From an optimization exercise on the open Yosys and OpenROAD flow, aimed at small area and a short achievable clock period; shortcuts taken in it are not production practice. The series may have gaps, and a smaller design here may also do less where the tests do not look. Function was not checked in any run shown here: the RTL went through the layout flow alone.

Figure 1. Wires at chosen ports, followed through buffers (run 1).
Drawn at 3 px/um.
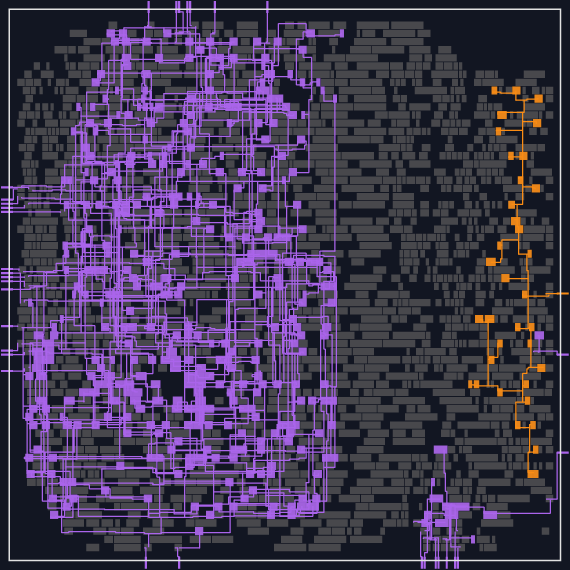
Figure 2. Congestion heat map (run 1).
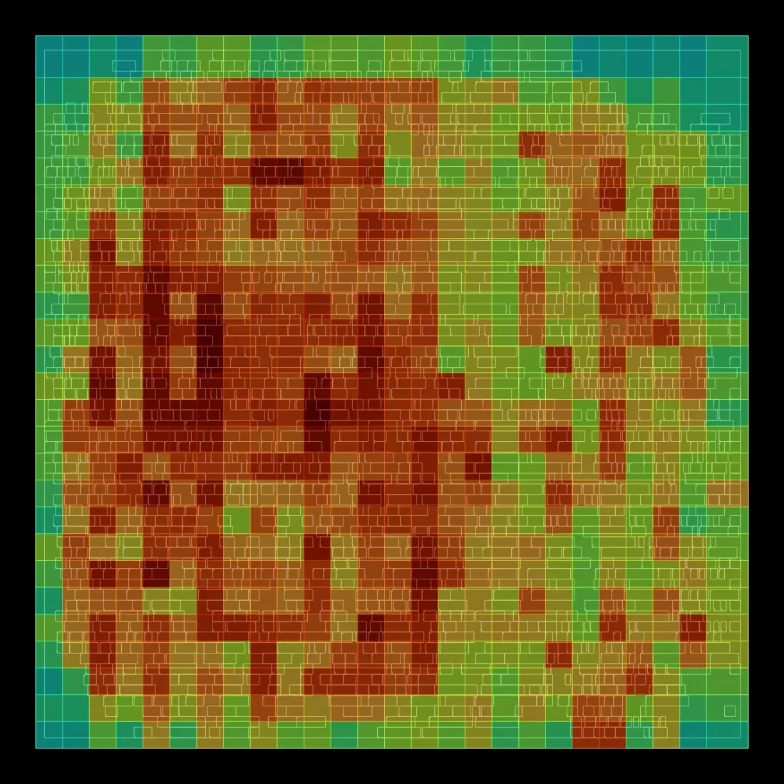
Figure 3. Sequential cells grouped by signal name (run 1).
Drawn at 3 px/um. Other sequential cells in the stronger grey, the rest of the logic in the fainter grey.
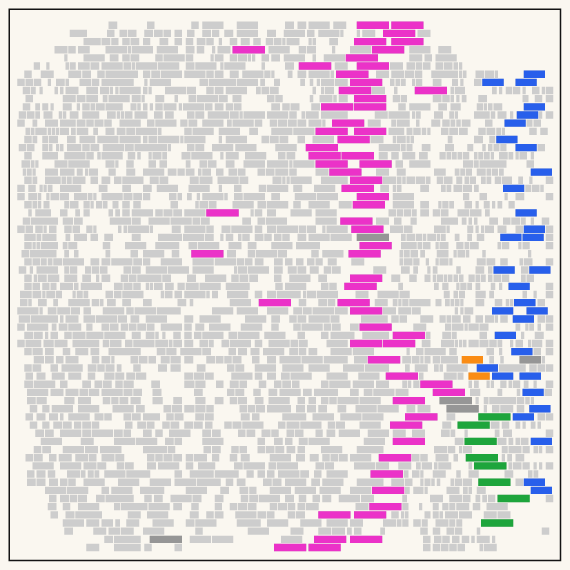
<file path="flow/design.v">
module FloatingPointMultiplierSingle (clk,reset,en,inputA,inputB,result, OF);
input clk,reset,en;
input [31:0] inputA, inputB;
output reg [31:0] result;
output OF;
wire [31:0] A = inputA;
wire [31:0] B = inputB;
wire [23:0] ma = {1'b1, A[22:0]};
wire [23:0] mb = {1'b1, B[22:0]};
wire [25:0] mbx = {2'b00, mb};
wire [24:0] max1 = {1'b0, ma};       
wire [24:0] max2 = {ma, 1'b0};       
wire one0 = mb[0] ^ 1'b0;
wire two0 = (mbx[1] & ~mb[0] & ~1'b0) | (~mbx[1] & mb[0] & 1'b0);
wire neg0 = mbx[1] & (one0 | ~mb[0]);
wire pp1 = ((one0 & max1[0]) | (two0 & max2[0])) ^ neg0;
wire pp2 = ((one0 & max1[1]) | (two0 & max2[1])) ^ neg0;
wire pp3 = ((one0 & max1[2]) | (two0 & max2[2])) ^ neg0;
wire pp4 = ((one0 & max1[3]) | (two0 & max2[3])) ^ neg0;
wire pp5 = ((one0 & max1[4]) | (two0 & max2[4])) ^ neg0;
wire pp6 = ((one0 & max1[5]) | (two0 & max2[5])) ^ neg0;
wire pp7 = ((one0 & max1[6]) | (two0 & max2[6])) ^ neg0;
wire pp8 = ((one0 & max1[7]) | (two0 & max2[7])) ^ neg0;
wire pp9 = ((one0 & max1[8]) | (two0 & max2[8])) ^ neg0;
wire pp10 = ((one0 & max1[9]) | (two0 & max2[9])) ^ neg0;
wire pp11 = ((one0 & max1[10]) | (two0 & max2[10])) ^ neg0;
wire pp12 = ((one0 & max1[11]) | (two0 & max2[11])) ^ neg0;
wire pp13 = ((one0 & max1[12]) | (two0 & max2[12])) ^ neg0;
wire pp14 = ((one0 & max1[13]) | (two0 & max2[13])) ^ neg0;
wire pp15 = ((one0 & max1[14]) | (two0 & max2[14])) ^ neg0;
wire pp16 = ((one0 & max1[15]) | (two0 & max2[15])) ^ neg0;
wire pp17 = ((one0 & max1[16]) | (two0 & max2[16])) ^ neg0;
wire pp18 = ((one0 & max1[17]) | (two0 & max2[17])) ^ neg0;
wire pp19 = ((one0 & max1[18]) | (two0 & max2[18])) ^ neg0;
wire pp20 = ((one0 & max1[19]) | (two0 & max2[19])) ^ neg0;
wire pp21 = ((one0 & max1[20]) | (two0 & max2[20])) ^ neg0;
wire pp22 = ((one0 & max1[21]) | (two0 & max2[21])) ^ neg0;
wire pp23 = ((one0 & max1[22]) | (two0 & max2[22])) ^ neg0;
wire pp24 = ((one0 & max1[23]) | (two0 & max2[23])) ^ neg0;
wire pp25 = ((one0 & max1[24]) | (two0 & max2[24])) ^ neg0;
wire one1 = mb[2] ^ mb[1];
wire two1 = (mbx[3] & ~mb[2] & ~mb[1]) | (~mbx[3] & mb[2] & mb[1]);
wire neg1 = mbx[3] & (one1 | ~mb[2]);
wire pp26 = ((one1 & max1[0]) | (two1 & max2[0])) ^ neg1;
wire pp27 = ((one1 & max1[1]) | (two1 & max2[1])) ^ neg1;
wire pp28 = ((one1 & max1[2]) | (two1 & max2[2])) ^ neg1;
wire pp29 = ((one1 & max1[3]) | (two1 & max2[3])) ^ neg1;
wire pp30 = ((one1 & max1[4]) | (two1 & max2[4])) ^ neg1;
wire pp31 = ((one1 & max1[5]) | (two1 & max2[5])) ^ neg1;
wire pp32 = ((one1 & max1[6]) | (two1 & max2[6])) ^ neg1;
wire pp33 = ((one1 & max1[7]) | (two1 & max2[7])) ^ neg1;
wire pp34 = ((one1 & max1[8]) | (two1 & max2[8])) ^ neg1;
wire pp35 = ((one1 & max1[9]) | (two1 & max2[9])) ^ neg1;
wire pp36 = ((one1 & max1[10]) | (two1 & max2[10])) ^ neg1;
wire pp37 = ((one1 & max1[11]) | (two1 & max2[11])) ^ neg1;
wire pp38 = ((one1 & max1[12]) | (two1 & max2[12])) ^ neg1;
wire pp39 = ((one1 & max1[13]) | (two1 & max2[13])) ^ neg1;
wire pp40 = ((one1 & max1[14]) | (two1 & max2[14])) ^ neg1;
wire pp41 = ((one1 & max1[15]) | (two1 & max2[15])) ^ neg1;
wire pp42 = ((one1 & max1[16]) | (two1 & max2[16])) ^ neg1;
wire pp43 = ((one1 & max1[17]) | (two1 & max2[17])) ^ neg1;
wire pp44 = ((one1 & max1[18]) | (two1 & max2[18])) ^ neg1;
wire pp45 = ((one1 & max1[19]) | (two1 & max2[19])) ^ neg1;
wire pp46 = ((one1 & max1[20]) | (two1 & max2[20])) ^ neg1;
wire pp47 = ((one1 & max1[21]) | (two1 & max2[21])) ^ neg1;
wire pp48 = ((one1 & max1[22]) | (two1 & max2[22])) ^ neg1;
wire pp49 = ((one1 & max1[23]) | (two1 & max2[23])) ^ neg1;
wire pp50 = ((one1 & max1[24]) | (two1 & max2[24])) ^ neg1;
wire one2 = mb[4] ^ mb[3];
wire two2 = (mbx[5] & ~mb[4] & ~mb[3]) | (~mbx[5] & mb[4] & mb[3]);
wire neg2 = mbx[5] & (one2 | ~mb[4]);
wire pp51 = ((one2 & max1[0]) | (two2 & max2[0])) ^ neg2;
wire pp52 = ((one2 & max1[1]) | (two2 & max2[1])) ^ neg2;
wire pp53 = ((one2 & max1[2]) | (two2 & max2[2])) ^ neg2;
wire pp54 = ((one2 & max1[3]) | (two2 & max2[3])) ^ neg2;
wire pp55 = ((one2 & max1[4]) | (two2 & max2[4])) ^ neg2;
wire pp56 = ((one2 & max1[5]) | (two2 & max2[5])) ^ neg2;
wire pp57 = ((one2 & max1[6]) | (two2 & max2[6])) ^ neg2;
wire pp58 = ((one2 & max1[7]) | (two2 & max2[7])) ^ neg2;
wire pp59 = ((one2 & max1[8]) | (two2 & max2[8])) ^ neg2;
wire pp60 = ((one2 & max1[9]) | (two2 & max2[9])) ^ neg2;
wire pp61 = ((one2 & max1[10]) | (two2 & max2[10])) ^ neg2;
wire pp62 = ((one2 & max1[11]) | (two2 & max2[11])) ^ neg2;
wire pp63 = ((one2 & max1[12]) | (two2 & max2[12])) ^ neg2;
wire pp64 = ((one2 & max1[13]) | (two2 & max2[13])) ^ neg2;
wire pp65 = ((one2 & max1[14]) | (two2 & max2[14])) ^ neg2;
wire pp66 = ((one2 & max1[15]) | (two2 & max2[15])) ^ neg2;
wire pp67 = ((one2 & max1[16]) | (two2 & max2[16])) ^ neg2;
wire pp68 = ((one2 & max1[17]) | (two2 & max2[17])) ^ neg2;
wire pp69 = ((one2 & max1[18]) | (two2 & max2[18])) ^ neg2;
wire pp70 = ((one2 & max1[19]) | (two2 & max2[19])) ^ neg2;
wire pp71 = ((one2 & max1[20]) | (two2 & max2[20])) ^ neg2;
wire pp72 = ((one2 & max1[21]) | (two2 & max2[21])) ^ neg2;
wire pp73 = ((one2 & max1[22]) | (two2 & max2[22])) ^ neg2;
wire pp74 = ((one2 & max1[23]) | (two2 & max2[23])) ^ neg2;
wire pp75 = ((one2 & max1[24]) | (two2 & max2[24])) ^ neg2;
wire one3 = mb[6] ^ mb[5];
wire two3 = (mbx[7] & ~mb[6] & ~mb[5]) | (~mbx[7] & mb[6] & mb[5]);
wire neg3 = mbx[7] & (one3 | ~mb[6]);
wire pp76 = ((one3 & max1[0]) | (two3 & max2[0])) ^ neg3;
wire pp77 = ((one3 & max1[1]) | (two3 & max2[1])) ^ neg3;
wire pp78 = ((one3 & max1[2]) | (two3 & max2[2])) ^ neg3;
wire pp79 = ((one3 & max1[3]) | (two3 & max2[3])) ^ neg3;
wire pp80 = ((one3 & max1[4]) | (two3 & max2[4])) ^ neg3;
wire pp81 = ((one3 & max1[5]) | (two3 & max2[5])) ^ neg3;
wire pp82 = ((one3 & max1[6]) | (two3 & max2[6])) ^ neg3;
wire pp83 = ((one3 & max1[7]) | (two3 & max2[7])) ^ neg3;
wire pp84 = ((one3 & max1[8]) | (two3 & max2[8])) ^ neg3;
wire pp85 = ((one3 & max1[9]) | (two3 & max2[9])) ^ neg3;
wire pp86 = ((one3 & max1[10]) | (two3 & max2[10])) ^ neg3;
wire pp87 = ((one3 & max1[11]) | (two3 & max2[11])) ^ neg3;
wire pp88 = ((one3 & max1[12]) | (two3 & max2[12])) ^ neg3;
wire pp89 = ((one3 & max1[13]) | (two3 & max2[13])) ^ neg3;
wire pp90 = ((one3 & max1[14]) | (two3 & max2[14])) ^ neg3;
wire pp91 = ((one3 & max1[15]) | (two3 & max2[15])) ^ neg3;
wire pp92 = ((one3 & max1[16]) | (two3 & max2[16])) ^ neg3;
wire pp93 = ((one3 & max1[17]) | (two3 & max2[17])) ^ neg3;
wire pp94 = ((one3 & max1[18]) | (two3 & max2[18])) ^ neg3;
wire pp95 = ((one3 & max1[19]) | (two3 & max2[19])) ^ neg3;
wire pp96 = ((one3 & max1[20]) | (two3 & max2[20])) ^ neg3;
wire pp97 = ((one3 & max1[21]) | (two3 & max2[21])) ^ neg3;
wire pp98 = ((one3 & max1[22]) | (two3 & max2[22])) ^ neg3;
wire pp99 = ((one3 & max1[23]) | (two3 & max2[23])) ^ neg3;
wire pp100 = ((one3 & max1[24]) | (two3 & max2[24])) ^ neg3;
wire one4 = mb[8] ^ mb[7];
wire two4 = (mbx[9] & ~mb[8] & ~mb[7]) | (~mbx[9] & mb[8] & mb[7]);
wire neg4 = mbx[9] & (one4 | ~mb[8]);
wire pp101 = ((one4 & max1[0]) | (two4 & max2[0])) ^ neg4;
wire pp102 = ((one4 & max1[1]) | (two4 & max2[1])) ^ neg4;
wire pp103 = ((one4 & max1[2]) | (two4 & max2[2])) ^ neg4;
wire pp104 = ((one4 & max1[3]) | (two4 & max2[3])) ^ neg4;
wire pp105 = ((one4 & max1[4]) | (two4 & max2[4])) ^ neg4;
wire pp106 = ((one4 & max1[5]) | (two4 & max2[5])) ^ neg4;
wire pp107 = ((one4 & max1[6]) | (two4 & max2[6])) ^ neg4;
wire pp108 = ((one4 & max1[7]) | (two4 & max2[7])) ^ neg4;
wire pp109 = ((one4 & max1[8]) | (two4 & max2[8])) ^ neg4;
wire pp110 = ((one4 & max1[9]) | (two4 & max2[9])) ^ neg4;
wire pp111 = ((one4 & max1[10]) | (two4 & max2[10])) ^ neg4;
wire pp112 = ((one4 & max1[11]) | (two4 & max2[11])) ^ neg4;
wire pp113 = ((one4 & max1[12]) | (two4 & max2[12])) ^ neg4;
wire pp114 = ((one4 & max1[13]) | (two4 & max2[13])) ^ neg4;
wire pp115 = ((one4 & max1[14]) | (two4 & max2[14])) ^ neg4;
wire pp116 = ((one4 & max1[15]) | (two4 & max2[15])) ^ neg4;
wire pp117 = ((one4 & max1[16]) | (two4 & max2[16])) ^ neg4;
wire pp118 = ((one4 & max1[17]) | (two4 & max2[17])) ^ neg4;
wire pp119 = ((one4 & max1[18]) | (two4 & max2[18])) ^ neg4;
wire pp120 = ((one4 & max1[19]) | (two4 & max2[19])) ^ neg4;
wire pp121 = ((one4 & max1[20]) | (two4 & max2[20])) ^ neg4;
wire pp122 = ((one4 & max1[21]) | (two4 & max2[21])) ^ neg4;
wire pp123 = ((one4 & max1[22]) | (two4 & max2[22])) ^ neg4;
wire pp124 = ((one4 & max1[23]) | (two4 & max2[23])) ^ neg4;
wire pp125 = ((one4 & max1[24]) | (two4 & max2[24])) ^ neg4;
wire one5 = mb[10] ^ mb[9];
wire two5 = (mbx[11] & ~mb[10] & ~mb[9]) | (~mbx[11] & mb[10] & mb[9]);
wire neg5 = mbx[11] & (one5 | ~mb[10]);
wire pp126 = ((one5 & max1[0]) | (two5 & max2[0])) ^ neg5;
wire pp127 = ((one5 & max1[1]) | (two5 & max2[1])) ^ neg5;
wire pp128 = ((one5 & max1[2]) | (two5 & max2[2])) ^ neg5;
wire pp129 = ((one5 & max1[3]) | (two5 & max2[3])) ^ neg5;
wire pp130 = ((one5 & max1[4]) | (two5 & max2[4])) ^ neg5;
wire pp131 = ((one5 & max1[5]) | (two5 & max2[5])) ^ neg5;
wire pp132 = ((one5 & max1[6]) | (two5 & max2[6])) ^ neg5;
wire pp133 = ((one5 & max1[7]) | (two5 & max2[7])) ^ neg5;
wire pp134 = ((one5 & max1[8]) | (two5 & max2[8])) ^ neg5;
wire pp135 = ((one5 & max1[9]) | (two5 & max2[9])) ^ neg5;
wire pp136 = ((one5 & max1[10]) | (two5 & max2[10])) ^ neg5;
wire pp137 = ((one5 & max1[11]) | (two5 & max2[11])) ^ neg5;
wire pp138 = ((one5 & max1[12]) | (two5 & max2[12])) ^ neg5;
wire pp139 = ((one5 & max1[13]) | (two5 & max2[13])) ^ neg5;
wire pp140 = ((one5 & max1[14]) | (two5 & max2[14])) ^ neg5;
wire pp141 = ((one5 & max1[15]) | (two5 & max2[15])) ^ neg5;
wire pp142 = ((one5 & max1[16]) | (two5 & max2[16])) ^ neg5;
wire pp143 = ((one5 & max1[17]) | (two5 & max2[17])) ^ neg5;
wire pp144 = ((one5 & max1[18]) | (two5 & max2[18])) ^ neg5;
wire pp145 = ((one5 & max1[19]) | (two5 & max2[19])) ^ neg5;
wire pp146 = ((one5 & max1[20]) | (two5 & max2[20])) ^ neg5;
wire pp147 = ((one5 & max1[21]) | (two5 & max2[21])) ^ neg5;
wire pp148 = ((one5 & max1[22]) | (two5 & max2[22])) ^ neg5;
wire pp149 = ((one5 & max1[23]) | (two5 & max2[23])) ^ neg5;
wire pp150 = ((one5 & max1[24]) | (two5 & max2[24])) ^ neg5;
wire one6 = mb[12] ^ mb[11];
wire two6 = (mbx[13] & ~mb[12] & ~mb[11]) | (~mbx[13] & mb[12] & mb[11]);
wire neg6 = mbx[13] & (one6 | ~mb[12]);
wire pp151 = ((one6 & max1[0]) | (two6 & max2[0])) ^ neg6;
wire pp152 = ((one6 & max1[1]) | (two6 & max2[1])) ^ neg6;
wire pp153 = ((one6 & max1[2]) | (two6 & max2[2])) ^ neg6;
wire pp154 = ((one6 & max1[3]) | (two6 & max2[3])) ^ neg6;
wire pp155 = ((one6 & max1[4]) | (two6 & max2[4])) ^ neg6;
wire pp156 = ((one6 & max1[5]) | (two6 & max2[5])) ^ neg6;
wire pp157 = ((one6 & max1[6]) | (two6 & max2[6])) ^ neg6;
wire pp158 = ((one6 & max1[7]) | (two6 & max2[7])) ^ neg6;
wire pp159 = ((one6 & max1[8]) | (two6 & max2[8])) ^ neg6;
wire pp160 = ((one6 & max1[9]) | (two6 & max2[9])) ^ neg6;
wire pp161 = ((one6 & max1[10]) | (two6 & max2[10])) ^ neg6;
wire pp162 = ((one6 & max1[11]) | (two6 & max2[11])) ^ neg6;
wire pp163 = ((one6 & max1[12]) | (two6 & max2[12])) ^ neg6;
wire pp164 = ((one6 & max1[13]) | (two6 & max2[13])) ^ neg6;
wire pp165 = ((one6 & max1[14]) | (two6 & max2[14])) ^ neg6;
wire pp166 = ((one6 & max1[15]) | (two6 & max2[15])) ^ neg6;
wire pp167 = ((one6 & max1[16]) | (two6 & max2[16])) ^ neg6;
wire pp168 = ((one6 & max1[17]) | (two6 & max2[17])) ^ neg6;
wire pp169 = ((one6 & max1[18]) | (two6 & max2[18])) ^ neg6;
wire pp170 = ((one6 & max1[19]) | (two6 & max2[19])) ^ neg6;
wire pp171 = ((one6 & max1[20]) | (two6 & max2[20])) ^ neg6;
wire pp172 = ((one6 & max1[21]) | (two6 & max2[21])) ^ neg6;
wire pp173 = ((one6 & max1[22]) | (two6 & max2[22])) ^ neg6;
wire pp174 = ((one6 & max1[23]) | (two6 & max2[23])) ^ neg6;
wire pp175 = ((one6 & max1[24]) | (two6 & max2[24])) ^ neg6;
wire one7 = mb[14] ^ mb[13];
wire two7 = (mbx[15] & ~mb[14] & ~mb[13]) | (~mbx[15] & mb[14] & mb[13]);
wire neg7 = mbx[15] & (one7 | ~mb[14]);
wire pp176 = ((one7 & max1[0]) | (two7 & max2[0])) ^ neg7;
wire pp177 = ((one7 & max1[1]) | (two7 & max2[1])) ^ neg7;
wire pp178 = ((one7 & max1[2]) | (two7 & max2[2])) ^ neg7;
wire pp179 = ((one7 & max1[3]) | (two7 & max2[3])) ^ neg7;
wire pp180 = ((one7 & max1[4]) | (two7 & max2[4])) ^ neg7;
wire pp181 = ((one7 & max1[5]) | (two7 & max2[5])) ^ neg7;
wire pp182 = ((one7 & max1[6]) | (two7 & max2[6])) ^ neg7;
wire pp183 = ((one7 & max1[7]) | (two7 & max2[7])) ^ neg7;
wire pp184 = ((one7 & max1[8]) | (two7 & max2[8])) ^ neg7;
wire pp185 = ((one7 & max1[9]) | (two7 & max2[9])) ^ neg7;
wire pp186 = ((one7 & max1[10]) | (two7 & max2[10])) ^ neg7;
wire pp187 = ((one7 & max1[11]) | (two7 & max2[11])) ^ neg7;
wire pp188 = ((one7 & max1[12]) | (two7 & max2[12])) ^ neg7;
wire pp189 = ((one7 & max1[13]) | (two7 & max2[13])) ^ neg7;
wire pp190 = ((one7 & max1[14]) | (two7 & max2[14])) ^ neg7;
wire pp191 = ((one7 & max1[15]) | (two7 & max2[15])) ^ neg7;
wire pp192 = ((one7 & max1[16]) | (two7 & max2[16])) ^ neg7;
wire pp193 = ((one7 & max1[17]) | (two7 & max2[17])) ^ neg7;
wire pp194 = ((one7 & max1[18]) | (two7 & max2[18])) ^ neg7;
wire pp195 = ((one7 & max1[19]) | (two7 & max2[19])) ^ neg7;
wire pp196 = ((one7 & max1[20]) | (two7 & max2[20])) ^ neg7;
wire pp197 = ((one7 & max1[21]) | (two7 & max2[21])) ^ neg7;
wire pp198 = ((one7 & max1[22]) | (two7 & max2[22])) ^ neg7;
wire pp199 = ((one7 & max1[23]) | (two7 & max2[23])) ^ neg7;
wire pp200 = ((one7 & max1[24]) | (two7 & max2[24])) ^ neg7;
wire one8 = mb[16] ^ mb[15];
wire two8 = (mbx[17] & ~mb[16] & ~mb[15]) | (~mbx[17] & mb[16] & mb[15]);
wire neg8 = mbx[17] & (one8 | ~mb[16]);
wire pp201 = ((one8 & max1[0]) | (two8 & max2[0])) ^ neg8;
wire pp202 = ((one8 & max1[1]) | (two8 & max2[1])) ^ neg8;
wire pp203 = ((one8 & max1[2]) | (two8 & max2[2])) ^ neg8;
wire pp204 = ((one8 & max1[3]) | (two8 & max2[3])) ^ neg8;
wire pp205 = ((one8 & max1[4]) | (two8 & max2[4])) ^ neg8;
wire pp206 = ((one8 & max1[5]) | (two8 & max2[5])) ^ neg8;
wire pp207 = ((one8 & max1[6]) | (two8 & max2[6])) ^ neg8;
wire pp208 = ((one8 & max1[7]) | (two8 & max2[7])) ^ neg8;
wire pp209 = ((one8 & max1[8]) | (two8 & max2[8])) ^ neg8;
wire pp210 = ((one8 & max1[9]) | (two8 & max2[9])) ^ neg8;
wire pp211 = ((one8 & max1[10]) | (two8 & max2[10])) ^ neg8;
wire pp212 = ((one8 & max1[11]) | (two8 & max2[11])) ^ neg8;
wire pp213 = ((one8 & max1[12]) | (two8 & max2[12])) ^ neg8;
wire pp214 = ((one8 & max1[13]) | (two8 & max2[13])) ^ neg8;
wire pp215 = ((one8 & max1[14]) | (two8 & max2[14])) ^ neg8;
wire pp216 = ((one8 & max1[15]) | (two8 & max2[15])) ^ neg8;
wire pp217 = ((one8 & max1[16]) | (two8 & max2[16])) ^ neg8;
wire pp218 = ((one8 & max1[17]) | (two8 & max2[17])) ^ neg8;
wire pp219 = ((one8 & max1[18]) | (two8 & max2[18])) ^ neg8;
wire pp220 = ((one8 & max1[19]) | (two8 & max2[19])) ^ neg8;
wire pp221 = ((one8 & max1[20]) | (two8 & max2[20])) ^ neg8;
wire pp222 = ((one8 & max1[21]) | (two8 & max2[21])) ^ neg8;
wire pp223 = ((one8 & max1[22]) | (two8 & max2[22])) ^ neg8;
wire pp224 = ((one8 & max1[23]) | (two8 & max2[23])) ^ neg8;
wire pp225 = ((one8 & max1[24]) | (two8 & max2[24])) ^ neg8;
wire one9 = mb[18] ^ mb[17];
wire two9 = (mbx[19] & ~mb[18] & ~mb[17]) | (~mbx[19] & mb[18] & mb[17]);
wire neg9 = mbx[19] & (one9 | ~mb[18]);
wire pp226 = ((one9 & max1[0]) | (two9 & max2[0])) ^ neg9;
wire pp227 = ((one9 & max1[1]) | (two9 & max2[1])) ^ neg9;
wire pp228 = ((one9 & max1[2]) | (two9 & max2[2])) ^ neg9;
wire pp229 = ((one9 & max1[3]) | (two9 & max2[3])) ^ neg9;
wire pp230 = ((one9 & max1[4]) | (two9 & max2[4])) ^ neg9;
wire pp231 = ((one9 & max1[5]) | (two9 & max2[5])) ^ neg9;
wire pp232 = ((one9 & max1[6]) | (two9 & max2[6])) ^ neg9;
wire pp233 = ((one9 & max1[7]) | (two9 & max2[7])) ^ neg9;
wire pp234 = ((one9 & max1[8]) | (two9 & max2[8])) ^ neg9;
wire pp235 = ((one9 & max1[9]) | (two9 & max2[9])) ^ neg9;
wire pp236 = ((one9 & max1[10]) | (two9 & max2[10])) ^ neg9;
wire pp237 = ((one9 & max1[11]) | (two9 & max2[11])) ^ neg9;
wire pp238 = ((one9 & max1[12]) | (two9 & max2[12])) ^ neg9;
wire pp239 = ((one9 & max1[13]) | (two9 & max2[13])) ^ neg9;
wire pp240 = ((one9 & max1[14]) | (two9 & max2[14])) ^ neg9;
wire pp241 = ((one9 & max1[15]) | (two9 & max2[15])) ^ neg9;
wire pp242 = ((one9 & max1[16]) | (two9 & max2[16])) ^ neg9;
wire pp243 = ((one9 & max1[17]) | (two9 & max2[17])) ^ neg9;
wire pp244 = ((one9 & max1[18]) | (two9 & max2[18])) ^ neg9;
wire pp245 = ((one9 & max1[19]) | (two9 & max2[19])) ^ neg9;
wire pp246 = ((one9 & max1[20]) | (two9 & max2[20])) ^ neg9;
wire pp247 = ((one9 & max1[21]) | (two9 & max2[21])) ^ neg9;
wire pp248 = ((one9 & max1[22]) | (two9 & max2[22])) ^ neg9;
wire pp249 = ((one9 & max1[23]) | (two9 & max2[23])) ^ neg9;
wire pp250 = ((one9 & max1[24]) | (two9 & max2[24])) ^ neg9;
wire one10 = mb[20] ^ mb[19];
wire two10 = (mbx[21] & ~mb[20] & ~mb[19]) | (~mbx[21] & mb[20] & mb[19]);
wire neg10 = mbx[21] & (one10 | ~mb[20]);
wire pp251 = ((one10 & max1[0]) | (two10 & max2[0])) ^ neg10;
wire pp252 = ((one10 & max1[1]) | (two10 & max2[1])) ^ neg10;
wire pp253 = ((one10 & max1[2]) | (two10 & max2[2])) ^ neg10;
wire pp254 = ((one10 & max1[3]) | (two10 & max2[3])) ^ neg10;
wire pp255 = ((one10 & max1[4]) | (two10 & max2[4])) ^ neg10;
wire pp256 = ((one10 & max1[5]) | (two10 & max2[5])) ^ neg10;
wire pp257 = ((one10 & max1[6]) | (two10 & max2[6])) ^ neg10;
wire pp258 = ((one10 & max1[7]) | (two10 & max2[7])) ^ neg10;
wire pp259 = ((one10 & max1[8]) | (two10 & max2[8])) ^ neg10;
wire pp260 = ((one10 & max1[9]) | (two10 & max2[9])) ^ neg10;
wire pp261 = ((one10 & max1[10]) | (two10 & max2[10])) ^ neg10;
wire pp262 = ((one10 & max1[11]) | (two10 & max2[11])) ^ neg10;
wire pp263 = ((one10 & max1[12]) | (two10 & max2[12])) ^ neg10;
wire pp264 = ((one10 & max1[13]) | (two10 & max2[13])) ^ neg10;
wire pp265 = ((one10 & max1[14]) | (two10 & max2[14])) ^ neg10;
wire pp266 = ((one10 & max1[15]) | (two10 & max2[15])) ^ neg10;
wire pp267 = ((one10 & max1[16]) | (two10 & max2[16])) ^ neg10;
wire pp268 = ((one10 & max1[17]) | (two10 & max2[17])) ^ neg10;
wire pp269 = ((one10 & max1[18]) | (two10 & max2[18])) ^ neg10;
wire pp270 = ((one10 & max1[19]) | (two10 & max2[19])) ^ neg10;
wire pp271 = ((one10 & max1[20]) | (two10 & max2[20])) ^ neg10;
wire pp272 = ((one10 & max1[21]) | (two10 & max2[21])) ^ neg10;
wire pp273 = ((one10 & max1[22]) | (two10 & max2[22])) ^ neg10;
wire pp274 = ((one10 & max1[23]) | (two10 & max2[23])) ^ neg10;
wire pp275 = ((one10 & max1[24]) | (two10 & max2[24])) ^ neg10;
wire one11 = mb[22] ^ mb[21];
wire two11 = (mbx[23] & ~mb[22] & ~mb[21]) | (~mbx[23] & mb[22] & mb[21]);
wire neg11 = mbx[23] & (one11 | ~mb[22]);
wire pp276 = ((one11 & max1[0]) | (two11 & max2[0])) ^ neg11;
wire pp277 = ((one11 & max1[1]) | (two11 & max2[1])) ^ neg11;
wire pp278 = ((one11 & max1[2]) | (two11 & max2[2])) ^ neg11;
wire pp279 = ((one11 & max1[3]) | (two11 & max2[3])) ^ neg11;
wire pp280 = ((one11 & max1[4]) | (two11 & max2[4])) ^ neg11;
wire pp281 = ((one11 & max1[5]) | (two11 & max2[5])) ^ neg11;
wire pp282 = ((one11 & max1[6]) | (two11 & max2[6])) ^ neg11;
wire pp283 = ((one11 & max1[7]) | (two11 & max2[7])) ^ neg11;
wire pp284 = ((one11 & max1[8]) | (two11 & max2[8])) ^ neg11;
wire pp285 = ((one11 & max1[9]) | (two11 & max2[9])) ^ neg11;
wire pp286 = ((one11 & max1[10]) | (two11 & max2[10])) ^ neg11;
wire pp287 = ((one11 & max1[11]) | (two11 & max2[11])) ^ neg11;
wire pp288 = ((one11 & max1[12]) | (two11 & max2[12])) ^ neg11;
wire pp289 = ((one11 & max1[13]) | (two11 & max2[13])) ^ neg11;
wire pp290 = ((one11 & max1[14]) | (two11 & max2[14])) ^ neg11;
wire pp291 = ((one11 & max1[15]) | (two11 & max2[15])) ^ neg11;
wire pp292 = ((one11 & max1[16]) | (two11 & max2[16])) ^ neg11;
wire pp293 = ((one11 & max1[17]) | (two11 & max2[17])) ^ neg11;
wire pp294 = ((one11 & max1[18]) | (two11 & max2[18])) ^ neg11;
wire pp295 = ((one11 & max1[19]) | (two11 & max2[19])) ^ neg11;
wire pp296 = ((one11 & max1[20]) | (two11 & max2[20])) ^ neg11;
wire pp297 = ((one11 & max1[21]) | (two11 & max2[21])) ^ neg11;
wire pp298 = ((one11 & max1[22]) | (two11 & max2[22])) ^ neg11;
wire pp299 = ((one11 & max1[23]) | (two11 & max2[23])) ^ neg11;
wire pp300 = ((one11 & max1[24]) | (two11 & max2[24])) ^ neg11;
wire s301 = neg1 ^ pp3;
wire c302 = neg1 & pp3;
wire s303 = pp4 ^ pp27;
wire c304 = pp4 & pp27;
wire s305 = neg2 ^ pp5 ^ pp28;
wire c306 = (neg2 & pp5) | (neg2 & pp28) | (pp5 & pp28);
wire s307 = pp51 ^ c304;
wire c308 = pp51 & c304;
wire s309 = pp6 ^ pp29 ^ pp52;
wire c310 = (pp6 & pp29) | (pp6 & pp52) | (pp29 & pp52);
wire s311 = c306 ^ c308;
wire c312 = c306 & c308;
wire s313 = neg3 ^ pp7 ^ pp30;
wire c314 = (neg3 & pp7) | (neg3 & pp30) | (pp7 & pp30);
wire s315 = pp53 ^ pp76 ^ c310;
wire c316 = (pp53 & pp76) | (pp53 & c310) | (pp76 & c310);
wire s317 = s313 ^ c312;
wire c318 = s313 & c312;
wire s319 = pp8 ^ pp31 ^ pp54;
wire c320 = (pp8 & pp31) | (pp8 & pp54) | (pp31 & pp54);
wire s321 = pp77 ^ c314 ^ s319;
wire c322 = (pp77 & c314) | (pp77 & s319) | (c314 & s319);
wire s323 = c316 ^ c318;
wire c324 = c316 & c318;
wire s325 = neg4 ^ pp9 ^ pp32;
wire c326 = (neg4 & pp9) | (neg4 & pp32) | (pp9 & pp32);
wire s327 = pp55 ^ pp78 ^ pp101;
wire c328 = (pp55 & pp78) | (pp55 & pp101) | (pp78 & pp101);
wire s329 = c320 ^ s325 ^ s327;
wire c330 = (c320 & s325) | (c320 & s327) | (s325 & s327);
wire s331 = c322 ^ s329;
wire c332 = c322 & s329;
wire s333 = pp10 ^ pp33 ^ pp56;
wire c334 = (pp10 & pp33) | (pp10 & pp56) | (pp33 & pp56);
wire s335 = pp79 ^ pp102 ^ c326;
wire c336 = (pp79 & pp102) | (pp79 & c326) | (pp102 & c326);
wire s337 = c328 ^ s333 ^ s335;
wire c338 = (c328 & s333) | (c328 & s335) | (s333 & s335);
wire s339 = c330 ^ c332;
wire c340 = c330 & c332;
wire s341 = neg5 ^ pp11 ^ pp34;
wire c342 = (neg5 & pp11) | (neg5 & pp34) | (pp11 & pp34);
wire s343 = pp57 ^ pp80 ^ pp103;
wire c344 = (pp57 & pp80) | (pp57 & pp103) | (pp80 & pp103);
wire s345 = pp126 ^ c334 ^ s341;
wire c346 = (pp126 & c334) | (pp126 & s341) | (c334 & s341);
wire s347 = s343 ^ c336 ^ s345;
wire c348 = (s343 & c336) | (s343 & s345) | (c336 & s345);
wire s349 = c338 ^ c340;
wire c350 = c338 & c340;
wire s351 = pp12 ^ pp35 ^ pp58;
wire c352 = (pp12 & pp35) | (pp12 & pp58) | (pp35 & pp58);
wire s353 = pp81 ^ pp104 ^ pp127;
wire c354 = (pp81 & pp104) | (pp81 & pp127) | (pp104 & pp127);
wire s355 = c342 ^ c344 ^ s351;
wire c356 = (c342 & c344) | (c342 & s351) | (c344 & s351);
wire s357 = s353 ^ c346 ^ s355;
wire c358 = (s353 & c346) | (s353 & s355) | (c346 & s355);
wire s359 = c348 ^ s357;
wire c360 = c348 & s357;
wire s361 = neg6 ^ pp13 ^ pp36;
wire c362 = (neg6 & pp13) | (neg6 & pp36) | (pp13 & pp36);
wire s363 = pp59 ^ pp82 ^ pp105;
wire c364 = (pp59 & pp82) | (pp59 & pp105) | (pp82 & pp105);
wire s365 = pp128 ^ pp151 ^ c352;
wire c366 = (pp128 & pp151) | (pp128 & c352) | (pp151 & c352);
wire s367 = c354 ^ s361 ^ s363;
wire c368 = (c354 & s361) | (c354 & s363) | (s361 & s363);
wire s369 = s365 ^ c356 ^ s367;
wire c370 = (s365 & c356) | (s365 & s367) | (c356 & s367);
wire s371 = c358 ^ s369;
wire c372 = c358 & s369;
wire s373 = pp14 ^ pp37 ^ pp60;
wire c374 = (pp14 & pp37) | (pp14 & pp60) | (pp37 & pp60);
wire s375 = pp83 ^ pp106 ^ pp129;
wire c376 = (pp83 & pp106) | (pp83 & pp129) | (pp106 & pp129);
wire s377 = pp152 ^ c362 ^ c364;
wire c378 = (pp152 & c362) | (pp152 & c364) | (c362 & c364);
wire s379 = s373 ^ s375 ^ c366;
wire c380 = (s373 & s375) | (s373 & c366) | (s375 & c366);
wire s381 = s377 ^ c368 ^ s379;
wire c382 = (s377 & c368) | (s377 & s379) | (c368 & s379);
wire s383 = c370 ^ c372;
wire c384 = c370 & c372;
wire s385 = neg7 ^ pp15 ^ pp38;
wire c386 = (neg7 & pp15) | (neg7 & pp38) | (pp15 & pp38);
wire s387 = pp61 ^ pp84 ^ pp107;
wire c388 = (pp61 & pp84) | (pp61 & pp107) | (pp84 & pp107);
wire s389 = pp130 ^ pp153 ^ pp176;
wire c390 = (pp130 & pp153) | (pp130 & pp176) | (pp153 & pp176);
wire s391 = c374 ^ c376 ^ s385;
wire c392 = (c374 & c376) | (c374 & s385) | (c376 & s385);
wire s393 = s387 ^ s389 ^ c378;
wire c394 = (s387 & s389) | (s387 & c378) | (s389 & c378);
wire s395 = s391 ^ c380 ^ s393;
wire c396 = (s391 & c380) | (s391 & s393) | (c380 & s393);
wire s397 = c382 ^ s395;
wire c398 = c382 & s395;
wire s399 = pp16 ^ pp39 ^ pp62;
wire c400 = (pp16 & pp39) | (pp16 & pp62) | (pp39 & pp62);
wire s401 = pp85 ^ pp108 ^ pp131;
wire c402 = (pp85 & pp108) | (pp85 & pp131) | (pp108 & pp131);
wire s403 = pp154 ^ pp177 ^ c386;
wire c404 = (pp154 & pp177) | (pp154 & c386) | (pp177 & c386);
wire s405 = c388 ^ c390 ^ s399;
wire c406 = (c388 & c390) | (c388 & s399) | (c390 & s399);
wire s407 = s401 ^ s403 ^ c392;
wire c408 = (s401 & s403) | (s401 & c392) | (s403 & c392);
wire s409 = s405 ^ c394 ^ s407;
wire c410 = (s405 & c394) | (s405 & s407) | (c394 & s407);
wire s411 = c396 ^ s409;
wire c412 = c396 & s409;
wire s413 = neg8 ^ pp17 ^ pp40;
wire c414 = (neg8 & pp17) | (neg8 & pp40) | (pp17 & pp40);
wire s415 = pp63 ^ pp86 ^ pp109;
wire c416 = (pp63 & pp86) | (pp63 & pp109) | (pp86 & pp109);
wire s417 = pp132 ^ pp155 ^ pp178;
wire c418 = (pp132 & pp155) | (pp132 & pp178) | (pp155 & pp178);
wire s419 = pp201 ^ c400 ^ c402;
wire c420 = (pp201 & c400) | (pp201 & c402) | (c400 & c402);
wire s421 = s413 ^ s415 ^ s417;
wire c422 = (s413 & s415) | (s413 & s417) | (s415 & s417);
wire s423 = c404 ^ s419 ^ c406;
wire c424 = (c404 & s419) | (c404 & c406) | (s419 & c406);
wire s425 = s421 ^ c408 ^ s423;
wire c426 = (s421 & c408) | (s421 & s423) | (c408 & s423);
wire s427 = c410 ^ s425;
wire c428 = c410 & s425;
wire s429 = pp18 ^ pp41 ^ pp64;
wire c430 = (pp18 & pp41) | (pp18 & pp64) | (pp41 & pp64);
wire s431 = pp87 ^ pp110 ^ pp133;
wire c432 = (pp87 & pp110) | (pp87 & pp133) | (pp110 & pp133);
wire s433 = pp156 ^ pp179 ^ pp202;
wire c434 = (pp156 & pp179) | (pp156 & pp202) | (pp179 & pp202);
wire s435 = c414 ^ c416 ^ c418;
wire c436 = (c414 & c416) | (c414 & c418) | (c416 & c418);
wire s437 = s429 ^ s431 ^ s433;
wire c438 = (s429 & s431) | (s429 & s433) | (s431 & s433);
wire s439 = c420 ^ s435 ^ c422;
wire c440 = (c420 & s435) | (c420 & c422) | (s435 & c422);
wire s441 = s437 ^ c424 ^ s439;
wire c442 = (s437 & c424) | (s437 & s439) | (c424 & s439);
wire s443 = c426 ^ s441;
wire c444 = c426 & s441;
wire s445 = neg9 ^ pp19 ^ pp42;
wire c446 = (neg9 & pp19) | (neg9 & pp42) | (pp19 & pp42);
wire s447 = pp65 ^ pp88 ^ pp111;
wire c448 = (pp65 & pp88) | (pp65 & pp111) | (pp88 & pp111);
wire s449 = pp134 ^ pp157 ^ pp180;
wire c450 = (pp134 & pp157) | (pp134 & pp180) | (pp157 & pp180);
wire s451 = pp203 ^ pp226 ^ c430;
wire c452 = (pp203 & pp226) | (pp203 & c430) | (pp226 & c430);
wire s453 = c432 ^ c434 ^ s445;
wire c454 = (c432 & c434) | (c432 & s445) | (c434 & s445);
wire s455 = s447 ^ s449 ^ c436;
wire c456 = (s447 & s449) | (s447 & c436) | (s449 & c436);
wire s457 = s451 ^ c438 ^ s453;
wire c458 = (s451 & c438) | (s451 & s453) | (c438 & s453);
wire s459 = s455 ^ c440 ^ s457;
wire c460 = (s455 & c440) | (s455 & s457) | (c440 & s457);
wire s461 = c442 ^ s459;
wire c462 = c442 & s459;
wire s463 = pp20 ^ pp43 ^ pp66;
wire c464 = (pp20 & pp43) | (pp20 & pp66) | (pp43 & pp66);
wire s465 = pp89 ^ pp112 ^ pp135;
wire c466 = (pp89 & pp112) | (pp89 & pp135) | (pp112 & pp135);
wire s467 = pp158 ^ pp181 ^ pp204;
wire c468 = (pp158 & pp181) | (pp158 & pp204) | (pp181 & pp204);
wire s469 = pp227 ^ c446 ^ c448;
wire c470 = (pp227 & c446) | (pp227 & c448) | (c446 & c448);
wire s471 = c450 ^ s463 ^ s465;
wire c472 = (c450 & s463) | (c450 & s465) | (s463 & s465);
wire s473 = s467 ^ c452 ^ s469;
wire c474 = (s467 & c452) | (s467 & s469) | (c452 & s469);
wire s475 = c454 ^ s471 ^ c456;
wire c476 = (c454 & s471) | (c454 & c456) | (s471 & c456);
wire s477 = c458 ^ s473 ^ s475;
wire c478 = (c458 & s473) | (c458 & s475) | (s473 & s475);
wire s479 = c460 ^ c462;
wire c480 = c460 & c462;
wire s481 = neg10 ^ pp21 ^ pp44;
wire c482 = (neg10 & pp21) | (neg10 & pp44) | (pp21 & pp44);
wire s483 = pp67 ^ pp90 ^ pp113;
wire c484 = (pp67 & pp90) | (pp67 & pp113) | (pp90 & pp113);
wire s485 = pp136 ^ pp159 ^ pp182;
wire c486 = (pp136 & pp159) | (pp136 & pp182) | (pp159 & pp182);
wire s487 = pp205 ^ pp228 ^ pp251;
wire c488 = (pp205 & pp228) | (pp205 & pp251) | (pp228 & pp251);
wire s489 = c464 ^ c466 ^ c468;
wire c490 = (c464 & c466) | (c464 & c468) | (c466 & c468);
wire s491 = s481 ^ s483 ^ s485;
wire c492 = (s481 & s483) | (s481 & s485) | (s483 & s485);
wire s493 = s487 ^ c470 ^ s489;
wire c494 = (s487 & c470) | (s487 & s489) | (c470 & s489);
wire s495 = c472 ^ s491 ^ c474;
wire c496 = (c472 & s491) | (c472 & c474) | (s491 & c474);
wire s497 = s493 ^ c476 ^ s495;
wire c498 = (s493 & c476) | (s493 & s495) | (c476 & s495);
wire s499 = c478 ^ s497;
wire c500 = c478 & s497;
wire s501 = pp22 ^ pp45 ^ pp68;
wire c502 = (pp22 & pp45) | (pp22 & pp68) | (pp45 & pp68);
wire s503 = pp91 ^ pp114 ^ pp137;
wire c504 = (pp91 & pp114) | (pp91 & pp137) | (pp114 & pp137);
wire s505 = pp160 ^ pp183 ^ pp206;
wire c506 = (pp160 & pp183) | (pp160 & pp206) | (pp183 & pp206);
wire s507 = pp229 ^ pp252 ^ c482;
wire c508 = (pp229 & pp252) | (pp229 & c482) | (pp252 & c482);
wire s509 = c484 ^ c486 ^ c488;
wire c510 = (c484 & c486) | (c484 & c488) | (c486 & c488);
wire s511 = s501 ^ s503 ^ s505;
wire c512 = (s501 & s503) | (s501 & s505) | (s503 & s505);
wire s513 = c490 ^ s507 ^ s509;
wire c514 = (c490 & s507) | (c490 & s509) | (s507 & s509);
wire s515 = c492 ^ s511 ^ c494;
wire c516 = (c492 & s511) | (c492 & c494) | (s511 & c494);
wire s517 = s513 ^ c496 ^ s515;
wire c518 = (s513 & c496) | (s513 & s515) | (c496 & s515);
wire s519 = c498 ^ s517;
wire c520 = c498 & s517;
wire s521 = neg11 ^ pp23 ^ pp46;
wire c522 = (neg11 & pp23) | (neg11 & pp46) | (pp23 & pp46);
wire s523 = pp69 ^ pp92 ^ pp115;
wire c524 = (pp69 & pp92) | (pp69 & pp115) | (pp92 & pp115);
wire s525 = pp138 ^ pp161 ^ pp184;
wire c526 = (pp138 & pp161) | (pp138 & pp184) | (pp161 & pp184);
wire s527 = pp207 ^ pp230 ^ pp253;
wire c528 = (pp207 & pp230) | (pp207 & pp253) | (pp230 & pp253);
wire s529 = pp276 ^ c502 ^ c504;
wire c530 = (pp276 & c502) | (pp276 & c504) | (c502 & c504);
wire s531 = c506 ^ s521 ^ s523;
wire c532 = (c506 & s521) | (c506 & s523) | (s521 & s523);
wire s533 = s525 ^ s527 ^ c508;
wire c534 = (s525 & s527) | (s525 & c508) | (s527 & c508);
wire s535 = c510 ^ s529 ^ c512;
wire c536 = (c510 & s529) | (c510 & c512) | (s529 & c512);
wire s537 = s531 ^ s533 ^ c514;
wire c538 = (s531 & s533) | (s531 & c514) | (s533 & c514);
wire s539 = s535 ^ c516 ^ s537;
wire c540 = (s535 & c516) | (s535 & s537) | (c516 & s537);
wire s541 = c518 ^ s539;
wire c542 = c518 & s539;
wire s543 = pp24 ^ pp47 ^ pp70;
wire c544 = (pp24 & pp47) | (pp24 & pp70) | (pp47 & pp70);
wire s545 = pp93 ^ pp116 ^ pp139;
wire c546 = (pp93 & pp116) | (pp93 & pp139) | (pp116 & pp139);
wire s547 = pp162 ^ pp185 ^ pp208;
wire c548 = (pp162 & pp185) | (pp162 & pp208) | (pp185 & pp208);
wire s549 = pp231 ^ pp254 ^ pp277;
wire c550 = (pp231 & pp254) | (pp231 & pp277) | (pp254 & pp277);
wire s551 = c522 ^ c524 ^ c526;
wire c552 = (c522 & c524) | (c522 & c526) | (c524 & c526);
wire s553 = c528 ^ s543 ^ s545;
wire c554 = (c528 & s543) | (c528 & s545) | (s543 & s545);
wire s555 = s547 ^ s549 ^ c530;
wire c556 = (s547 & s549) | (s547 & c530) | (s549 & c530);
wire s557 = s551 ^ c532 ^ s553;
wire c558 = (s551 & c532) | (s551 & s553) | (c532 & s553);
wire s559 = c534 ^ s555 ^ c536;
wire c560 = (c534 & s555) | (c534 & c536) | (s555 & c536);
wire s561 = s557 ^ c538 ^ s559;
wire c562 = (s557 & c538) | (s557 & s559) | (c538 & s559);
wire s563 = c540 ^ s561;
wire c564 = c540 & s561;
wire s565 = ma[0] ^ pp25 ^ pp48;
wire c566 = (ma[0] & pp25) | (ma[0] & pp48) | (pp25 & pp48);
wire s567 = pp71 ^ pp94 ^ pp117;
wire c568 = (pp71 & pp94) | (pp71 & pp117) | (pp94 & pp117);
wire s569 = pp140 ^ pp163 ^ pp186;
wire c570 = (pp140 & pp163) | (pp140 & pp186) | (pp163 & pp186);
wire s571 = pp209 ^ pp232 ^ pp255;
wire c572 = (pp209 & pp232) | (pp209 & pp255) | (pp232 & pp255);
wire s573 = pp278 ^ c544 ^ c546;
wire c574 = (pp278 & c544) | (pp278 & c546) | (c544 & c546);
wire s575 = c548 ^ c550 ^ s565;
wire c576 = (c548 & c550) | (c548 & s565) | (c550 & s565);
wire s577 = s567 ^ s569 ^ s571;
wire c578 = (s567 & s569) | (s567 & s571) | (s569 & s571);
wire s579 = c552 ^ s573 ^ c554;
wire c580 = (c552 & s573) | (c552 & c554) | (s573 & c554);
wire s581 = s575 ^ s577 ^ c556;
wire c582 = (s575 & s577) | (s575 & c556) | (s577 & c556);
wire s583 = c558 ^ s579 ^ c560;
wire c584 = (c558 & s579) | (c558 & c560) | (s579 & c560);
wire s585 = s581 ^ c562 ^ s583;
wire c586 = (s581 & c562) | (s581 & s583) | (c562 & s583);
wire s587 = 1'b1 ^ ma[1] ^ ~neg0;
wire c588 = (1'b1 & ma[1]) | (1'b1 & ~neg0) | (ma[1] & ~neg0);
wire s589 = pp49 ^ pp72 ^ pp95;
wire c590 = (pp49 & pp72) | (pp49 & pp95) | (pp72 & pp95);
wire s591 = pp118 ^ pp141 ^ pp164;
wire c592 = (pp118 & pp141) | (pp118 & pp164) | (pp141 & pp164);
wire s593 = pp187 ^ pp210 ^ pp233;
wire c594 = (pp187 & pp210) | (pp187 & pp233) | (pp210 & pp233);
wire s595 = pp256 ^ pp279 ^ s587;
wire c596 = (pp256 & pp279) | (pp256 & s587) | (pp279 & s587);
wire s597 = c566 ^ c568 ^ c570;
wire c598 = (c566 & c568) | (c566 & c570) | (c568 & c570);
wire s599 = c572 ^ s589 ^ s591;
wire c600 = (c572 & s589) | (c572 & s591) | (s589 & s591);
wire s601 = s593 ^ s595 ^ c574;
wire c602 = (s593 & s595) | (s593 & c574) | (s595 & c574);
wire s603 = s597 ^ c576 ^ c578;
wire c604 = (s597 & c576) | (s597 & c578) | (c576 & c578);
wire s605 = s599 ^ s601 ^ c580;
wire c606 = (s599 & s601) | (s599 & c580) | (s601 & c580);
wire s607 = s603 ^ c582 ^ s605;
wire c608 = (s603 & c582) | (s603 & s605) | (c582 & s605);
wire s609 = c584 ^ s607;
wire c610 = c584 & s607;
wire s611 = 1'b1 ^ ma[2] ^ pp50;
wire c612 = (1'b1 & ma[2]) | (1'b1 & pp50) | (ma[2] & pp50);
wire s613 = pp73 ^ pp96 ^ pp119;
wire c614 = (pp73 & pp96) | (pp73 & pp119) | (pp96 & pp119);
wire s615 = pp142 ^ pp165 ^ pp188;
wire c616 = (pp142 & pp165) | (pp142 & pp188) | (pp165 & pp188);
wire s617 = pp211 ^ pp234 ^ pp257;
wire c618 = (pp211 & pp234) | (pp211 & pp257) | (pp234 & pp257);
wire s619 = pp280 ^ c588 ^ c590;
wire c620 = (pp280 & c588) | (pp280 & c590) | (c588 & c590);
wire s621 = c592 ^ c594 ^ s611;
wire c622 = (c592 & c594) | (c592 & s611) | (c594 & s611);
wire s623 = s613 ^ s615 ^ s617;
wire c624 = (s613 & s615) | (s613 & s617) | (s615 & s617);
wire s625 = c596 ^ c598 ^ s619;
wire c626 = (c596 & c598) | (c596 & s619) | (c598 & s619);
wire s627 = c600 ^ s621 ^ s623;
wire c628 = (c600 & s621) | (c600 & s623) | (s621 & s623);
wire s629 = c602 ^ c604 ^ s625;
wire c630 = (c602 & c604) | (c602 & s625) | (c604 & s625);
wire s631 = s627 ^ c606 ^ s629;
wire c632 = (s627 & c606) | (s627 & s629) | (c606 & s629);
wire s633 = c608 ^ s631;
wire c634 = c608 & s631;
wire s635 = ma[3] ^ ~neg1 ^ pp74;
wire c636 = (ma[3] & ~neg1) | (ma[3] & pp74) | (~neg1 & pp74);
wire s637 = pp97 ^ pp120 ^ pp143;
wire c638 = (pp97 & pp120) | (pp97 & pp143) | (pp120 & pp143);
wire s639 = pp166 ^ pp189 ^ pp212;
wire c640 = (pp166 & pp189) | (pp166 & pp212) | (pp189 & pp212);
wire s641 = pp235 ^ pp258 ^ pp281;
wire c642 = (pp235 & pp258) | (pp235 & pp281) | (pp258 & pp281);
wire s643 = c612 ^ c614 ^ c616;
wire c644 = (c612 & c614) | (c612 & c616) | (c614 & c616);
wire s645 = c618 ^ s635 ^ s637;
wire c646 = (c618 & s635) | (c618 & s637) | (s635 & s637);
wire s647 = s639 ^ s641 ^ c620;
wire c648 = (s639 & s641) | (s639 & c620) | (s641 & c620);
wire s649 = s643 ^ c622 ^ c624;
wire c650 = (s643 & c622) | (s643 & c624) | (c622 & c624);
wire s651 = s645 ^ s647 ^ c626;
wire c652 = (s645 & s647) | (s645 & c626) | (s647 & c626);
wire s653 = c628 ^ s649 ^ c630;
wire c654 = (c628 & s649) | (c628 & c630) | (s649 & c630);
wire s655 = s651 ^ c632 ^ s653;
wire c656 = (s651 & c632) | (s651 & s653) | (c632 & s653);
wire s657 = 1'b1 ^ ma[4] ^ pp75;
wire c658 = (1'b1 & ma[4]) | (1'b1 & pp75) | (ma[4] & pp75);
wire s659 = pp98 ^ pp121 ^ pp144;
wire c660 = (pp98 & pp121) | (pp98 & pp144) | (pp121 & pp144);
wire s661 = pp167 ^ pp190 ^ pp213;
wire c662 = (pp167 & pp190) | (pp167 & pp213) | (pp190 & pp213);
wire s663 = pp236 ^ pp259 ^ pp282;
wire c664 = (pp236 & pp259) | (pp236 & pp282) | (pp259 & pp282);
wire s665 = c636 ^ c638 ^ c640;
wire c666 = (c636 & c638) | (c636 & c640) | (c638 & c640);
wire s667 = c642 ^ s657 ^ s659;
wire c668 = (c642 & s657) | (c642 & s659) | (s657 & s659);
wire s669 = s661 ^ s663 ^ c644;
wire c670 = (s661 & s663) | (s661 & c644) | (s663 & c644);
wire s671 = s665 ^ c646 ^ s667;
wire c672 = (s665 & c646) | (s665 & s667) | (c646 & s667);
wire s673 = c648 ^ s669 ^ c650;
wire c674 = (c648 & s669) | (c648 & c650) | (s669 & c650);
wire s675 = s671 ^ c652 ^ s673;
wire c676 = (s671 & c652) | (s671 & s673) | (c652 & s673);
wire s677 = c654 ^ s675;
wire c678 = c654 & s675;
wire s679 = ma[5] ^ ~neg2 ^ pp99;
wire c680 = (ma[5] & ~neg2) | (ma[5] & pp99) | (~neg2 & pp99);
wire s681 = pp122 ^ pp145 ^ pp168;
wire c682 = (pp122 & pp145) | (pp122 & pp168) | (pp145 & pp168);
wire s683 = pp191 ^ pp214 ^ pp237;
wire c684 = (pp191 & pp214) | (pp191 & pp237) | (pp214 & pp237);
wire s685 = pp260 ^ pp283 ^ c658;
wire c686 = (pp260 & pp283) | (pp260 & c658) | (pp283 & c658);
wire s687 = c660 ^ c662 ^ c664;
wire c688 = (c660 & c662) | (c660 & c664) | (c662 & c664);
wire s689 = s679 ^ s681 ^ s683;
wire c690 = (s679 & s681) | (s679 & s683) | (s681 & s683);
wire s691 = c666 ^ s685 ^ s687;
wire c692 = (c666 & s685) | (c666 & s687) | (s685 & s687);
wire s693 = c668 ^ s689 ^ c670;
wire c694 = (c668 & s689) | (c668 & c670) | (s689 & c670);
wire s695 = c672 ^ s691 ^ c674;
wire c696 = (c672 & s691) | (c672 & c674) | (s691 & c674);
wire s697 = s693 ^ c676 ^ s695;
wire c698 = (s693 & c676) | (s693 & s695) | (c676 & s695);
wire s699 = 1'b1 ^ ma[6] ^ pp100;
wire c700 = (1'b1 & ma[6]) | (1'b1 & pp100) | (ma[6] & pp100);
wire s701 = pp123 ^ pp146 ^ pp169;
wire c702 = (pp123 & pp146) | (pp123 & pp169) | (pp146 & pp169);
wire s703 = pp192 ^ pp215 ^ pp238;
wire c704 = (pp192 & pp215) | (pp192 & pp238) | (pp215 & pp238);
wire s705 = pp261 ^ pp284 ^ c680;
wire c706 = (pp261 & pp284) | (pp261 & c680) | (pp284 & c680);
wire s707 = c682 ^ c684 ^ s699;
wire c708 = (c682 & c684) | (c682 & s699) | (c684 & s699);
wire s709 = s701 ^ s703 ^ c686;
wire c710 = (s701 & s703) | (s701 & c686) | (s703 & c686);
wire s711 = c688 ^ s705 ^ c690;
wire c712 = (c688 & s705) | (c688 & c690) | (s705 & c690);
wire s713 = s707 ^ s709 ^ c692;
wire c714 = (s707 & s709) | (s707 & c692) | (s709 & c692);
wire s715 = s711 ^ c694 ^ s713;
wire c716 = (s711 & c694) | (s711 & s713) | (c694 & s713);
wire s717 = c696 ^ s715;
wire c718 = c696 & s715;
wire s719 = ma[7] ^ ~neg3 ^ pp124;
wire c720 = (ma[7] & ~neg3) | (ma[7] & pp124) | (~neg3 & pp124);
wire s721 = pp147 ^ pp170 ^ pp193;
wire c722 = (pp147 & pp170) | (pp147 & pp193) | (pp170 & pp193);
wire s723 = pp216 ^ pp239 ^ pp262;
wire c724 = (pp216 & pp239) | (pp216 & pp262) | (pp239 & pp262);
wire s725 = pp285 ^ c700 ^ c702;
wire c726 = (pp285 & c700) | (pp285 & c702) | (c700 & c702);
wire s727 = c704 ^ s719 ^ s721;
wire c728 = (c704 & s719) | (c704 & s721) | (s719 & s721);
wire s729 = s723 ^ c706 ^ s725;
wire c730 = (s723 & c706) | (s723 & s725) | (c706 & s725);
wire s731 = c708 ^ s727 ^ c710;
wire c732 = (c708 & s727) | (c708 & c710) | (s727 & c710);
wire s733 = c712 ^ s729 ^ c714;
wire c734 = (c712 & s729) | (c712 & c714) | (s729 & c714);
wire s735 = s731 ^ c716 ^ s733;
wire c736 = (s731 & c716) | (s731 & s733) | (c716 & s733);
wire s737 = 1'b1 ^ ma[8] ^ pp125;
wire c738 = (1'b1 & ma[8]) | (1'b1 & pp125) | (ma[8] & pp125);
wire s739 = pp148 ^ pp171 ^ pp194;
wire c740 = (pp148 & pp171) | (pp148 & pp194) | (pp171 & pp194);
wire s741 = pp217 ^ pp240 ^ pp263;
wire c742 = (pp217 & pp240) | (pp217 & pp263) | (pp240 & pp263);
wire s743 = pp286 ^ c720 ^ c722;
wire c744 = (pp286 & c720) | (pp286 & c722) | (c720 & c722);
wire s745 = c724 ^ s737 ^ s739;
wire c746 = (c724 & s737) | (c724 & s739) | (s737 & s739);
wire s747 = s741 ^ c726 ^ s743;
wire c748 = (s741 & c726) | (s741 & s743) | (c726 & s743);
wire s749 = c728 ^ s745 ^ c730;
wire c750 = (c728 & s745) | (c728 & c730) | (s745 & c730);
wire s751 = s747 ^ c732 ^ s749;
wire c752 = (s747 & c732) | (s747 & s749) | (c732 & s749);
wire s753 = c734 ^ s751;
wire c754 = c734 & s751;
wire s755 = ma[9] ^ ~neg4 ^ pp149;
wire c756 = (ma[9] & ~neg4) | (ma[9] & pp149) | (~neg4 & pp149);
wire s757 = pp172 ^ pp195 ^ pp218;
wire c758 = (pp172 & pp195) | (pp172 & pp218) | (pp195 & pp218);
wire s759 = pp241 ^ pp264 ^ pp287;
wire c760 = (pp241 & pp264) | (pp241 & pp287) | (pp264 & pp287);
wire s761 = c738 ^ c740 ^ c742;
wire c762 = (c738 & c740) | (c738 & c742) | (c740 & c742);
wire s763 = s755 ^ s757 ^ s759;
wire c764 = (s755 & s757) | (s755 & s759) | (s757 & s759);
wire s765 = c744 ^ s761 ^ c746;
wire c766 = (c744 & s761) | (c744 & c746) | (s761 & c746);
wire s767 = s763 ^ c748 ^ s765;
wire c768 = (s763 & c748) | (s763 & s765) | (c748 & s765);
wire s769 = c750 ^ s767 ^ c752;
wire c770 = (c750 & s767) | (c750 & c752) | (s767 & c752);
wire s771 = 1'b1 ^ ma[10] ^ pp150;
wire c772 = (1'b1 & ma[10]) | (1'b1 & pp150) | (ma[10] & pp150);
wire s773 = pp173 ^ pp196 ^ pp219;
wire c774 = (pp173 & pp196) | (pp173 & pp219) | (pp196 & pp219);
wire s775 = pp242 ^ pp265 ^ pp288;
wire c776 = (pp242 & pp265) | (pp242 & pp288) | (pp265 & pp288);
wire s777 = c756 ^ c758 ^ c760;
wire c778 = (c756 & c758) | (c756 & c760) | (c758 & c760);
wire s779 = s771 ^ s773 ^ s775;
wire c780 = (s771 & s773) | (s771 & s775) | (s773 & s775);
wire s781 = c762 ^ s777 ^ c764;
wire c782 = (c762 & s777) | (c762 & c764) | (s777 & c764);
wire s783 = s779 ^ c766 ^ s781;
wire c784 = (s779 & c766) | (s779 & s781) | (c766 & s781);
wire s785 = c768 ^ s783;
wire c786 = c768 & s783;
wire s787 = ma[11] ^ ~neg5 ^ pp174;
wire c788 = (ma[11] & ~neg5) | (ma[11] & pp174) | (~neg5 & pp174);
wire s789 = pp197 ^ pp220 ^ pp243;
wire c790 = (pp197 & pp220) | (pp197 & pp243) | (pp220 & pp243);
wire s791 = pp266 ^ pp289 ^ c772;
wire c792 = (pp266 & pp289) | (pp266 & c772) | (pp289 & c772);
wire s793 = c774 ^ c776 ^ s787;
wire c794 = (c774 & c776) | (c774 & s787) | (c776 & s787);
wire s795 = s789 ^ c778 ^ s791;
wire c796 = (s789 & c778) | (s789 & s791) | (c778 & s791);
wire s797 = c780 ^ s793 ^ c782;
wire c798 = (c780 & s793) | (c780 & c782) | (s793 & c782);
wire s799 = s795 ^ c784 ^ s797;
wire c800 = (s795 & c784) | (s795 & s797) | (c784 & s797);
wire s801 = 1'b1 ^ ma[12] ^ pp175;
wire c802 = (1'b1 & ma[12]) | (1'b1 & pp175) | (ma[12] & pp175);
wire s803 = pp198 ^ pp221 ^ pp244;
wire c804 = (pp198 & pp221) | (pp198 & pp244) | (pp221 & pp244);
wire s805 = pp267 ^ pp290 ^ c788;
wire c806 = (pp267 & pp290) | (pp267 & c788) | (pp290 & c788);
wire s807 = c790 ^ s801 ^ s803;
wire c808 = (c790 & s801) | (c790 & s803) | (s801 & s803);
wire s809 = c792 ^ s805 ^ c794;
wire c810 = (c792 & s805) | (c792 & c794) | (s805 & c794);
wire s811 = s807 ^ c796 ^ s809;
wire c812 = (s807 & c796) | (s807 & s809) | (c796 & s809);
wire s813 = c798 ^ s811;
wire c814 = c798 & s811;
wire s815 = ma[13] ^ ~neg6 ^ pp199;
wire c816 = (ma[13] & ~neg6) | (ma[13] & pp199) | (~neg6 & pp199);
wire s817 = pp222 ^ pp245 ^ pp268;
wire c818 = (pp222 & pp245) | (pp222 & pp268) | (pp245 & pp268);
wire s819 = pp291 ^ c802 ^ c804;
wire c820 = (pp291 & c802) | (pp291 & c804) | (c802 & c804);
wire s821 = s815 ^ s817 ^ c806;
wire c822 = (s815 & s817) | (s815 & c806) | (s817 & c806);
wire s823 = s819 ^ c808 ^ s821;
wire c824 = (s819 & c808) | (s819 & s821) | (c808 & s821);
wire s825 = c810 ^ s823 ^ c812;
wire c826 = (c810 & s823) | (c810 & c812) | (s823 & c812);
wire s827 = 1'b1 ^ ma[14] ^ pp200;
wire c828 = (1'b1 & ma[14]) | (1'b1 & pp200) | (ma[14] & pp200);
wire s829 = pp223 ^ pp246 ^ pp269;
wire c830 = (pp223 & pp246) | (pp223 & pp269) | (pp246 & pp269);
wire s831 = pp292 ^ c816 ^ c818;
wire c832 = (pp292 & c816) | (pp292 & c818) | (c816 & c818);
wire s833 = s827 ^ s829 ^ c820;
wire c834 = (s827 & s829) | (s827 & c820) | (s829 & c820);
wire s835 = s831 ^ c822 ^ s833;
wire c836 = (s831 & c822) | (s831 & s833) | (c822 & s833);
wire s837 = c824 ^ s835;
wire c838 = c824 & s835;
wire s839 = ma[15] ^ ~neg7 ^ pp224;
wire c840 = (ma[15] & ~neg7) | (ma[15] & pp224) | (~neg7 & pp224);
wire s841 = pp247 ^ pp270 ^ pp293;
wire c842 = (pp247 & pp270) | (pp247 & pp293) | (pp270 & pp293);
wire s843 = c828 ^ c830 ^ s839;
wire c844 = (c828 & c830) | (c828 & s839) | (c830 & s839);
wire s845 = s841 ^ c832 ^ s843;
wire c846 = (s841 & c832) | (s841 & s843) | (c832 & s843);
wire s847 = c834 ^ s845 ^ c836;
wire c848 = (c834 & s845) | (c834 & c836) | (s845 & c836);
wire s849 = 1'b1 ^ ma[16] ^ pp225;
wire c850 = (1'b1 & ma[16]) | (1'b1 & pp225) | (ma[16] & pp225);
wire s851 = pp248 ^ pp271 ^ pp294;
wire c852 = (pp248 & pp271) | (pp248 & pp294) | (pp271 & pp294);
wire s853 = c840 ^ c842 ^ s849;
wire c854 = (c840 & c842) | (c840 & s849) | (c842 & s849);
wire s855 = s851 ^ c844 ^ s853;
wire c856 = (s851 & c844) | (s851 & s853) | (c844 & s853);
wire s857 = c846 ^ s855;
wire c858 = c846 & s855;
wire s859 = ma[17] ^ ~neg8 ^ pp249;
wire c860 = (ma[17] & ~neg8) | (ma[17] & pp249) | (~neg8 & pp249);
wire s861 = pp272 ^ pp295 ^ c850;
wire c862 = (pp272 & pp295) | (pp272 & c850) | (pp295 & c850);
wire s863 = c852 ^ s859 ^ s861;
wire c864 = (c852 & s859) | (c852 & s861) | (s859 & s861);
wire s865 = c854 ^ c856 ^ s863;
wire c866 = (c854 & c856) | (c854 & s863) | (c856 & s863);
wire s867 = 1'b1 ^ ma[18] ^ pp250;
wire c868 = (1'b1 & ma[18]) | (1'b1 & pp250) | (ma[18] & pp250);
wire s869 = pp273 ^ pp296 ^ c860;
wire c870 = (pp273 & pp296) | (pp273 & c860) | (pp296 & c860);
wire s871 = s867 ^ c862 ^ s869;
wire c872 = (s867 & c862) | (s867 & s869) | (c862 & s869);
wire s873 = c864 ^ s871;
wire c874 = c864 & s871;
wire s875 = ma[19] ^ ~neg9 ^ pp274;
wire c876 = (ma[19] & ~neg9) | (ma[19] & pp274) | (~neg9 & pp274);
wire s877 = pp297 ^ c868 ^ s875;
wire c878 = (pp297 & c868) | (pp297 & s875) | (c868 & s875);
wire s879 = c870 ^ s877 ^ c872;
wire c880 = (c870 & s877) | (c870 & c872) | (s877 & c872);
wire s881 = 1'b1 ^ ma[20] ^ pp275;
wire c882 = (1'b1 & ma[20]) | (1'b1 & pp275) | (ma[20] & pp275);
wire s883 = pp298 ^ c876 ^ s881;
wire c884 = (pp298 & c876) | (pp298 & s881) | (c876 & s881);
wire s885 = c878 ^ s883;
wire c886 = c878 & s883;
wire s887 = ma[21] ^ ~neg10 ^ pp299;
wire c888 = (ma[21] & ~neg10) | (ma[21] & pp299) | (~neg10 & pp299);
wire s889 = c882 ^ s887 ^ c884;
wire c890 = (c882 & s887) | (c882 & c884) | (s887 & c884);
wire s891 = 1'b1 ^ ma[22] ^ pp300;
wire c892 = (1'b1 & ma[22]) | (1'b1 & pp300) | (ma[22] & pp300);
wire s893 = c888 ^ s891;
wire c894 = c888 & s891;
wire s895 = ma[23] ^ ~neg11 ^ c892;
wire c896 = (ma[23] & ~neg11) | (ma[23] & c892) | (~neg11 & c892);
wire [63:0] pp_bits = {s895, c894, s893, c890, s889, c886, s885, c880, s879, c874, s873, c866, s865, c858, s857, c848, s847, c838, s837, c826, s825, c814, s813, c800, s799, c786, s785, c770, s769, c754, s753, c736, s735, c718, s717, c698, s697, c678, s677, c656, s655, c634, s633, c610, s609, c586, s585, c564, s563, c542, s541, c520, s519, c500, s499, c480, s479, s477, s461, c444, s443, c428, s427, c412};
wire [15:0] low0 = {c398, c384, s381, c360, c350, s347, s337, c324, s321, s315, s309, s305, c302, pp26, pp2, pp1};
wire [15:0] low1 = {s411, s397, s383, s371, s359, s349, s339, s331, s323, s317, s311, s307, s303, s301, 1'b0, neg0};
wire [16:0] lowsum = low0 + low1;
wire cK = lowsum[16];    
function [4:0] tz23; input [22:0] m; integer i; begin
  tz23 = 5'd23;
  for (i = 22; i >= 0; i = i - 1) if (m[i]) tz23 = i;
end endfunction
wire [5:0] tzsum = tz23(A[22:0]) + tz23(B[22:0]);
wire sticky = tzsum < 6'd23;
wire [8:0] e0 = {1'b0, A[30:23]} + {1'b0, B[30:23]} - 9'd127;
wire [8:0] e1 = e0 + 9'd1;
wire a_mz = A[22:0] == 23'd0, b_mz = B[22:0] == 23'd0;
wire a_ef = A[30:23] == 8'hff, b_ef = B[30:23] == 8'hff;
wire zf = (a_mz & A[30:23] == 8'h00) | (b_mz & B[30:23] == 8'h00);
wire inf = (a_mz & a_ef) | (b_mz & b_ef);
wire nan = (zf & inf) | (~a_mz & a_ef) | (~b_mz & b_ef);
wire [1:0] cls = nan ? 2'b10 : zf ? 2'b00 : inf ? 2'b01 : 2'b11;
reg [63:0] q_pp;
reg q_cK, q_sticky, q_sign, q_of0, q_of1;
reg [7:0] q_e0;
reg [1:0] q_cls;
always @(posedge clk) begin
  if (reset) begin
    q_sign <= 1'b0; q_cls <= 2'b00;
  end else if (en) begin
    q_sign <= A[31] ^ B[31]; q_cls <= cls;
  end
end
always @(posedge clk) begin
  if (en) begin
    q_pp <= pp_bits; q_cK <= cK; q_sticky <= sticky;
    q_of0 <= e0[8]; q_of1 <= e1[8]; q_e0 <= e0[7:0];
  end
end
wire [31:0] row0 = {q_pp[62], q_pp[60], q_pp[58], q_pp[56], q_pp[54], q_pp[52], q_pp[50], q_pp[48], q_pp[46], q_pp[44], q_pp[42], q_pp[40], q_pp[38], q_pp[36], q_pp[34], q_pp[32], q_pp[30], q_pp[28], q_pp[26], q_pp[24], q_pp[22], q_pp[20], q_pp[18], q_pp[16], q_pp[14], q_pp[12], q_pp[10], q_pp[8], q_pp[6], q_pp[4], q_pp[2], q_pp[0]};
wire [31:0] row1 = {q_pp[63], q_pp[61], q_pp[59], q_pp[57], q_pp[55], q_pp[53], q_pp[51], q_pp[49], q_pp[47], q_pp[45], q_pp[43], q_pp[41], q_pp[39], q_pp[37], q_pp[35], q_pp[33], q_pp[31], q_pp[29], q_pp[27], q_pp[25], q_pp[23], q_pp[21], q_pp[19], q_pp[17], q_pp[15], q_pp[13], q_pp[11], q_pp[9], q_pp[7], q_pp[5], q_pp[3], q_pp[1]};
wire [31:0] ag = row0 & row1;
wire [31:0] ap = row0 ^ row1;
wire G897 = ag[0] | (ap[0] & q_cK);
wire Pg898 = ap[0] & 1'b0;
wire G899 = ag[2] | (ap[2] & ag[1]);
wire Pg900 = ap[2] & ap[1];
wire G901 = ag[4] | (ap[4] & ag[3]);
wire Pg902 = ap[4] & ap[3];
wire G903 = ag[6] | (ap[6] & ag[5]);
wire Pg904 = ap[6] & ap[5];
wire G905 = ag[8] | (ap[8] & ag[7]);
wire Pg906 = ap[8] & ap[7];
wire G907 = ag[10] | (ap[10] & ag[9]);
wire Pg908 = ap[10] & ap[9];
wire G909 = ag[12] | (ap[12] & ag[11]);
wire Pg910 = ap[12] & ap[11];
wire G911 = ag[14] | (ap[14] & ag[13]);
wire Pg912 = ap[14] & ap[13];
wire G913 = ag[16] | (ap[16] & ag[15]);
wire Pg914 = ap[16] & ap[15];
wire G915 = ag[18] | (ap[18] & ag[17]);
wire Pg916 = ap[18] & ap[17];
wire G917 = ag[20] | (ap[20] & ag[19]);
wire Pg918 = ap[20] & ap[19];
wire G919 = ag[22] | (ap[22] & ag[21]);
wire Pg920 = ap[22] & ap[21];
wire G921 = ag[24] | (ap[24] & ag[23]);
wire Pg922 = ap[24] & ap[23];
wire G923 = ag[26] | (ap[26] & ag[25]);
wire Pg924 = ap[26] & ap[25];
wire G925 = ag[28] | (ap[28] & ag[27]);
wire Pg926 = ap[28] & ap[27];
wire G927 = ag[30] | (ap[30] & ag[29]);
wire Pg928 = ap[30] & ap[29];
wire G929 = G899 | (Pg900 & G897);
wire Pg930 = Pg900 & Pg898;
wire G931 = G903 | (Pg904 & G901);
wire Pg932 = Pg904 & Pg902;
wire G933 = G907 | (Pg908 & G905);
wire Pg934 = Pg908 & Pg906;
wire G935 = G911 | (Pg912 & G909);
wire Pg936 = Pg912 & Pg910;
wire G937 = G915 | (Pg916 & G913);
wire Pg938 = Pg916 & Pg914;
wire G939 = G919 | (Pg920 & G917);
wire Pg940 = Pg920 & Pg918;
wire G941 = G923 | (Pg924 & G921);
wire Pg942 = Pg924 & Pg922;
wire G943 = G927 | (Pg928 & G925);
wire Pg944 = Pg928 & Pg926;
wire G945 = G931 | (Pg932 & G929);
wire Pg946 = Pg932 & Pg930;
wire G947 = G935 | (Pg936 & G933);
wire Pg948 = Pg936 & Pg934;
wire G949 = G939 | (Pg940 & G937);
wire Pg950 = Pg940 & Pg938;
wire G951 = G943 | (Pg944 & G941);
wire Pg952 = Pg944 & Pg942;
wire G953 = G947 | (Pg948 & G945);
wire Pg954 = Pg948 & Pg946;
wire G955 = G951 | (Pg952 & G949);
wire Pg956 = Pg952 & Pg950;
wire G957 = G955 | (Pg956 & G953);
wire Pg958 = Pg956 & Pg954;
wire G959 = G949 | (Pg950 & G953);
wire Pg960 = Pg950 & Pg954;
wire G961 = G933 | (Pg934 & G945);
wire Pg962 = Pg934 & Pg946;
wire G963 = G937 | (Pg938 & G953);
wire Pg964 = Pg938 & Pg954;
wire G965 = G941 | (Pg942 & G959);
wire Pg966 = Pg942 & Pg960;
wire G967 = G901 | (Pg902 & G929);
wire Pg968 = Pg902 & Pg930;
wire G969 = G905 | (Pg906 & G945);
wire Pg970 = Pg906 & Pg946;
wire G971 = G909 | (Pg910 & G961);
wire Pg972 = Pg910 & Pg962;
wire G973 = G913 | (Pg914 & G953);
wire Pg974 = Pg914 & Pg954;
wire G975 = G917 | (Pg918 & G963);
wire Pg976 = Pg918 & Pg964;
wire G977 = G921 | (Pg922 & G959);
wire Pg978 = Pg922 & Pg960;
wire G979 = G925 | (Pg926 & G965);
wire Pg980 = Pg926 & Pg966;
wire G981 = ag[1] | (ap[1] & G897);
wire Pg982 = ap[1] & Pg898;
wire G983 = ag[3] | (ap[3] & G929);
wire Pg984 = ap[3] & Pg930;
wire G985 = ag[5] | (ap[5] & G967);
wire Pg986 = ap[5] & Pg968;
wire G987 = ag[7] | (ap[7] & G945);
wire Pg988 = ap[7] & Pg946;
wire G989 = ag[9] | (ap[9] & G969);
wire Pg990 = ap[9] & Pg970;
wire G991 = ag[11] | (ap[11] & G961);
wire Pg992 = ap[11] & Pg962;
wire G993 = ag[13] | (ap[13] & G971);
wire Pg994 = ap[13] & Pg972;
wire G995 = ag[15] | (ap[15] & G953);
wire Pg996 = ap[15] & Pg954;
wire G997 = ag[17] | (ap[17] & G973);
wire Pg998 = ap[17] & Pg974;
wire G999 = ag[19] | (ap[19] & G963);
wire Pg1000 = ap[19] & Pg964;
wire G1001 = ag[21] | (ap[21] & G975);
wire Pg1002 = ap[21] & Pg976;
wire G1003 = ag[23] | (ap[23] & G959);
wire Pg1004 = ap[23] & Pg960;
wire G1005 = ag[25] | (ap[25] & G977);
wire Pg1006 = ap[25] & Pg978;
wire G1007 = ag[27] | (ap[27] & G965);
wire Pg1008 = ap[27] & Pg966;
wire G1009 = ag[29] | (ap[29] & G979);
wire Pg1010 = ap[29] & Pg980;
wire [31:0] carry = {G957, G1009, G979, G1007, G965, G1005, G977, G1003, G959, G1001, G975, G999, G963, G997, G973, G995, G953, G993, G971, G991, G961, G989, G969, G987, G945, G985, G967, G983, G929, G981, G897, q_cK};
wire [31:0] P = ap ^ carry;   
wire n = P[31];
wire [22:0] m_sel = n ? P[30:8] : P[29:7];
wire m_inc = n ? (P[7] & q_sticky) : P[6];
wire Ap1011 = m_sel[1] & m_sel[0];
wire Ap1012 = m_sel[3] & m_sel[2];
wire Ap1013 = m_sel[5] & m_sel[4];
wire Ap1014 = m_sel[7] & m_sel[6];
wire Ap1015 = m_sel[9] & m_sel[8];
wire Ap1016 = m_sel[11] & m_sel[10];
wire Ap1017 = m_sel[13] & m_sel[12];
wire Ap1018 = m_sel[15] & m_sel[14];
wire Ap1019 = m_sel[17] & m_sel[16];
wire Ap1020 = m_sel[19] & m_sel[18];
wire Ap1021 = m_sel[21] & m_sel[20];
wire Ap1022 = Ap1012 & Ap1011;
wire Ap1023 = Ap1014 & Ap1013;
wire Ap1024 = Ap1016 & Ap1015;
wire Ap1025 = Ap1018 & Ap1017;
wire Ap1026 = Ap1020 & Ap1019;
wire Ap1027 = Ap1023 & Ap1022;
wire Ap1028 = Ap1025 & Ap1024;
wire Ap1029 = Ap1028 & Ap1027;
wire Ap1030 = Ap1024 & Ap1027;
wire Ap1031 = Ap1026 & Ap1029;
wire Ap1032 = Ap1013 & Ap1022;
wire Ap1033 = Ap1015 & Ap1027;
wire Ap1034 = Ap1017 & Ap1030;
wire Ap1035 = Ap1019 & Ap1029;
wire Ap1036 = Ap1021 & Ap1031;
wire Ap1037 = m_sel[2] & Ap1011;
wire Ap1038 = m_sel[4] & Ap1022;
wire Ap1039 = m_sel[6] & Ap1032;
wire Ap1040 = m_sel[8] & Ap1027;
wire Ap1041 = m_sel[10] & Ap1033;
wire Ap1042 = m_sel[12] & Ap1030;
wire Ap1043 = m_sel[14] & Ap1034;
wire Ap1044 = m_sel[16] & Ap1029;
wire Ap1045 = m_sel[18] & Ap1035;
wire Ap1046 = m_sel[20] & Ap1031;
wire [22:0] ones = {Ap1036, Ap1046, Ap1031, Ap1045, Ap1035, Ap1044, Ap1029, Ap1043, Ap1034, Ap1042, Ap1030, Ap1041, Ap1033, Ap1040, Ap1027, Ap1039, Ap1032, Ap1038, Ap1022, Ap1037, Ap1011, m_sel[0], 1'b1};
wire [22:0] mant = m_sel ^ ({23{m_inc}} & ones);
wire [7:0] expo = q_e0 + n;
wire normal = q_cls == 2'b11;
assign OF = normal & (n ? q_of1 : q_of0);
wire [31:0] O;
assign O[31] = q_sign;
assign O[30:23] = normal ? expo : (q_cls == 2'b00 ? 8'h00 : 8'hff);
assign O[22:0] = normal ? mant : (q_cls == 2'b10 ? 23'h7fffff : 23'h0);
always @(posedge clk) begin
  if (reset) result <= 32'd0;
  else if (en) result <= O;
end
endmodule
</file>
<file path="flow/constraint.sdc">
create_clock -name core_clock -period 11.0 [get_ports {clk}]
set_input_delay 2.2000 -clock core_clock [delete_from_list [all_inputs] [get_ports {clk}]]
set_output_delay 2.2000 -clock core_clock [all_outputs]
set_load 0.01 [all_outputs]
</file>
<file path="flow/flow/run.sh">
#!/bin/bash
# Standard ORFS layout with two changes: Yosys's generic ABC pass before
# full-adder extraction is skipped (SYNTH_ARGS=-noabc), so the hand-written
# adder tree maps to full-adder cells without extra inverters; and the port
# buffers are buf_4 cells instead of the default delay-buffer choice.
# Registers are unchanged. ORFS writes each tool's log under orfs/logs.
set -euo pipefail
bash standard.sh SYNTH_ARGS=-noabc "BUFFER_PORTS_ARGS=-buffer_cell sky130_fd_sc_hd__buf_4" finish > standard.log 2>&1
</file>
<file path="flow/standard.sh">
#!/bin/bash
# synth_recipe.tcl (not shown) runs the flow's synth.tcl, then flattens the netlist and writes it again
# the make line also repeats each setting of config.mk as NAME=value (left out here)
make -C /OpenROAD-flow-scripts/flow DESIGN_CONFIG=/design/flow/config.mk WORK_HOME=/design/flow/orfs CLKGATE_MAP_FILE= SYNTH_SCRIPT=/design/flow/synth_recipe.tcl "${@:-finish}"
</file>
<file path="flow/config.mk">
export PLATFORM = sky130hd
export DESIGN_NAME = FloatingPointMultiplierSingle
export DESIGN_NICKNAME = FloatingPointMultiplierSingle
export VERILOG_FILES = /design/flow/design.v
export SDC_FILE = /design/flow/constraint.sdc
export NUM_CORES = 4
export LEC_CHECK = 0
export CAP_MARGIN = 20
export CORE_MARGIN = 2
export CORE_UTILIZATION = 60
export PLACE_DENSITY = 0.7
export SETUP_SLACK_MARGIN = 5
export SLEW_MARGIN = 20
export TNS_END_PERCENT = 100
</file>
==> reports/qor.txt, run 1 <==
outcome = finished clean
CTS H-tree depth = 3
hold-critical path endpoint = result[23]$_SDFFE_PP0P_
total CTS buffers = 9
Syn. warnings = 1
dpl ws = 3.96 ns
Final min period = 6.01 ns
Filler Cells Inserted = 2513
commonest non-fill, non-tap cell in the layout = xnor2_1
worst-skew pair later-pin latency = 0.36 ns
area grow syn2layout = 10.2%
Syn Area/Cell = 9.85 sq um
total grt overflow = 0
CORE AREA = 0.0316 sq mm
Initial Util = 60.9%
hold path start = result[23]$_SDFFE_PP0P_
Final Max Slew Viols = 0
nets = 2401
hold crit path type = reg -> reg
CTS Buffer Depth = 2
Synth top area share = 27.5%
IO Port Bufs = 99
Cell Area, Synth = 0.0193 sq mm
RD Place Congestion = 0.914
data required time at the worst endpoint = 11.10 ns
ys async rst share = 0%
FP Rows = 65
Placement Cell Area = 0.0201 sq mm
Worst R2R Start = q_pp[8]$_DFFE_PP_
About Figure 1:
Key: purple = inputA [direction input, end cells 373, buffers 32, wire 11200 um]; orange = reset [direction input, end cells 36, buffers 1, wire 308 um]

About Figure 2:
GR peak layer: met2
wire per inst: 25.8 um

About Figure 3:
Key: blue = result [sequential cells 32]; green = q_e0 [sequential cells 8, where bottom right]; magenta = q_pp [sequential cells 64]; orange = q_cls [sequential cells 2]
Another 5 sequential cells are not coloured.
fin util: 67.1%
register area: 0.00298 sq mm

run 1: worst max-delay path: stages:
cell      delay (ns)
buf_4           0.15
ha_4            0.15
nand2b_2        0.37
inv_16          0.22
xnor2_1         0.11
fa_1            0.41
fa_2            0.37
fa_1            0.48
fa_1            0.57
ha_1            0.23
ha_1            0.29
and4_4          0.22
a21oi_2         0.18
o311ai_4        0.12
run 1: final cells by class:
| cell class | instances | area [sq um] | share of cell area (%) |
|---|---|---|---|
| Clock inverter | 3 | 26.3 | 0.124 |
| Timing Repair Buffer | 137 | 1210 | 5.69 |
| Sequential cell | 111 | 2980 | 14.0 |
| Tap cell | 402 | 503 | 2.37 |
| Timing Repair inverter | 7 | 61.3 | 0.289 |
| Clock buffer | 13 | 262 | 1.23 |
| Inverter | 102 | 586 | 2.76 |
| Antenna cell | 1 | 2.50 | 0.0118 |
| Multi-Input combinational cell | 1574 | 15600 | 73.5 |
run 1: per-layer routing:
layer | wire length [um] | up-vias | global-route usage [%]
met5 | 0 | - | 0
met1 | 22500 | 7865 | 45.3
met4 | 3250 | 0 | 17.6
met3 | 7760 | 257 | 9.61
li1 | - | 6906 | -
met2 | 27200 | 1204 | 55.9
run 1: kinds of logic after synthesis:
family                     share of synthesized area [%]
muxes                                               1.63
DFF                                                 15.5
AOI/OAI and AO/OA                                   19.2
buffers and inverters                               5.37
xor gates and xnor gates                            14.7
adders and majority gates                           35.8
and+or+nand+nor                                     7.89
run 1: flip-flops by register name, indices dropped and copies added, names as in the netlist:
register / cells
q_cK: 1
result: 32
q_cls: 2
q_sticky: 1
q_e0: 8
q_of1: 1
q_pp: 64
q_of0: 1
q_sign: 1
run 1: repair_timing:
item                       in CTS  in global routing
hold buffers                    0                  0
buffers inserted                3                 12
pin swaps                       4                 26
gates resized for setup        69                 85
cloned                          5                  6
setup endpoints to repair      37                 19
Figure 4. Signal metal coverage by tile (run 1).
Drawn at 2 px/um. The die is cut into 37 by 37 equal tiles; white is low, dark blue is high, scaled to the fullest tile. Values are wire area over tile area, all layers added.
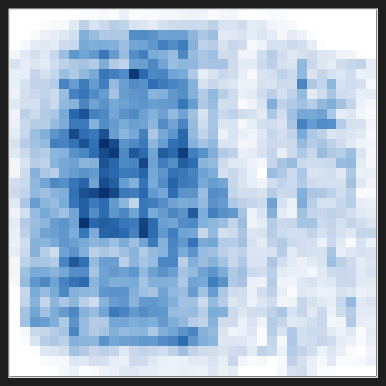

--- run 2 (changed files replaced; the others as in run 1) ---
==> flow/design.v <==
module FloatingPointMultiplierSingle (clk,reset,en,inputA,inputB,result, OF);
input clk,reset,en;
input [31:0] inputA, inputB;
output reg [31:0] result;
output OF;
wire [31:0] A = inputA;
wire [31:0] B = inputB;
wire [23:0] ma = {1'b1, A[22:0]};
wire [23:0] mb = {1'b1, B[22:0]};
wire [25:0] mbx = {2'b00, mb};
wire [24:0] max1 = {1'b0, ma};       
wire [24:0] max2 = {ma, 1'b0};       
wire one0 = mb[0] ^ 1'b0;
wire two0 = (mbx[1] & ~mb[0] & ~1'b0) | (~mbx[1] & mb[0] & 1'b0);
wire neg0 = mbx[1] & (one0 | ~mb[0]);
wire pp1 = ((one0 & max1[0]) | (two0 & max2[0])) ^ neg0;
wire pp2 = ((one0 & max1[1]) | (two0 & max2[1])) ^ neg0;
wire pp3 = ((one0 & max1[2]) | (two0 & max2[2])) ^ neg0;
wire pp4 = ((one0 & max1[3]) | (two0 & max2[3])) ^ neg0;
wire pp5 = ((one0 & max1[4]) | (two0 & max2[4])) ^ neg0;
wire pp6 = ((one0 & max1[5]) | (two0 & max2[5])) ^ neg0;
wire pp7 = ((one0 & max1[6]) | (two0 & max2[6])) ^ neg0;
wire pp8 = ((one0 & max1[7]) | (two0 & max2[7])) ^ neg0;
wire pp9 = ((one0 & max1[8]) | (two0 & max2[8])) ^ neg0;
wire pp10 = ((one0 & max1[9]) | (two0 & max2[9])) ^ neg0;
wire pp11 = ((one0 & max1[10]) | (two0 & max2[10])) ^ neg0;
wire pp12 = ((one0 & max1[11]) | (two0 & max2[11])) ^ neg0;
wire pp13 = ((one0 & max1[12]) | (two0 & max2[12])) ^ neg0;
wire pp14 = ((one0 & max1[13]) | (two0 & max2[13])) ^ neg0;
wire pp15 = ((one0 & max1[14]) | (two0 & max2[14])) ^ neg0;
wire pp16 = ((one0 & max1[15]) | (two0 & max2[15])) ^ neg0;
wire pp17 = ((one0 & max1[16]) | (two0 & max2[16])) ^ neg0;
wire pp18 = ((one0 & max1[17]) | (two0 & max2[17])) ^ neg0;
wire pp19 = ((one0 & max1[18]) | (two0 & max2[18])) ^ neg0;
wire pp20 = ((one0 & max1[19]) | (two0 & max2[19])) ^ neg0;
wire pp21 = ((one0 & max1[20]) | (two0 & max2[20])) ^ neg0;
wire pp22 = ((one0 & max1[21]) | (two0 & max2[21])) ^ neg0;
wire pp23 = ((one0 & max1[22]) | (two0 & max2[22])) ^ neg0;
wire pp24 = ((one0 & max1[23]) | (two0 & max2[23])) ^ neg0;
wire pp25 = ((one0 & max1[24]) | (two0 & max2[24])) ^ neg0;
wire one1 = mb[2] ^ mb[1];
wire two1 = (mbx[3] & ~mb[2] & ~mb[1]) | (~mbx[3] & mb[2] & mb[1]);
wire neg1 = mbx[3] & (one1 | ~mb[2]);
wire pp26 = ((one1 & max1[0]) | (two1 & max2[0])) ^ neg1;
wire pp27 = ((one1 & max1[1]) | (two1 & max2[1])) ^ neg1;
wire pp28 = ((one1 & max1[2]) | (two1 & max2[2])) ^ neg1;
wire pp29 = ((one1 & max1[3]) | (two1 & max2[3])) ^ neg1;
wire pp30 = ((one1 & max1[4]) | (two1 & max2[4])) ^ neg1;
wire pp31 = ((one1 & max1[5]) | (two1 & max2[5])) ^ neg1;
wire pp32 = ((one1 & max1[6]) | (two1 & max2[6])) ^ neg1;
wire pp33 = ((one1 & max1[7]) | (two1 & max2[7])) ^ neg1;
wire pp34 = ((one1 & max1[8]) | (two1 & max2[8])) ^ neg1;
wire pp35 = ((one1 & max1[9]) | (two1 & max2[9])) ^ neg1;
wire pp36 = ((one1 & max1[10]) | (two1 & max2[10])) ^ neg1;
wire pp37 = ((one1 & max1[11]) | (two1 & max2[11])) ^ neg1;
wire pp38 = ((one1 & max1[12]) | (two1 & max2[12])) ^ neg1;
wire pp39 = ((one1 & max1[13]) | (two1 & max2[13])) ^ neg1;
wire pp40 = ((one1 & max1[14]) | (two1 & max2[14])) ^ neg1;
wire pp41 = ((one1 & max1[15]) | (two1 & max2[15])) ^ neg1;
wire pp42 = ((one1 & max1[16]) | (two1 & max2[16])) ^ neg1;
wire pp43 = ((one1 & max1[17]) | (two1 & max2[17])) ^ neg1;
wire pp44 = ((one1 & max1[18]) | (two1 & max2[18])) ^ neg1;
wire pp45 = ((one1 & max1[19]) | (two1 & max2[19])) ^ neg1;
wire pp46 = ((one1 & max1[20]) | (two1 & max2[20])) ^ neg1;
wire pp47 = ((one1 & max1[21]) | (two1 & max2[21])) ^ neg1;
wire pp48 = ((one1 & max1[22]) | (two1 & max2[22])) ^ neg1;
wire pp49 = ((one1 & max1[23]) | (two1 & max2[23])) ^ neg1;
wire pp50 = ((one1 & max1[24]) | (two1 & max2[24])) ^ neg1;
wire one2 = mb[4] ^ mb[3];
wire two2 = (mbx[5] & ~mb[4] & ~mb[3]) | (~mbx[5] & mb[4] & mb[3]);
wire neg2 = mbx[5] & (one2 | ~mb[4]);
wire pp51 = ((one2 & max1[0]) | (two2 & max2[0])) ^ neg2;
wire pp52 = ((one2 & max1[1]) | (two2 & max2[1])) ^ neg2;
wire pp53 = ((one2 & max1[2]) | (two2 & max2[2])) ^ neg2;
wire pp54 = ((one2 & max1[3]) | (two2 & max2[3])) ^ neg2;
wire pp55 = ((one2 & max1[4]) | (two2 & max2[4])) ^ neg2;
wire pp56 = ((one2 & max1[5]) | (two2 & max2[5])) ^ neg2;
wire pp57 = ((one2 & max1[6]) | (two2 & max2[6])) ^ neg2;
wire pp58 = ((one2 & max1[7]) | (two2 & max2[7])) ^ neg2;
wire pp59 = ((one2 & max1[8]) | (two2 & max2[8])) ^ neg2;
wire pp60 = ((one2 & max1[9]) | (two2 & max2[9])) ^ neg2;
wire pp61 = ((one2 & max1[10]) | (two2 & max2[10])) ^ neg2;
wire pp62 = ((one2 & max1[11]) | (two2 & max2[11])) ^ neg2;
wire pp63 = ((one2 & max1[12]) | (two2 & max2[12])) ^ neg2;
wire pp64 = ((one2 & max1[13]) | (two2 & max2[13])) ^ neg2;
wire pp65 = ((one2 & max1[14]) | (two2 & max2[14])) ^ neg2;
wire pp66 = ((one2 & max1[15]) | (two2 & max2[15])) ^ neg2;
wire pp67 = ((one2 & max1[16]) | (two2 & max2[16])) ^ neg2;
wire pp68 = ((one2 & max1[17]) | (two2 & max2[17])) ^ neg2;
wire pp69 = ((one2 & max1[18]) | (two2 & max2[18])) ^ neg2;
wire pp70 = ((one2 & max1[19]) | (two2 & max2[19])) ^ neg2;
wire pp71 = ((one2 & max1[20]) | (two2 & max2[20])) ^ neg2;
wire pp72 = ((one2 & max1[21]) | (two2 & max2[21])) ^ neg2;
wire pp73 = ((one2 & max1[22]) | (two2 & max2[22])) ^ neg2;
wire pp74 = ((one2 & max1[23]) | (two2 & max2[23])) ^ neg2;
wire pp75 = ((one2 & max1[24]) | (two2 & max2[24])) ^ neg2;
wire one3 = mb[6] ^ mb[5];
wire two3 = (mbx[7] & ~mb[6] & ~mb[5]) | (~mbx[7] & mb[6] & mb[5]);
wire neg3 = mbx[7] & (one3 | ~mb[6]);
wire pp76 = ((one3 & max1[0]) | (two3 & max2[0])) ^ neg3;
wire pp77 = ((one3 & max1[1]) | (two3 & max2[1])) ^ neg3;
wire pp78 = ((one3 & max1[2]) | (two3 & max2[2])) ^ neg3;
wire pp79 = ((one3 & max1[3]) | (two3 & max2[3])) ^ neg3;
wire pp80 = ((one3 & max1[4]) | (two3 & max2[4])) ^ neg3;
wire pp81 = ((one3 & max1[5]) | (two3 & max2[5])) ^ neg3;
wire pp82 = ((one3 & max1[6]) | (two3 & max2[6])) ^ neg3;
wire pp83 = ((one3 & max1[7]) | (two3 & max2[7])) ^ neg3;
wire pp84 = ((one3 & max1[8]) | (two3 & max2[8])) ^ neg3;
wire pp85 = ((one3 & max1[9]) | (two3 & max2[9])) ^ neg3;
wire pp86 = ((one3 & max1[10]) | (two3 & max2[10])) ^ neg3;
wire pp87 = ((one3 & max1[11]) | (two3 & max2[11])) ^ neg3;
wire pp88 = ((one3 & max1[12]) | (two3 & max2[12])) ^ neg3;
wire pp89 = ((one3 & max1[13]) | (two3 & max2[13])) ^ neg3;
wire pp90 = ((one3 & max1[14]) | (two3 & max2[14])) ^ neg3;
wire pp91 = ((one3 & max1[15]) | (two3 & max2[15])) ^ neg3;
wire pp92 = ((one3 & max1[16]) | (two3 & max2[16])) ^ neg3;
wire pp93 = ((one3 & max1[17]) | (two3 & max2[17])) ^ neg3;
wire pp94 = ((one3 & max1[18]) | (two3 & max2[18])) ^ neg3;
wire pp95 = ((one3 & max1[19]) | (two3 & max2[19])) ^ neg3;
wire pp96 = ((one3 & max1[20]) | (two3 & max2[20])) ^ neg3;
wire pp97 = ((one3 & max1[21]) | (two3 & max2[21])) ^ neg3;
wire pp98 = ((one3 & max1[22]) | (two3 & max2[22])) ^ neg3;
wire pp99 = ((one3 & max1[23]) | (two3 & max2[23])) ^ neg3;
wire pp100 = ((one3 & max1[24]) | (two3 & max2[24])) ^ neg3;
wire one4 = mb[8] ^ mb[7];
wire two4 = (mbx[9] & ~mb[8] & ~mb[7]) | (~mbx[9] & mb[8] & mb[7]);
wire neg4 = mbx[9] & (one4 | ~mb[8]);
wire pp101 = ((one4 & max1[0]) | (two4 & max2[0])) ^ neg4;
wire pp102 = ((one4 & max1[1]) | (two4 & max2[1])) ^ neg4;
wire pp103 = ((one4 & max1[2]) | (two4 & max2[2])) ^ neg4;
wire pp104 = ((one4 & max1[3]) | (two4 & max2[3])) ^ neg4;
wire pp105 = ((one4 & max1[4]) | (two4 & max2[4])) ^ neg4;
wire pp106 = ((one4 & max1[5]) | (two4 & max2[5])) ^ neg4;
wire pp107 = ((one4 & max1[6]) | (two4 & max2[6])) ^ neg4;
wire pp108 = ((one4 & max1[7]) | (two4 & max2[7])) ^ neg4;
wire pp109 = ((one4 & max1[8]) | (two4 & max2[8])) ^ neg4;
wire pp110 = ((one4 & max1[9]) | (two4 & max2[9])) ^ neg4;
wire pp111 = ((one4 & max1[10]) | (two4 & max2[10])) ^ neg4;
wire pp112 = ((one4 & max1[11]) | (two4 & max2[11])) ^ neg4;
wire pp113 = ((one4 & max1[12]) | (two4 & max2[12])) ^ neg4;
wire pp114 = ((one4 & max1[13]) | (two4 & max2[13])) ^ neg4;
wire pp115 = ((one4 & max1[14]) | (two4 & max2[14])) ^ neg4;
wire pp116 = ((one4 & max1[15]) | (two4 & max2[15])) ^ neg4;
wire pp117 = ((one4 & max1[16]) | (two4 & max2[16])) ^ neg4;
wire pp118 = ((one4 & max1[17]) | (two4 & max2[17])) ^ neg4;
wire pp119 = ((one4 & max1[18]) | (two4 & max2[18])) ^ neg4;
wire pp120 = ((one4 & max1[19]) | (two4 & max2[19])) ^ neg4;
wire pp121 = ((one4 & max1[20]) | (two4 & max2[20])) ^ neg4;
wire pp122 = ((one4 & max1[21]) | (two4 & max2[21])) ^ neg4;
wire pp123 = ((one4 & max1[22]) | (two4 & max2[22])) ^ neg4;
wire pp124 = ((one4 & max1[23]) | (two4 & max2[23])) ^ neg4;
wire pp125 = ((one4 & max1[24]) | (two4 & max2[24])) ^ neg4;
wire one5 = mb[10] ^ mb[9];
wire two5 = (mbx[11] & ~mb[10] & ~mb[9]) | (~mbx[11] & mb[10] & mb[9]);
wire neg5 = mbx[11] & (one5 | ~mb[10]);
wire pp126 = ((one5 & max1[0]) | (two5 & max2[0])) ^ neg5;
wire pp127 = ((one5 & max1[1]) | (two5 & max2[1])) ^ neg5;
wire pp128 = ((one5 & max1[2]) | (two5 & max2[2])) ^ neg5;
wire pp129 = ((one5 & max1[3]) | (two5 & max2[3])) ^ neg5;
wire pp130 = ((one5 & max1[4]) | (two5 & max2[4])) ^ neg5;
wire pp131 = ((one5 & max1[5]) | (two5 & max2[5])) ^ neg5;
wire pp132 = ((one5 & max1[6]) | (two5 & max2[6])) ^ neg5;
wire pp133 = ((one5 & max1[7]) | (two5 & max2[7])) ^ neg5;
wire pp134 = ((one5 & max1[8]) | (two5 & max2[8])) ^ neg5;
wire pp135 = ((one5 & max1[9]) | (two5 & max2[9])) ^ neg5;
wire pp136 = ((one5 & max1[10]) | (two5 & max2[10])) ^ neg5;
wire pp137 = ((one5 & max1[11]) | (two5 & max2[11])) ^ neg5;
wire pp138 = ((one5 & max1[12]) | (two5 & max2[12])) ^ neg5;
wire pp139 = ((one5 & max1[13]) | (two5 & max2[13])) ^ neg5;
wire pp140 = ((one5 & max1[14]) | (two5 & max2[14])) ^ neg5;
wire pp141 = ((one5 & max1[15]) | (two5 & max2[15])) ^ neg5;
wire pp142 = ((one5 & max1[16]) | (two5 & max2[16])) ^ neg5;
wire pp143 = ((one5 & max1[17]) | (two5 & max2[17])) ^ neg5;
wire pp144 = ((one5 & max1[18]) | (two5 & max2[18])) ^ neg5;
wire pp145 = ((one5 & max1[19]) | (two5 & max2[19])) ^ neg5;
wire pp146 = ((one5 & max1[20]) | (two5 & max2[20])) ^ neg5;
wire pp147 = ((one5 & max1[21]) | (two5 & max2[21])) ^ neg5;
wire pp148 = ((one5 & max1[22]) | (two5 & max2[22])) ^ neg5;
wire pp149 = ((one5 & max1[23]) | (two5 & max2[23])) ^ neg5;
wire pp150 = ((one5 & max1[24]) | (two5 & max2[24])) ^ neg5;
wire one6 = mb[12] ^ mb[11];
wire two6 = (mbx[13] & ~mb[12] & ~mb[11]) | (~mbx[13] & mb[12] & mb[11]);
wire neg6 = mbx[13] & (one6 | ~mb[12]);
wire pp151 = ((one6 & max1[0]) | (two6 & max2[0])) ^ neg6;
wire pp152 = ((one6 & max1[1]) | (two6 & max2[1])) ^ neg6;
wire pp153 = ((one6 & max1[2]) | (two6 & max2[2])) ^ neg6;
wire pp154 = ((one6 & max1[3]) | (two6 & max2[3])) ^ neg6;
wire pp155 = ((one6 & max1[4]) | (two6 & max2[4])) ^ neg6;
wire pp156 = ((one6 & max1[5]) | (two6 & max2[5])) ^ neg6;
wire pp157 = ((one6 & max1[6]) | (two6 & max2[6])) ^ neg6;
wire pp158 = ((one6 & max1[7]) | (two6 & max2[7])) ^ neg6;
wire pp159 = ((one6 & max1[8]) | (two6 & max2[8])) ^ neg6;
wire pp160 = ((one6 & max1[9]) | (two6 & max2[9])) ^ neg6;
wire pp161 = ((one6 & max1[10]) | (two6 & max2[10])) ^ neg6;
wire pp162 = ((one6 & max1[11]) | (two6 & max2[11])) ^ neg6;
wire pp163 = ((one6 & max1[12]) | (two6 & max2[12])) ^ neg6;
wire pp164 = ((one6 & max1[13]) | (two6 & max2[13])) ^ neg6;
wire pp165 = ((one6 & max1[14]) | (two6 & max2[14])) ^ neg6;
wire pp166 = ((one6 & max1[15]) | (two6 & max2[15])) ^ neg6;
wire pp167 = ((one6 & max1[16]) | (two6 & max2[16])) ^ neg6;
wire pp168 = ((one6 & max1[17]) | (two6 & max2[17])) ^ neg6;
wire pp169 = ((one6 & max1[18]) | (two6 & max2[18])) ^ neg6;
wire pp170 = ((one6 & max1[19]) | (two6 & max2[19])) ^ neg6;
wire pp171 = ((one6 & max1[20]) | (two6 & max2[20])) ^ neg6;
wire pp172 = ((one6 & max1[21]) | (two6 & max2[21])) ^ neg6;
wire pp173 = ((one6 & max1[22]) | (two6 & max2[22])) ^ neg6;
wire pp174 = ((one6 & max1[23]) | (two6 & max2[23])) ^ neg6;
wire pp175 = ((one6 & max1[24]) | (two6 & max2[24])) ^ neg6;
wire one7 = mb[14] ^ mb[13];
wire two7 = (mbx[15] & ~mb[14] & ~mb[13]) | (~mbx[15] & mb[14] & mb[13]);
wire neg7 = mbx[15] & (one7 | ~mb[14]);
wire pp176 = ((one7 & max1[0]) | (two7 & max2[0])) ^ neg7;
wire pp177 = ((one7 & max1[1]) | (two7 & max2[1])) ^ neg7;
wire pp178 = ((one7 & max1[2]) | (two7 & max2[2])) ^ neg7;
wire pp179 = ((one7 & max1[3]) | (two7 & max2[3])) ^ neg7;
wire pp180 = ((one7 & max1[4]) | (two7 & max2[4])) ^ neg7;
wire pp181 = ((one7 & max1[5]) | (two7 & max2[5])) ^ neg7;
wire pp182 = ((one7 & max1[6]) | (two7 & max2[6])) ^ neg7;
wire pp183 = ((one7 & max1[7]) | (two7 & max2[7])) ^ neg7;
wire pp184 = ((one7 & max1[8]) | (two7 & max2[8])) ^ neg7;
wire pp185 = ((one7 & max1[9]) | (two7 & max2[9])) ^ neg7;
wire pp186 = ((one7 & max1[10]) | (two7 & max2[10])) ^ neg7;
wire pp187 = ((one7 & max1[11]) | (two7 & max2[11])) ^ neg7;
wire pp188 = ((one7 & max1[12]) | (two7 & max2[12])) ^ neg7;
wire pp189 = ((one7 & max1[13]) | (two7 & max2[13])) ^ neg7;
wire pp190 = ((one7 & max1[14]) | (two7 & max2[14])) ^ neg7;
wire pp191 = ((one7 & max1[15]) | (two7 & max2[15])) ^ neg7;
wire pp192 = ((one7 & max1[16]) | (two7 & max2[16])) ^ neg7;
wire pp193 = ((one7 & max1[17]) | (two7 & max2[17])) ^ neg7;
wire pp194 = ((one7 & max1[18]) | (two7 & max2[18])) ^ neg7;
wire pp195 = ((one7 & max1[19]) | (two7 & max2[19])) ^ neg7;
wire pp196 = ((one7 & max1[20]) | (two7 & max2[20])) ^ neg7;
wire pp197 = ((one7 & max1[21]) | (two7 & max2[21])) ^ neg7;
wire pp198 = ((one7 & max1[22]) | (two7 & max2[22])) ^ neg7;
wire pp199 = ((one7 & max1[23]) | (two7 & max2[23])) ^ neg7;
wire pp200 = ((one7 & max1[24]) | (two7 & max2[24])) ^ neg7;
wire one8 = mb[16] ^ mb[15];
wire two8 = (mbx[17] & ~mb[16] & ~mb[15]) | (~mbx[17] & mb[16] & mb[15]);
wire neg8 = mbx[17] & (one8 | ~mb[16]);
wire pp201 = ((one8 & max1[0]) | (two8 & max2[0])) ^ neg8;
wire pp202 = ((one8 & max1[1]) | (two8 & max2[1])) ^ neg8;
wire pp203 = ((one8 & max1[2]) | (two8 & max2[2])) ^ neg8;
wire pp204 = ((one8 & max1[3]) | (two8 & max2[3])) ^ neg8;
wire pp205 = ((one8 & max1[4]) | (two8 & max2[4])) ^ neg8;
wire pp206 = ((one8 & max1[5]) | (two8 & max2[5])) ^ neg8;
wire pp207 = ((one8 & max1[6]) | (two8 & max2[6])) ^ neg8;
wire pp208 = ((one8 & max1[7]) | (two8 & max2[7])) ^ neg8;
wire pp209 = ((one8 & max1[8]) | (two8 & max2[8])) ^ neg8;
wire pp210 = ((one8 & max1[9]) | (two8 & max2[9])) ^ neg8;
wire pp211 = ((one8 & max1[10]) | (two8 & max2[10])) ^ neg8;
wire pp212 = ((one8 & max1[11]) | (two8 & max2[11])) ^ neg8;
wire pp213 = ((one8 & max1[12]) | (two8 & max2[12])) ^ neg8;
wire pp214 = ((one8 & max1[13]) | (two8 & max2[13])) ^ neg8;
wire pp215 = ((one8 & max1[14]) | (two8 & max2[14])) ^ neg8;
wire pp216 = ((one8 & max1[15]) | (two8 & max2[15])) ^ neg8;
wire pp217 = ((one8 & max1[16]) | (two8 & max2[16])) ^ neg8;
wire pp218 = ((one8 & max1[17]) | (two8 & max2[17])) ^ neg8;
wire pp219 = ((one8 & max1[18]) | (two8 & max2[18])) ^ neg8;
wire pp220 = ((one8 & max1[19]) | (two8 & max2[19])) ^ neg8;
wire pp221 = ((one8 & max1[20]) | (two8 & max2[20])) ^ neg8;
wire pp222 = ((one8 & max1[21]) | (two8 & max2[21])) ^ neg8;
wire pp223 = ((one8 & max1[22]) | (two8 & max2[22])) ^ neg8;
wire pp224 = ((one8 & max1[23]) | (two8 & max2[23])) ^ neg8;
wire pp225 = ((one8 & max1[24]) | (two8 & max2[24])) ^ neg8;
wire one9 = mb[18] ^ mb[17];
wire two9 = (mbx[19] & ~mb[18] & ~mb[17]) | (~mbx[19] & mb[18] & mb[17]);
wire neg9 = mbx[19] & (one9 | ~mb[18]);
wire pp226 = ((one9 & max1[0]) | (two9 & max2[0])) ^ neg9;
wire pp227 = ((one9 & max1[1]) | (two9 & max2[1])) ^ neg9;
wire pp228 = ((one9 & max1[2]) | (two9 & max2[2])) ^ neg9;
wire pp229 = ((one9 & max1[3]) | (two9 & max2[3])) ^ neg9;
wire pp230 = ((one9 & max1[4]) | (two9 & max2[4])) ^ neg9;
wire pp231 = ((one9 & max1[5]) | (two9 & max2[5])) ^ neg9;
wire pp232 = ((one9 & max1[6]) | (two9 & max2[6])) ^ neg9;
wire pp233 = ((one9 & max1[7]) | (two9 & max2[7])) ^ neg9;
wire pp234 = ((one9 & max1[8]) | (two9 & max2[8])) ^ neg9;
wire pp235 = ((one9 & max1[9]) | (two9 & max2[9])) ^ neg9;
wire pp236 = ((one9 & max1[10]) | (two9 & max2[10])) ^ neg9;
wire pp237 = ((one9 & max1[11]) | (two9 & max2[11])) ^ neg9;
wire pp238 = ((one9 & max1[12]) | (two9 & max2[12])) ^ neg9;
wire pp239 = ((one9 & max1[13]) | (two9 & max2[13])) ^ neg9;
wire pp240 = ((one9 & max1[14]) | (two9 & max2[14])) ^ neg9;
wire pp241 = ((one9 & max1[15]) | (two9 & max2[15])) ^ neg9;
wire pp242 = ((one9 & max1[16]) | (two9 & max2[16])) ^ neg9;
wire pp243 = ((one9 & max1[17]) | (two9 & max2[17])) ^ neg9;
wire pp244 = ((one9 & max1[18]) | (two9 & max2[18])) ^ neg9;
wire pp245 = ((one9 & max1[19]) | (two9 & max2[19])) ^ neg9;
wire pp246 = ((one9 & max1[20]) | (two9 & max2[20])) ^ neg9;
wire pp247 = ((one9 & max1[21]) | (two9 & max2[21])) ^ neg9;
wire pp248 = ((one9 & max1[22]) | (two9 & max2[22])) ^ neg9;
wire pp249 = ((one9 & max1[23]) | (two9 & max2[23])) ^ neg9;
wire pp250 = ((one9 & max1[24]) | (two9 & max2[24])) ^ neg9;
wire one10 = mb[20] ^ mb[19];
wire two10 = (mbx[21] & ~mb[20] & ~mb[19]) | (~mbx[21] & mb[20] & mb[19]);
wire neg10 = mbx[21] & (one10 | ~mb[20]);
wire pp251 = ((one10 & max1[0]) | (two10 & max2[0])) ^ neg10;
wire pp252 = ((one10 & max1[1]) | (two10 & max2[1])) ^ neg10;
wire pp253 = ((one10 & max1[2]) | (two10 & max2[2])) ^ neg10;
wire pp254 = ((one10 & max1[3]) | (two10 & max2[3])) ^ neg10;
wire pp255 = ((one10 & max1[4]) | (two10 & max2[4])) ^ neg10;
wire pp256 = ((one10 & max1[5]) | (two10 & max2[5])) ^ neg10;
wire pp257 = ((one10 & max1[6]) | (two10 & max2[6])) ^ neg10;
wire pp258 = ((one10 & max1[7]) | (two10 & max2[7])) ^ neg10;
wire pp259 = ((one10 & max1[8]) | (two10 & max2[8])) ^ neg10;
wire pp260 = ((one10 & max1[9]) | (two10 & max2[9])) ^ neg10;
wire pp261 = ((one10 & max1[10]) | (two10 & max2[10])) ^ neg10;
wire pp262 = ((one10 & max1[11]) | (two10 & max2[11])) ^ neg10;
wire pp263 = ((one10 & max1[12]) | (two10 & max2[12])) ^ neg10;
wire pp264 = ((one10 & max1[13]) | (two10 & max2[13])) ^ neg10;
wire pp265 = ((one10 & max1[14]) | (two10 & max2[14])) ^ neg10;
wire pp266 = ((one10 & max1[15]) | (two10 & max2[15])) ^ neg10;
wire pp267 = ((one10 & max1[16]) | (two10 & max2[16])) ^ neg10;
wire pp268 = ((one10 & max1[17]) | (two10 & max2[17])) ^ neg10;
wire pp269 = ((one10 & max1[18]) | (two10 & max2[18])) ^ neg10;
wire pp270 = ((one10 & max1[19]) | (two10 & max2[19])) ^ neg10;
wire pp271 = ((one10 & max1[20]) | (two10 & max2[20])) ^ neg10;
wire pp272 = ((one10 & max1[21]) | (two10 & max2[21])) ^ neg10;
wire pp273 = ((one10 & max1[22]) | (two10 & max2[22])) ^ neg10;
wire pp274 = ((one10 & max1[23]) | (two10 & max2[23])) ^ neg10;
wire pp275 = ((one10 & max1[24]) | (two10 & max2[24])) ^ neg10;
wire one11 = mb[22] ^ mb[21];
wire two11 = (mbx[23] & ~mb[22] & ~mb[21]) | (~mbx[23] & mb[22] & mb[21]);
wire neg11 = mbx[23] & (one11 | ~mb[22]);
wire pp276 = ((one11 & max1[0]) | (two11 & max2[0])) ^ neg11;
wire pp277 = ((one11 & max1[1]) | (two11 & max2[1])) ^ neg11;
wire pp278 = ((one11 & max1[2]) | (two11 & max2[2])) ^ neg11;
wire pp279 = ((one11 & max1[3]) | (two11 & max2[3])) ^ neg11;
wire pp280 = ((one11 & max1[4]) | (two11 & max2[4])) ^ neg11;
wire pp281 = ((one11 & max1[5]) | (two11 & max2[5])) ^ neg11;
wire pp282 = ((one11 & max1[6]) | (two11 & max2[6])) ^ neg11;
wire pp283 = ((one11 & max1[7]) | (two11 & max2[7])) ^ neg11;
wire pp284 = ((one11 & max1[8]) | (two11 & max2[8])) ^ neg11;
wire pp285 = ((one11 & max1[9]) | (two11 & max2[9])) ^ neg11;
wire pp286 = ((one11 & max1[10]) | (two11 & max2[10])) ^ neg11;
wire pp287 = ((one11 & max1[11]) | (two11 & max2[11])) ^ neg11;
wire pp288 = ((one11 & max1[12]) | (two11 & max2[12])) ^ neg11;
wire pp289 = ((one11 & max1[13]) | (two11 & max2[13])) ^ neg11;
wire pp290 = ((one11 & max1[14]) | (two11 & max2[14])) ^ neg11;
wire pp291 = ((one11 & max1[15]) | (two11 & max2[15])) ^ neg11;
wire pp292 = ((one11 & max1[16]) | (two11 & max2[16])) ^ neg11;
wire pp293 = ((one11 & max1[17]) | (two11 & max2[17])) ^ neg11;
wire pp294 = ((one11 & max1[18]) | (two11 & max2[18])) ^ neg11;
wire pp295 = ((one11 & max1[19]) | (two11 & max2[19])) ^ neg11;
wire pp296 = ((one11 & max1[20]) | (two11 & max2[20])) ^ neg11;
wire pp297 = ((one11 & max1[21]) | (two11 & max2[21])) ^ neg11;
wire pp298 = ((one11 & max1[22]) | (two11 & max2[22])) ^ neg11;
wire pp299 = ((one11 & max1[23]) | (two11 & max2[23])) ^ neg11;
wire pp300 = ((one11 & max1[24]) | (two11 & max2[24])) ^ neg11;
wire s301 = neg1 ^ pp3;
wire c302 = neg1 & pp3;
wire s303 = pp4 ^ pp27;
wire c304 = pp4 & pp27;
wire s305 = neg2 ^ pp5 ^ pp28;
wire c306 = (neg2 & pp5) | (neg2 & pp28) | (pp5 & pp28);
wire s307 = pp51 ^ c304;
wire c308 = pp51 & c304;
wire s309 = pp6 ^ pp29 ^ pp52;
wire c310 = (pp6 & pp29) | (pp6 & pp52) | (pp29 & pp52);
wire s311 = c308 ^ c306;
wire c312 = c308 & c306;
wire s313 = neg3 ^ pp7 ^ pp30;
wire c314 = (neg3 & pp7) | (neg3 & pp30) | (pp7 & pp30);
wire s315 = pp53 ^ pp76 ^ c310;
wire c316 = (pp53 & pp76) | (pp53 & c310) | (pp76 & c310);
wire s317 = s313 ^ c312;
wire c318 = s313 & c312;
wire s319 = pp8 ^ pp31 ^ pp54;
wire c320 = (pp8 & pp31) | (pp8 & pp54) | (pp31 & pp54);
wire s321 = pp77 ^ c314 ^ s319;
wire c322 = (pp77 & c314) | (pp77 & s319) | (c314 & s319);
wire s323 = c318 ^ c316;
wire c324 = c318 & c316;
wire s325 = neg4 ^ pp9 ^ pp32;
wire c326 = (neg4 & pp9) | (neg4 & pp32) | (pp9 & pp32);
wire s327 = pp55 ^ pp78 ^ pp101;
wire c328 = (pp55 & pp78) | (pp55 & pp101) | (pp78 & pp101);
wire s329 = c320 ^ s325 ^ s327;
wire c330 = (c320 & s325) | (c320 & s327) | (s325 & s327);
wire s331 = c322 ^ s329;
wire c332 = c322 & s329;
wire s333 = pp10 ^ pp33 ^ pp56;
wire c334 = (pp10 & pp33) | (pp10 & pp56) | (pp33 & pp56);
wire s335 = pp79 ^ pp102 ^ c326;
wire c336 = (pp79 & pp102) | (pp79 & c326) | (pp102 & c326);
wire s337 = c328 ^ s333 ^ c330;
wire c338 = (c328 & s333) | (c328 & c330) | (s333 & c330);
wire s339 = s335 ^ c332;
wire c340 = s335 & c332;
wire s341 = neg5 ^ pp11 ^ pp34;
wire c342 = (neg5 & pp11) | (neg5 & pp34) | (pp11 & pp34);
wire s343 = pp57 ^ pp80 ^ pp103;
wire c344 = (pp57 & pp80) | (pp57 & pp103) | (pp80 & pp103);
wire s345 = pp126 ^ c334 ^ s341;
wire c346 = (pp126 & c334) | (pp126 & s341) | (c334 & s341);
wire s347 = s343 ^ c336 ^ s345;
wire c348 = (s343 & c336) | (s343 & s345) | (c336 & s345);
wire s349 = c338 ^ c340;
wire c350 = c338 & c340;
wire s351 = pp12 ^ pp35 ^ pp58;
wire c352 = (pp12 & pp35) | (pp12 & pp58) | (pp35 & pp58);
wire s353 = pp81 ^ pp104 ^ pp127;
wire c354 = (pp81 & pp104) | (pp81 & pp127) | (pp104 & pp127);
wire s355 = c342 ^ c344 ^ s351;
wire c356 = (c342 & c344) | (c342 & s351) | (c344 & s351);
wire s357 = s353 ^ c346 ^ s355;
wire c358 = (s353 & c346) | (s353 & s355) | (c346 & s355);
wire s359 = c348 ^ s357;
wire c360 = c348 & s357;
wire s361 = neg6 ^ pp13 ^ pp36;
wire c362 = (neg6 & pp13) | (neg6 & pp36) | (pp13 & pp36);
wire s363 = pp59 ^ pp82 ^ pp105;
wire c364 = (pp59 & pp82) | (pp59 & pp105) | (pp82 & pp105);
wire s365 = pp128 ^ pp151 ^ c352;
wire c366 = (pp128 & pp151) | (pp128 & c352) | (pp151 & c352);
wire s367 = c354 ^ s361 ^ s363;
wire c368 = (c354 & s361) | (c354 & s363) | (s361 & s363);
wire s369 = c356 ^ s365 ^ s367;
wire c370 = (c356 & s365) | (c356 & s367) | (s365 & s367);
wire s371 = c358 ^ s369;
wire c372 = c358 & s369;
wire s373 = pp14 ^ pp37 ^ pp60;
wire c374 = (pp14 & pp37) | (pp14 & pp60) | (pp37 & pp60);
wire s375 = pp83 ^ pp106 ^ pp129;
wire c376 = (pp83 & pp106) | (pp83 & pp129) | (pp106 & pp129);
wire s377 = pp152 ^ c362 ^ c364;
wire c378 = (pp152 & c362) | (pp152 & c364) | (c362 & c364);
wire s379 = s373 ^ s375 ^ c366;
wire c380 = (s373 & s375) | (s373 & c366) | (s375 & c366);
wire s381 = c368 ^ s377 ^ s379;
wire c382 = (c368 & s377) | (c368 & s379) | (s377 & s379);
wire s383 = c370 ^ c372;
wire c384 = c370 & c372;
wire s385 = neg7 ^ pp15 ^ pp38;
wire c386 = (neg7 & pp15) | (neg7 & pp38) | (pp15 & pp38);
wire s387 = pp61 ^ pp84 ^ pp107;
wire c388 = (pp61 & pp84) | (pp61 & pp107) | (pp84 & pp107);
wire s389 = pp130 ^ pp153 ^ pp176;
wire c390 = (pp130 & pp153) | (pp130 & pp176) | (pp153 & pp176);
wire s391 = c374 ^ c376 ^ s385;
wire c392 = (c374 & c376) | (c374 & s385) | (c376 & s385);
wire s393 = s387 ^ s389 ^ c378;
wire c394 = (s387 & s389) | (s387 & c378) | (s389 & c378);
wire s395 = s391 ^ c380 ^ s393;
wire c396 = (s391 & c380) | (s391 & s393) | (c380 & s393);
wire s397 = c382 ^ s395;
wire c398 = c382 & s395;
wire s399 = pp16 ^ pp39 ^ pp62;
wire c400 = (pp16 & pp39) | (pp16 & pp62) | (pp39 & pp62);
wire s401 = pp85 ^ pp108 ^ pp131;
wire c402 = (pp85 & pp108) | (pp85 & pp131) | (pp108 & pp131);
wire s403 = pp154 ^ pp177 ^ c386;
wire c404 = (pp154 & pp177) | (pp154 & c386) | (pp177 & c386);
wire s405 = c388 ^ c390 ^ s399;
wire c406 = (c388 & c390) | (c388 & s399) | (c390 & s399);
wire s407 = s401 ^ c392 ^ s403;
wire c408 = (s401 & c392) | (s401 & s403) | (c392 & s403);
wire s409 = s405 ^ c394 ^ s407;
wire c410 = (s405 & c394) | (s405 & s407) | (c394 & s407);
wire s411 = c396 ^ s409;
wire c412 = c396 & s409;
wire s413 = neg8 ^ pp17 ^ pp40;
wire c414 = (neg8 & pp17) | (neg8 & pp40) | (pp17 & pp40);
wire s415 = pp63 ^ pp86 ^ pp109;
wire c416 = (pp63 & pp86) | (pp63 & pp109) | (pp86 & pp109);
wire s417 = pp132 ^ pp155 ^ pp178;
wire c418 = (pp132 & pp155) | (pp132 & pp178) | (pp155 & pp178);
wire s419 = pp201 ^ c400 ^ c402;
wire c420 = (pp201 & c400) | (pp201 & c402) | (c400 & c402);
wire s421 = s413 ^ s415 ^ s417;
wire c422 = (s413 & s415) | (s413 & s417) | (s415 & s417);
wire s423 = c404 ^ c406 ^ s419;
wire c424 = (c404 & c406) | (c404 & s419) | (c406 & s419);
wire s425 = s421 ^ c408 ^ s423;
wire c426 = (s421 & c408) | (s421 & s423) | (c408 & s423);
wire s427 = c410 ^ s425;
wire c428 = c410 & s425;
wire s429 = pp18 ^ pp41 ^ pp64;
wire c430 = (pp18 & pp41) | (pp18 & pp64) | (pp41 & pp64);
wire s431 = pp87 ^ pp110 ^ pp133;
wire c432 = (pp87 & pp110) | (pp87 & pp133) | (pp110 & pp133);
wire s433 = pp156 ^ pp179 ^ pp202;
wire c434 = (pp156 & pp179) | (pp156 & pp202) | (pp179 & pp202);
wire s435 = c414 ^ c416 ^ c418;
wire c436 = (c414 & c416) | (c414 & c418) | (c416 & c418);
wire s437 = s429 ^ s431 ^ s433;
wire c438 = (s429 & s431) | (s429 & s433) | (s431 & s433);
wire s439 = c420 ^ c422 ^ s435;
wire c440 = (c420 & c422) | (c420 & s435) | (c422 & s435);
wire s441 = s437 ^ c424 ^ s439;
wire c442 = (s437 & c424) | (s437 & s439) | (c424 & s439);
wire s443 = c426 ^ s441;
wire c444 = c426 & s441;
wire s445 = neg9 ^ pp19 ^ pp42;
wire c446 = (neg9 & pp19) | (neg9 & pp42) | (pp19 & pp42);
wire s447 = pp65 ^ pp88 ^ pp111;
wire c448 = (pp65 & pp88) | (pp65 & pp111) | (pp88 & pp111);
wire s449 = pp134 ^ pp157 ^ pp180;
wire c450 = (pp134 & pp157) | (pp134 & pp180) | (pp157 & pp180);
wire s451 = pp203 ^ pp226 ^ c430;
wire c452 = (pp203 & pp226) | (pp203 & c430) | (pp226 & c430);
wire s453 = c432 ^ c434 ^ s445;
wire c454 = (c432 & c434) | (c432 & s445) | (c434 & s445);
wire s455 = s447 ^ s449 ^ c436;
wire c456 = (s447 & s449) | (s447 & c436) | (s449 & c436);
wire s457 = c438 ^ s451 ^ s453;
wire c458 = (c438 & s451) | (c438 & s453) | (s451 & s453);
wire s459 = c440 ^ s455 ^ s457;
wire c460 = (c440 & s455) | (c440 & s457) | (s455 & s457);
wire s461 = c442 ^ s459;
wire c462 = c442 & s459;
wire s463 = pp20 ^ pp43 ^ pp66;
wire c464 = (pp20 & pp43) | (pp20 & pp66) | (pp43 & pp66);
wire s465 = pp89 ^ pp112 ^ pp135;
wire c466 = (pp89 & pp112) | (pp89 & pp135) | (pp112 & pp135);
wire s467 = pp158 ^ pp181 ^ pp204;
wire c468 = (pp158 & pp181) | (pp158 & pp204) | (pp181 & pp204);
wire s469 = pp227 ^ c446 ^ c448;
wire c470 = (pp227 & c446) | (pp227 & c448) | (c446 & c448);
wire s471 = c450 ^ s463 ^ s465;
wire c472 = (c450 & s463) | (c450 & s465) | (s463 & s465);
wire s473 = s467 ^ c452 ^ c454;
wire c474 = (s467 & c452) | (s467 & c454) | (c452 & c454);
wire s475 = s469 ^ s471 ^ c456;
wire c476 = (s469 & s471) | (s469 & c456) | (s471 & c456);
wire s477 = c458 ^ s473 ^ s475;
wire c478 = (c458 & s473) | (c458 & s475) | (s473 & s475);
wire s479 = c460 ^ c462;
wire c480 = c460 & c462;
wire s481 = neg10 ^ pp21 ^ pp44;
wire c482 = (neg10 & pp21) | (neg10 & pp44) | (pp21 & pp44);
wire s483 = pp67 ^ pp90 ^ pp113;
wire c484 = (pp67 & pp90) | (pp67 & pp113) | (pp90 & pp113);
wire s485 = pp136 ^ pp159 ^ pp182;
wire c486 = (pp136 & pp159) | (pp136 & pp182) | (pp159 & pp182);
wire s487 = pp205 ^ pp228 ^ pp251;
wire c488 = (pp205 & pp228) | (pp205 & pp251) | (pp228 & pp251);
wire s489 = c464 ^ c466 ^ c468;
wire c490 = (c464 & c466) | (c464 & c468) | (c466 & c468);
wire s491 = s481 ^ s483 ^ s485;
wire c492 = (s481 & s483) | (s481 & s485) | (s483 & s485);
wire s493 = s487 ^ c470 ^ c472;
wire c494 = (s487 & c470) | (s487 & c472) | (c470 & c472);
wire s495 = s489 ^ s491 ^ c474;
wire c496 = (s489 & s491) | (s489 & c474) | (s491 & c474);
wire s497 = s493 ^ c476 ^ s495;
wire c498 = (s493 & c476) | (s493 & s495) | (c476 & s495);
wire s499 = c478 ^ s497;
wire c500 = c478 & s497;
wire s501 = pp22 ^ pp45 ^ pp68;
wire c502 = (pp22 & pp45) | (pp22 & pp68) | (pp45 & pp68);
wire s503 = pp91 ^ pp114 ^ pp137;
wire c504 = (pp91 & pp114) | (pp91 & pp137) | (pp114 & pp137);
wire s505 = pp160 ^ pp183 ^ pp206;
wire c506 = (pp160 & pp183) | (pp160 & pp206) | (pp183 & pp206);
wire s507 = pp229 ^ pp252 ^ c482;
wire c508 = (pp229 & pp252) | (pp229 & c482) | (pp252 & c482);
wire s509 = c484 ^ c486 ^ c488;
wire c510 = (c484 & c486) | (c484 & c488) | (c486 & c488);
wire s511 = s501 ^ s503 ^ s505;
wire c512 = (s501 & s503) | (s501 & s505) | (s503 & s505);
wire s513 = c490 ^ c492 ^ s507;
wire c514 = (c490 & c492) | (c490 & s507) | (c492 & s507);
wire s515 = s509 ^ s511 ^ c494;
wire c516 = (s509 & s511) | (s509 & c494) | (s511 & c494);
wire s517 = s513 ^ c496 ^ s515;
wire c518 = (s513 & c496) | (s513 & s515) | (c496 & s515);
wire s519 = c498 ^ s517;
wire c520 = c498 & s517;
wire s521 = neg11 ^ pp23 ^ pp46;
wire c522 = (neg11 & pp23) | (neg11 & pp46) | (pp23 & pp46);
wire s523 = pp69 ^ pp92 ^ pp115;
wire c524 = (pp69 & pp92) | (pp69 & pp115) | (pp92 & pp115);
wire s525 = pp138 ^ pp161 ^ pp184;
wire c526 = (pp138 & pp161) | (pp138 & pp184) | (pp161 & pp184);
wire s527 = pp207 ^ pp230 ^ pp253;
wire c528 = (pp207 & pp230) | (pp207 & pp253) | (pp230 & pp253);
wire s529 = pp276 ^ c502 ^ c504;
wire c530 = (pp276 & c502) | (pp276 & c504) | (c502 & c504);
wire s531 = c506 ^ s521 ^ s523;
wire c532 = (c506 & s521) | (c506 & s523) | (s521 & s523);
wire s533 = s525 ^ s527 ^ c508;
wire c534 = (s525 & s527) | (s525 & c508) | (s527 & c508);
wire s535 = c510 ^ c512 ^ s529;
wire c536 = (c510 & c512) | (c510 & s529) | (c512 & s529);
wire s537 = s531 ^ c514 ^ s533;
wire c538 = (s531 & c514) | (s531 & s533) | (c514 & s533);
wire s539 = s535 ^ c516 ^ s537;
wire c540 = (s535 & c516) | (s535 & s537) | (c516 & s537);
wire s541 = c518 ^ s539;
wire c542 = c518 & s539;
wire s543 = pp24 ^ pp47 ^ pp70;
wire c544 = (pp24 & pp47) | (pp24 & pp70) | (pp47 & pp70);
wire s545 = pp93 ^ pp116 ^ pp139;
wire c546 = (pp93 & pp116) | (pp93 & pp139) | (pp116 & pp139);
wire s547 = pp162 ^ pp185 ^ pp208;
wire c548 = (pp162 & pp185) | (pp162 & pp208) | (pp185 & pp208);
wire s549 = pp231 ^ pp254 ^ pp277;
wire c550 = (pp231 & pp254) | (pp231 & pp277) | (pp254 & pp277);
wire s551 = c522 ^ c524 ^ c526;
wire c552 = (c522 & c524) | (c522 & c526) | (c524 & c526);
wire s553 = c528 ^ s543 ^ s545;
wire c554 = (c528 & s543) | (c528 & s545) | (s543 & s545);
wire s555 = s547 ^ s549 ^ c530;
wire c556 = (s547 & s549) | (s547 & c530) | (s549 & c530);
wire s557 = c532 ^ s551 ^ s553;
wire c558 = (c532 & s551) | (c532 & s553) | (s551 & s553);
wire s559 = c534 ^ c536 ^ s555;
wire c560 = (c534 & c536) | (c534 & s555) | (c536 & s555);
wire s561 = s557 ^ c538 ^ s559;
wire c562 = (s557 & c538) | (s557 & s559) | (c538 & s559);
wire s563 = c540 ^ s561;
wire c564 = c540 & s561;
wire s565 = ma[0] ^ pp25 ^ pp48;
wire c566 = (ma[0] & pp25) | (ma[0] & pp48) | (pp25 & pp48);
wire s567 = pp71 ^ pp94 ^ pp117;
wire c568 = (pp71 & pp94) | (pp71 & pp117) | (pp94 & pp117);
wire s569 = pp140 ^ pp163 ^ pp186;
wire c570 = (pp140 & pp163) | (pp140 & pp186) | (pp163 & pp186);
wire s571 = pp209 ^ pp232 ^ pp255;
wire c572 = (pp209 & pp232) | (pp209 & pp255) | (pp232 & pp255);
wire s573 = pp278 ^ c544 ^ c546;
wire c574 = (pp278 & c544) | (pp278 & c546) | (c544 & c546);
wire s575 = c548 ^ c550 ^ s565;
wire c576 = (c548 & c550) | (c548 & s565) | (c550 & s565);
wire s577 = s567 ^ s569 ^ s571;
wire c578 = (s567 & s569) | (s567 & s571) | (s569 & s571);
wire s579 = c552 ^ c554 ^ s573;
wire c580 = (c552 & c554) | (c552 & s573) | (c554 & s573);
wire s581 = s575 ^ s577 ^ c556;
wire c582 = (s575 & s577) | (s575 & c556) | (s577 & c556);
wire s583 = c558 ^ s579 ^ c560;
wire c584 = (c558 & s579) | (c558 & c560) | (s579 & c560);
wire s585 = s581 ^ c562;
wire c586 = s581 & c562;
wire s587 = 1'b1 ^ ma[1] ^ ~neg0;
wire c588 = (1'b1 & ma[1]) | (1'b1 & ~neg0) | (ma[1] & ~neg0);
wire s589 = pp49 ^ pp72 ^ pp95;
wire c590 = (pp49 & pp72) | (pp49 & pp95) | (pp72 & pp95);
wire s591 = pp118 ^ pp141 ^ pp164;
wire c592 = (pp118 & pp141) | (pp118 & pp164) | (pp141 & pp164);
wire s593 = pp187 ^ pp210 ^ pp233;
wire c594 = (pp187 & pp210) | (pp187 & pp233) | (pp210 & pp233);
wire s595 = pp256 ^ pp279 ^ s587;
wire c596 = (pp256 & pp279) | (pp256 & s587) | (pp279 & s587);
wire s597 = c566 ^ c568 ^ c570;
wire c598 = (c566 & c568) | (c566 & c570) | (c568 & c570);
wire s599 = c572 ^ s589 ^ s591;
wire c600 = (c572 & s589) | (c572 & s591) | (s589 & s591);
wire s601 = s593 ^ s595 ^ c574;
wire c602 = (s593 & s595) | (s593 & c574) | (s595 & c574);
wire s603 = c576 ^ c578 ^ s597;
wire c604 = (c576 & c578) | (c576 & s597) | (c578 & s597);
wire s605 = s599 ^ c580 ^ s601;
wire c606 = (s599 & c580) | (s599 & s601) | (c580 & s601);
wire s607 = s603 ^ c582 ^ s605;
wire c608 = (s603 & c582) | (s603 & s605) | (c582 & s605);
wire s609 = c584 ^ s607;
wire c610 = c584 & s607;
wire s611 = 1'b1 ^ ma[2] ^ pp50;
wire c612 = (1'b1 & ma[2]) | (1'b1 & pp50) | (ma[2] & pp50);
wire s613 = pp73 ^ pp96 ^ pp119;
wire c614 = (pp73 & pp96) | (pp73 & pp119) | (pp96 & pp119);
wire s615 = pp142 ^ pp165 ^ pp188;
wire c616 = (pp142 & pp165) | (pp142 & pp188) | (pp165 & pp188);
wire s617 = pp211 ^ pp234 ^ pp257;
wire c618 = (pp211 & pp234) | (pp211 & pp257) | (pp234 & pp257);
wire s619 = pp280 ^ c588 ^ c590;
wire c620 = (pp280 & c588) | (pp280 & c590) | (c588 & c590);
wire s621 = c592 ^ c594 ^ s611;
wire c622 = (c592 & c594) | (c592 & s611) | (c594 & s611);
wire s623 = s613 ^ s615 ^ s617;
wire c624 = (s613 & s615) | (s613 & s617) | (s615 & s617);
wire s625 = c596 ^ c598 ^ c600;
wire c626 = (c596 & c598) | (c596 & c600) | (c598 & c600);
wire s627 = s619 ^ s621 ^ s623;
wire c628 = (s619 & s621) | (s619 & s623) | (s621 & s623);
wire s629 = c602 ^ c604 ^ s625;
wire c630 = (c602 & c604) | (c602 & s625) | (c604 & s625);
wire s631 = s627 ^ c606 ^ s629;
wire c632 = (s627 & c606) | (s627 & s629) | (c606 & s629);
wire s633 = ma[3] ^ ~neg1 ^ pp74;
wire c634 = (ma[3] & ~neg1) | (ma[3] & pp74) | (~neg1 & pp74);
wire s635 = pp97 ^ pp120 ^ pp143;
wire c636 = (pp97 & pp120) | (pp97 & pp143) | (pp120 & pp143);
wire s637 = pp166 ^ pp189 ^ pp212;
wire c638 = (pp166 & pp189) | (pp166 & pp212) | (pp189 & pp212);
wire s639 = pp235 ^ pp258 ^ pp281;
wire c640 = (pp235 & pp258) | (pp235 & pp281) | (pp258 & pp281);
wire s641 = c612 ^ c614 ^ c616;
wire c642 = (c612 & c614) | (c612 & c616) | (c614 & c616);
wire s643 = c618 ^ s633 ^ s635;
wire c644 = (c618 & s633) | (c618 & s635) | (s633 & s635);
wire s645 = s637 ^ s639 ^ c620;
wire c646 = (s637 & s639) | (s637 & c620) | (s639 & c620);
wire s647 = c622 ^ c624 ^ s641;
wire c648 = (c622 & c624) | (c622 & s641) | (c624 & s641);
wire s649 = s643 ^ c626 ^ s645;
wire c650 = (s643 & c626) | (s643 & s645) | (c626 & s645);
wire s651 = c628 ^ s647 ^ c630;
wire c652 = (c628 & s647) | (c628 & c630) | (s647 & c630);
wire s653 = s649 ^ c632;
wire c654 = s649 & c632;
wire s655 = 1'b1 ^ ma[4] ^ pp75;
wire c656 = (1'b1 & ma[4]) | (1'b1 & pp75) | (ma[4] & pp75);
wire s657 = pp98 ^ pp121 ^ pp144;
wire c658 = (pp98 & pp121) | (pp98 & pp144) | (pp121 & pp144);
wire s659 = pp167 ^ pp190 ^ pp213;
wire c660 = (pp167 & pp190) | (pp167 & pp213) | (pp190 & pp213);
wire s661 = pp236 ^ pp259 ^ pp282;
wire c662 = (pp236 & pp259) | (pp236 & pp282) | (pp259 & pp282);
wire s663 = c634 ^ c636 ^ c638;
wire c664 = (c634 & c636) | (c634 & c638) | (c636 & c638);
wire s665 = c640 ^ s655 ^ s657;
wire c666 = (c640 & s655) | (c640 & s657) | (s655 & s657);
wire s667 = s659 ^ s661 ^ c642;
wire c668 = (s659 & s661) | (s659 & c642) | (s661 & c642);
wire s669 = c644 ^ s663 ^ s665;
wire c670 = (c644 & s663) | (c644 & s665) | (s663 & s665);
wire s671 = c646 ^ c648 ^ s667;
wire c672 = (c646 & c648) | (c646 & s667) | (c648 & s667);
wire s673 = s669 ^ c650 ^ s671;
wire c674 = (s669 & c650) | (s669 & s671) | (c650 & s671);
wire s675 = c652 ^ s673;
wire c676 = c652 & s673;
wire s677 = ma[5] ^ ~neg2 ^ pp99;
wire c678 = (ma[5] & ~neg2) | (ma[5] & pp99) | (~neg2 & pp99);
wire s679 = pp122 ^ pp145 ^ pp168;
wire c680 = (pp122 & pp145) | (pp122 & pp168) | (pp145 & pp168);
wire s681 = pp191 ^ pp214 ^ pp237;
wire c682 = (pp191 & pp214) | (pp191 & pp237) | (pp214 & pp237);
wire s683 = pp260 ^ pp283 ^ c656;
wire c684 = (pp260 & pp283) | (pp260 & c656) | (pp283 & c656);
wire s685 = c658 ^ c660 ^ c662;
wire c686 = (c658 & c660) | (c658 & c662) | (c660 & c662);
wire s687 = s677 ^ s679 ^ s681;
wire c688 = (s677 & s679) | (s677 & s681) | (s679 & s681);
wire s689 = c664 ^ c666 ^ s683;
wire c690 = (c664 & c666) | (c664 & s683) | (c666 & s683);
wire s691 = s685 ^ s687 ^ c668;
wire c692 = (s685 & s687) | (s685 & c668) | (s687 & c668);
wire s693 = c670 ^ s689 ^ c672;
wire c694 = (c670 & s689) | (c670 & c672) | (s689 & c672);
wire s695 = s691 ^ c674;
wire c696 = s691 & c674;
wire s697 = 1'b1 ^ ma[6] ^ pp100;
wire c698 = (1'b1 & ma[6]) | (1'b1 & pp100) | (ma[6] & pp100);
wire s699 = pp123 ^ pp146 ^ pp169;
wire c700 = (pp123 & pp146) | (pp123 & pp169) | (pp146 & pp169);
wire s701 = pp192 ^ pp215 ^ pp238;
wire c702 = (pp192 & pp215) | (pp192 & pp238) | (pp215 & pp238);
wire s703 = pp261 ^ pp284 ^ c678;
wire c704 = (pp261 & pp284) | (pp261 & c678) | (pp284 & c678);
wire s705 = c680 ^ c682 ^ s697;
wire c706 = (c680 & c682) | (c680 & s697) | (c682 & s697);
wire s707 = s699 ^ s701 ^ c684;
wire c708 = (s699 & s701) | (s699 & c684) | (s701 & c684);
wire s709 = c686 ^ c688 ^ s703;
wire c710 = (c686 & c688) | (c686 & s703) | (c688 & s703);
wire s711 = s705 ^ c690 ^ s707;
wire c712 = (s705 & c690) | (s705 & s707) | (c690 & s707);
wire s713 = s709 ^ c692 ^ s711;
wire c714 = (s709 & c692) | (s709 & s711) | (c692 & s711);
wire s715 = c694 ^ s713;
wire c716 = c694 & s713;
wire s717 = ma[7] ^ ~neg3 ^ pp124;
wire c718 = (ma[7] & ~neg3) | (ma[7] & pp124) | (~neg3 & pp124);
wire s719 = pp147 ^ pp170 ^ pp193;
wire c720 = (pp147 & pp170) | (pp147 & pp193) | (pp170 & pp193);
wire s721 = pp216 ^ pp239 ^ pp262;
wire c722 = (pp216 & pp239) | (pp216 & pp262) | (pp239 & pp262);
wire s723 = pp285 ^ c698 ^ c700;
wire c724 = (pp285 & c698) | (pp285 & c700) | (c698 & c700);
wire s725 = c702 ^ s717 ^ s719;
wire c726 = (c702 & s717) | (c702 & s719) | (s717 & s719);
wire s727 = s721 ^ c704 ^ c706;
wire c728 = (s721 & c704) | (s721 & c706) | (c704 & c706);
wire s729 = s723 ^ s725 ^ c708;
wire c730 = (s723 & s725) | (s723 & c708) | (s725 & c708);
wire s731 = c710 ^ s727 ^ c712;
wire c732 = (c710 & s727) | (c710 & c712) | (s727 & c712);
wire s733 = s729 ^ c714;
wire c734 = s729 & c714;
wire s735 = 1'b1 ^ ma[8] ^ pp125;
wire c736 = (1'b1 & ma[8]) | (1'b1 & pp125) | (ma[8] & pp125);
wire s737 = pp148 ^ pp171 ^ pp194;
wire c738 = (pp148 & pp171) | (pp148 & pp194) | (pp171 & pp194);
wire s739 = pp217 ^ pp240 ^ pp263;
wire c740 = (pp217 & pp240) | (pp217 & pp263) | (pp240 & pp263);
wire s741 = pp286 ^ c718 ^ c720;
wire c742 = (pp286 & c718) | (pp286 & c720) | (c718 & c720);
wire s743 = c722 ^ s735 ^ s737;
wire c744 = (c722 & s735) | (c722 & s737) | (s735 & s737);
wire s745 = s739 ^ c724 ^ c726;
wire c746 = (s739 & c724) | (s739 & c726) | (c724 & c726);
wire s747 = s741 ^ s743 ^ c728;
wire c748 = (s741 & s743) | (s741 & c728) | (s743 & c728);
wire s749 = s745 ^ c730 ^ s747;
wire c750 = (s745 & c730) | (s745 & s747) | (c730 & s747);
wire s751 = c732 ^ s749;
wire c752 = c732 & s749;
wire s753 = ma[9] ^ ~neg4 ^ pp149;
wire c754 = (ma[9] & ~neg4) | (ma[9] & pp149) | (~neg4 & pp149);
wire s755 = pp172 ^ pp195 ^ pp218;
wire c756 = (pp172 & pp195) | (pp172 & pp218) | (pp195 & pp218);
wire s757 = pp241 ^ pp264 ^ pp287;
wire c758 = (pp241 & pp264) | (pp241 & pp287) | (pp264 & pp287);
wire s759 = c736 ^ c738 ^ c740;
wire c760 = (c736 & c738) | (c736 & c740) | (c738 & c740);
wire s761 = s753 ^ s755 ^ s757;
wire c762 = (s753 & s755) | (s753 & s757) | (s755 & s757);
wire s763 = c742 ^ c744 ^ s759;
wire c764 = (c742 & c744) | (c742 & s759) | (c744 & s759);
wire s765 = s761 ^ c746 ^ s763;
wire c766 = (s761 & c746) | (s761 & s763) | (c746 & s763);
wire s767 = c748 ^ s765;
wire c768 = c748 & s765;
wire s769 = s767 ^ c750;
wire c770 = s767 & c750;
wire s771 = 1'b1 ^ ma[10] ^ pp150;
wire c772 = (1'b1 & ma[10]) | (1'b1 & pp150) | (ma[10] & pp150);
wire s773 = pp173 ^ pp196 ^ pp219;
wire c774 = (pp173 & pp196) | (pp173 & pp219) | (pp196 & pp219);
wire s775 = pp242 ^ pp265 ^ pp288;
wire c776 = (pp242 & pp265) | (pp242 & pp288) | (pp265 & pp288);
wire s777 = c754 ^ c756 ^ c758;
wire c778 = (c754 & c756) | (c754 & c758) | (c756 & c758);
wire s779 = s771 ^ s773 ^ s775;
wire c780 = (s771 & s773) | (s771 & s775) | (s773 & s775);
wire s781 = c760 ^ c762 ^ s777;
wire c782 = (c760 & c762) | (c760 & s777) | (c762 & s777);
wire s783 = s779 ^ c764 ^ s781;
wire c784 = (s779 & c764) | (s779 & s781) | (c764 & s781);
wire s785 = c766 ^ s783 ^ c768;
wire c786 = (c766 & s783) | (c766 & c768) | (s783 & c768);
wire s787 = ma[11] ^ ~neg5 ^ pp174;
wire c788 = (ma[11] & ~neg5) | (ma[11] & pp174) | (~neg5 & pp174);
wire s789 = pp197 ^ pp220 ^ pp243;
wire c790 = (pp197 & pp220) | (pp197 & pp243) | (pp220 & pp243);
wire s791 = pp266 ^ pp289 ^ c772;
wire c792 = (pp266 & pp289) | (pp266 & c772) | (pp289 & c772);
wire s793 = c774 ^ c776 ^ s787;
wire c794 = (c774 & c776) | (c774 & s787) | (c776 & s787);
wire s795 = s789 ^ c778 ^ c780;
wire c796 = (s789 & c778) | (s789 & c780) | (c778 & c780);
wire s797 = s791 ^ s793 ^ c782;
wire c798 = (s791 & s793) | (s791 & c782) | (s793 & c782);
wire s799 = s795 ^ c784 ^ s797;
wire c800 = (s795 & c784) | (s795 & s797) | (c784 & s797);
wire s801 = 1'b1 ^ ma[12] ^ pp175;
wire c802 = (1'b1 & ma[12]) | (1'b1 & pp175) | (ma[12] & pp175);
wire s803 = pp198 ^ pp221 ^ pp244;
wire c804 = (pp198 & pp221) | (pp198 & pp244) | (pp221 & pp244);
wire s805 = pp267 ^ pp290 ^ c788;
wire c806 = (pp267 & pp290) | (pp267 & c788) | (pp290 & c788);
wire s807 = c790 ^ s801 ^ s803;
wire c808 = (c790 & s801) | (c790 & s803) | (s801 & s803);
wire s809 = c792 ^ c794 ^ s805;
wire c810 = (c792 & c794) | (c792 & s805) | (c794 & s805);
wire s811 = s807 ^ c796 ^ s809;
wire c812 = (s807 & c796) | (s807 & s809) | (c796 & s809);
wire s813 = c798 ^ s811;
wire c814 = c798 & s811;
wire s815 = ma[13] ^ ~neg6 ^ pp199;
wire c816 = (ma[13] & ~neg6) | (ma[13] & pp199) | (~neg6 & pp199);
wire s817 = pp222 ^ pp245 ^ pp268;
wire c818 = (pp222 & pp245) | (pp222 & pp268) | (pp245 & pp268);
wire s819 = pp291 ^ c802 ^ c804;
wire c820 = (pp291 & c802) | (pp291 & c804) | (c802 & c804);
wire s821 = s815 ^ s817 ^ c806;
wire c822 = (s815 & s817) | (s815 & c806) | (s817 & c806);
wire s823 = c808 ^ s819 ^ c810;
wire c824 = (c808 & s819) | (c808 & c810) | (s819 & c810);
wire s825 = s821 ^ c812 ^ s823;
wire c826 = (s821 & c812) | (s821 & s823) | (c812 & s823);
wire s827 = 1'b1 ^ ma[14] ^ pp200;
wire c828 = (1'b1 & ma[14]) | (1'b1 & pp200) | (ma[14] & pp200);
wire s829 = pp223 ^ pp246 ^ pp269;
wire c830 = (pp223 & pp246) | (pp223 & pp269) | (pp246 & pp269);
wire s831 = pp292 ^ c816 ^ c818;
wire c832 = (pp292 & c816) | (pp292 & c818) | (c816 & c818);
wire s833 = s827 ^ s829 ^ c820;
wire c834 = (s827 & s829) | (s827 & c820) | (s829 & c820);
wire s835 = s831 ^ c822 ^ s833;
wire c836 = (s831 & c822) | (s831 & s833) | (c822 & s833);
wire s837 = c824 ^ s835;
wire c838 = c824 & s835;
wire s839 = ma[15] ^ ~neg7 ^ pp224;
wire c840 = (ma[15] & ~neg7) | (ma[15] & pp224) | (~neg7 & pp224);
wire s841 = pp247 ^ pp270 ^ pp293;
wire c842 = (pp247 & pp270) | (pp247 & pp293) | (pp270 & pp293);
wire s843 = c828 ^ c830 ^ s839;
wire c844 = (c828 & c830) | (c828 & s839) | (c830 & s839);
wire s845 = s841 ^ c832 ^ s843;
wire c846 = (s841 & c832) | (s841 & s843) | (c832 & s843);
wire s847 = c834 ^ s845 ^ c836;
wire c848 = (c834 & s845) | (c834 & c836) | (s845 & c836);
wire s849 = 1'b1 ^ ma[16] ^ pp225;
wire c850 = (1'b1 & ma[16]) | (1'b1 & pp225) | (ma[16] & pp225);
wire s851 = pp248 ^ pp271 ^ pp294;
wire c852 = (pp248 & pp271) | (pp248 & pp294) | (pp271 & pp294);
wire s853 = c840 ^ c842 ^ s849;
wire c854 = (c840 & c842) | (c840 & s849) | (c842 & s849);
wire s855 = s851 ^ c844 ^ s853;
wire c856 = (s851 & c844) | (s851 & s853) | (c844 & s853);
wire s857 = c846 ^ s855;
wire c858 = c846 & s855;
wire s859 = ma[17] ^ ~neg8 ^ pp249;
wire c860 = (ma[17] & ~neg8) | (ma[17] & pp249) | (~neg8 & pp249);
wire s861 = pp272 ^ pp295 ^ c850;
wire c862 = (pp272 & pp295) | (pp272 & c850) | (pp295 & c850);
wire s863 = c852 ^ s859 ^ c854;
wire c864 = (c852 & s859) | (c852 & c854) | (s859 & c854);
wire s865 = s861 ^ c856 ^ s863;
wire c866 = (s861 & c856) | (s861 & s863) | (c856 & s863);
wire s867 = 1'b1 ^ ma[18] ^ pp250;
wire c868 = (1'b1 & ma[18]) | (1'b1 & pp250) | (ma[18] & pp250);
wire s869 = pp273 ^ pp296 ^ c860;
wire c870 = (pp273 & pp296) | (pp273 & c860) | (pp296 & c860);
wire s871 = s867 ^ c862 ^ s869;
wire c872 = (s867 & c862) | (s867 & s869) | (c862 & s869);
wire s873 = c864 ^ s871;
wire c874 = c864 & s871;
wire s875 = ma[19] ^ ~neg9 ^ pp274;
wire c876 = (ma[19] & ~neg9) | (ma[19] & pp274) | (~neg9 & pp274);
wire s877 = pp297 ^ c868 ^ s875;
wire c878 = (pp297 & c868) | (pp297 & s875) | (c868 & s875);
wire s879 = c870 ^ s877 ^ c872;
wire c880 = (c870 & s877) | (c870 & c872) | (s877 & c872);
wire s881 = 1'b1 ^ ma[20] ^ pp275;
wire c882 = (1'b1 & ma[20]) | (1'b1 & pp275) | (ma[20] & pp275);
wire s883 = pp298 ^ c876 ^ s881;
wire c884 = (pp298 & c876) | (pp298 & s881) | (c876 & s881);
wire s885 = c878 ^ s883;
wire c886 = c878 & s883;
wire s887 = ma[21] ^ ~neg10 ^ pp299;
wire c888 = (ma[21] & ~neg10) | (ma[21] & pp299) | (~neg10 & pp299);
wire s889 = c882 ^ s887 ^ c884;
wire c890 = (c882 & s887) | (c882 & c884) | (s887 & c884);
wire s891 = 1'b1 ^ ma[22] ^ pp300;
wire c892 = (1'b1 & ma[22]) | (1'b1 & pp300) | (ma[22] & pp300);
wire s893 = c888 ^ s891;
wire c894 = c888 & s891;
wire s895 = ma[23] ^ ~neg11 ^ c892;
wire c896 = (ma[23] & ~neg11) | (ma[23] & c892) | (~neg11 & c892);
wire [67:0] pp_bits = {s895, c894, s893, c890, s889, c886, s885, c880, s879, c874, s873, c866, s865, c858, s857, c848, s847, c838, s837, c826, s825, c814, s813, c800, s799, c786, s785, c770, s769, c752, s751, c734, s733, c716, s731, s715, c696, s695, c676, s693, s675, c654, s653, s651, s631, c610, c608, s609, c586, s585, c564, s583, s563, c542, s541, c520, s519, c500, s499, c480, s479, s477, s461, c444, s443, c428, s427, c412};
wire [15:0] low0 = {c398, c384, s381, c360, c350, s347, s337, c324, s321, s315, s309, s305, c302, pp26, pp2, pp1};
wire [15:0] low1 = {s411, s397, s383, s371, s359, s349, s339, s331, s323, s317, s311, s307, s303, s301, 1'b0, neg0};
wire [16:0] lowsum = low0 + low1;
wire cK = lowsum[16];    
function [4:0] tz23; input [22:0] m; integer i; begin
  tz23 = 5'd23;
  for (i = 22; i >= 0; i = i - 1) if (m[i]) tz23 = i;
end endfunction
wire [5:0] tzsum = tz23(A[22:0]) + tz23(B[22:0]);
wire sticky = tzsum < 6'd23;
wire [8:0] e0 = {1'b0, A[30:23]} + {1'b0, B[30:23]} - 9'd127;
wire [8:0] e1 = e0 + 9'd1;
wire a_mz = A[22:0] == 23'd0, b_mz = B[22:0] == 23'd0;
wire a_ef = A[30:23] == 8'hff, b_ef = B[30:23] == 8'hff;
wire zf = (a_mz & A[30:23] == 8'h00) | (b_mz & B[30:23] == 8'h00);
wire inf = (a_mz & a_ef) | (b_mz & b_ef);
wire nan = (zf & inf) | (~a_mz & a_ef) | (~b_mz & b_ef);
wire [1:0] cls = nan ? 2'b10 : zf ? 2'b00 : inf ? 2'b01 : 2'b11;
reg [67:0] q_pp;
reg q_cK, q_sticky, q_sign, q_of0, q_of1;
reg [7:0] q_e0;
reg [1:0] q_cls;
always @(posedge clk) begin
  if (reset) begin
    q_sign <= 1'b0; q_cls <= 2'b00;
  end else if (en) begin
    q_sign <= A[31] ^ B[31]; q_cls <= cls;
  end
end
always @(posedge clk) begin
  if (en) begin
    q_pp <= pp_bits; q_cK <= cK; q_sticky <= sticky;
    q_of0 <= e0[8]; q_of1 <= e1[8]; q_e0 <= e0[7:0];
  end
end
wire s897 = q_pp[16] ^ q_pp[17];
wire c898 = q_pp[16] & q_pp[17];
wire s899 = q_pp[19] ^ q_pp[20];
wire c900 = q_pp[19] & q_pp[20];
wire s901 = q_pp[21] ^ q_pp[22] ^ q_pp[23];
wire c902 = (q_pp[21] & q_pp[22]) | (q_pp[21] & q_pp[23]) | (q_pp[22] & q_pp[23]);
wire s903 = q_pp[24] ^ q_pp[25];
wire c904 = q_pp[24] & q_pp[25];
wire s905 = q_pp[26] ^ q_pp[27];
wire c906 = q_pp[26] & q_pp[27];
wire s907 = q_pp[28] ^ q_pp[29] ^ q_pp[30];
wire c908 = (q_pp[28] & q_pp[29]) | (q_pp[28] & q_pp[30]) | (q_pp[29] & q_pp[30]);
wire s909 = q_pp[31] ^ q_pp[32];
wire c910 = q_pp[31] & q_pp[32];
wire s911 = q_pp[33] ^ q_pp[34] ^ q_pp[35];
wire c912 = (q_pp[33] & q_pp[34]) | (q_pp[33] & q_pp[35]) | (q_pp[34] & q_pp[35]);
wire s913 = q_pp[36] ^ q_pp[37];
wire c914 = q_pp[36] & q_pp[37];
wire s915 = q_pp[38] ^ q_pp[39];
wire c916 = q_pp[38] & q_pp[39];
wire s917 = q_pp[40] ^ q_pp[41];
wire c918 = q_pp[40] & q_pp[41];
wire s919 = q_pp[42] ^ q_pp[43];
wire c920 = q_pp[42] & q_pp[43];
wire s921 = q_pp[44] ^ q_pp[45];
wire c922 = q_pp[44] & q_pp[45];
wire s923 = q_pp[46] ^ q_pp[47];
wire c924 = q_pp[46] & q_pp[47];
wire s925 = q_pp[48] ^ q_pp[49];
wire c926 = q_pp[48] & q_pp[49];
wire s927 = q_pp[50] ^ q_pp[51];
wire c928 = q_pp[50] & q_pp[51];
wire s929 = q_pp[52] ^ q_pp[53];
wire c930 = q_pp[52] & q_pp[53];
wire s931 = q_pp[54] ^ q_pp[55];
wire c932 = q_pp[54] & q_pp[55];
wire s933 = q_pp[56] ^ q_pp[57];
wire c934 = q_pp[56] & q_pp[57];
wire s935 = q_pp[58] ^ q_pp[59];
wire c936 = q_pp[58] & q_pp[59];
wire s937 = q_pp[60] ^ q_pp[61];
wire c938 = q_pp[60] & q_pp[61];
wire s939 = q_pp[62] ^ q_pp[63];
wire c940 = q_pp[62] & q_pp[63];
wire s941 = q_pp[64] ^ q_pp[65];
wire c942 = q_pp[64] & q_pp[65];
wire s943 = q_pp[66] ^ q_pp[67];
wire c944 = q_pp[66] & q_pp[67];
wire [31:0] row0 = {c942, c940, c938, c936, c934, c932, c930, c928, c926, c924, c922, c920, c918, c916, c914, c912, c910, c908, c906, c904, c902, c900, c898, q_pp[18], q_pp[14], q_pp[12], q_pp[10], q_pp[8], q_pp[6], q_pp[4], q_pp[2], q_pp[0]};
wire [31:0] row1 = {s943, s941, s939, s937, s935, s933, s931, s929, s927, s925, s923, s921, s919, s917, s915, s913, s911, s909, s907, s905, s903, s901, s899, s897, q_pp[15], q_pp[13], q_pp[11], q_pp[9], q_pp[7], q_pp[5], q_pp[3], q_pp[1]};
wire [31:0] ag = row0 & row1;
wire [31:0] ap = row0 ^ row1;
wire G945 = ag[0] | (ap[0] & q_cK);
wire Pg946 = ap[0] & 1'b0;
wire G947 = ag[2] | (ap[2] & ag[1]);
wire Pg948 = ap[2] & ap[1];
wire G949 = ag[4] | (ap[4] & ag[3]);
wire Pg950 = ap[4] & ap[3];
wire G951 = ag[6] | (ap[6] & ag[5]);
wire Pg952 = ap[6] & ap[5];
wire G953 = ag[8] | (ap[8] & ag[7]);
wire Pg954 = ap[8] & ap[7];
wire G955 = ag[10] | (ap[10] & ag[9]);
wire Pg956 = ap[10] & ap[9];
wire G957 = ag[12] | (ap[12] & ag[11]);
wire Pg958 = ap[12] & ap[11];
wire G959 = ag[14] | (ap[14] & ag[13]);
wire Pg960 = ap[14] & ap[13];
wire G961 = ag[16] | (ap[16] & ag[15]);
wire Pg962 = ap[16] & ap[15];
wire G963 = ag[18] | (ap[18] & ag[17]);
wire Pg964 = ap[18] & ap[17];
wire G965 = ag[20] | (ap[20] & ag[19]);
wire Pg966 = ap[20] & ap[19];
wire G967 = ag[22] | (ap[22] & ag[21]);
wire Pg968 = ap[22] & ap[21];
wire G969 = ag[24] | (ap[24] & ag[23]);
wire Pg970 = ap[24] & ap[23];
wire G971 = ag[26] | (ap[26] & ag[25]);
wire Pg972 = ap[26] & ap[25];
wire G973 = ag[28] | (ap[28] & ag[27]);
wire Pg974 = ap[28] & ap[27];
wire G975 = ag[30] | (ap[30] & ag[29]);
wire Pg976 = ap[30] & ap[29];
wire G977 = G947 | (Pg948 & G945);
wire Pg978 = Pg948 & Pg946;
wire G979 = G951 | (Pg952 & G949);
wire Pg980 = Pg952 & Pg950;
wire G981 = G955 | (Pg956 & G953);
wire Pg982 = Pg956 & Pg954;
wire G983 = G959 | (Pg960 & G957);
wire Pg984 = Pg960 & Pg958;
wire G985 = G963 | (Pg964 & G961);
wire Pg986 = Pg964 & Pg962;
wire G987 = G967 | (Pg968 & G965);
wire Pg988 = Pg968 & Pg966;
wire G989 = G971 | (Pg972 & G969);
wire Pg990 = Pg972 & Pg970;
wire G991 = G975 | (Pg976 & G973);
wire Pg992 = Pg976 & Pg974;
wire G993 = G979 | (Pg980 & G977);
wire Pg994 = Pg980 & Pg978;
wire G995 = G983 | (Pg984 & G981);
wire Pg996 = Pg984 & Pg982;
wire G997 = G987 | (Pg988 & G985);
wire Pg998 = Pg988 & Pg986;
wire G999 = G991 | (Pg992 & G989);
wire Pg1000 = Pg992 & Pg990;
wire G1001 = G995 | (Pg996 & G993);
wire Pg1002 = Pg996 & Pg994;
wire G1003 = G999 | (Pg1000 & G997);
wire Pg1004 = Pg1000 & Pg998;
wire G1005 = G1003 | (Pg1004 & G1001);
wire Pg1006 = Pg1004 & Pg1002;
wire G1007 = G997 | (Pg998 & G1001);
wire Pg1008 = Pg998 & Pg1002;
wire G1009 = G981 | (Pg982 & G993);
wire Pg1010 = Pg982 & Pg994;
wire G1011 = G985 | (Pg986 & G1001);
wire Pg1012 = Pg986 & Pg1002;
wire G1013 = G989 | (Pg990 & G1007);
wire Pg1014 = Pg990 & Pg1008;
wire G1015 = G949 | (Pg950 & G977);
wire Pg1016 = Pg950 & Pg978;
wire G1017 = G953 | (Pg954 & G993);
wire Pg1018 = Pg954 & Pg994;
wire G1019 = G957 | (Pg958 & G1009);
wire Pg1020 = Pg958 & Pg1010;
wire G1021 = G961 | (Pg962 & G1001);
wire Pg1022 = Pg962 & Pg1002;
wire G1023 = G965 | (Pg966 & G1011);
wire Pg1024 = Pg966 & Pg1012;
wire G1025 = G969 | (Pg970 & G1007);
wire Pg1026 = Pg970 & Pg1008;
wire G1027 = G973 | (Pg974 & G1013);
wire Pg1028 = Pg974 & Pg1014;
wire G1029 = ag[1] | (ap[1] & G945);
wire Pg1030 = ap[1] & Pg946;
wire G1031 = ag[3] | (ap[3] & G977);
wire Pg1032 = ap[3] & Pg978;
wire G1033 = ag[5] | (ap[5] & G1015);
wire Pg1034 = ap[5] & Pg1016;
wire G1035 = ag[7] | (ap[7] & G993);
wire Pg1036 = ap[7] & Pg994;
wire G1037 = ag[9] | (ap[9] & G1017);
wire Pg1038 = ap[9] & Pg1018;
wire G1039 = ag[11] | (ap[11] & G1009);
wire Pg1040 = ap[11] & Pg1010;
wire G1041 = ag[13] | (ap[13] & G1019);
wire Pg1042 = ap[13] & Pg1020;
wire G1043 = ag[15] | (ap[15] & G1001);
wire Pg1044 = ap[15] & Pg1002;
wire G1045 = ag[17] | (ap[17] & G1021);
wire Pg1046 = ap[17] & Pg1022;
wire G1047 = ag[19] | (ap[19] & G1011);
wire Pg1048 = ap[19] & Pg1012;
wire G1049 = ag[21] | (ap[21] & G1023);
wire Pg1050 = ap[21] & Pg1024;
wire G1051 = ag[23] | (ap[23] & G1007);
wire Pg1052 = ap[23] & Pg1008;
wire G1053 = ag[25] | (ap[25] & G1025);
wire Pg1054 = ap[25] & Pg1026;
wire G1055 = ag[27] | (ap[27] & G1013);
wire Pg1056 = ap[27] & Pg1014;
wire G1057 = ag[29] | (ap[29] & G1027);
wire Pg1058 = ap[29] & Pg1028;
wire [31:0] carry = {G1005, G1057, G1027, G1055, G1013, G1053, G1025, G1051, G1007, G1049, G1023, G1047, G1011, G1045, G1021, G1043, G1001, G1041, G1019, G1039, G1009, G1037, G1017, G1035, G993, G1033, G1015, G1031, G977, G1029, G945, q_cK};
wire [31:0] P = ap ^ carry;   
wire n = P[31];
wire [22:0] m_sel = n ? P[30:8] : P[29:7];
wire m_inc = n ? (P[7] & q_sticky) : P[6];
wire Ap1059 = m_sel[1] & m_sel[0];
wire Ap1060 = m_sel[3] & m_sel[2];
wire Ap1061 = m_sel[5] & m_sel[4];
wire Ap1062 = m_sel[7] & m_sel[6];
wire Ap1063 = m_sel[9] & m_sel[8];
wire Ap1064 = m_sel[11] & m_sel[10];
wire Ap1065 = m_sel[13] & m_sel[12];
wire Ap1066 = m_sel[15] & m_sel[14];
wire Ap1067 = m_sel[17] & m_sel[16];
wire Ap1068 = m_sel[19] & m_sel[18];
wire Ap1069 = m_sel[21] & m_sel[20];
wire Ap1070 = Ap1060 & Ap1059;
wire Ap1071 = Ap1062 & Ap1061;
wire Ap1072 = Ap1064 & Ap1063;
wire Ap1073 = Ap1066 & Ap1065;
wire Ap1074 = Ap1068 & Ap1067;
wire Ap1075 = Ap1071 & Ap1070;
wire Ap1076 = Ap1073 & Ap1072;
wire Ap1077 = Ap1076 & Ap1075;
wire Ap1078 = Ap1072 & Ap1075;
wire Ap1079 = Ap1074 & Ap1077;
wire Ap1080 = Ap1061 & Ap1070;
wire Ap1081 = Ap1063 & Ap1075;
wire Ap1082 = Ap1065 & Ap1078;
wire Ap1083 = Ap1067 & Ap1077;
wire Ap1084 = Ap1069 & Ap1079;
wire Ap1085 = m_sel[2] & Ap1059;
wire Ap1086 = m_sel[4] & Ap1070;
wire Ap1087 = m_sel[6] & Ap1080;
wire Ap1088 = m_sel[8] & Ap1075;
wire Ap1089 = m_sel[10] & Ap1081;
wire Ap1090 = m_sel[12] & Ap1078;
wire Ap1091 = m_sel[14] & Ap1082;
wire Ap1092 = m_sel[16] & Ap1077;
wire Ap1093 = m_sel[18] & Ap1083;
wire Ap1094 = m_sel[20] & Ap1079;
wire [22:0] ones = {Ap1084, Ap1094, Ap1079, Ap1093, Ap1083, Ap1092, Ap1077, Ap1091, Ap1082, Ap1090, Ap1078, Ap1089, Ap1081, Ap1088, Ap1075, Ap1087, Ap1080, Ap1086, Ap1070, Ap1085, Ap1059, m_sel[0], 1'b1};
wire [22:0] mant = m_sel ^ ({23{m_inc}} & ones);
wire [7:0] expo = q_e0 + n;
wire normal = q_cls == 2'b11;
assign OF = normal & (n ? q_of1 : q_of0);
wire [1:0] r_cls = reset ? 2'b00 : q_cls;
wire r_normal = r_cls == 2'b11;
wire [31:0] O;
assign O[31] = q_sign & ~reset;
assign O[30:23] = r_normal ? expo : (r_cls == 2'b00 ? 8'h00 : 8'hff);
assign O[22:0] = r_normal ? mant : (r_cls == 2'b10 ? 23'h7fffff : 23'h0);
always @(posedge clk) begin
  if (en | reset) result <= O;
end
endmodule
==> flow/flow/run.sh <==
#!/bin/bash
# Standard ORFS layout with two changes: Yosys's generic ABC pass before
# full-adder extraction is skipped (SYNTH_ARGS=-noabc), so the hand-written
# adder tree maps to full-adder cells without extra inverters; and the port
# buffers are buf_2 cells instead of the default delay-buffer choice.
# Registers are unchanged. ORFS writes each tool's log under orfs/logs.
set -euo pipefail
bash standard.sh SYNTH_ARGS=-noabc "BUFFER_PORTS_ARGS=-buffer_cell sky130_fd_sc_hd__buf_2" finish > standard.log 2>&1
==> flow/config.mk <==
export PLATFORM = sky130hd
export DESIGN_NAME = FloatingPointMultiplierSingle
export DESIGN_NICKNAME = FloatingPointMultiplierSingle
export VERILOG_FILES = /design/flow/design.v
export SDC_FILE = /design/flow/constraint.sdc
export NUM_CORES = 4
export LEC_CHECK = 0
export CAP_MARGIN = 20
export CORE_MARGIN = 2
export CORE_UTILIZATION = 45
export CTS_BUF_LIST = sky130_fd_sc_hd__clkbuf_4 sky130_fd_sc_hd__clkbuf_8
export SETUP_SLACK_MARGIN = 5
export SLEW_MARGIN = 20
export TNS_END_PERCENT = 100
Figure 5. Signal metal coverage by tile (run 2).
Drawn at 2 px/um. The die is cut into 21 by 21 equal tiles; white is low, dark blue is high, scaled to the fullest tile. Values are wire area over tile area, all layers added.
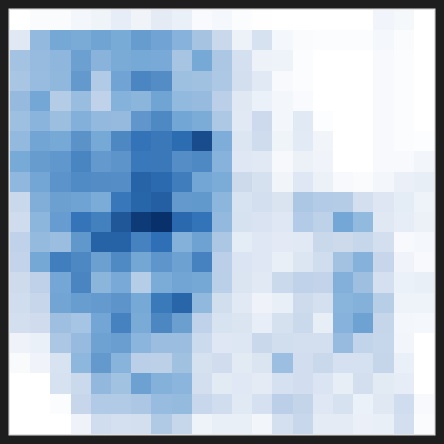
12% of the tiles are nearly empty. The fullest tile reaches 0.84. The densest ninth of the die: left middle.

Figure 6. Congestion heat map (run 2).
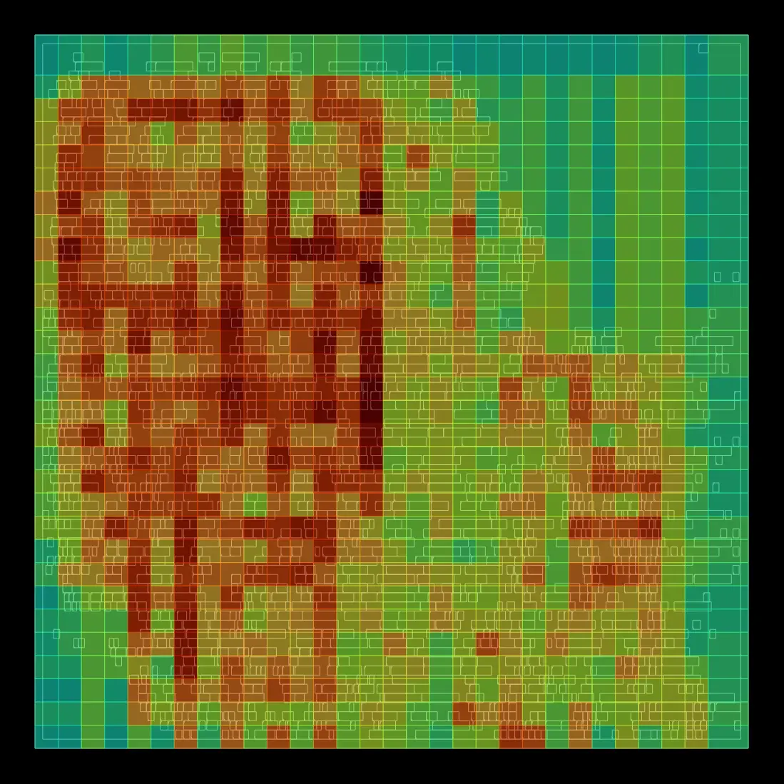
met3 usage: 6.44%
fin util: 50.2%

==> run 2 against run 1 <==
Compared with the run above: still clean on timing, DRC and antenna; worst setup slack gained 0.038 ns; die area up 34%; clock skew is 0.013 ns higher; critical path depth down 4; final cell count grew 6.4%; critical path type unchanged; highest routed layer unchanged.
==> reports/qor.txt, run 2 <==
CTS tree = done
total CTS buffers = 17
total grt overflow = 0
Crit path buffers/inverters = 2
Synth top area share = 27.1%
met3 wire length = 6770 um
Syn. warnings = 1
largest registers = q_pp x68, result x32, q_e0 x8
Max stage delay on crit path = 0.59 ns
data required time at the worst endpoint = 11.20 ns
Multi-input gate area = 0.0154 sq mm
routing usage on met1 = 35.2%
hold crit path type = reg -> reg
top routing layer used = met4
sequential fraction of the synthesis area = 17.6%
max reg flops = 68
area grow syn2layout = 10.5%
Initial Util = 45.4%
wire per inst = 25.1 um
RD Place Congestion = 0.882
crit path cell chain = buf_2 -> inv_1 -> nand3_1 -> o21ai_0 -> fa_1 -> fa_1 -> fa_1 -> fa_1 -> fa_1 -> ha_1
commonest non-fill, non-tap cell in the layout = xnor2_1
CORE AREA = 0.0429 sq mm
Most flops, register = q_pp
CP Class = in -> reg
CTS Buffer Depth = 2
Slew @ Worst Pin = 0.814 ns
Arr. time, crit path = 6.16 ns
Placement Cell Area = 0.0203 sq mm
Crit path top cell by count = fa_1
outcome = finished clean
IO Port Bufs = 99
CP max stage cell = fa_1
worst-skew pair later-pin latency = 0.47 ns
ys async rst share = 0%
WL met1 = 25100 um
wire length on met2 = 27900 um
GR peak layer = met2
FP Rows = 76
Final Max Slew Viols = 0
Syn Area/Cell = 10.3 sq um
CTS H-tree depth = 4
antenna cells = 0
Filler Cells Inserted = 3886
Vias/cell = 6.24
Cell Area, Synth = 0.0195 sq mm
dpl ws = 3.56 ns
Final min period = 5.97 ns
register area = 0.00342 sq mm
crit end category = register
Top delay family on crit path = adder cells
## run 2: cell count changes in the layout (fill, tap and decap cells not counted), moves of 17 or more
cell      previous run  this run
buf_2                1        84
buf_4              111        37
edfxtp_1            76       112
dfxtp_1             35         3
nand2_1            104        78
ha_1               119       144
a21oi_1             75        55
clkbuf_8             0        17
## run 2: cell families after synthesis
family,after synthesis,share of synthesized area [%]
compound gates,453,16.6
mux,35,1.81
flops,115,17.6
simple gates,282,7.42
fa+ha+maj,415,36.8
xor+xnor,325,14.6
buf+inv,266,5.18
## run 2: worst paths after layout
kind                                           from                    to  slack, ns  cells after the start
worst min register to register  q_sign$_SDFFE_PP0P_   q_sign$_SDFFE_PP0P_       0.49                      2
worst max-delay path                     inputA[22]    q_pp[20]$_DFFE_PP_       5.03                     10
worst min-delay path            q_sign$_SDFFE_PP0P_   q_sign$_SDFFE_PP0P_       0.49                      2
worst max register to register    q_pp[0]$_DFFE_PP_  result[21]$_DFFE_PP_       5.48                     19
## run 2: area by class of cell
type	instances	share of cell area, %
clock buffer	18	1.12
clock inverter	14	0.715
inverter	105	2.56
multi-input combinational	1514	71.4
sequential	115	15.9
tap	585	3.40
timing repair buffer	144	4.66
timing repair inverter	6	0.256
## run 2: repair_timing
| action | 4_1_cts | 5_1_grt |
|---|---|---|
| hold buffers | 0 | 0 |
| pin swaps | 5 | 14 |
| setup buffers | 8 | 16 |
| gates resized for setup | 46 | 75 |
| cloned | 4 | 9 |
| setup endpoints to repair | 46 | 24 |
## run 2: worst reg2reg max path: stages, from the launching register on
cell and delay (ns):
edfxtp_1 0.39, ha_1 0.30, a21oi_1 0.37, o221ai_1 0.25
a31oi_1 0.58, nand2_1 0.20, nand3_1 0.13, nand2_1 0.09
a21o_1 0.19, a21o_1 0.18, fa_1 0.42, xnor2_1 0.20
or4_4 0.59, nor4_4 0.35, and3_1 0.32, and4_1 0.24
nand3_1 0.10, o21ai_2 0.09, xnor2_1 0.14, a31oi_1 0.11
## run 2: through the flow
stage,std cells
3_3_place_gp,2432
3_5_place_dp,2432
2_1_floorplan,1891
4_1_cts,2476
6_report,2501
5_1_grt,2501
Figure 7. Wires at chosen ports, followed through buffers (run 2).
Drawn at 3 px/um.
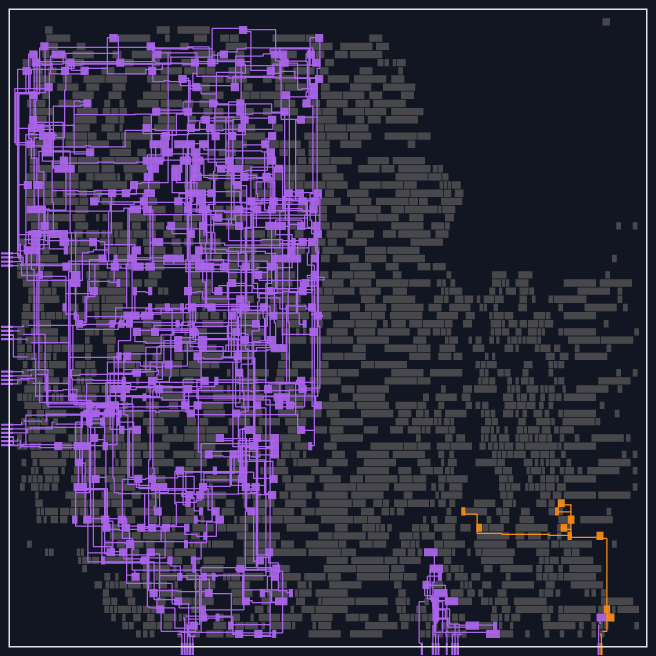

## Run 3: large edit since run 2, in outline
flow/design.v: 1202 -> 1184 lines; modules unchanged: 0
  FloatingPointMultiplierSingle: edited, 1202 -> 1184 lines
Figure 8. Wires at chosen ports, followed through buffers (run 3).
Drawn at 3 px/um.
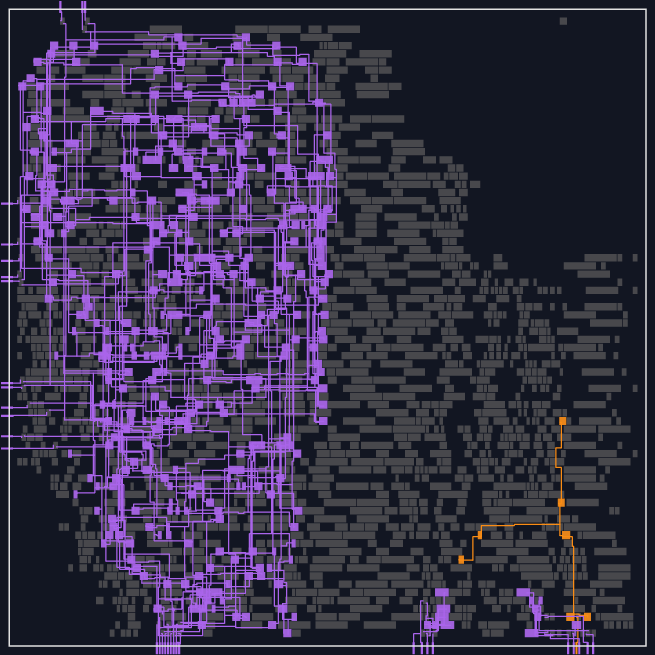
IO Port Bufs: 99
IO Count: 100

Figure 9. Congestion heat map (run 3).
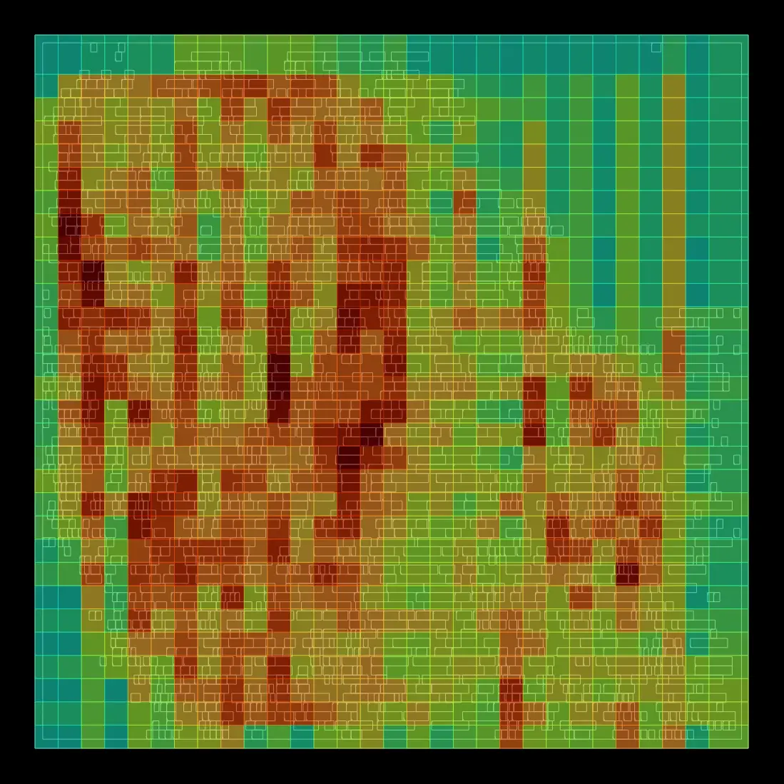
fin util: 49.2%
met3 usage: 4.63%
wire per inst: 23.1 um
routing usage on met1: 34.1%
GRT Total Usage: 26.1%

==> run 3 against run 2 <==
Compared with the run above: die area decreased by 0.23%; via count decreased by 3.9%; first-iteration DRC count decreased by 23%; largest cell class unchanged.
==> reports/qor.txt, run 3 <==
largest family of logic cells by synthesized area = adder cells
met3 wire length = 4600 um
Vias/cell = 6.04
XOR/XNOR Fraction of Synth Area = 15.6%
sequential fraction of the synthesis area = 17.8%
RD Place Congestion = 0.858
largest registers = q_pp x69, result x32, q_e0 x8
Cell Area, Synth = 0.0194 sq mm
nets = 2358
CTS Buffer Depth = 2
simple logic cell fraction of the synthesized area = 7.05%
Placement Cell Area = 0.0203 sq mm
R2R Path End = result[21]$_DFFE_PP_
Top delay family on crit path = adder cells
crit path cell chain = fa_1 -> ha_1 -> nand2_1 -> nor2_1 -> and4b_2 -> a2111oi_4 -> buf_4 -> nand4_1 -> nand2_2 -> buf_12 -> inv_1 -> buf_12 -> nand2_1 -> a21oi_2 -> buf_2
hold crit path type = reg -> reg
CTS tree = done
CORE AREA = 0.0429 sq mm
CP max stage cell = fa_1
Most flops, register = q_pp
mux contribution to synthesized area = 0.811%
Initial Util = 45.3%
WL met1 = 23800 um
Worst R2R Start = q_pp[17]$_DFFE_PP_
commonest non-fill, non-tap cell in the layout = xnor2_1
outcome = finished clean
R2R setup slack = 5.30 ns
ys async rst share = 0%
FP Rows = 76
total grt overflow = 0
Compound-Gate Fraction of Synth Area = 17.3%
Slew @ Worst Pin = 0.870 ns
Placed Cells = 2437
Syn. warnings = 1
Syn Area/Cell = 10.3 sq um
hold path start = q_sign$_SDFFE_PP0P_
final non-filler cell total = 2484
Synth top area share = 27.2%
hold_buf cts = 0
max reg flops = 69
Final min period = 5.92 ns
Final Max Slew Viols = 0
hold path cells = 2
hold-critical path endpoint = q_sign$_SDFFE_PP0P_
## run 3: cell count changes after synthesis, moves of 9 or more
| cell | previous run | this run |
|---|---|---|
| a21oi_1 | 55 | 90 |
| mux2i_1 | 34 | 9 |
| a22o_1 | 22 | 0 |
| clkbuf_1 | 109 | 127 |
| buf_1 | 48 | 31 |
| nand3_1 | 29 | 16 |
| a21o_1 | 17 | 26 |
| ha_1 | 151 | 142 |
| o21ai_0 | 34 | 43 |
| xnor2_1 | 287 | 296 |
| xor2_1 | 38 | 47 |
## run 3: cell type report
class	count	area, sq um
fill	3911	21800
multi-input combinational	1514	15200
sequential	116	3450
timing repair buffer	133	863
tap	585	732
inverter	103	414
clock buffer	17	234
clock inverter	15	183
antenna	1	2.50
## run 3: kinds of logic (layout without fill, tap and decap cells)
logic type,Yosys count,after routing
AO/OA/AOI/OAI,485,486
adder cells (fa/ha/maj),406,406
XOR/XNOR,345,345
AND/OR/NAND/NOR,263,263
buffers and inverters,263,268
flip-flops,116,116
multiplexers,14,14
other,0,1
## run 3: metal layers
metal / vias up / track usage, %
met5: - / 0
met4: 0 / 11.1
met3: 114 / 4.63
met2: 705 / 42.6
met1: 7525 / 34.1
li1: 6657 / -
## run 3: worst max-delay path by stage
stage	start	endpoint	slack (ns)	depth (start not counted)
5_1_grt	q_pp[36]$_DFFE_PP_	OF	4.87	14
3_5_place_dp	inputB[1]	q_cK$_DFFE_PP_	3.87	14
4_1_cts	inputB[7]	q_cK$_DFFE_PP_	4.97	14
3_3_place_gp	inputB[1]	q_cK$_DFFE_PP_	3.87	15
2_1_floorplan	inputB[1]	q_cK$_DFFE_PP_	4.94	16
6_report	q_pp[36]$_DFFE_PP_	OF	5.08	15
## run 3: repair_timing
action                                 CTS  global route
cloned                                   1             2
endpoints found under the hold margin    0             0
gates resized for setup                 23            41
pin swaps                                3            10
buffers inserted                         4             7
setup endpoints to repair               35            30
Figure 10. Cell sizes after repair (run 3).
Drawn at 3 px/um.
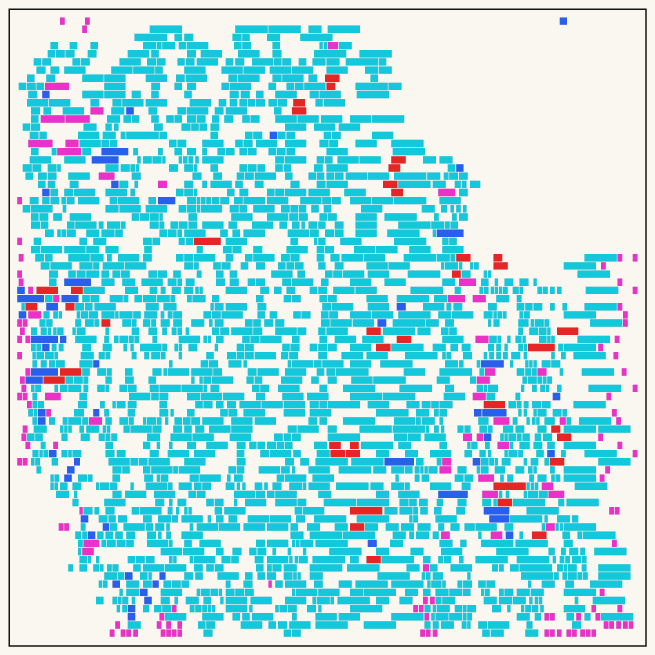

## Run 4: large edit since run 3, in outline
flow/design.v: 1184 -> 1029 lines; modules unchanged: 0
  FloatingPointMultiplierSingle: edited, 1184 -> 1029 lines
==> flow/flow/run.sh (replaced) <==
#!/bin/bash
# Standard ORFS layout with two changes: Yosys's generic ABC pass before
# full-adder extraction is skipped (SYNTH_ARGS=-noabc), so the hand-written
# adder tree maps to full-adder cells without extra inverters; and the port
# buffers are buf_4 cells instead of the default delay-buffer choice.
# Registers are unchanged. ORFS writes each tool's log under orfs/logs.
set -euo pipefail
bash standard.sh SYNTH_ARGS=-noabc "BUFFER_PORTS_ARGS=-buffer_cell sky130_fd_sc_hd__buf_4" finish > standard.log 2>&1
--- a/flow/config.mk
+++ b/flow/config.mk
@@ -9,6 +9,5 @@
 export CORE_MARGIN = 2
 export CORE_UTILIZATION = 45
-export CTS_BUF_LIST = sky130_fd_sc_hd__clkbuf_4 sky130_fd_sc_hd__clkbuf_8
-export SETUP_SLACK_MARGIN = 5
+export SETUP_SLACK_MARGIN = 4
 export SLEW_MARGIN = 20
 export TNS_END_PERCENT = 100
Figure 11. Cell sizes after repair (run 4).
Drawn at 3 px/um.
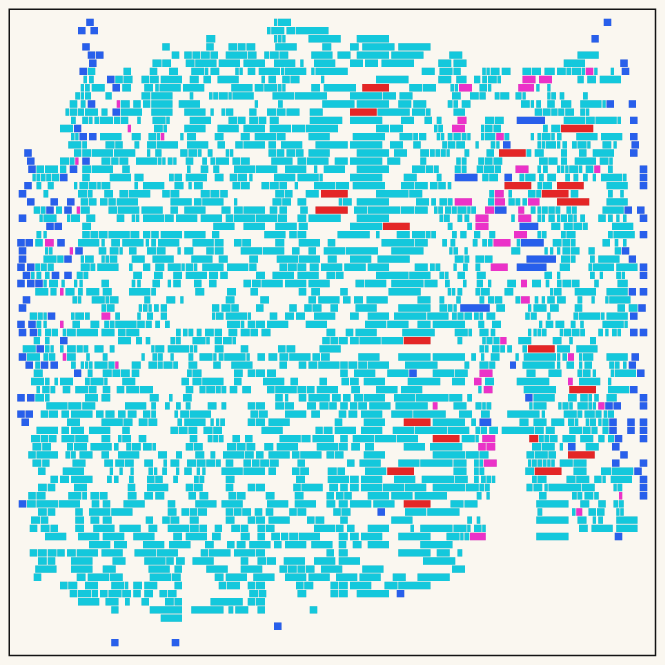
Key: magenta = x2 [cells 51, share 2.5%, most used inv_2]; red = x6 and larger [cells 21, share 1.0%, most used clkbuf_16]; blue = x3 and x4 [cells 138, share 6.8%, most used buf_4]; cyan = x1 and smaller [cells 1832, share 90%, most used xnor2_1]

Figure 12. Sequential cells grouped by signal name (run 4).
Drawn at 3 px/um. Other sequential cells in the stronger grey, the rest of the logic in the fainter grey.
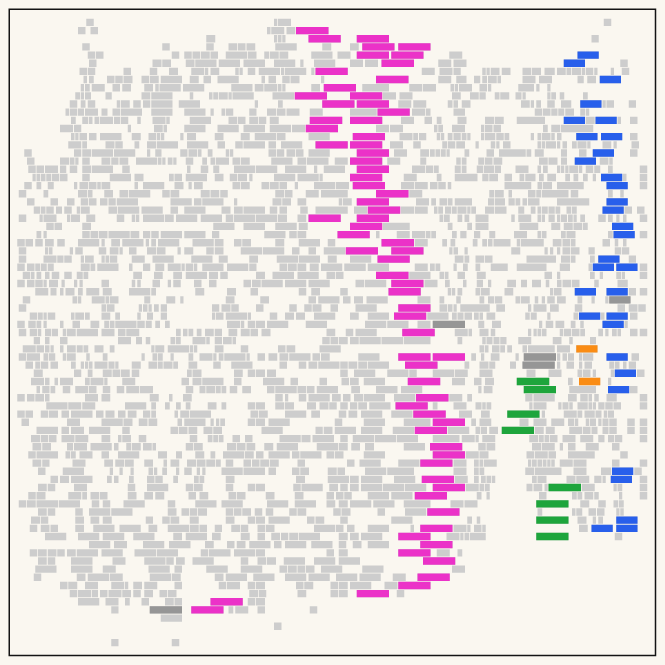
Key: orange = q_cls [sequential cells 2]; green = q_e0 [sequential cells 8]; magenta = q_pp [sequential cells 70, where a column down the middle]; blue = result [sequential cells 32]
Another 5 sequential cells are not coloured.
register area: 0.00316 sq mm
sequential share of cell area: 14.7%

==> run 4 against run 3 <==
Compared with the run above: critical path depth fell by 3; global-route usage rose by 0.16 points; sequential cell count rose by 1; utilization fell by 0.22 points; final cell count rose by 6.0%; synthesized cell count rose by 9.1%; fmax fell by 9.9%; non-clock buffer count fell by 11; count of clock-buffer cells in the layout did not move; critical endpoint is now q_cK$_DFFE_PP_.
==> reports/qor.txt, run 4 <==
Slew @ Worst Pin = 1.18 ns
CORE AREA = 0.0440 sq mm
Vias/cell = 6.10
# Post-CTS Setup Buffers = 0
CP max stage cell = ha_1
nets = 2492
Filler Cells Inserted = 4156
R2R setup slack = 4.93 ns
outcome = finished clean
hold crit path type = reg -> reg
antenna cells = 0
Crit path top cell by count = fa_1
ys async rst share = 0%
IO Port Bufs = 99
wire per inst = 22.9 um
CTS tree = done
hold-critical path endpoint = result[24]$_SDFFE_PP0P_
area grow syn2layout = 7.62%
cells on worst reg2reg path = 18
commonest non-fill, non-tap cell in the layout = xnor2_1
sequential fraction of the synthesis area = 15.8%
Post-CTS Resized = 0
total CTS buffers = 17
Final Max Slew Viols = 0
largest registers = q_pp x70, result x32, q_e0 x8
Max stage delay on crit path = 0.78 ns
crit end category = register
FP Rows = 77
IO Count = 100
Final min period = 6.58 ns
data required time at the worst endpoint = 11.17 ns
[run 4: changes by cell type after synthesis, sizes merged, moves of 19 or more]
cell | previous run | this run
edfxtp | 113 | 82
dfxtp | 3 | 35
buf | 33 | 52
nand2 | 89 | 110
xor2 | 49 | 70
a21oi | 90 | 125
[run 4: layout make-up]
| type | count | area (sq um) | share of cell area, % |
|---|---|---|---|
| tap | 592 | 741 | 3.44 |
| clock inverter | 14 | 161 | 0.749 |
| inverter | 111 | 419 | 1.95 |
| sequential | 117 | 3160 | 14.7 |
| multi-input combinational | 1661 | 15700 | 73.0 |
| clock buffer | 17 | 425 | 1.97 |
| timing repair buffer | 122 | 916 | 4.25 |
[run 4: layer usage]
layer  vias up  GRT usage (%)  part of all wire (%)
li1       7236              -                     -
met1      7937           35.0                    43
met2       768           41.9                    45
met3       139           4.95                   7.9
met4         0           10.7                   3.7
met5         -              0                     0
[run 4: worst max-delay path, delay by kind of cell]
kind,cells,cell delay [ns]
compound gates,3,0.75
buf+inv,1,0.43
xor+xnor,1,0.18
fa+ha+maj,7,3.16
[run 4: stage by stage]
step | worst slack [ns] | instances | area (sq um)
after CTS | 4.05 | 2634 | 21500
after floorplan | 4.53 | 2064 | 20000
after detailed placement | 4.06 | 2603 | 21000
after global placement | 3.98 | 2603 | 21000
after global routing | 4.21 | 2634 | 21500
final | 4.42 | 2634 | 21500
[run 4: cells by family (layout without fill, tap and decap cells)]
group	after synthesis	in the layout	synth area share (%)
AO/OA/AOI/OAI	564	564	19.7
adder cells (fa/ha/maj)	395	395	34.1
XOR/XNOR	350	350	15.4
AND/OR/NAND/NOR	345	345	8.89
buffers and inverters	286	264	5.71
flip-flops	117	117	15.8
multiplexers	7	7	0.350
[run 4: how the worst max path moves through the flow]
stage,from,slack [ns],to,cells after the start
final,inputB[1],4.42,q_cK$_DFFE_PP_,12
after global routing,q_pp[22]$_DFFE_PP_,4.21,OF,13
after CTS,q_pp[22]$_DFFE_PP_,4.05,OF,13
after detailed placement,inputB[1],4.06,q_cK$_DFFE_PP_,12
after global placement,inputB[1],3.98,q_cK$_DFFE_PP_,12
after floorplan,inputB[1],4.53,q_cK$_DFFE_PP_,14

static timing again, ports no longer ideal:
No port has a modelled driver above. Below, the same layouts with a new extraction and two added sets of constraints.
Step 1, drivers: a clkbuf_16 drives clk and a buf_2 each remaining input, both assumed.
Step 2 times the ports against the registers' clock, not the clock port: input delays grow and output delays shrink by t, the midpoint of the rising clock arrivals with the driver on.
a / b / c = ideal / step 1 / step 2; a / b = the first two.
| run | t (ns) | setup WS [ns] | worst hold slack (ns) |
|---|---|---|---|
| run 1 | 0.402 | 4.994 / 4.999 / 4.597 | 0.464 / 0.464 / 0.464 |
| run 2 | 0.499 | 5.032 / 5.052 / 4.553 | 0.490 / 0.490 / 0.490 |
| run 3 | 0.504 | 5.079 / 5.033 / 4.613 | 0.499 / 0.499 / 0.499 |
| run 4 | 0.472 | 4.425 / 4.447 / 3.975 | 0.462 / 0.462 / 0.462 |
After both steps every run listed still meets setup and hold. The setup slack of run 2, which loses most, moves by +0.020 ns with the drivers and by -0.479 ns with both steps.
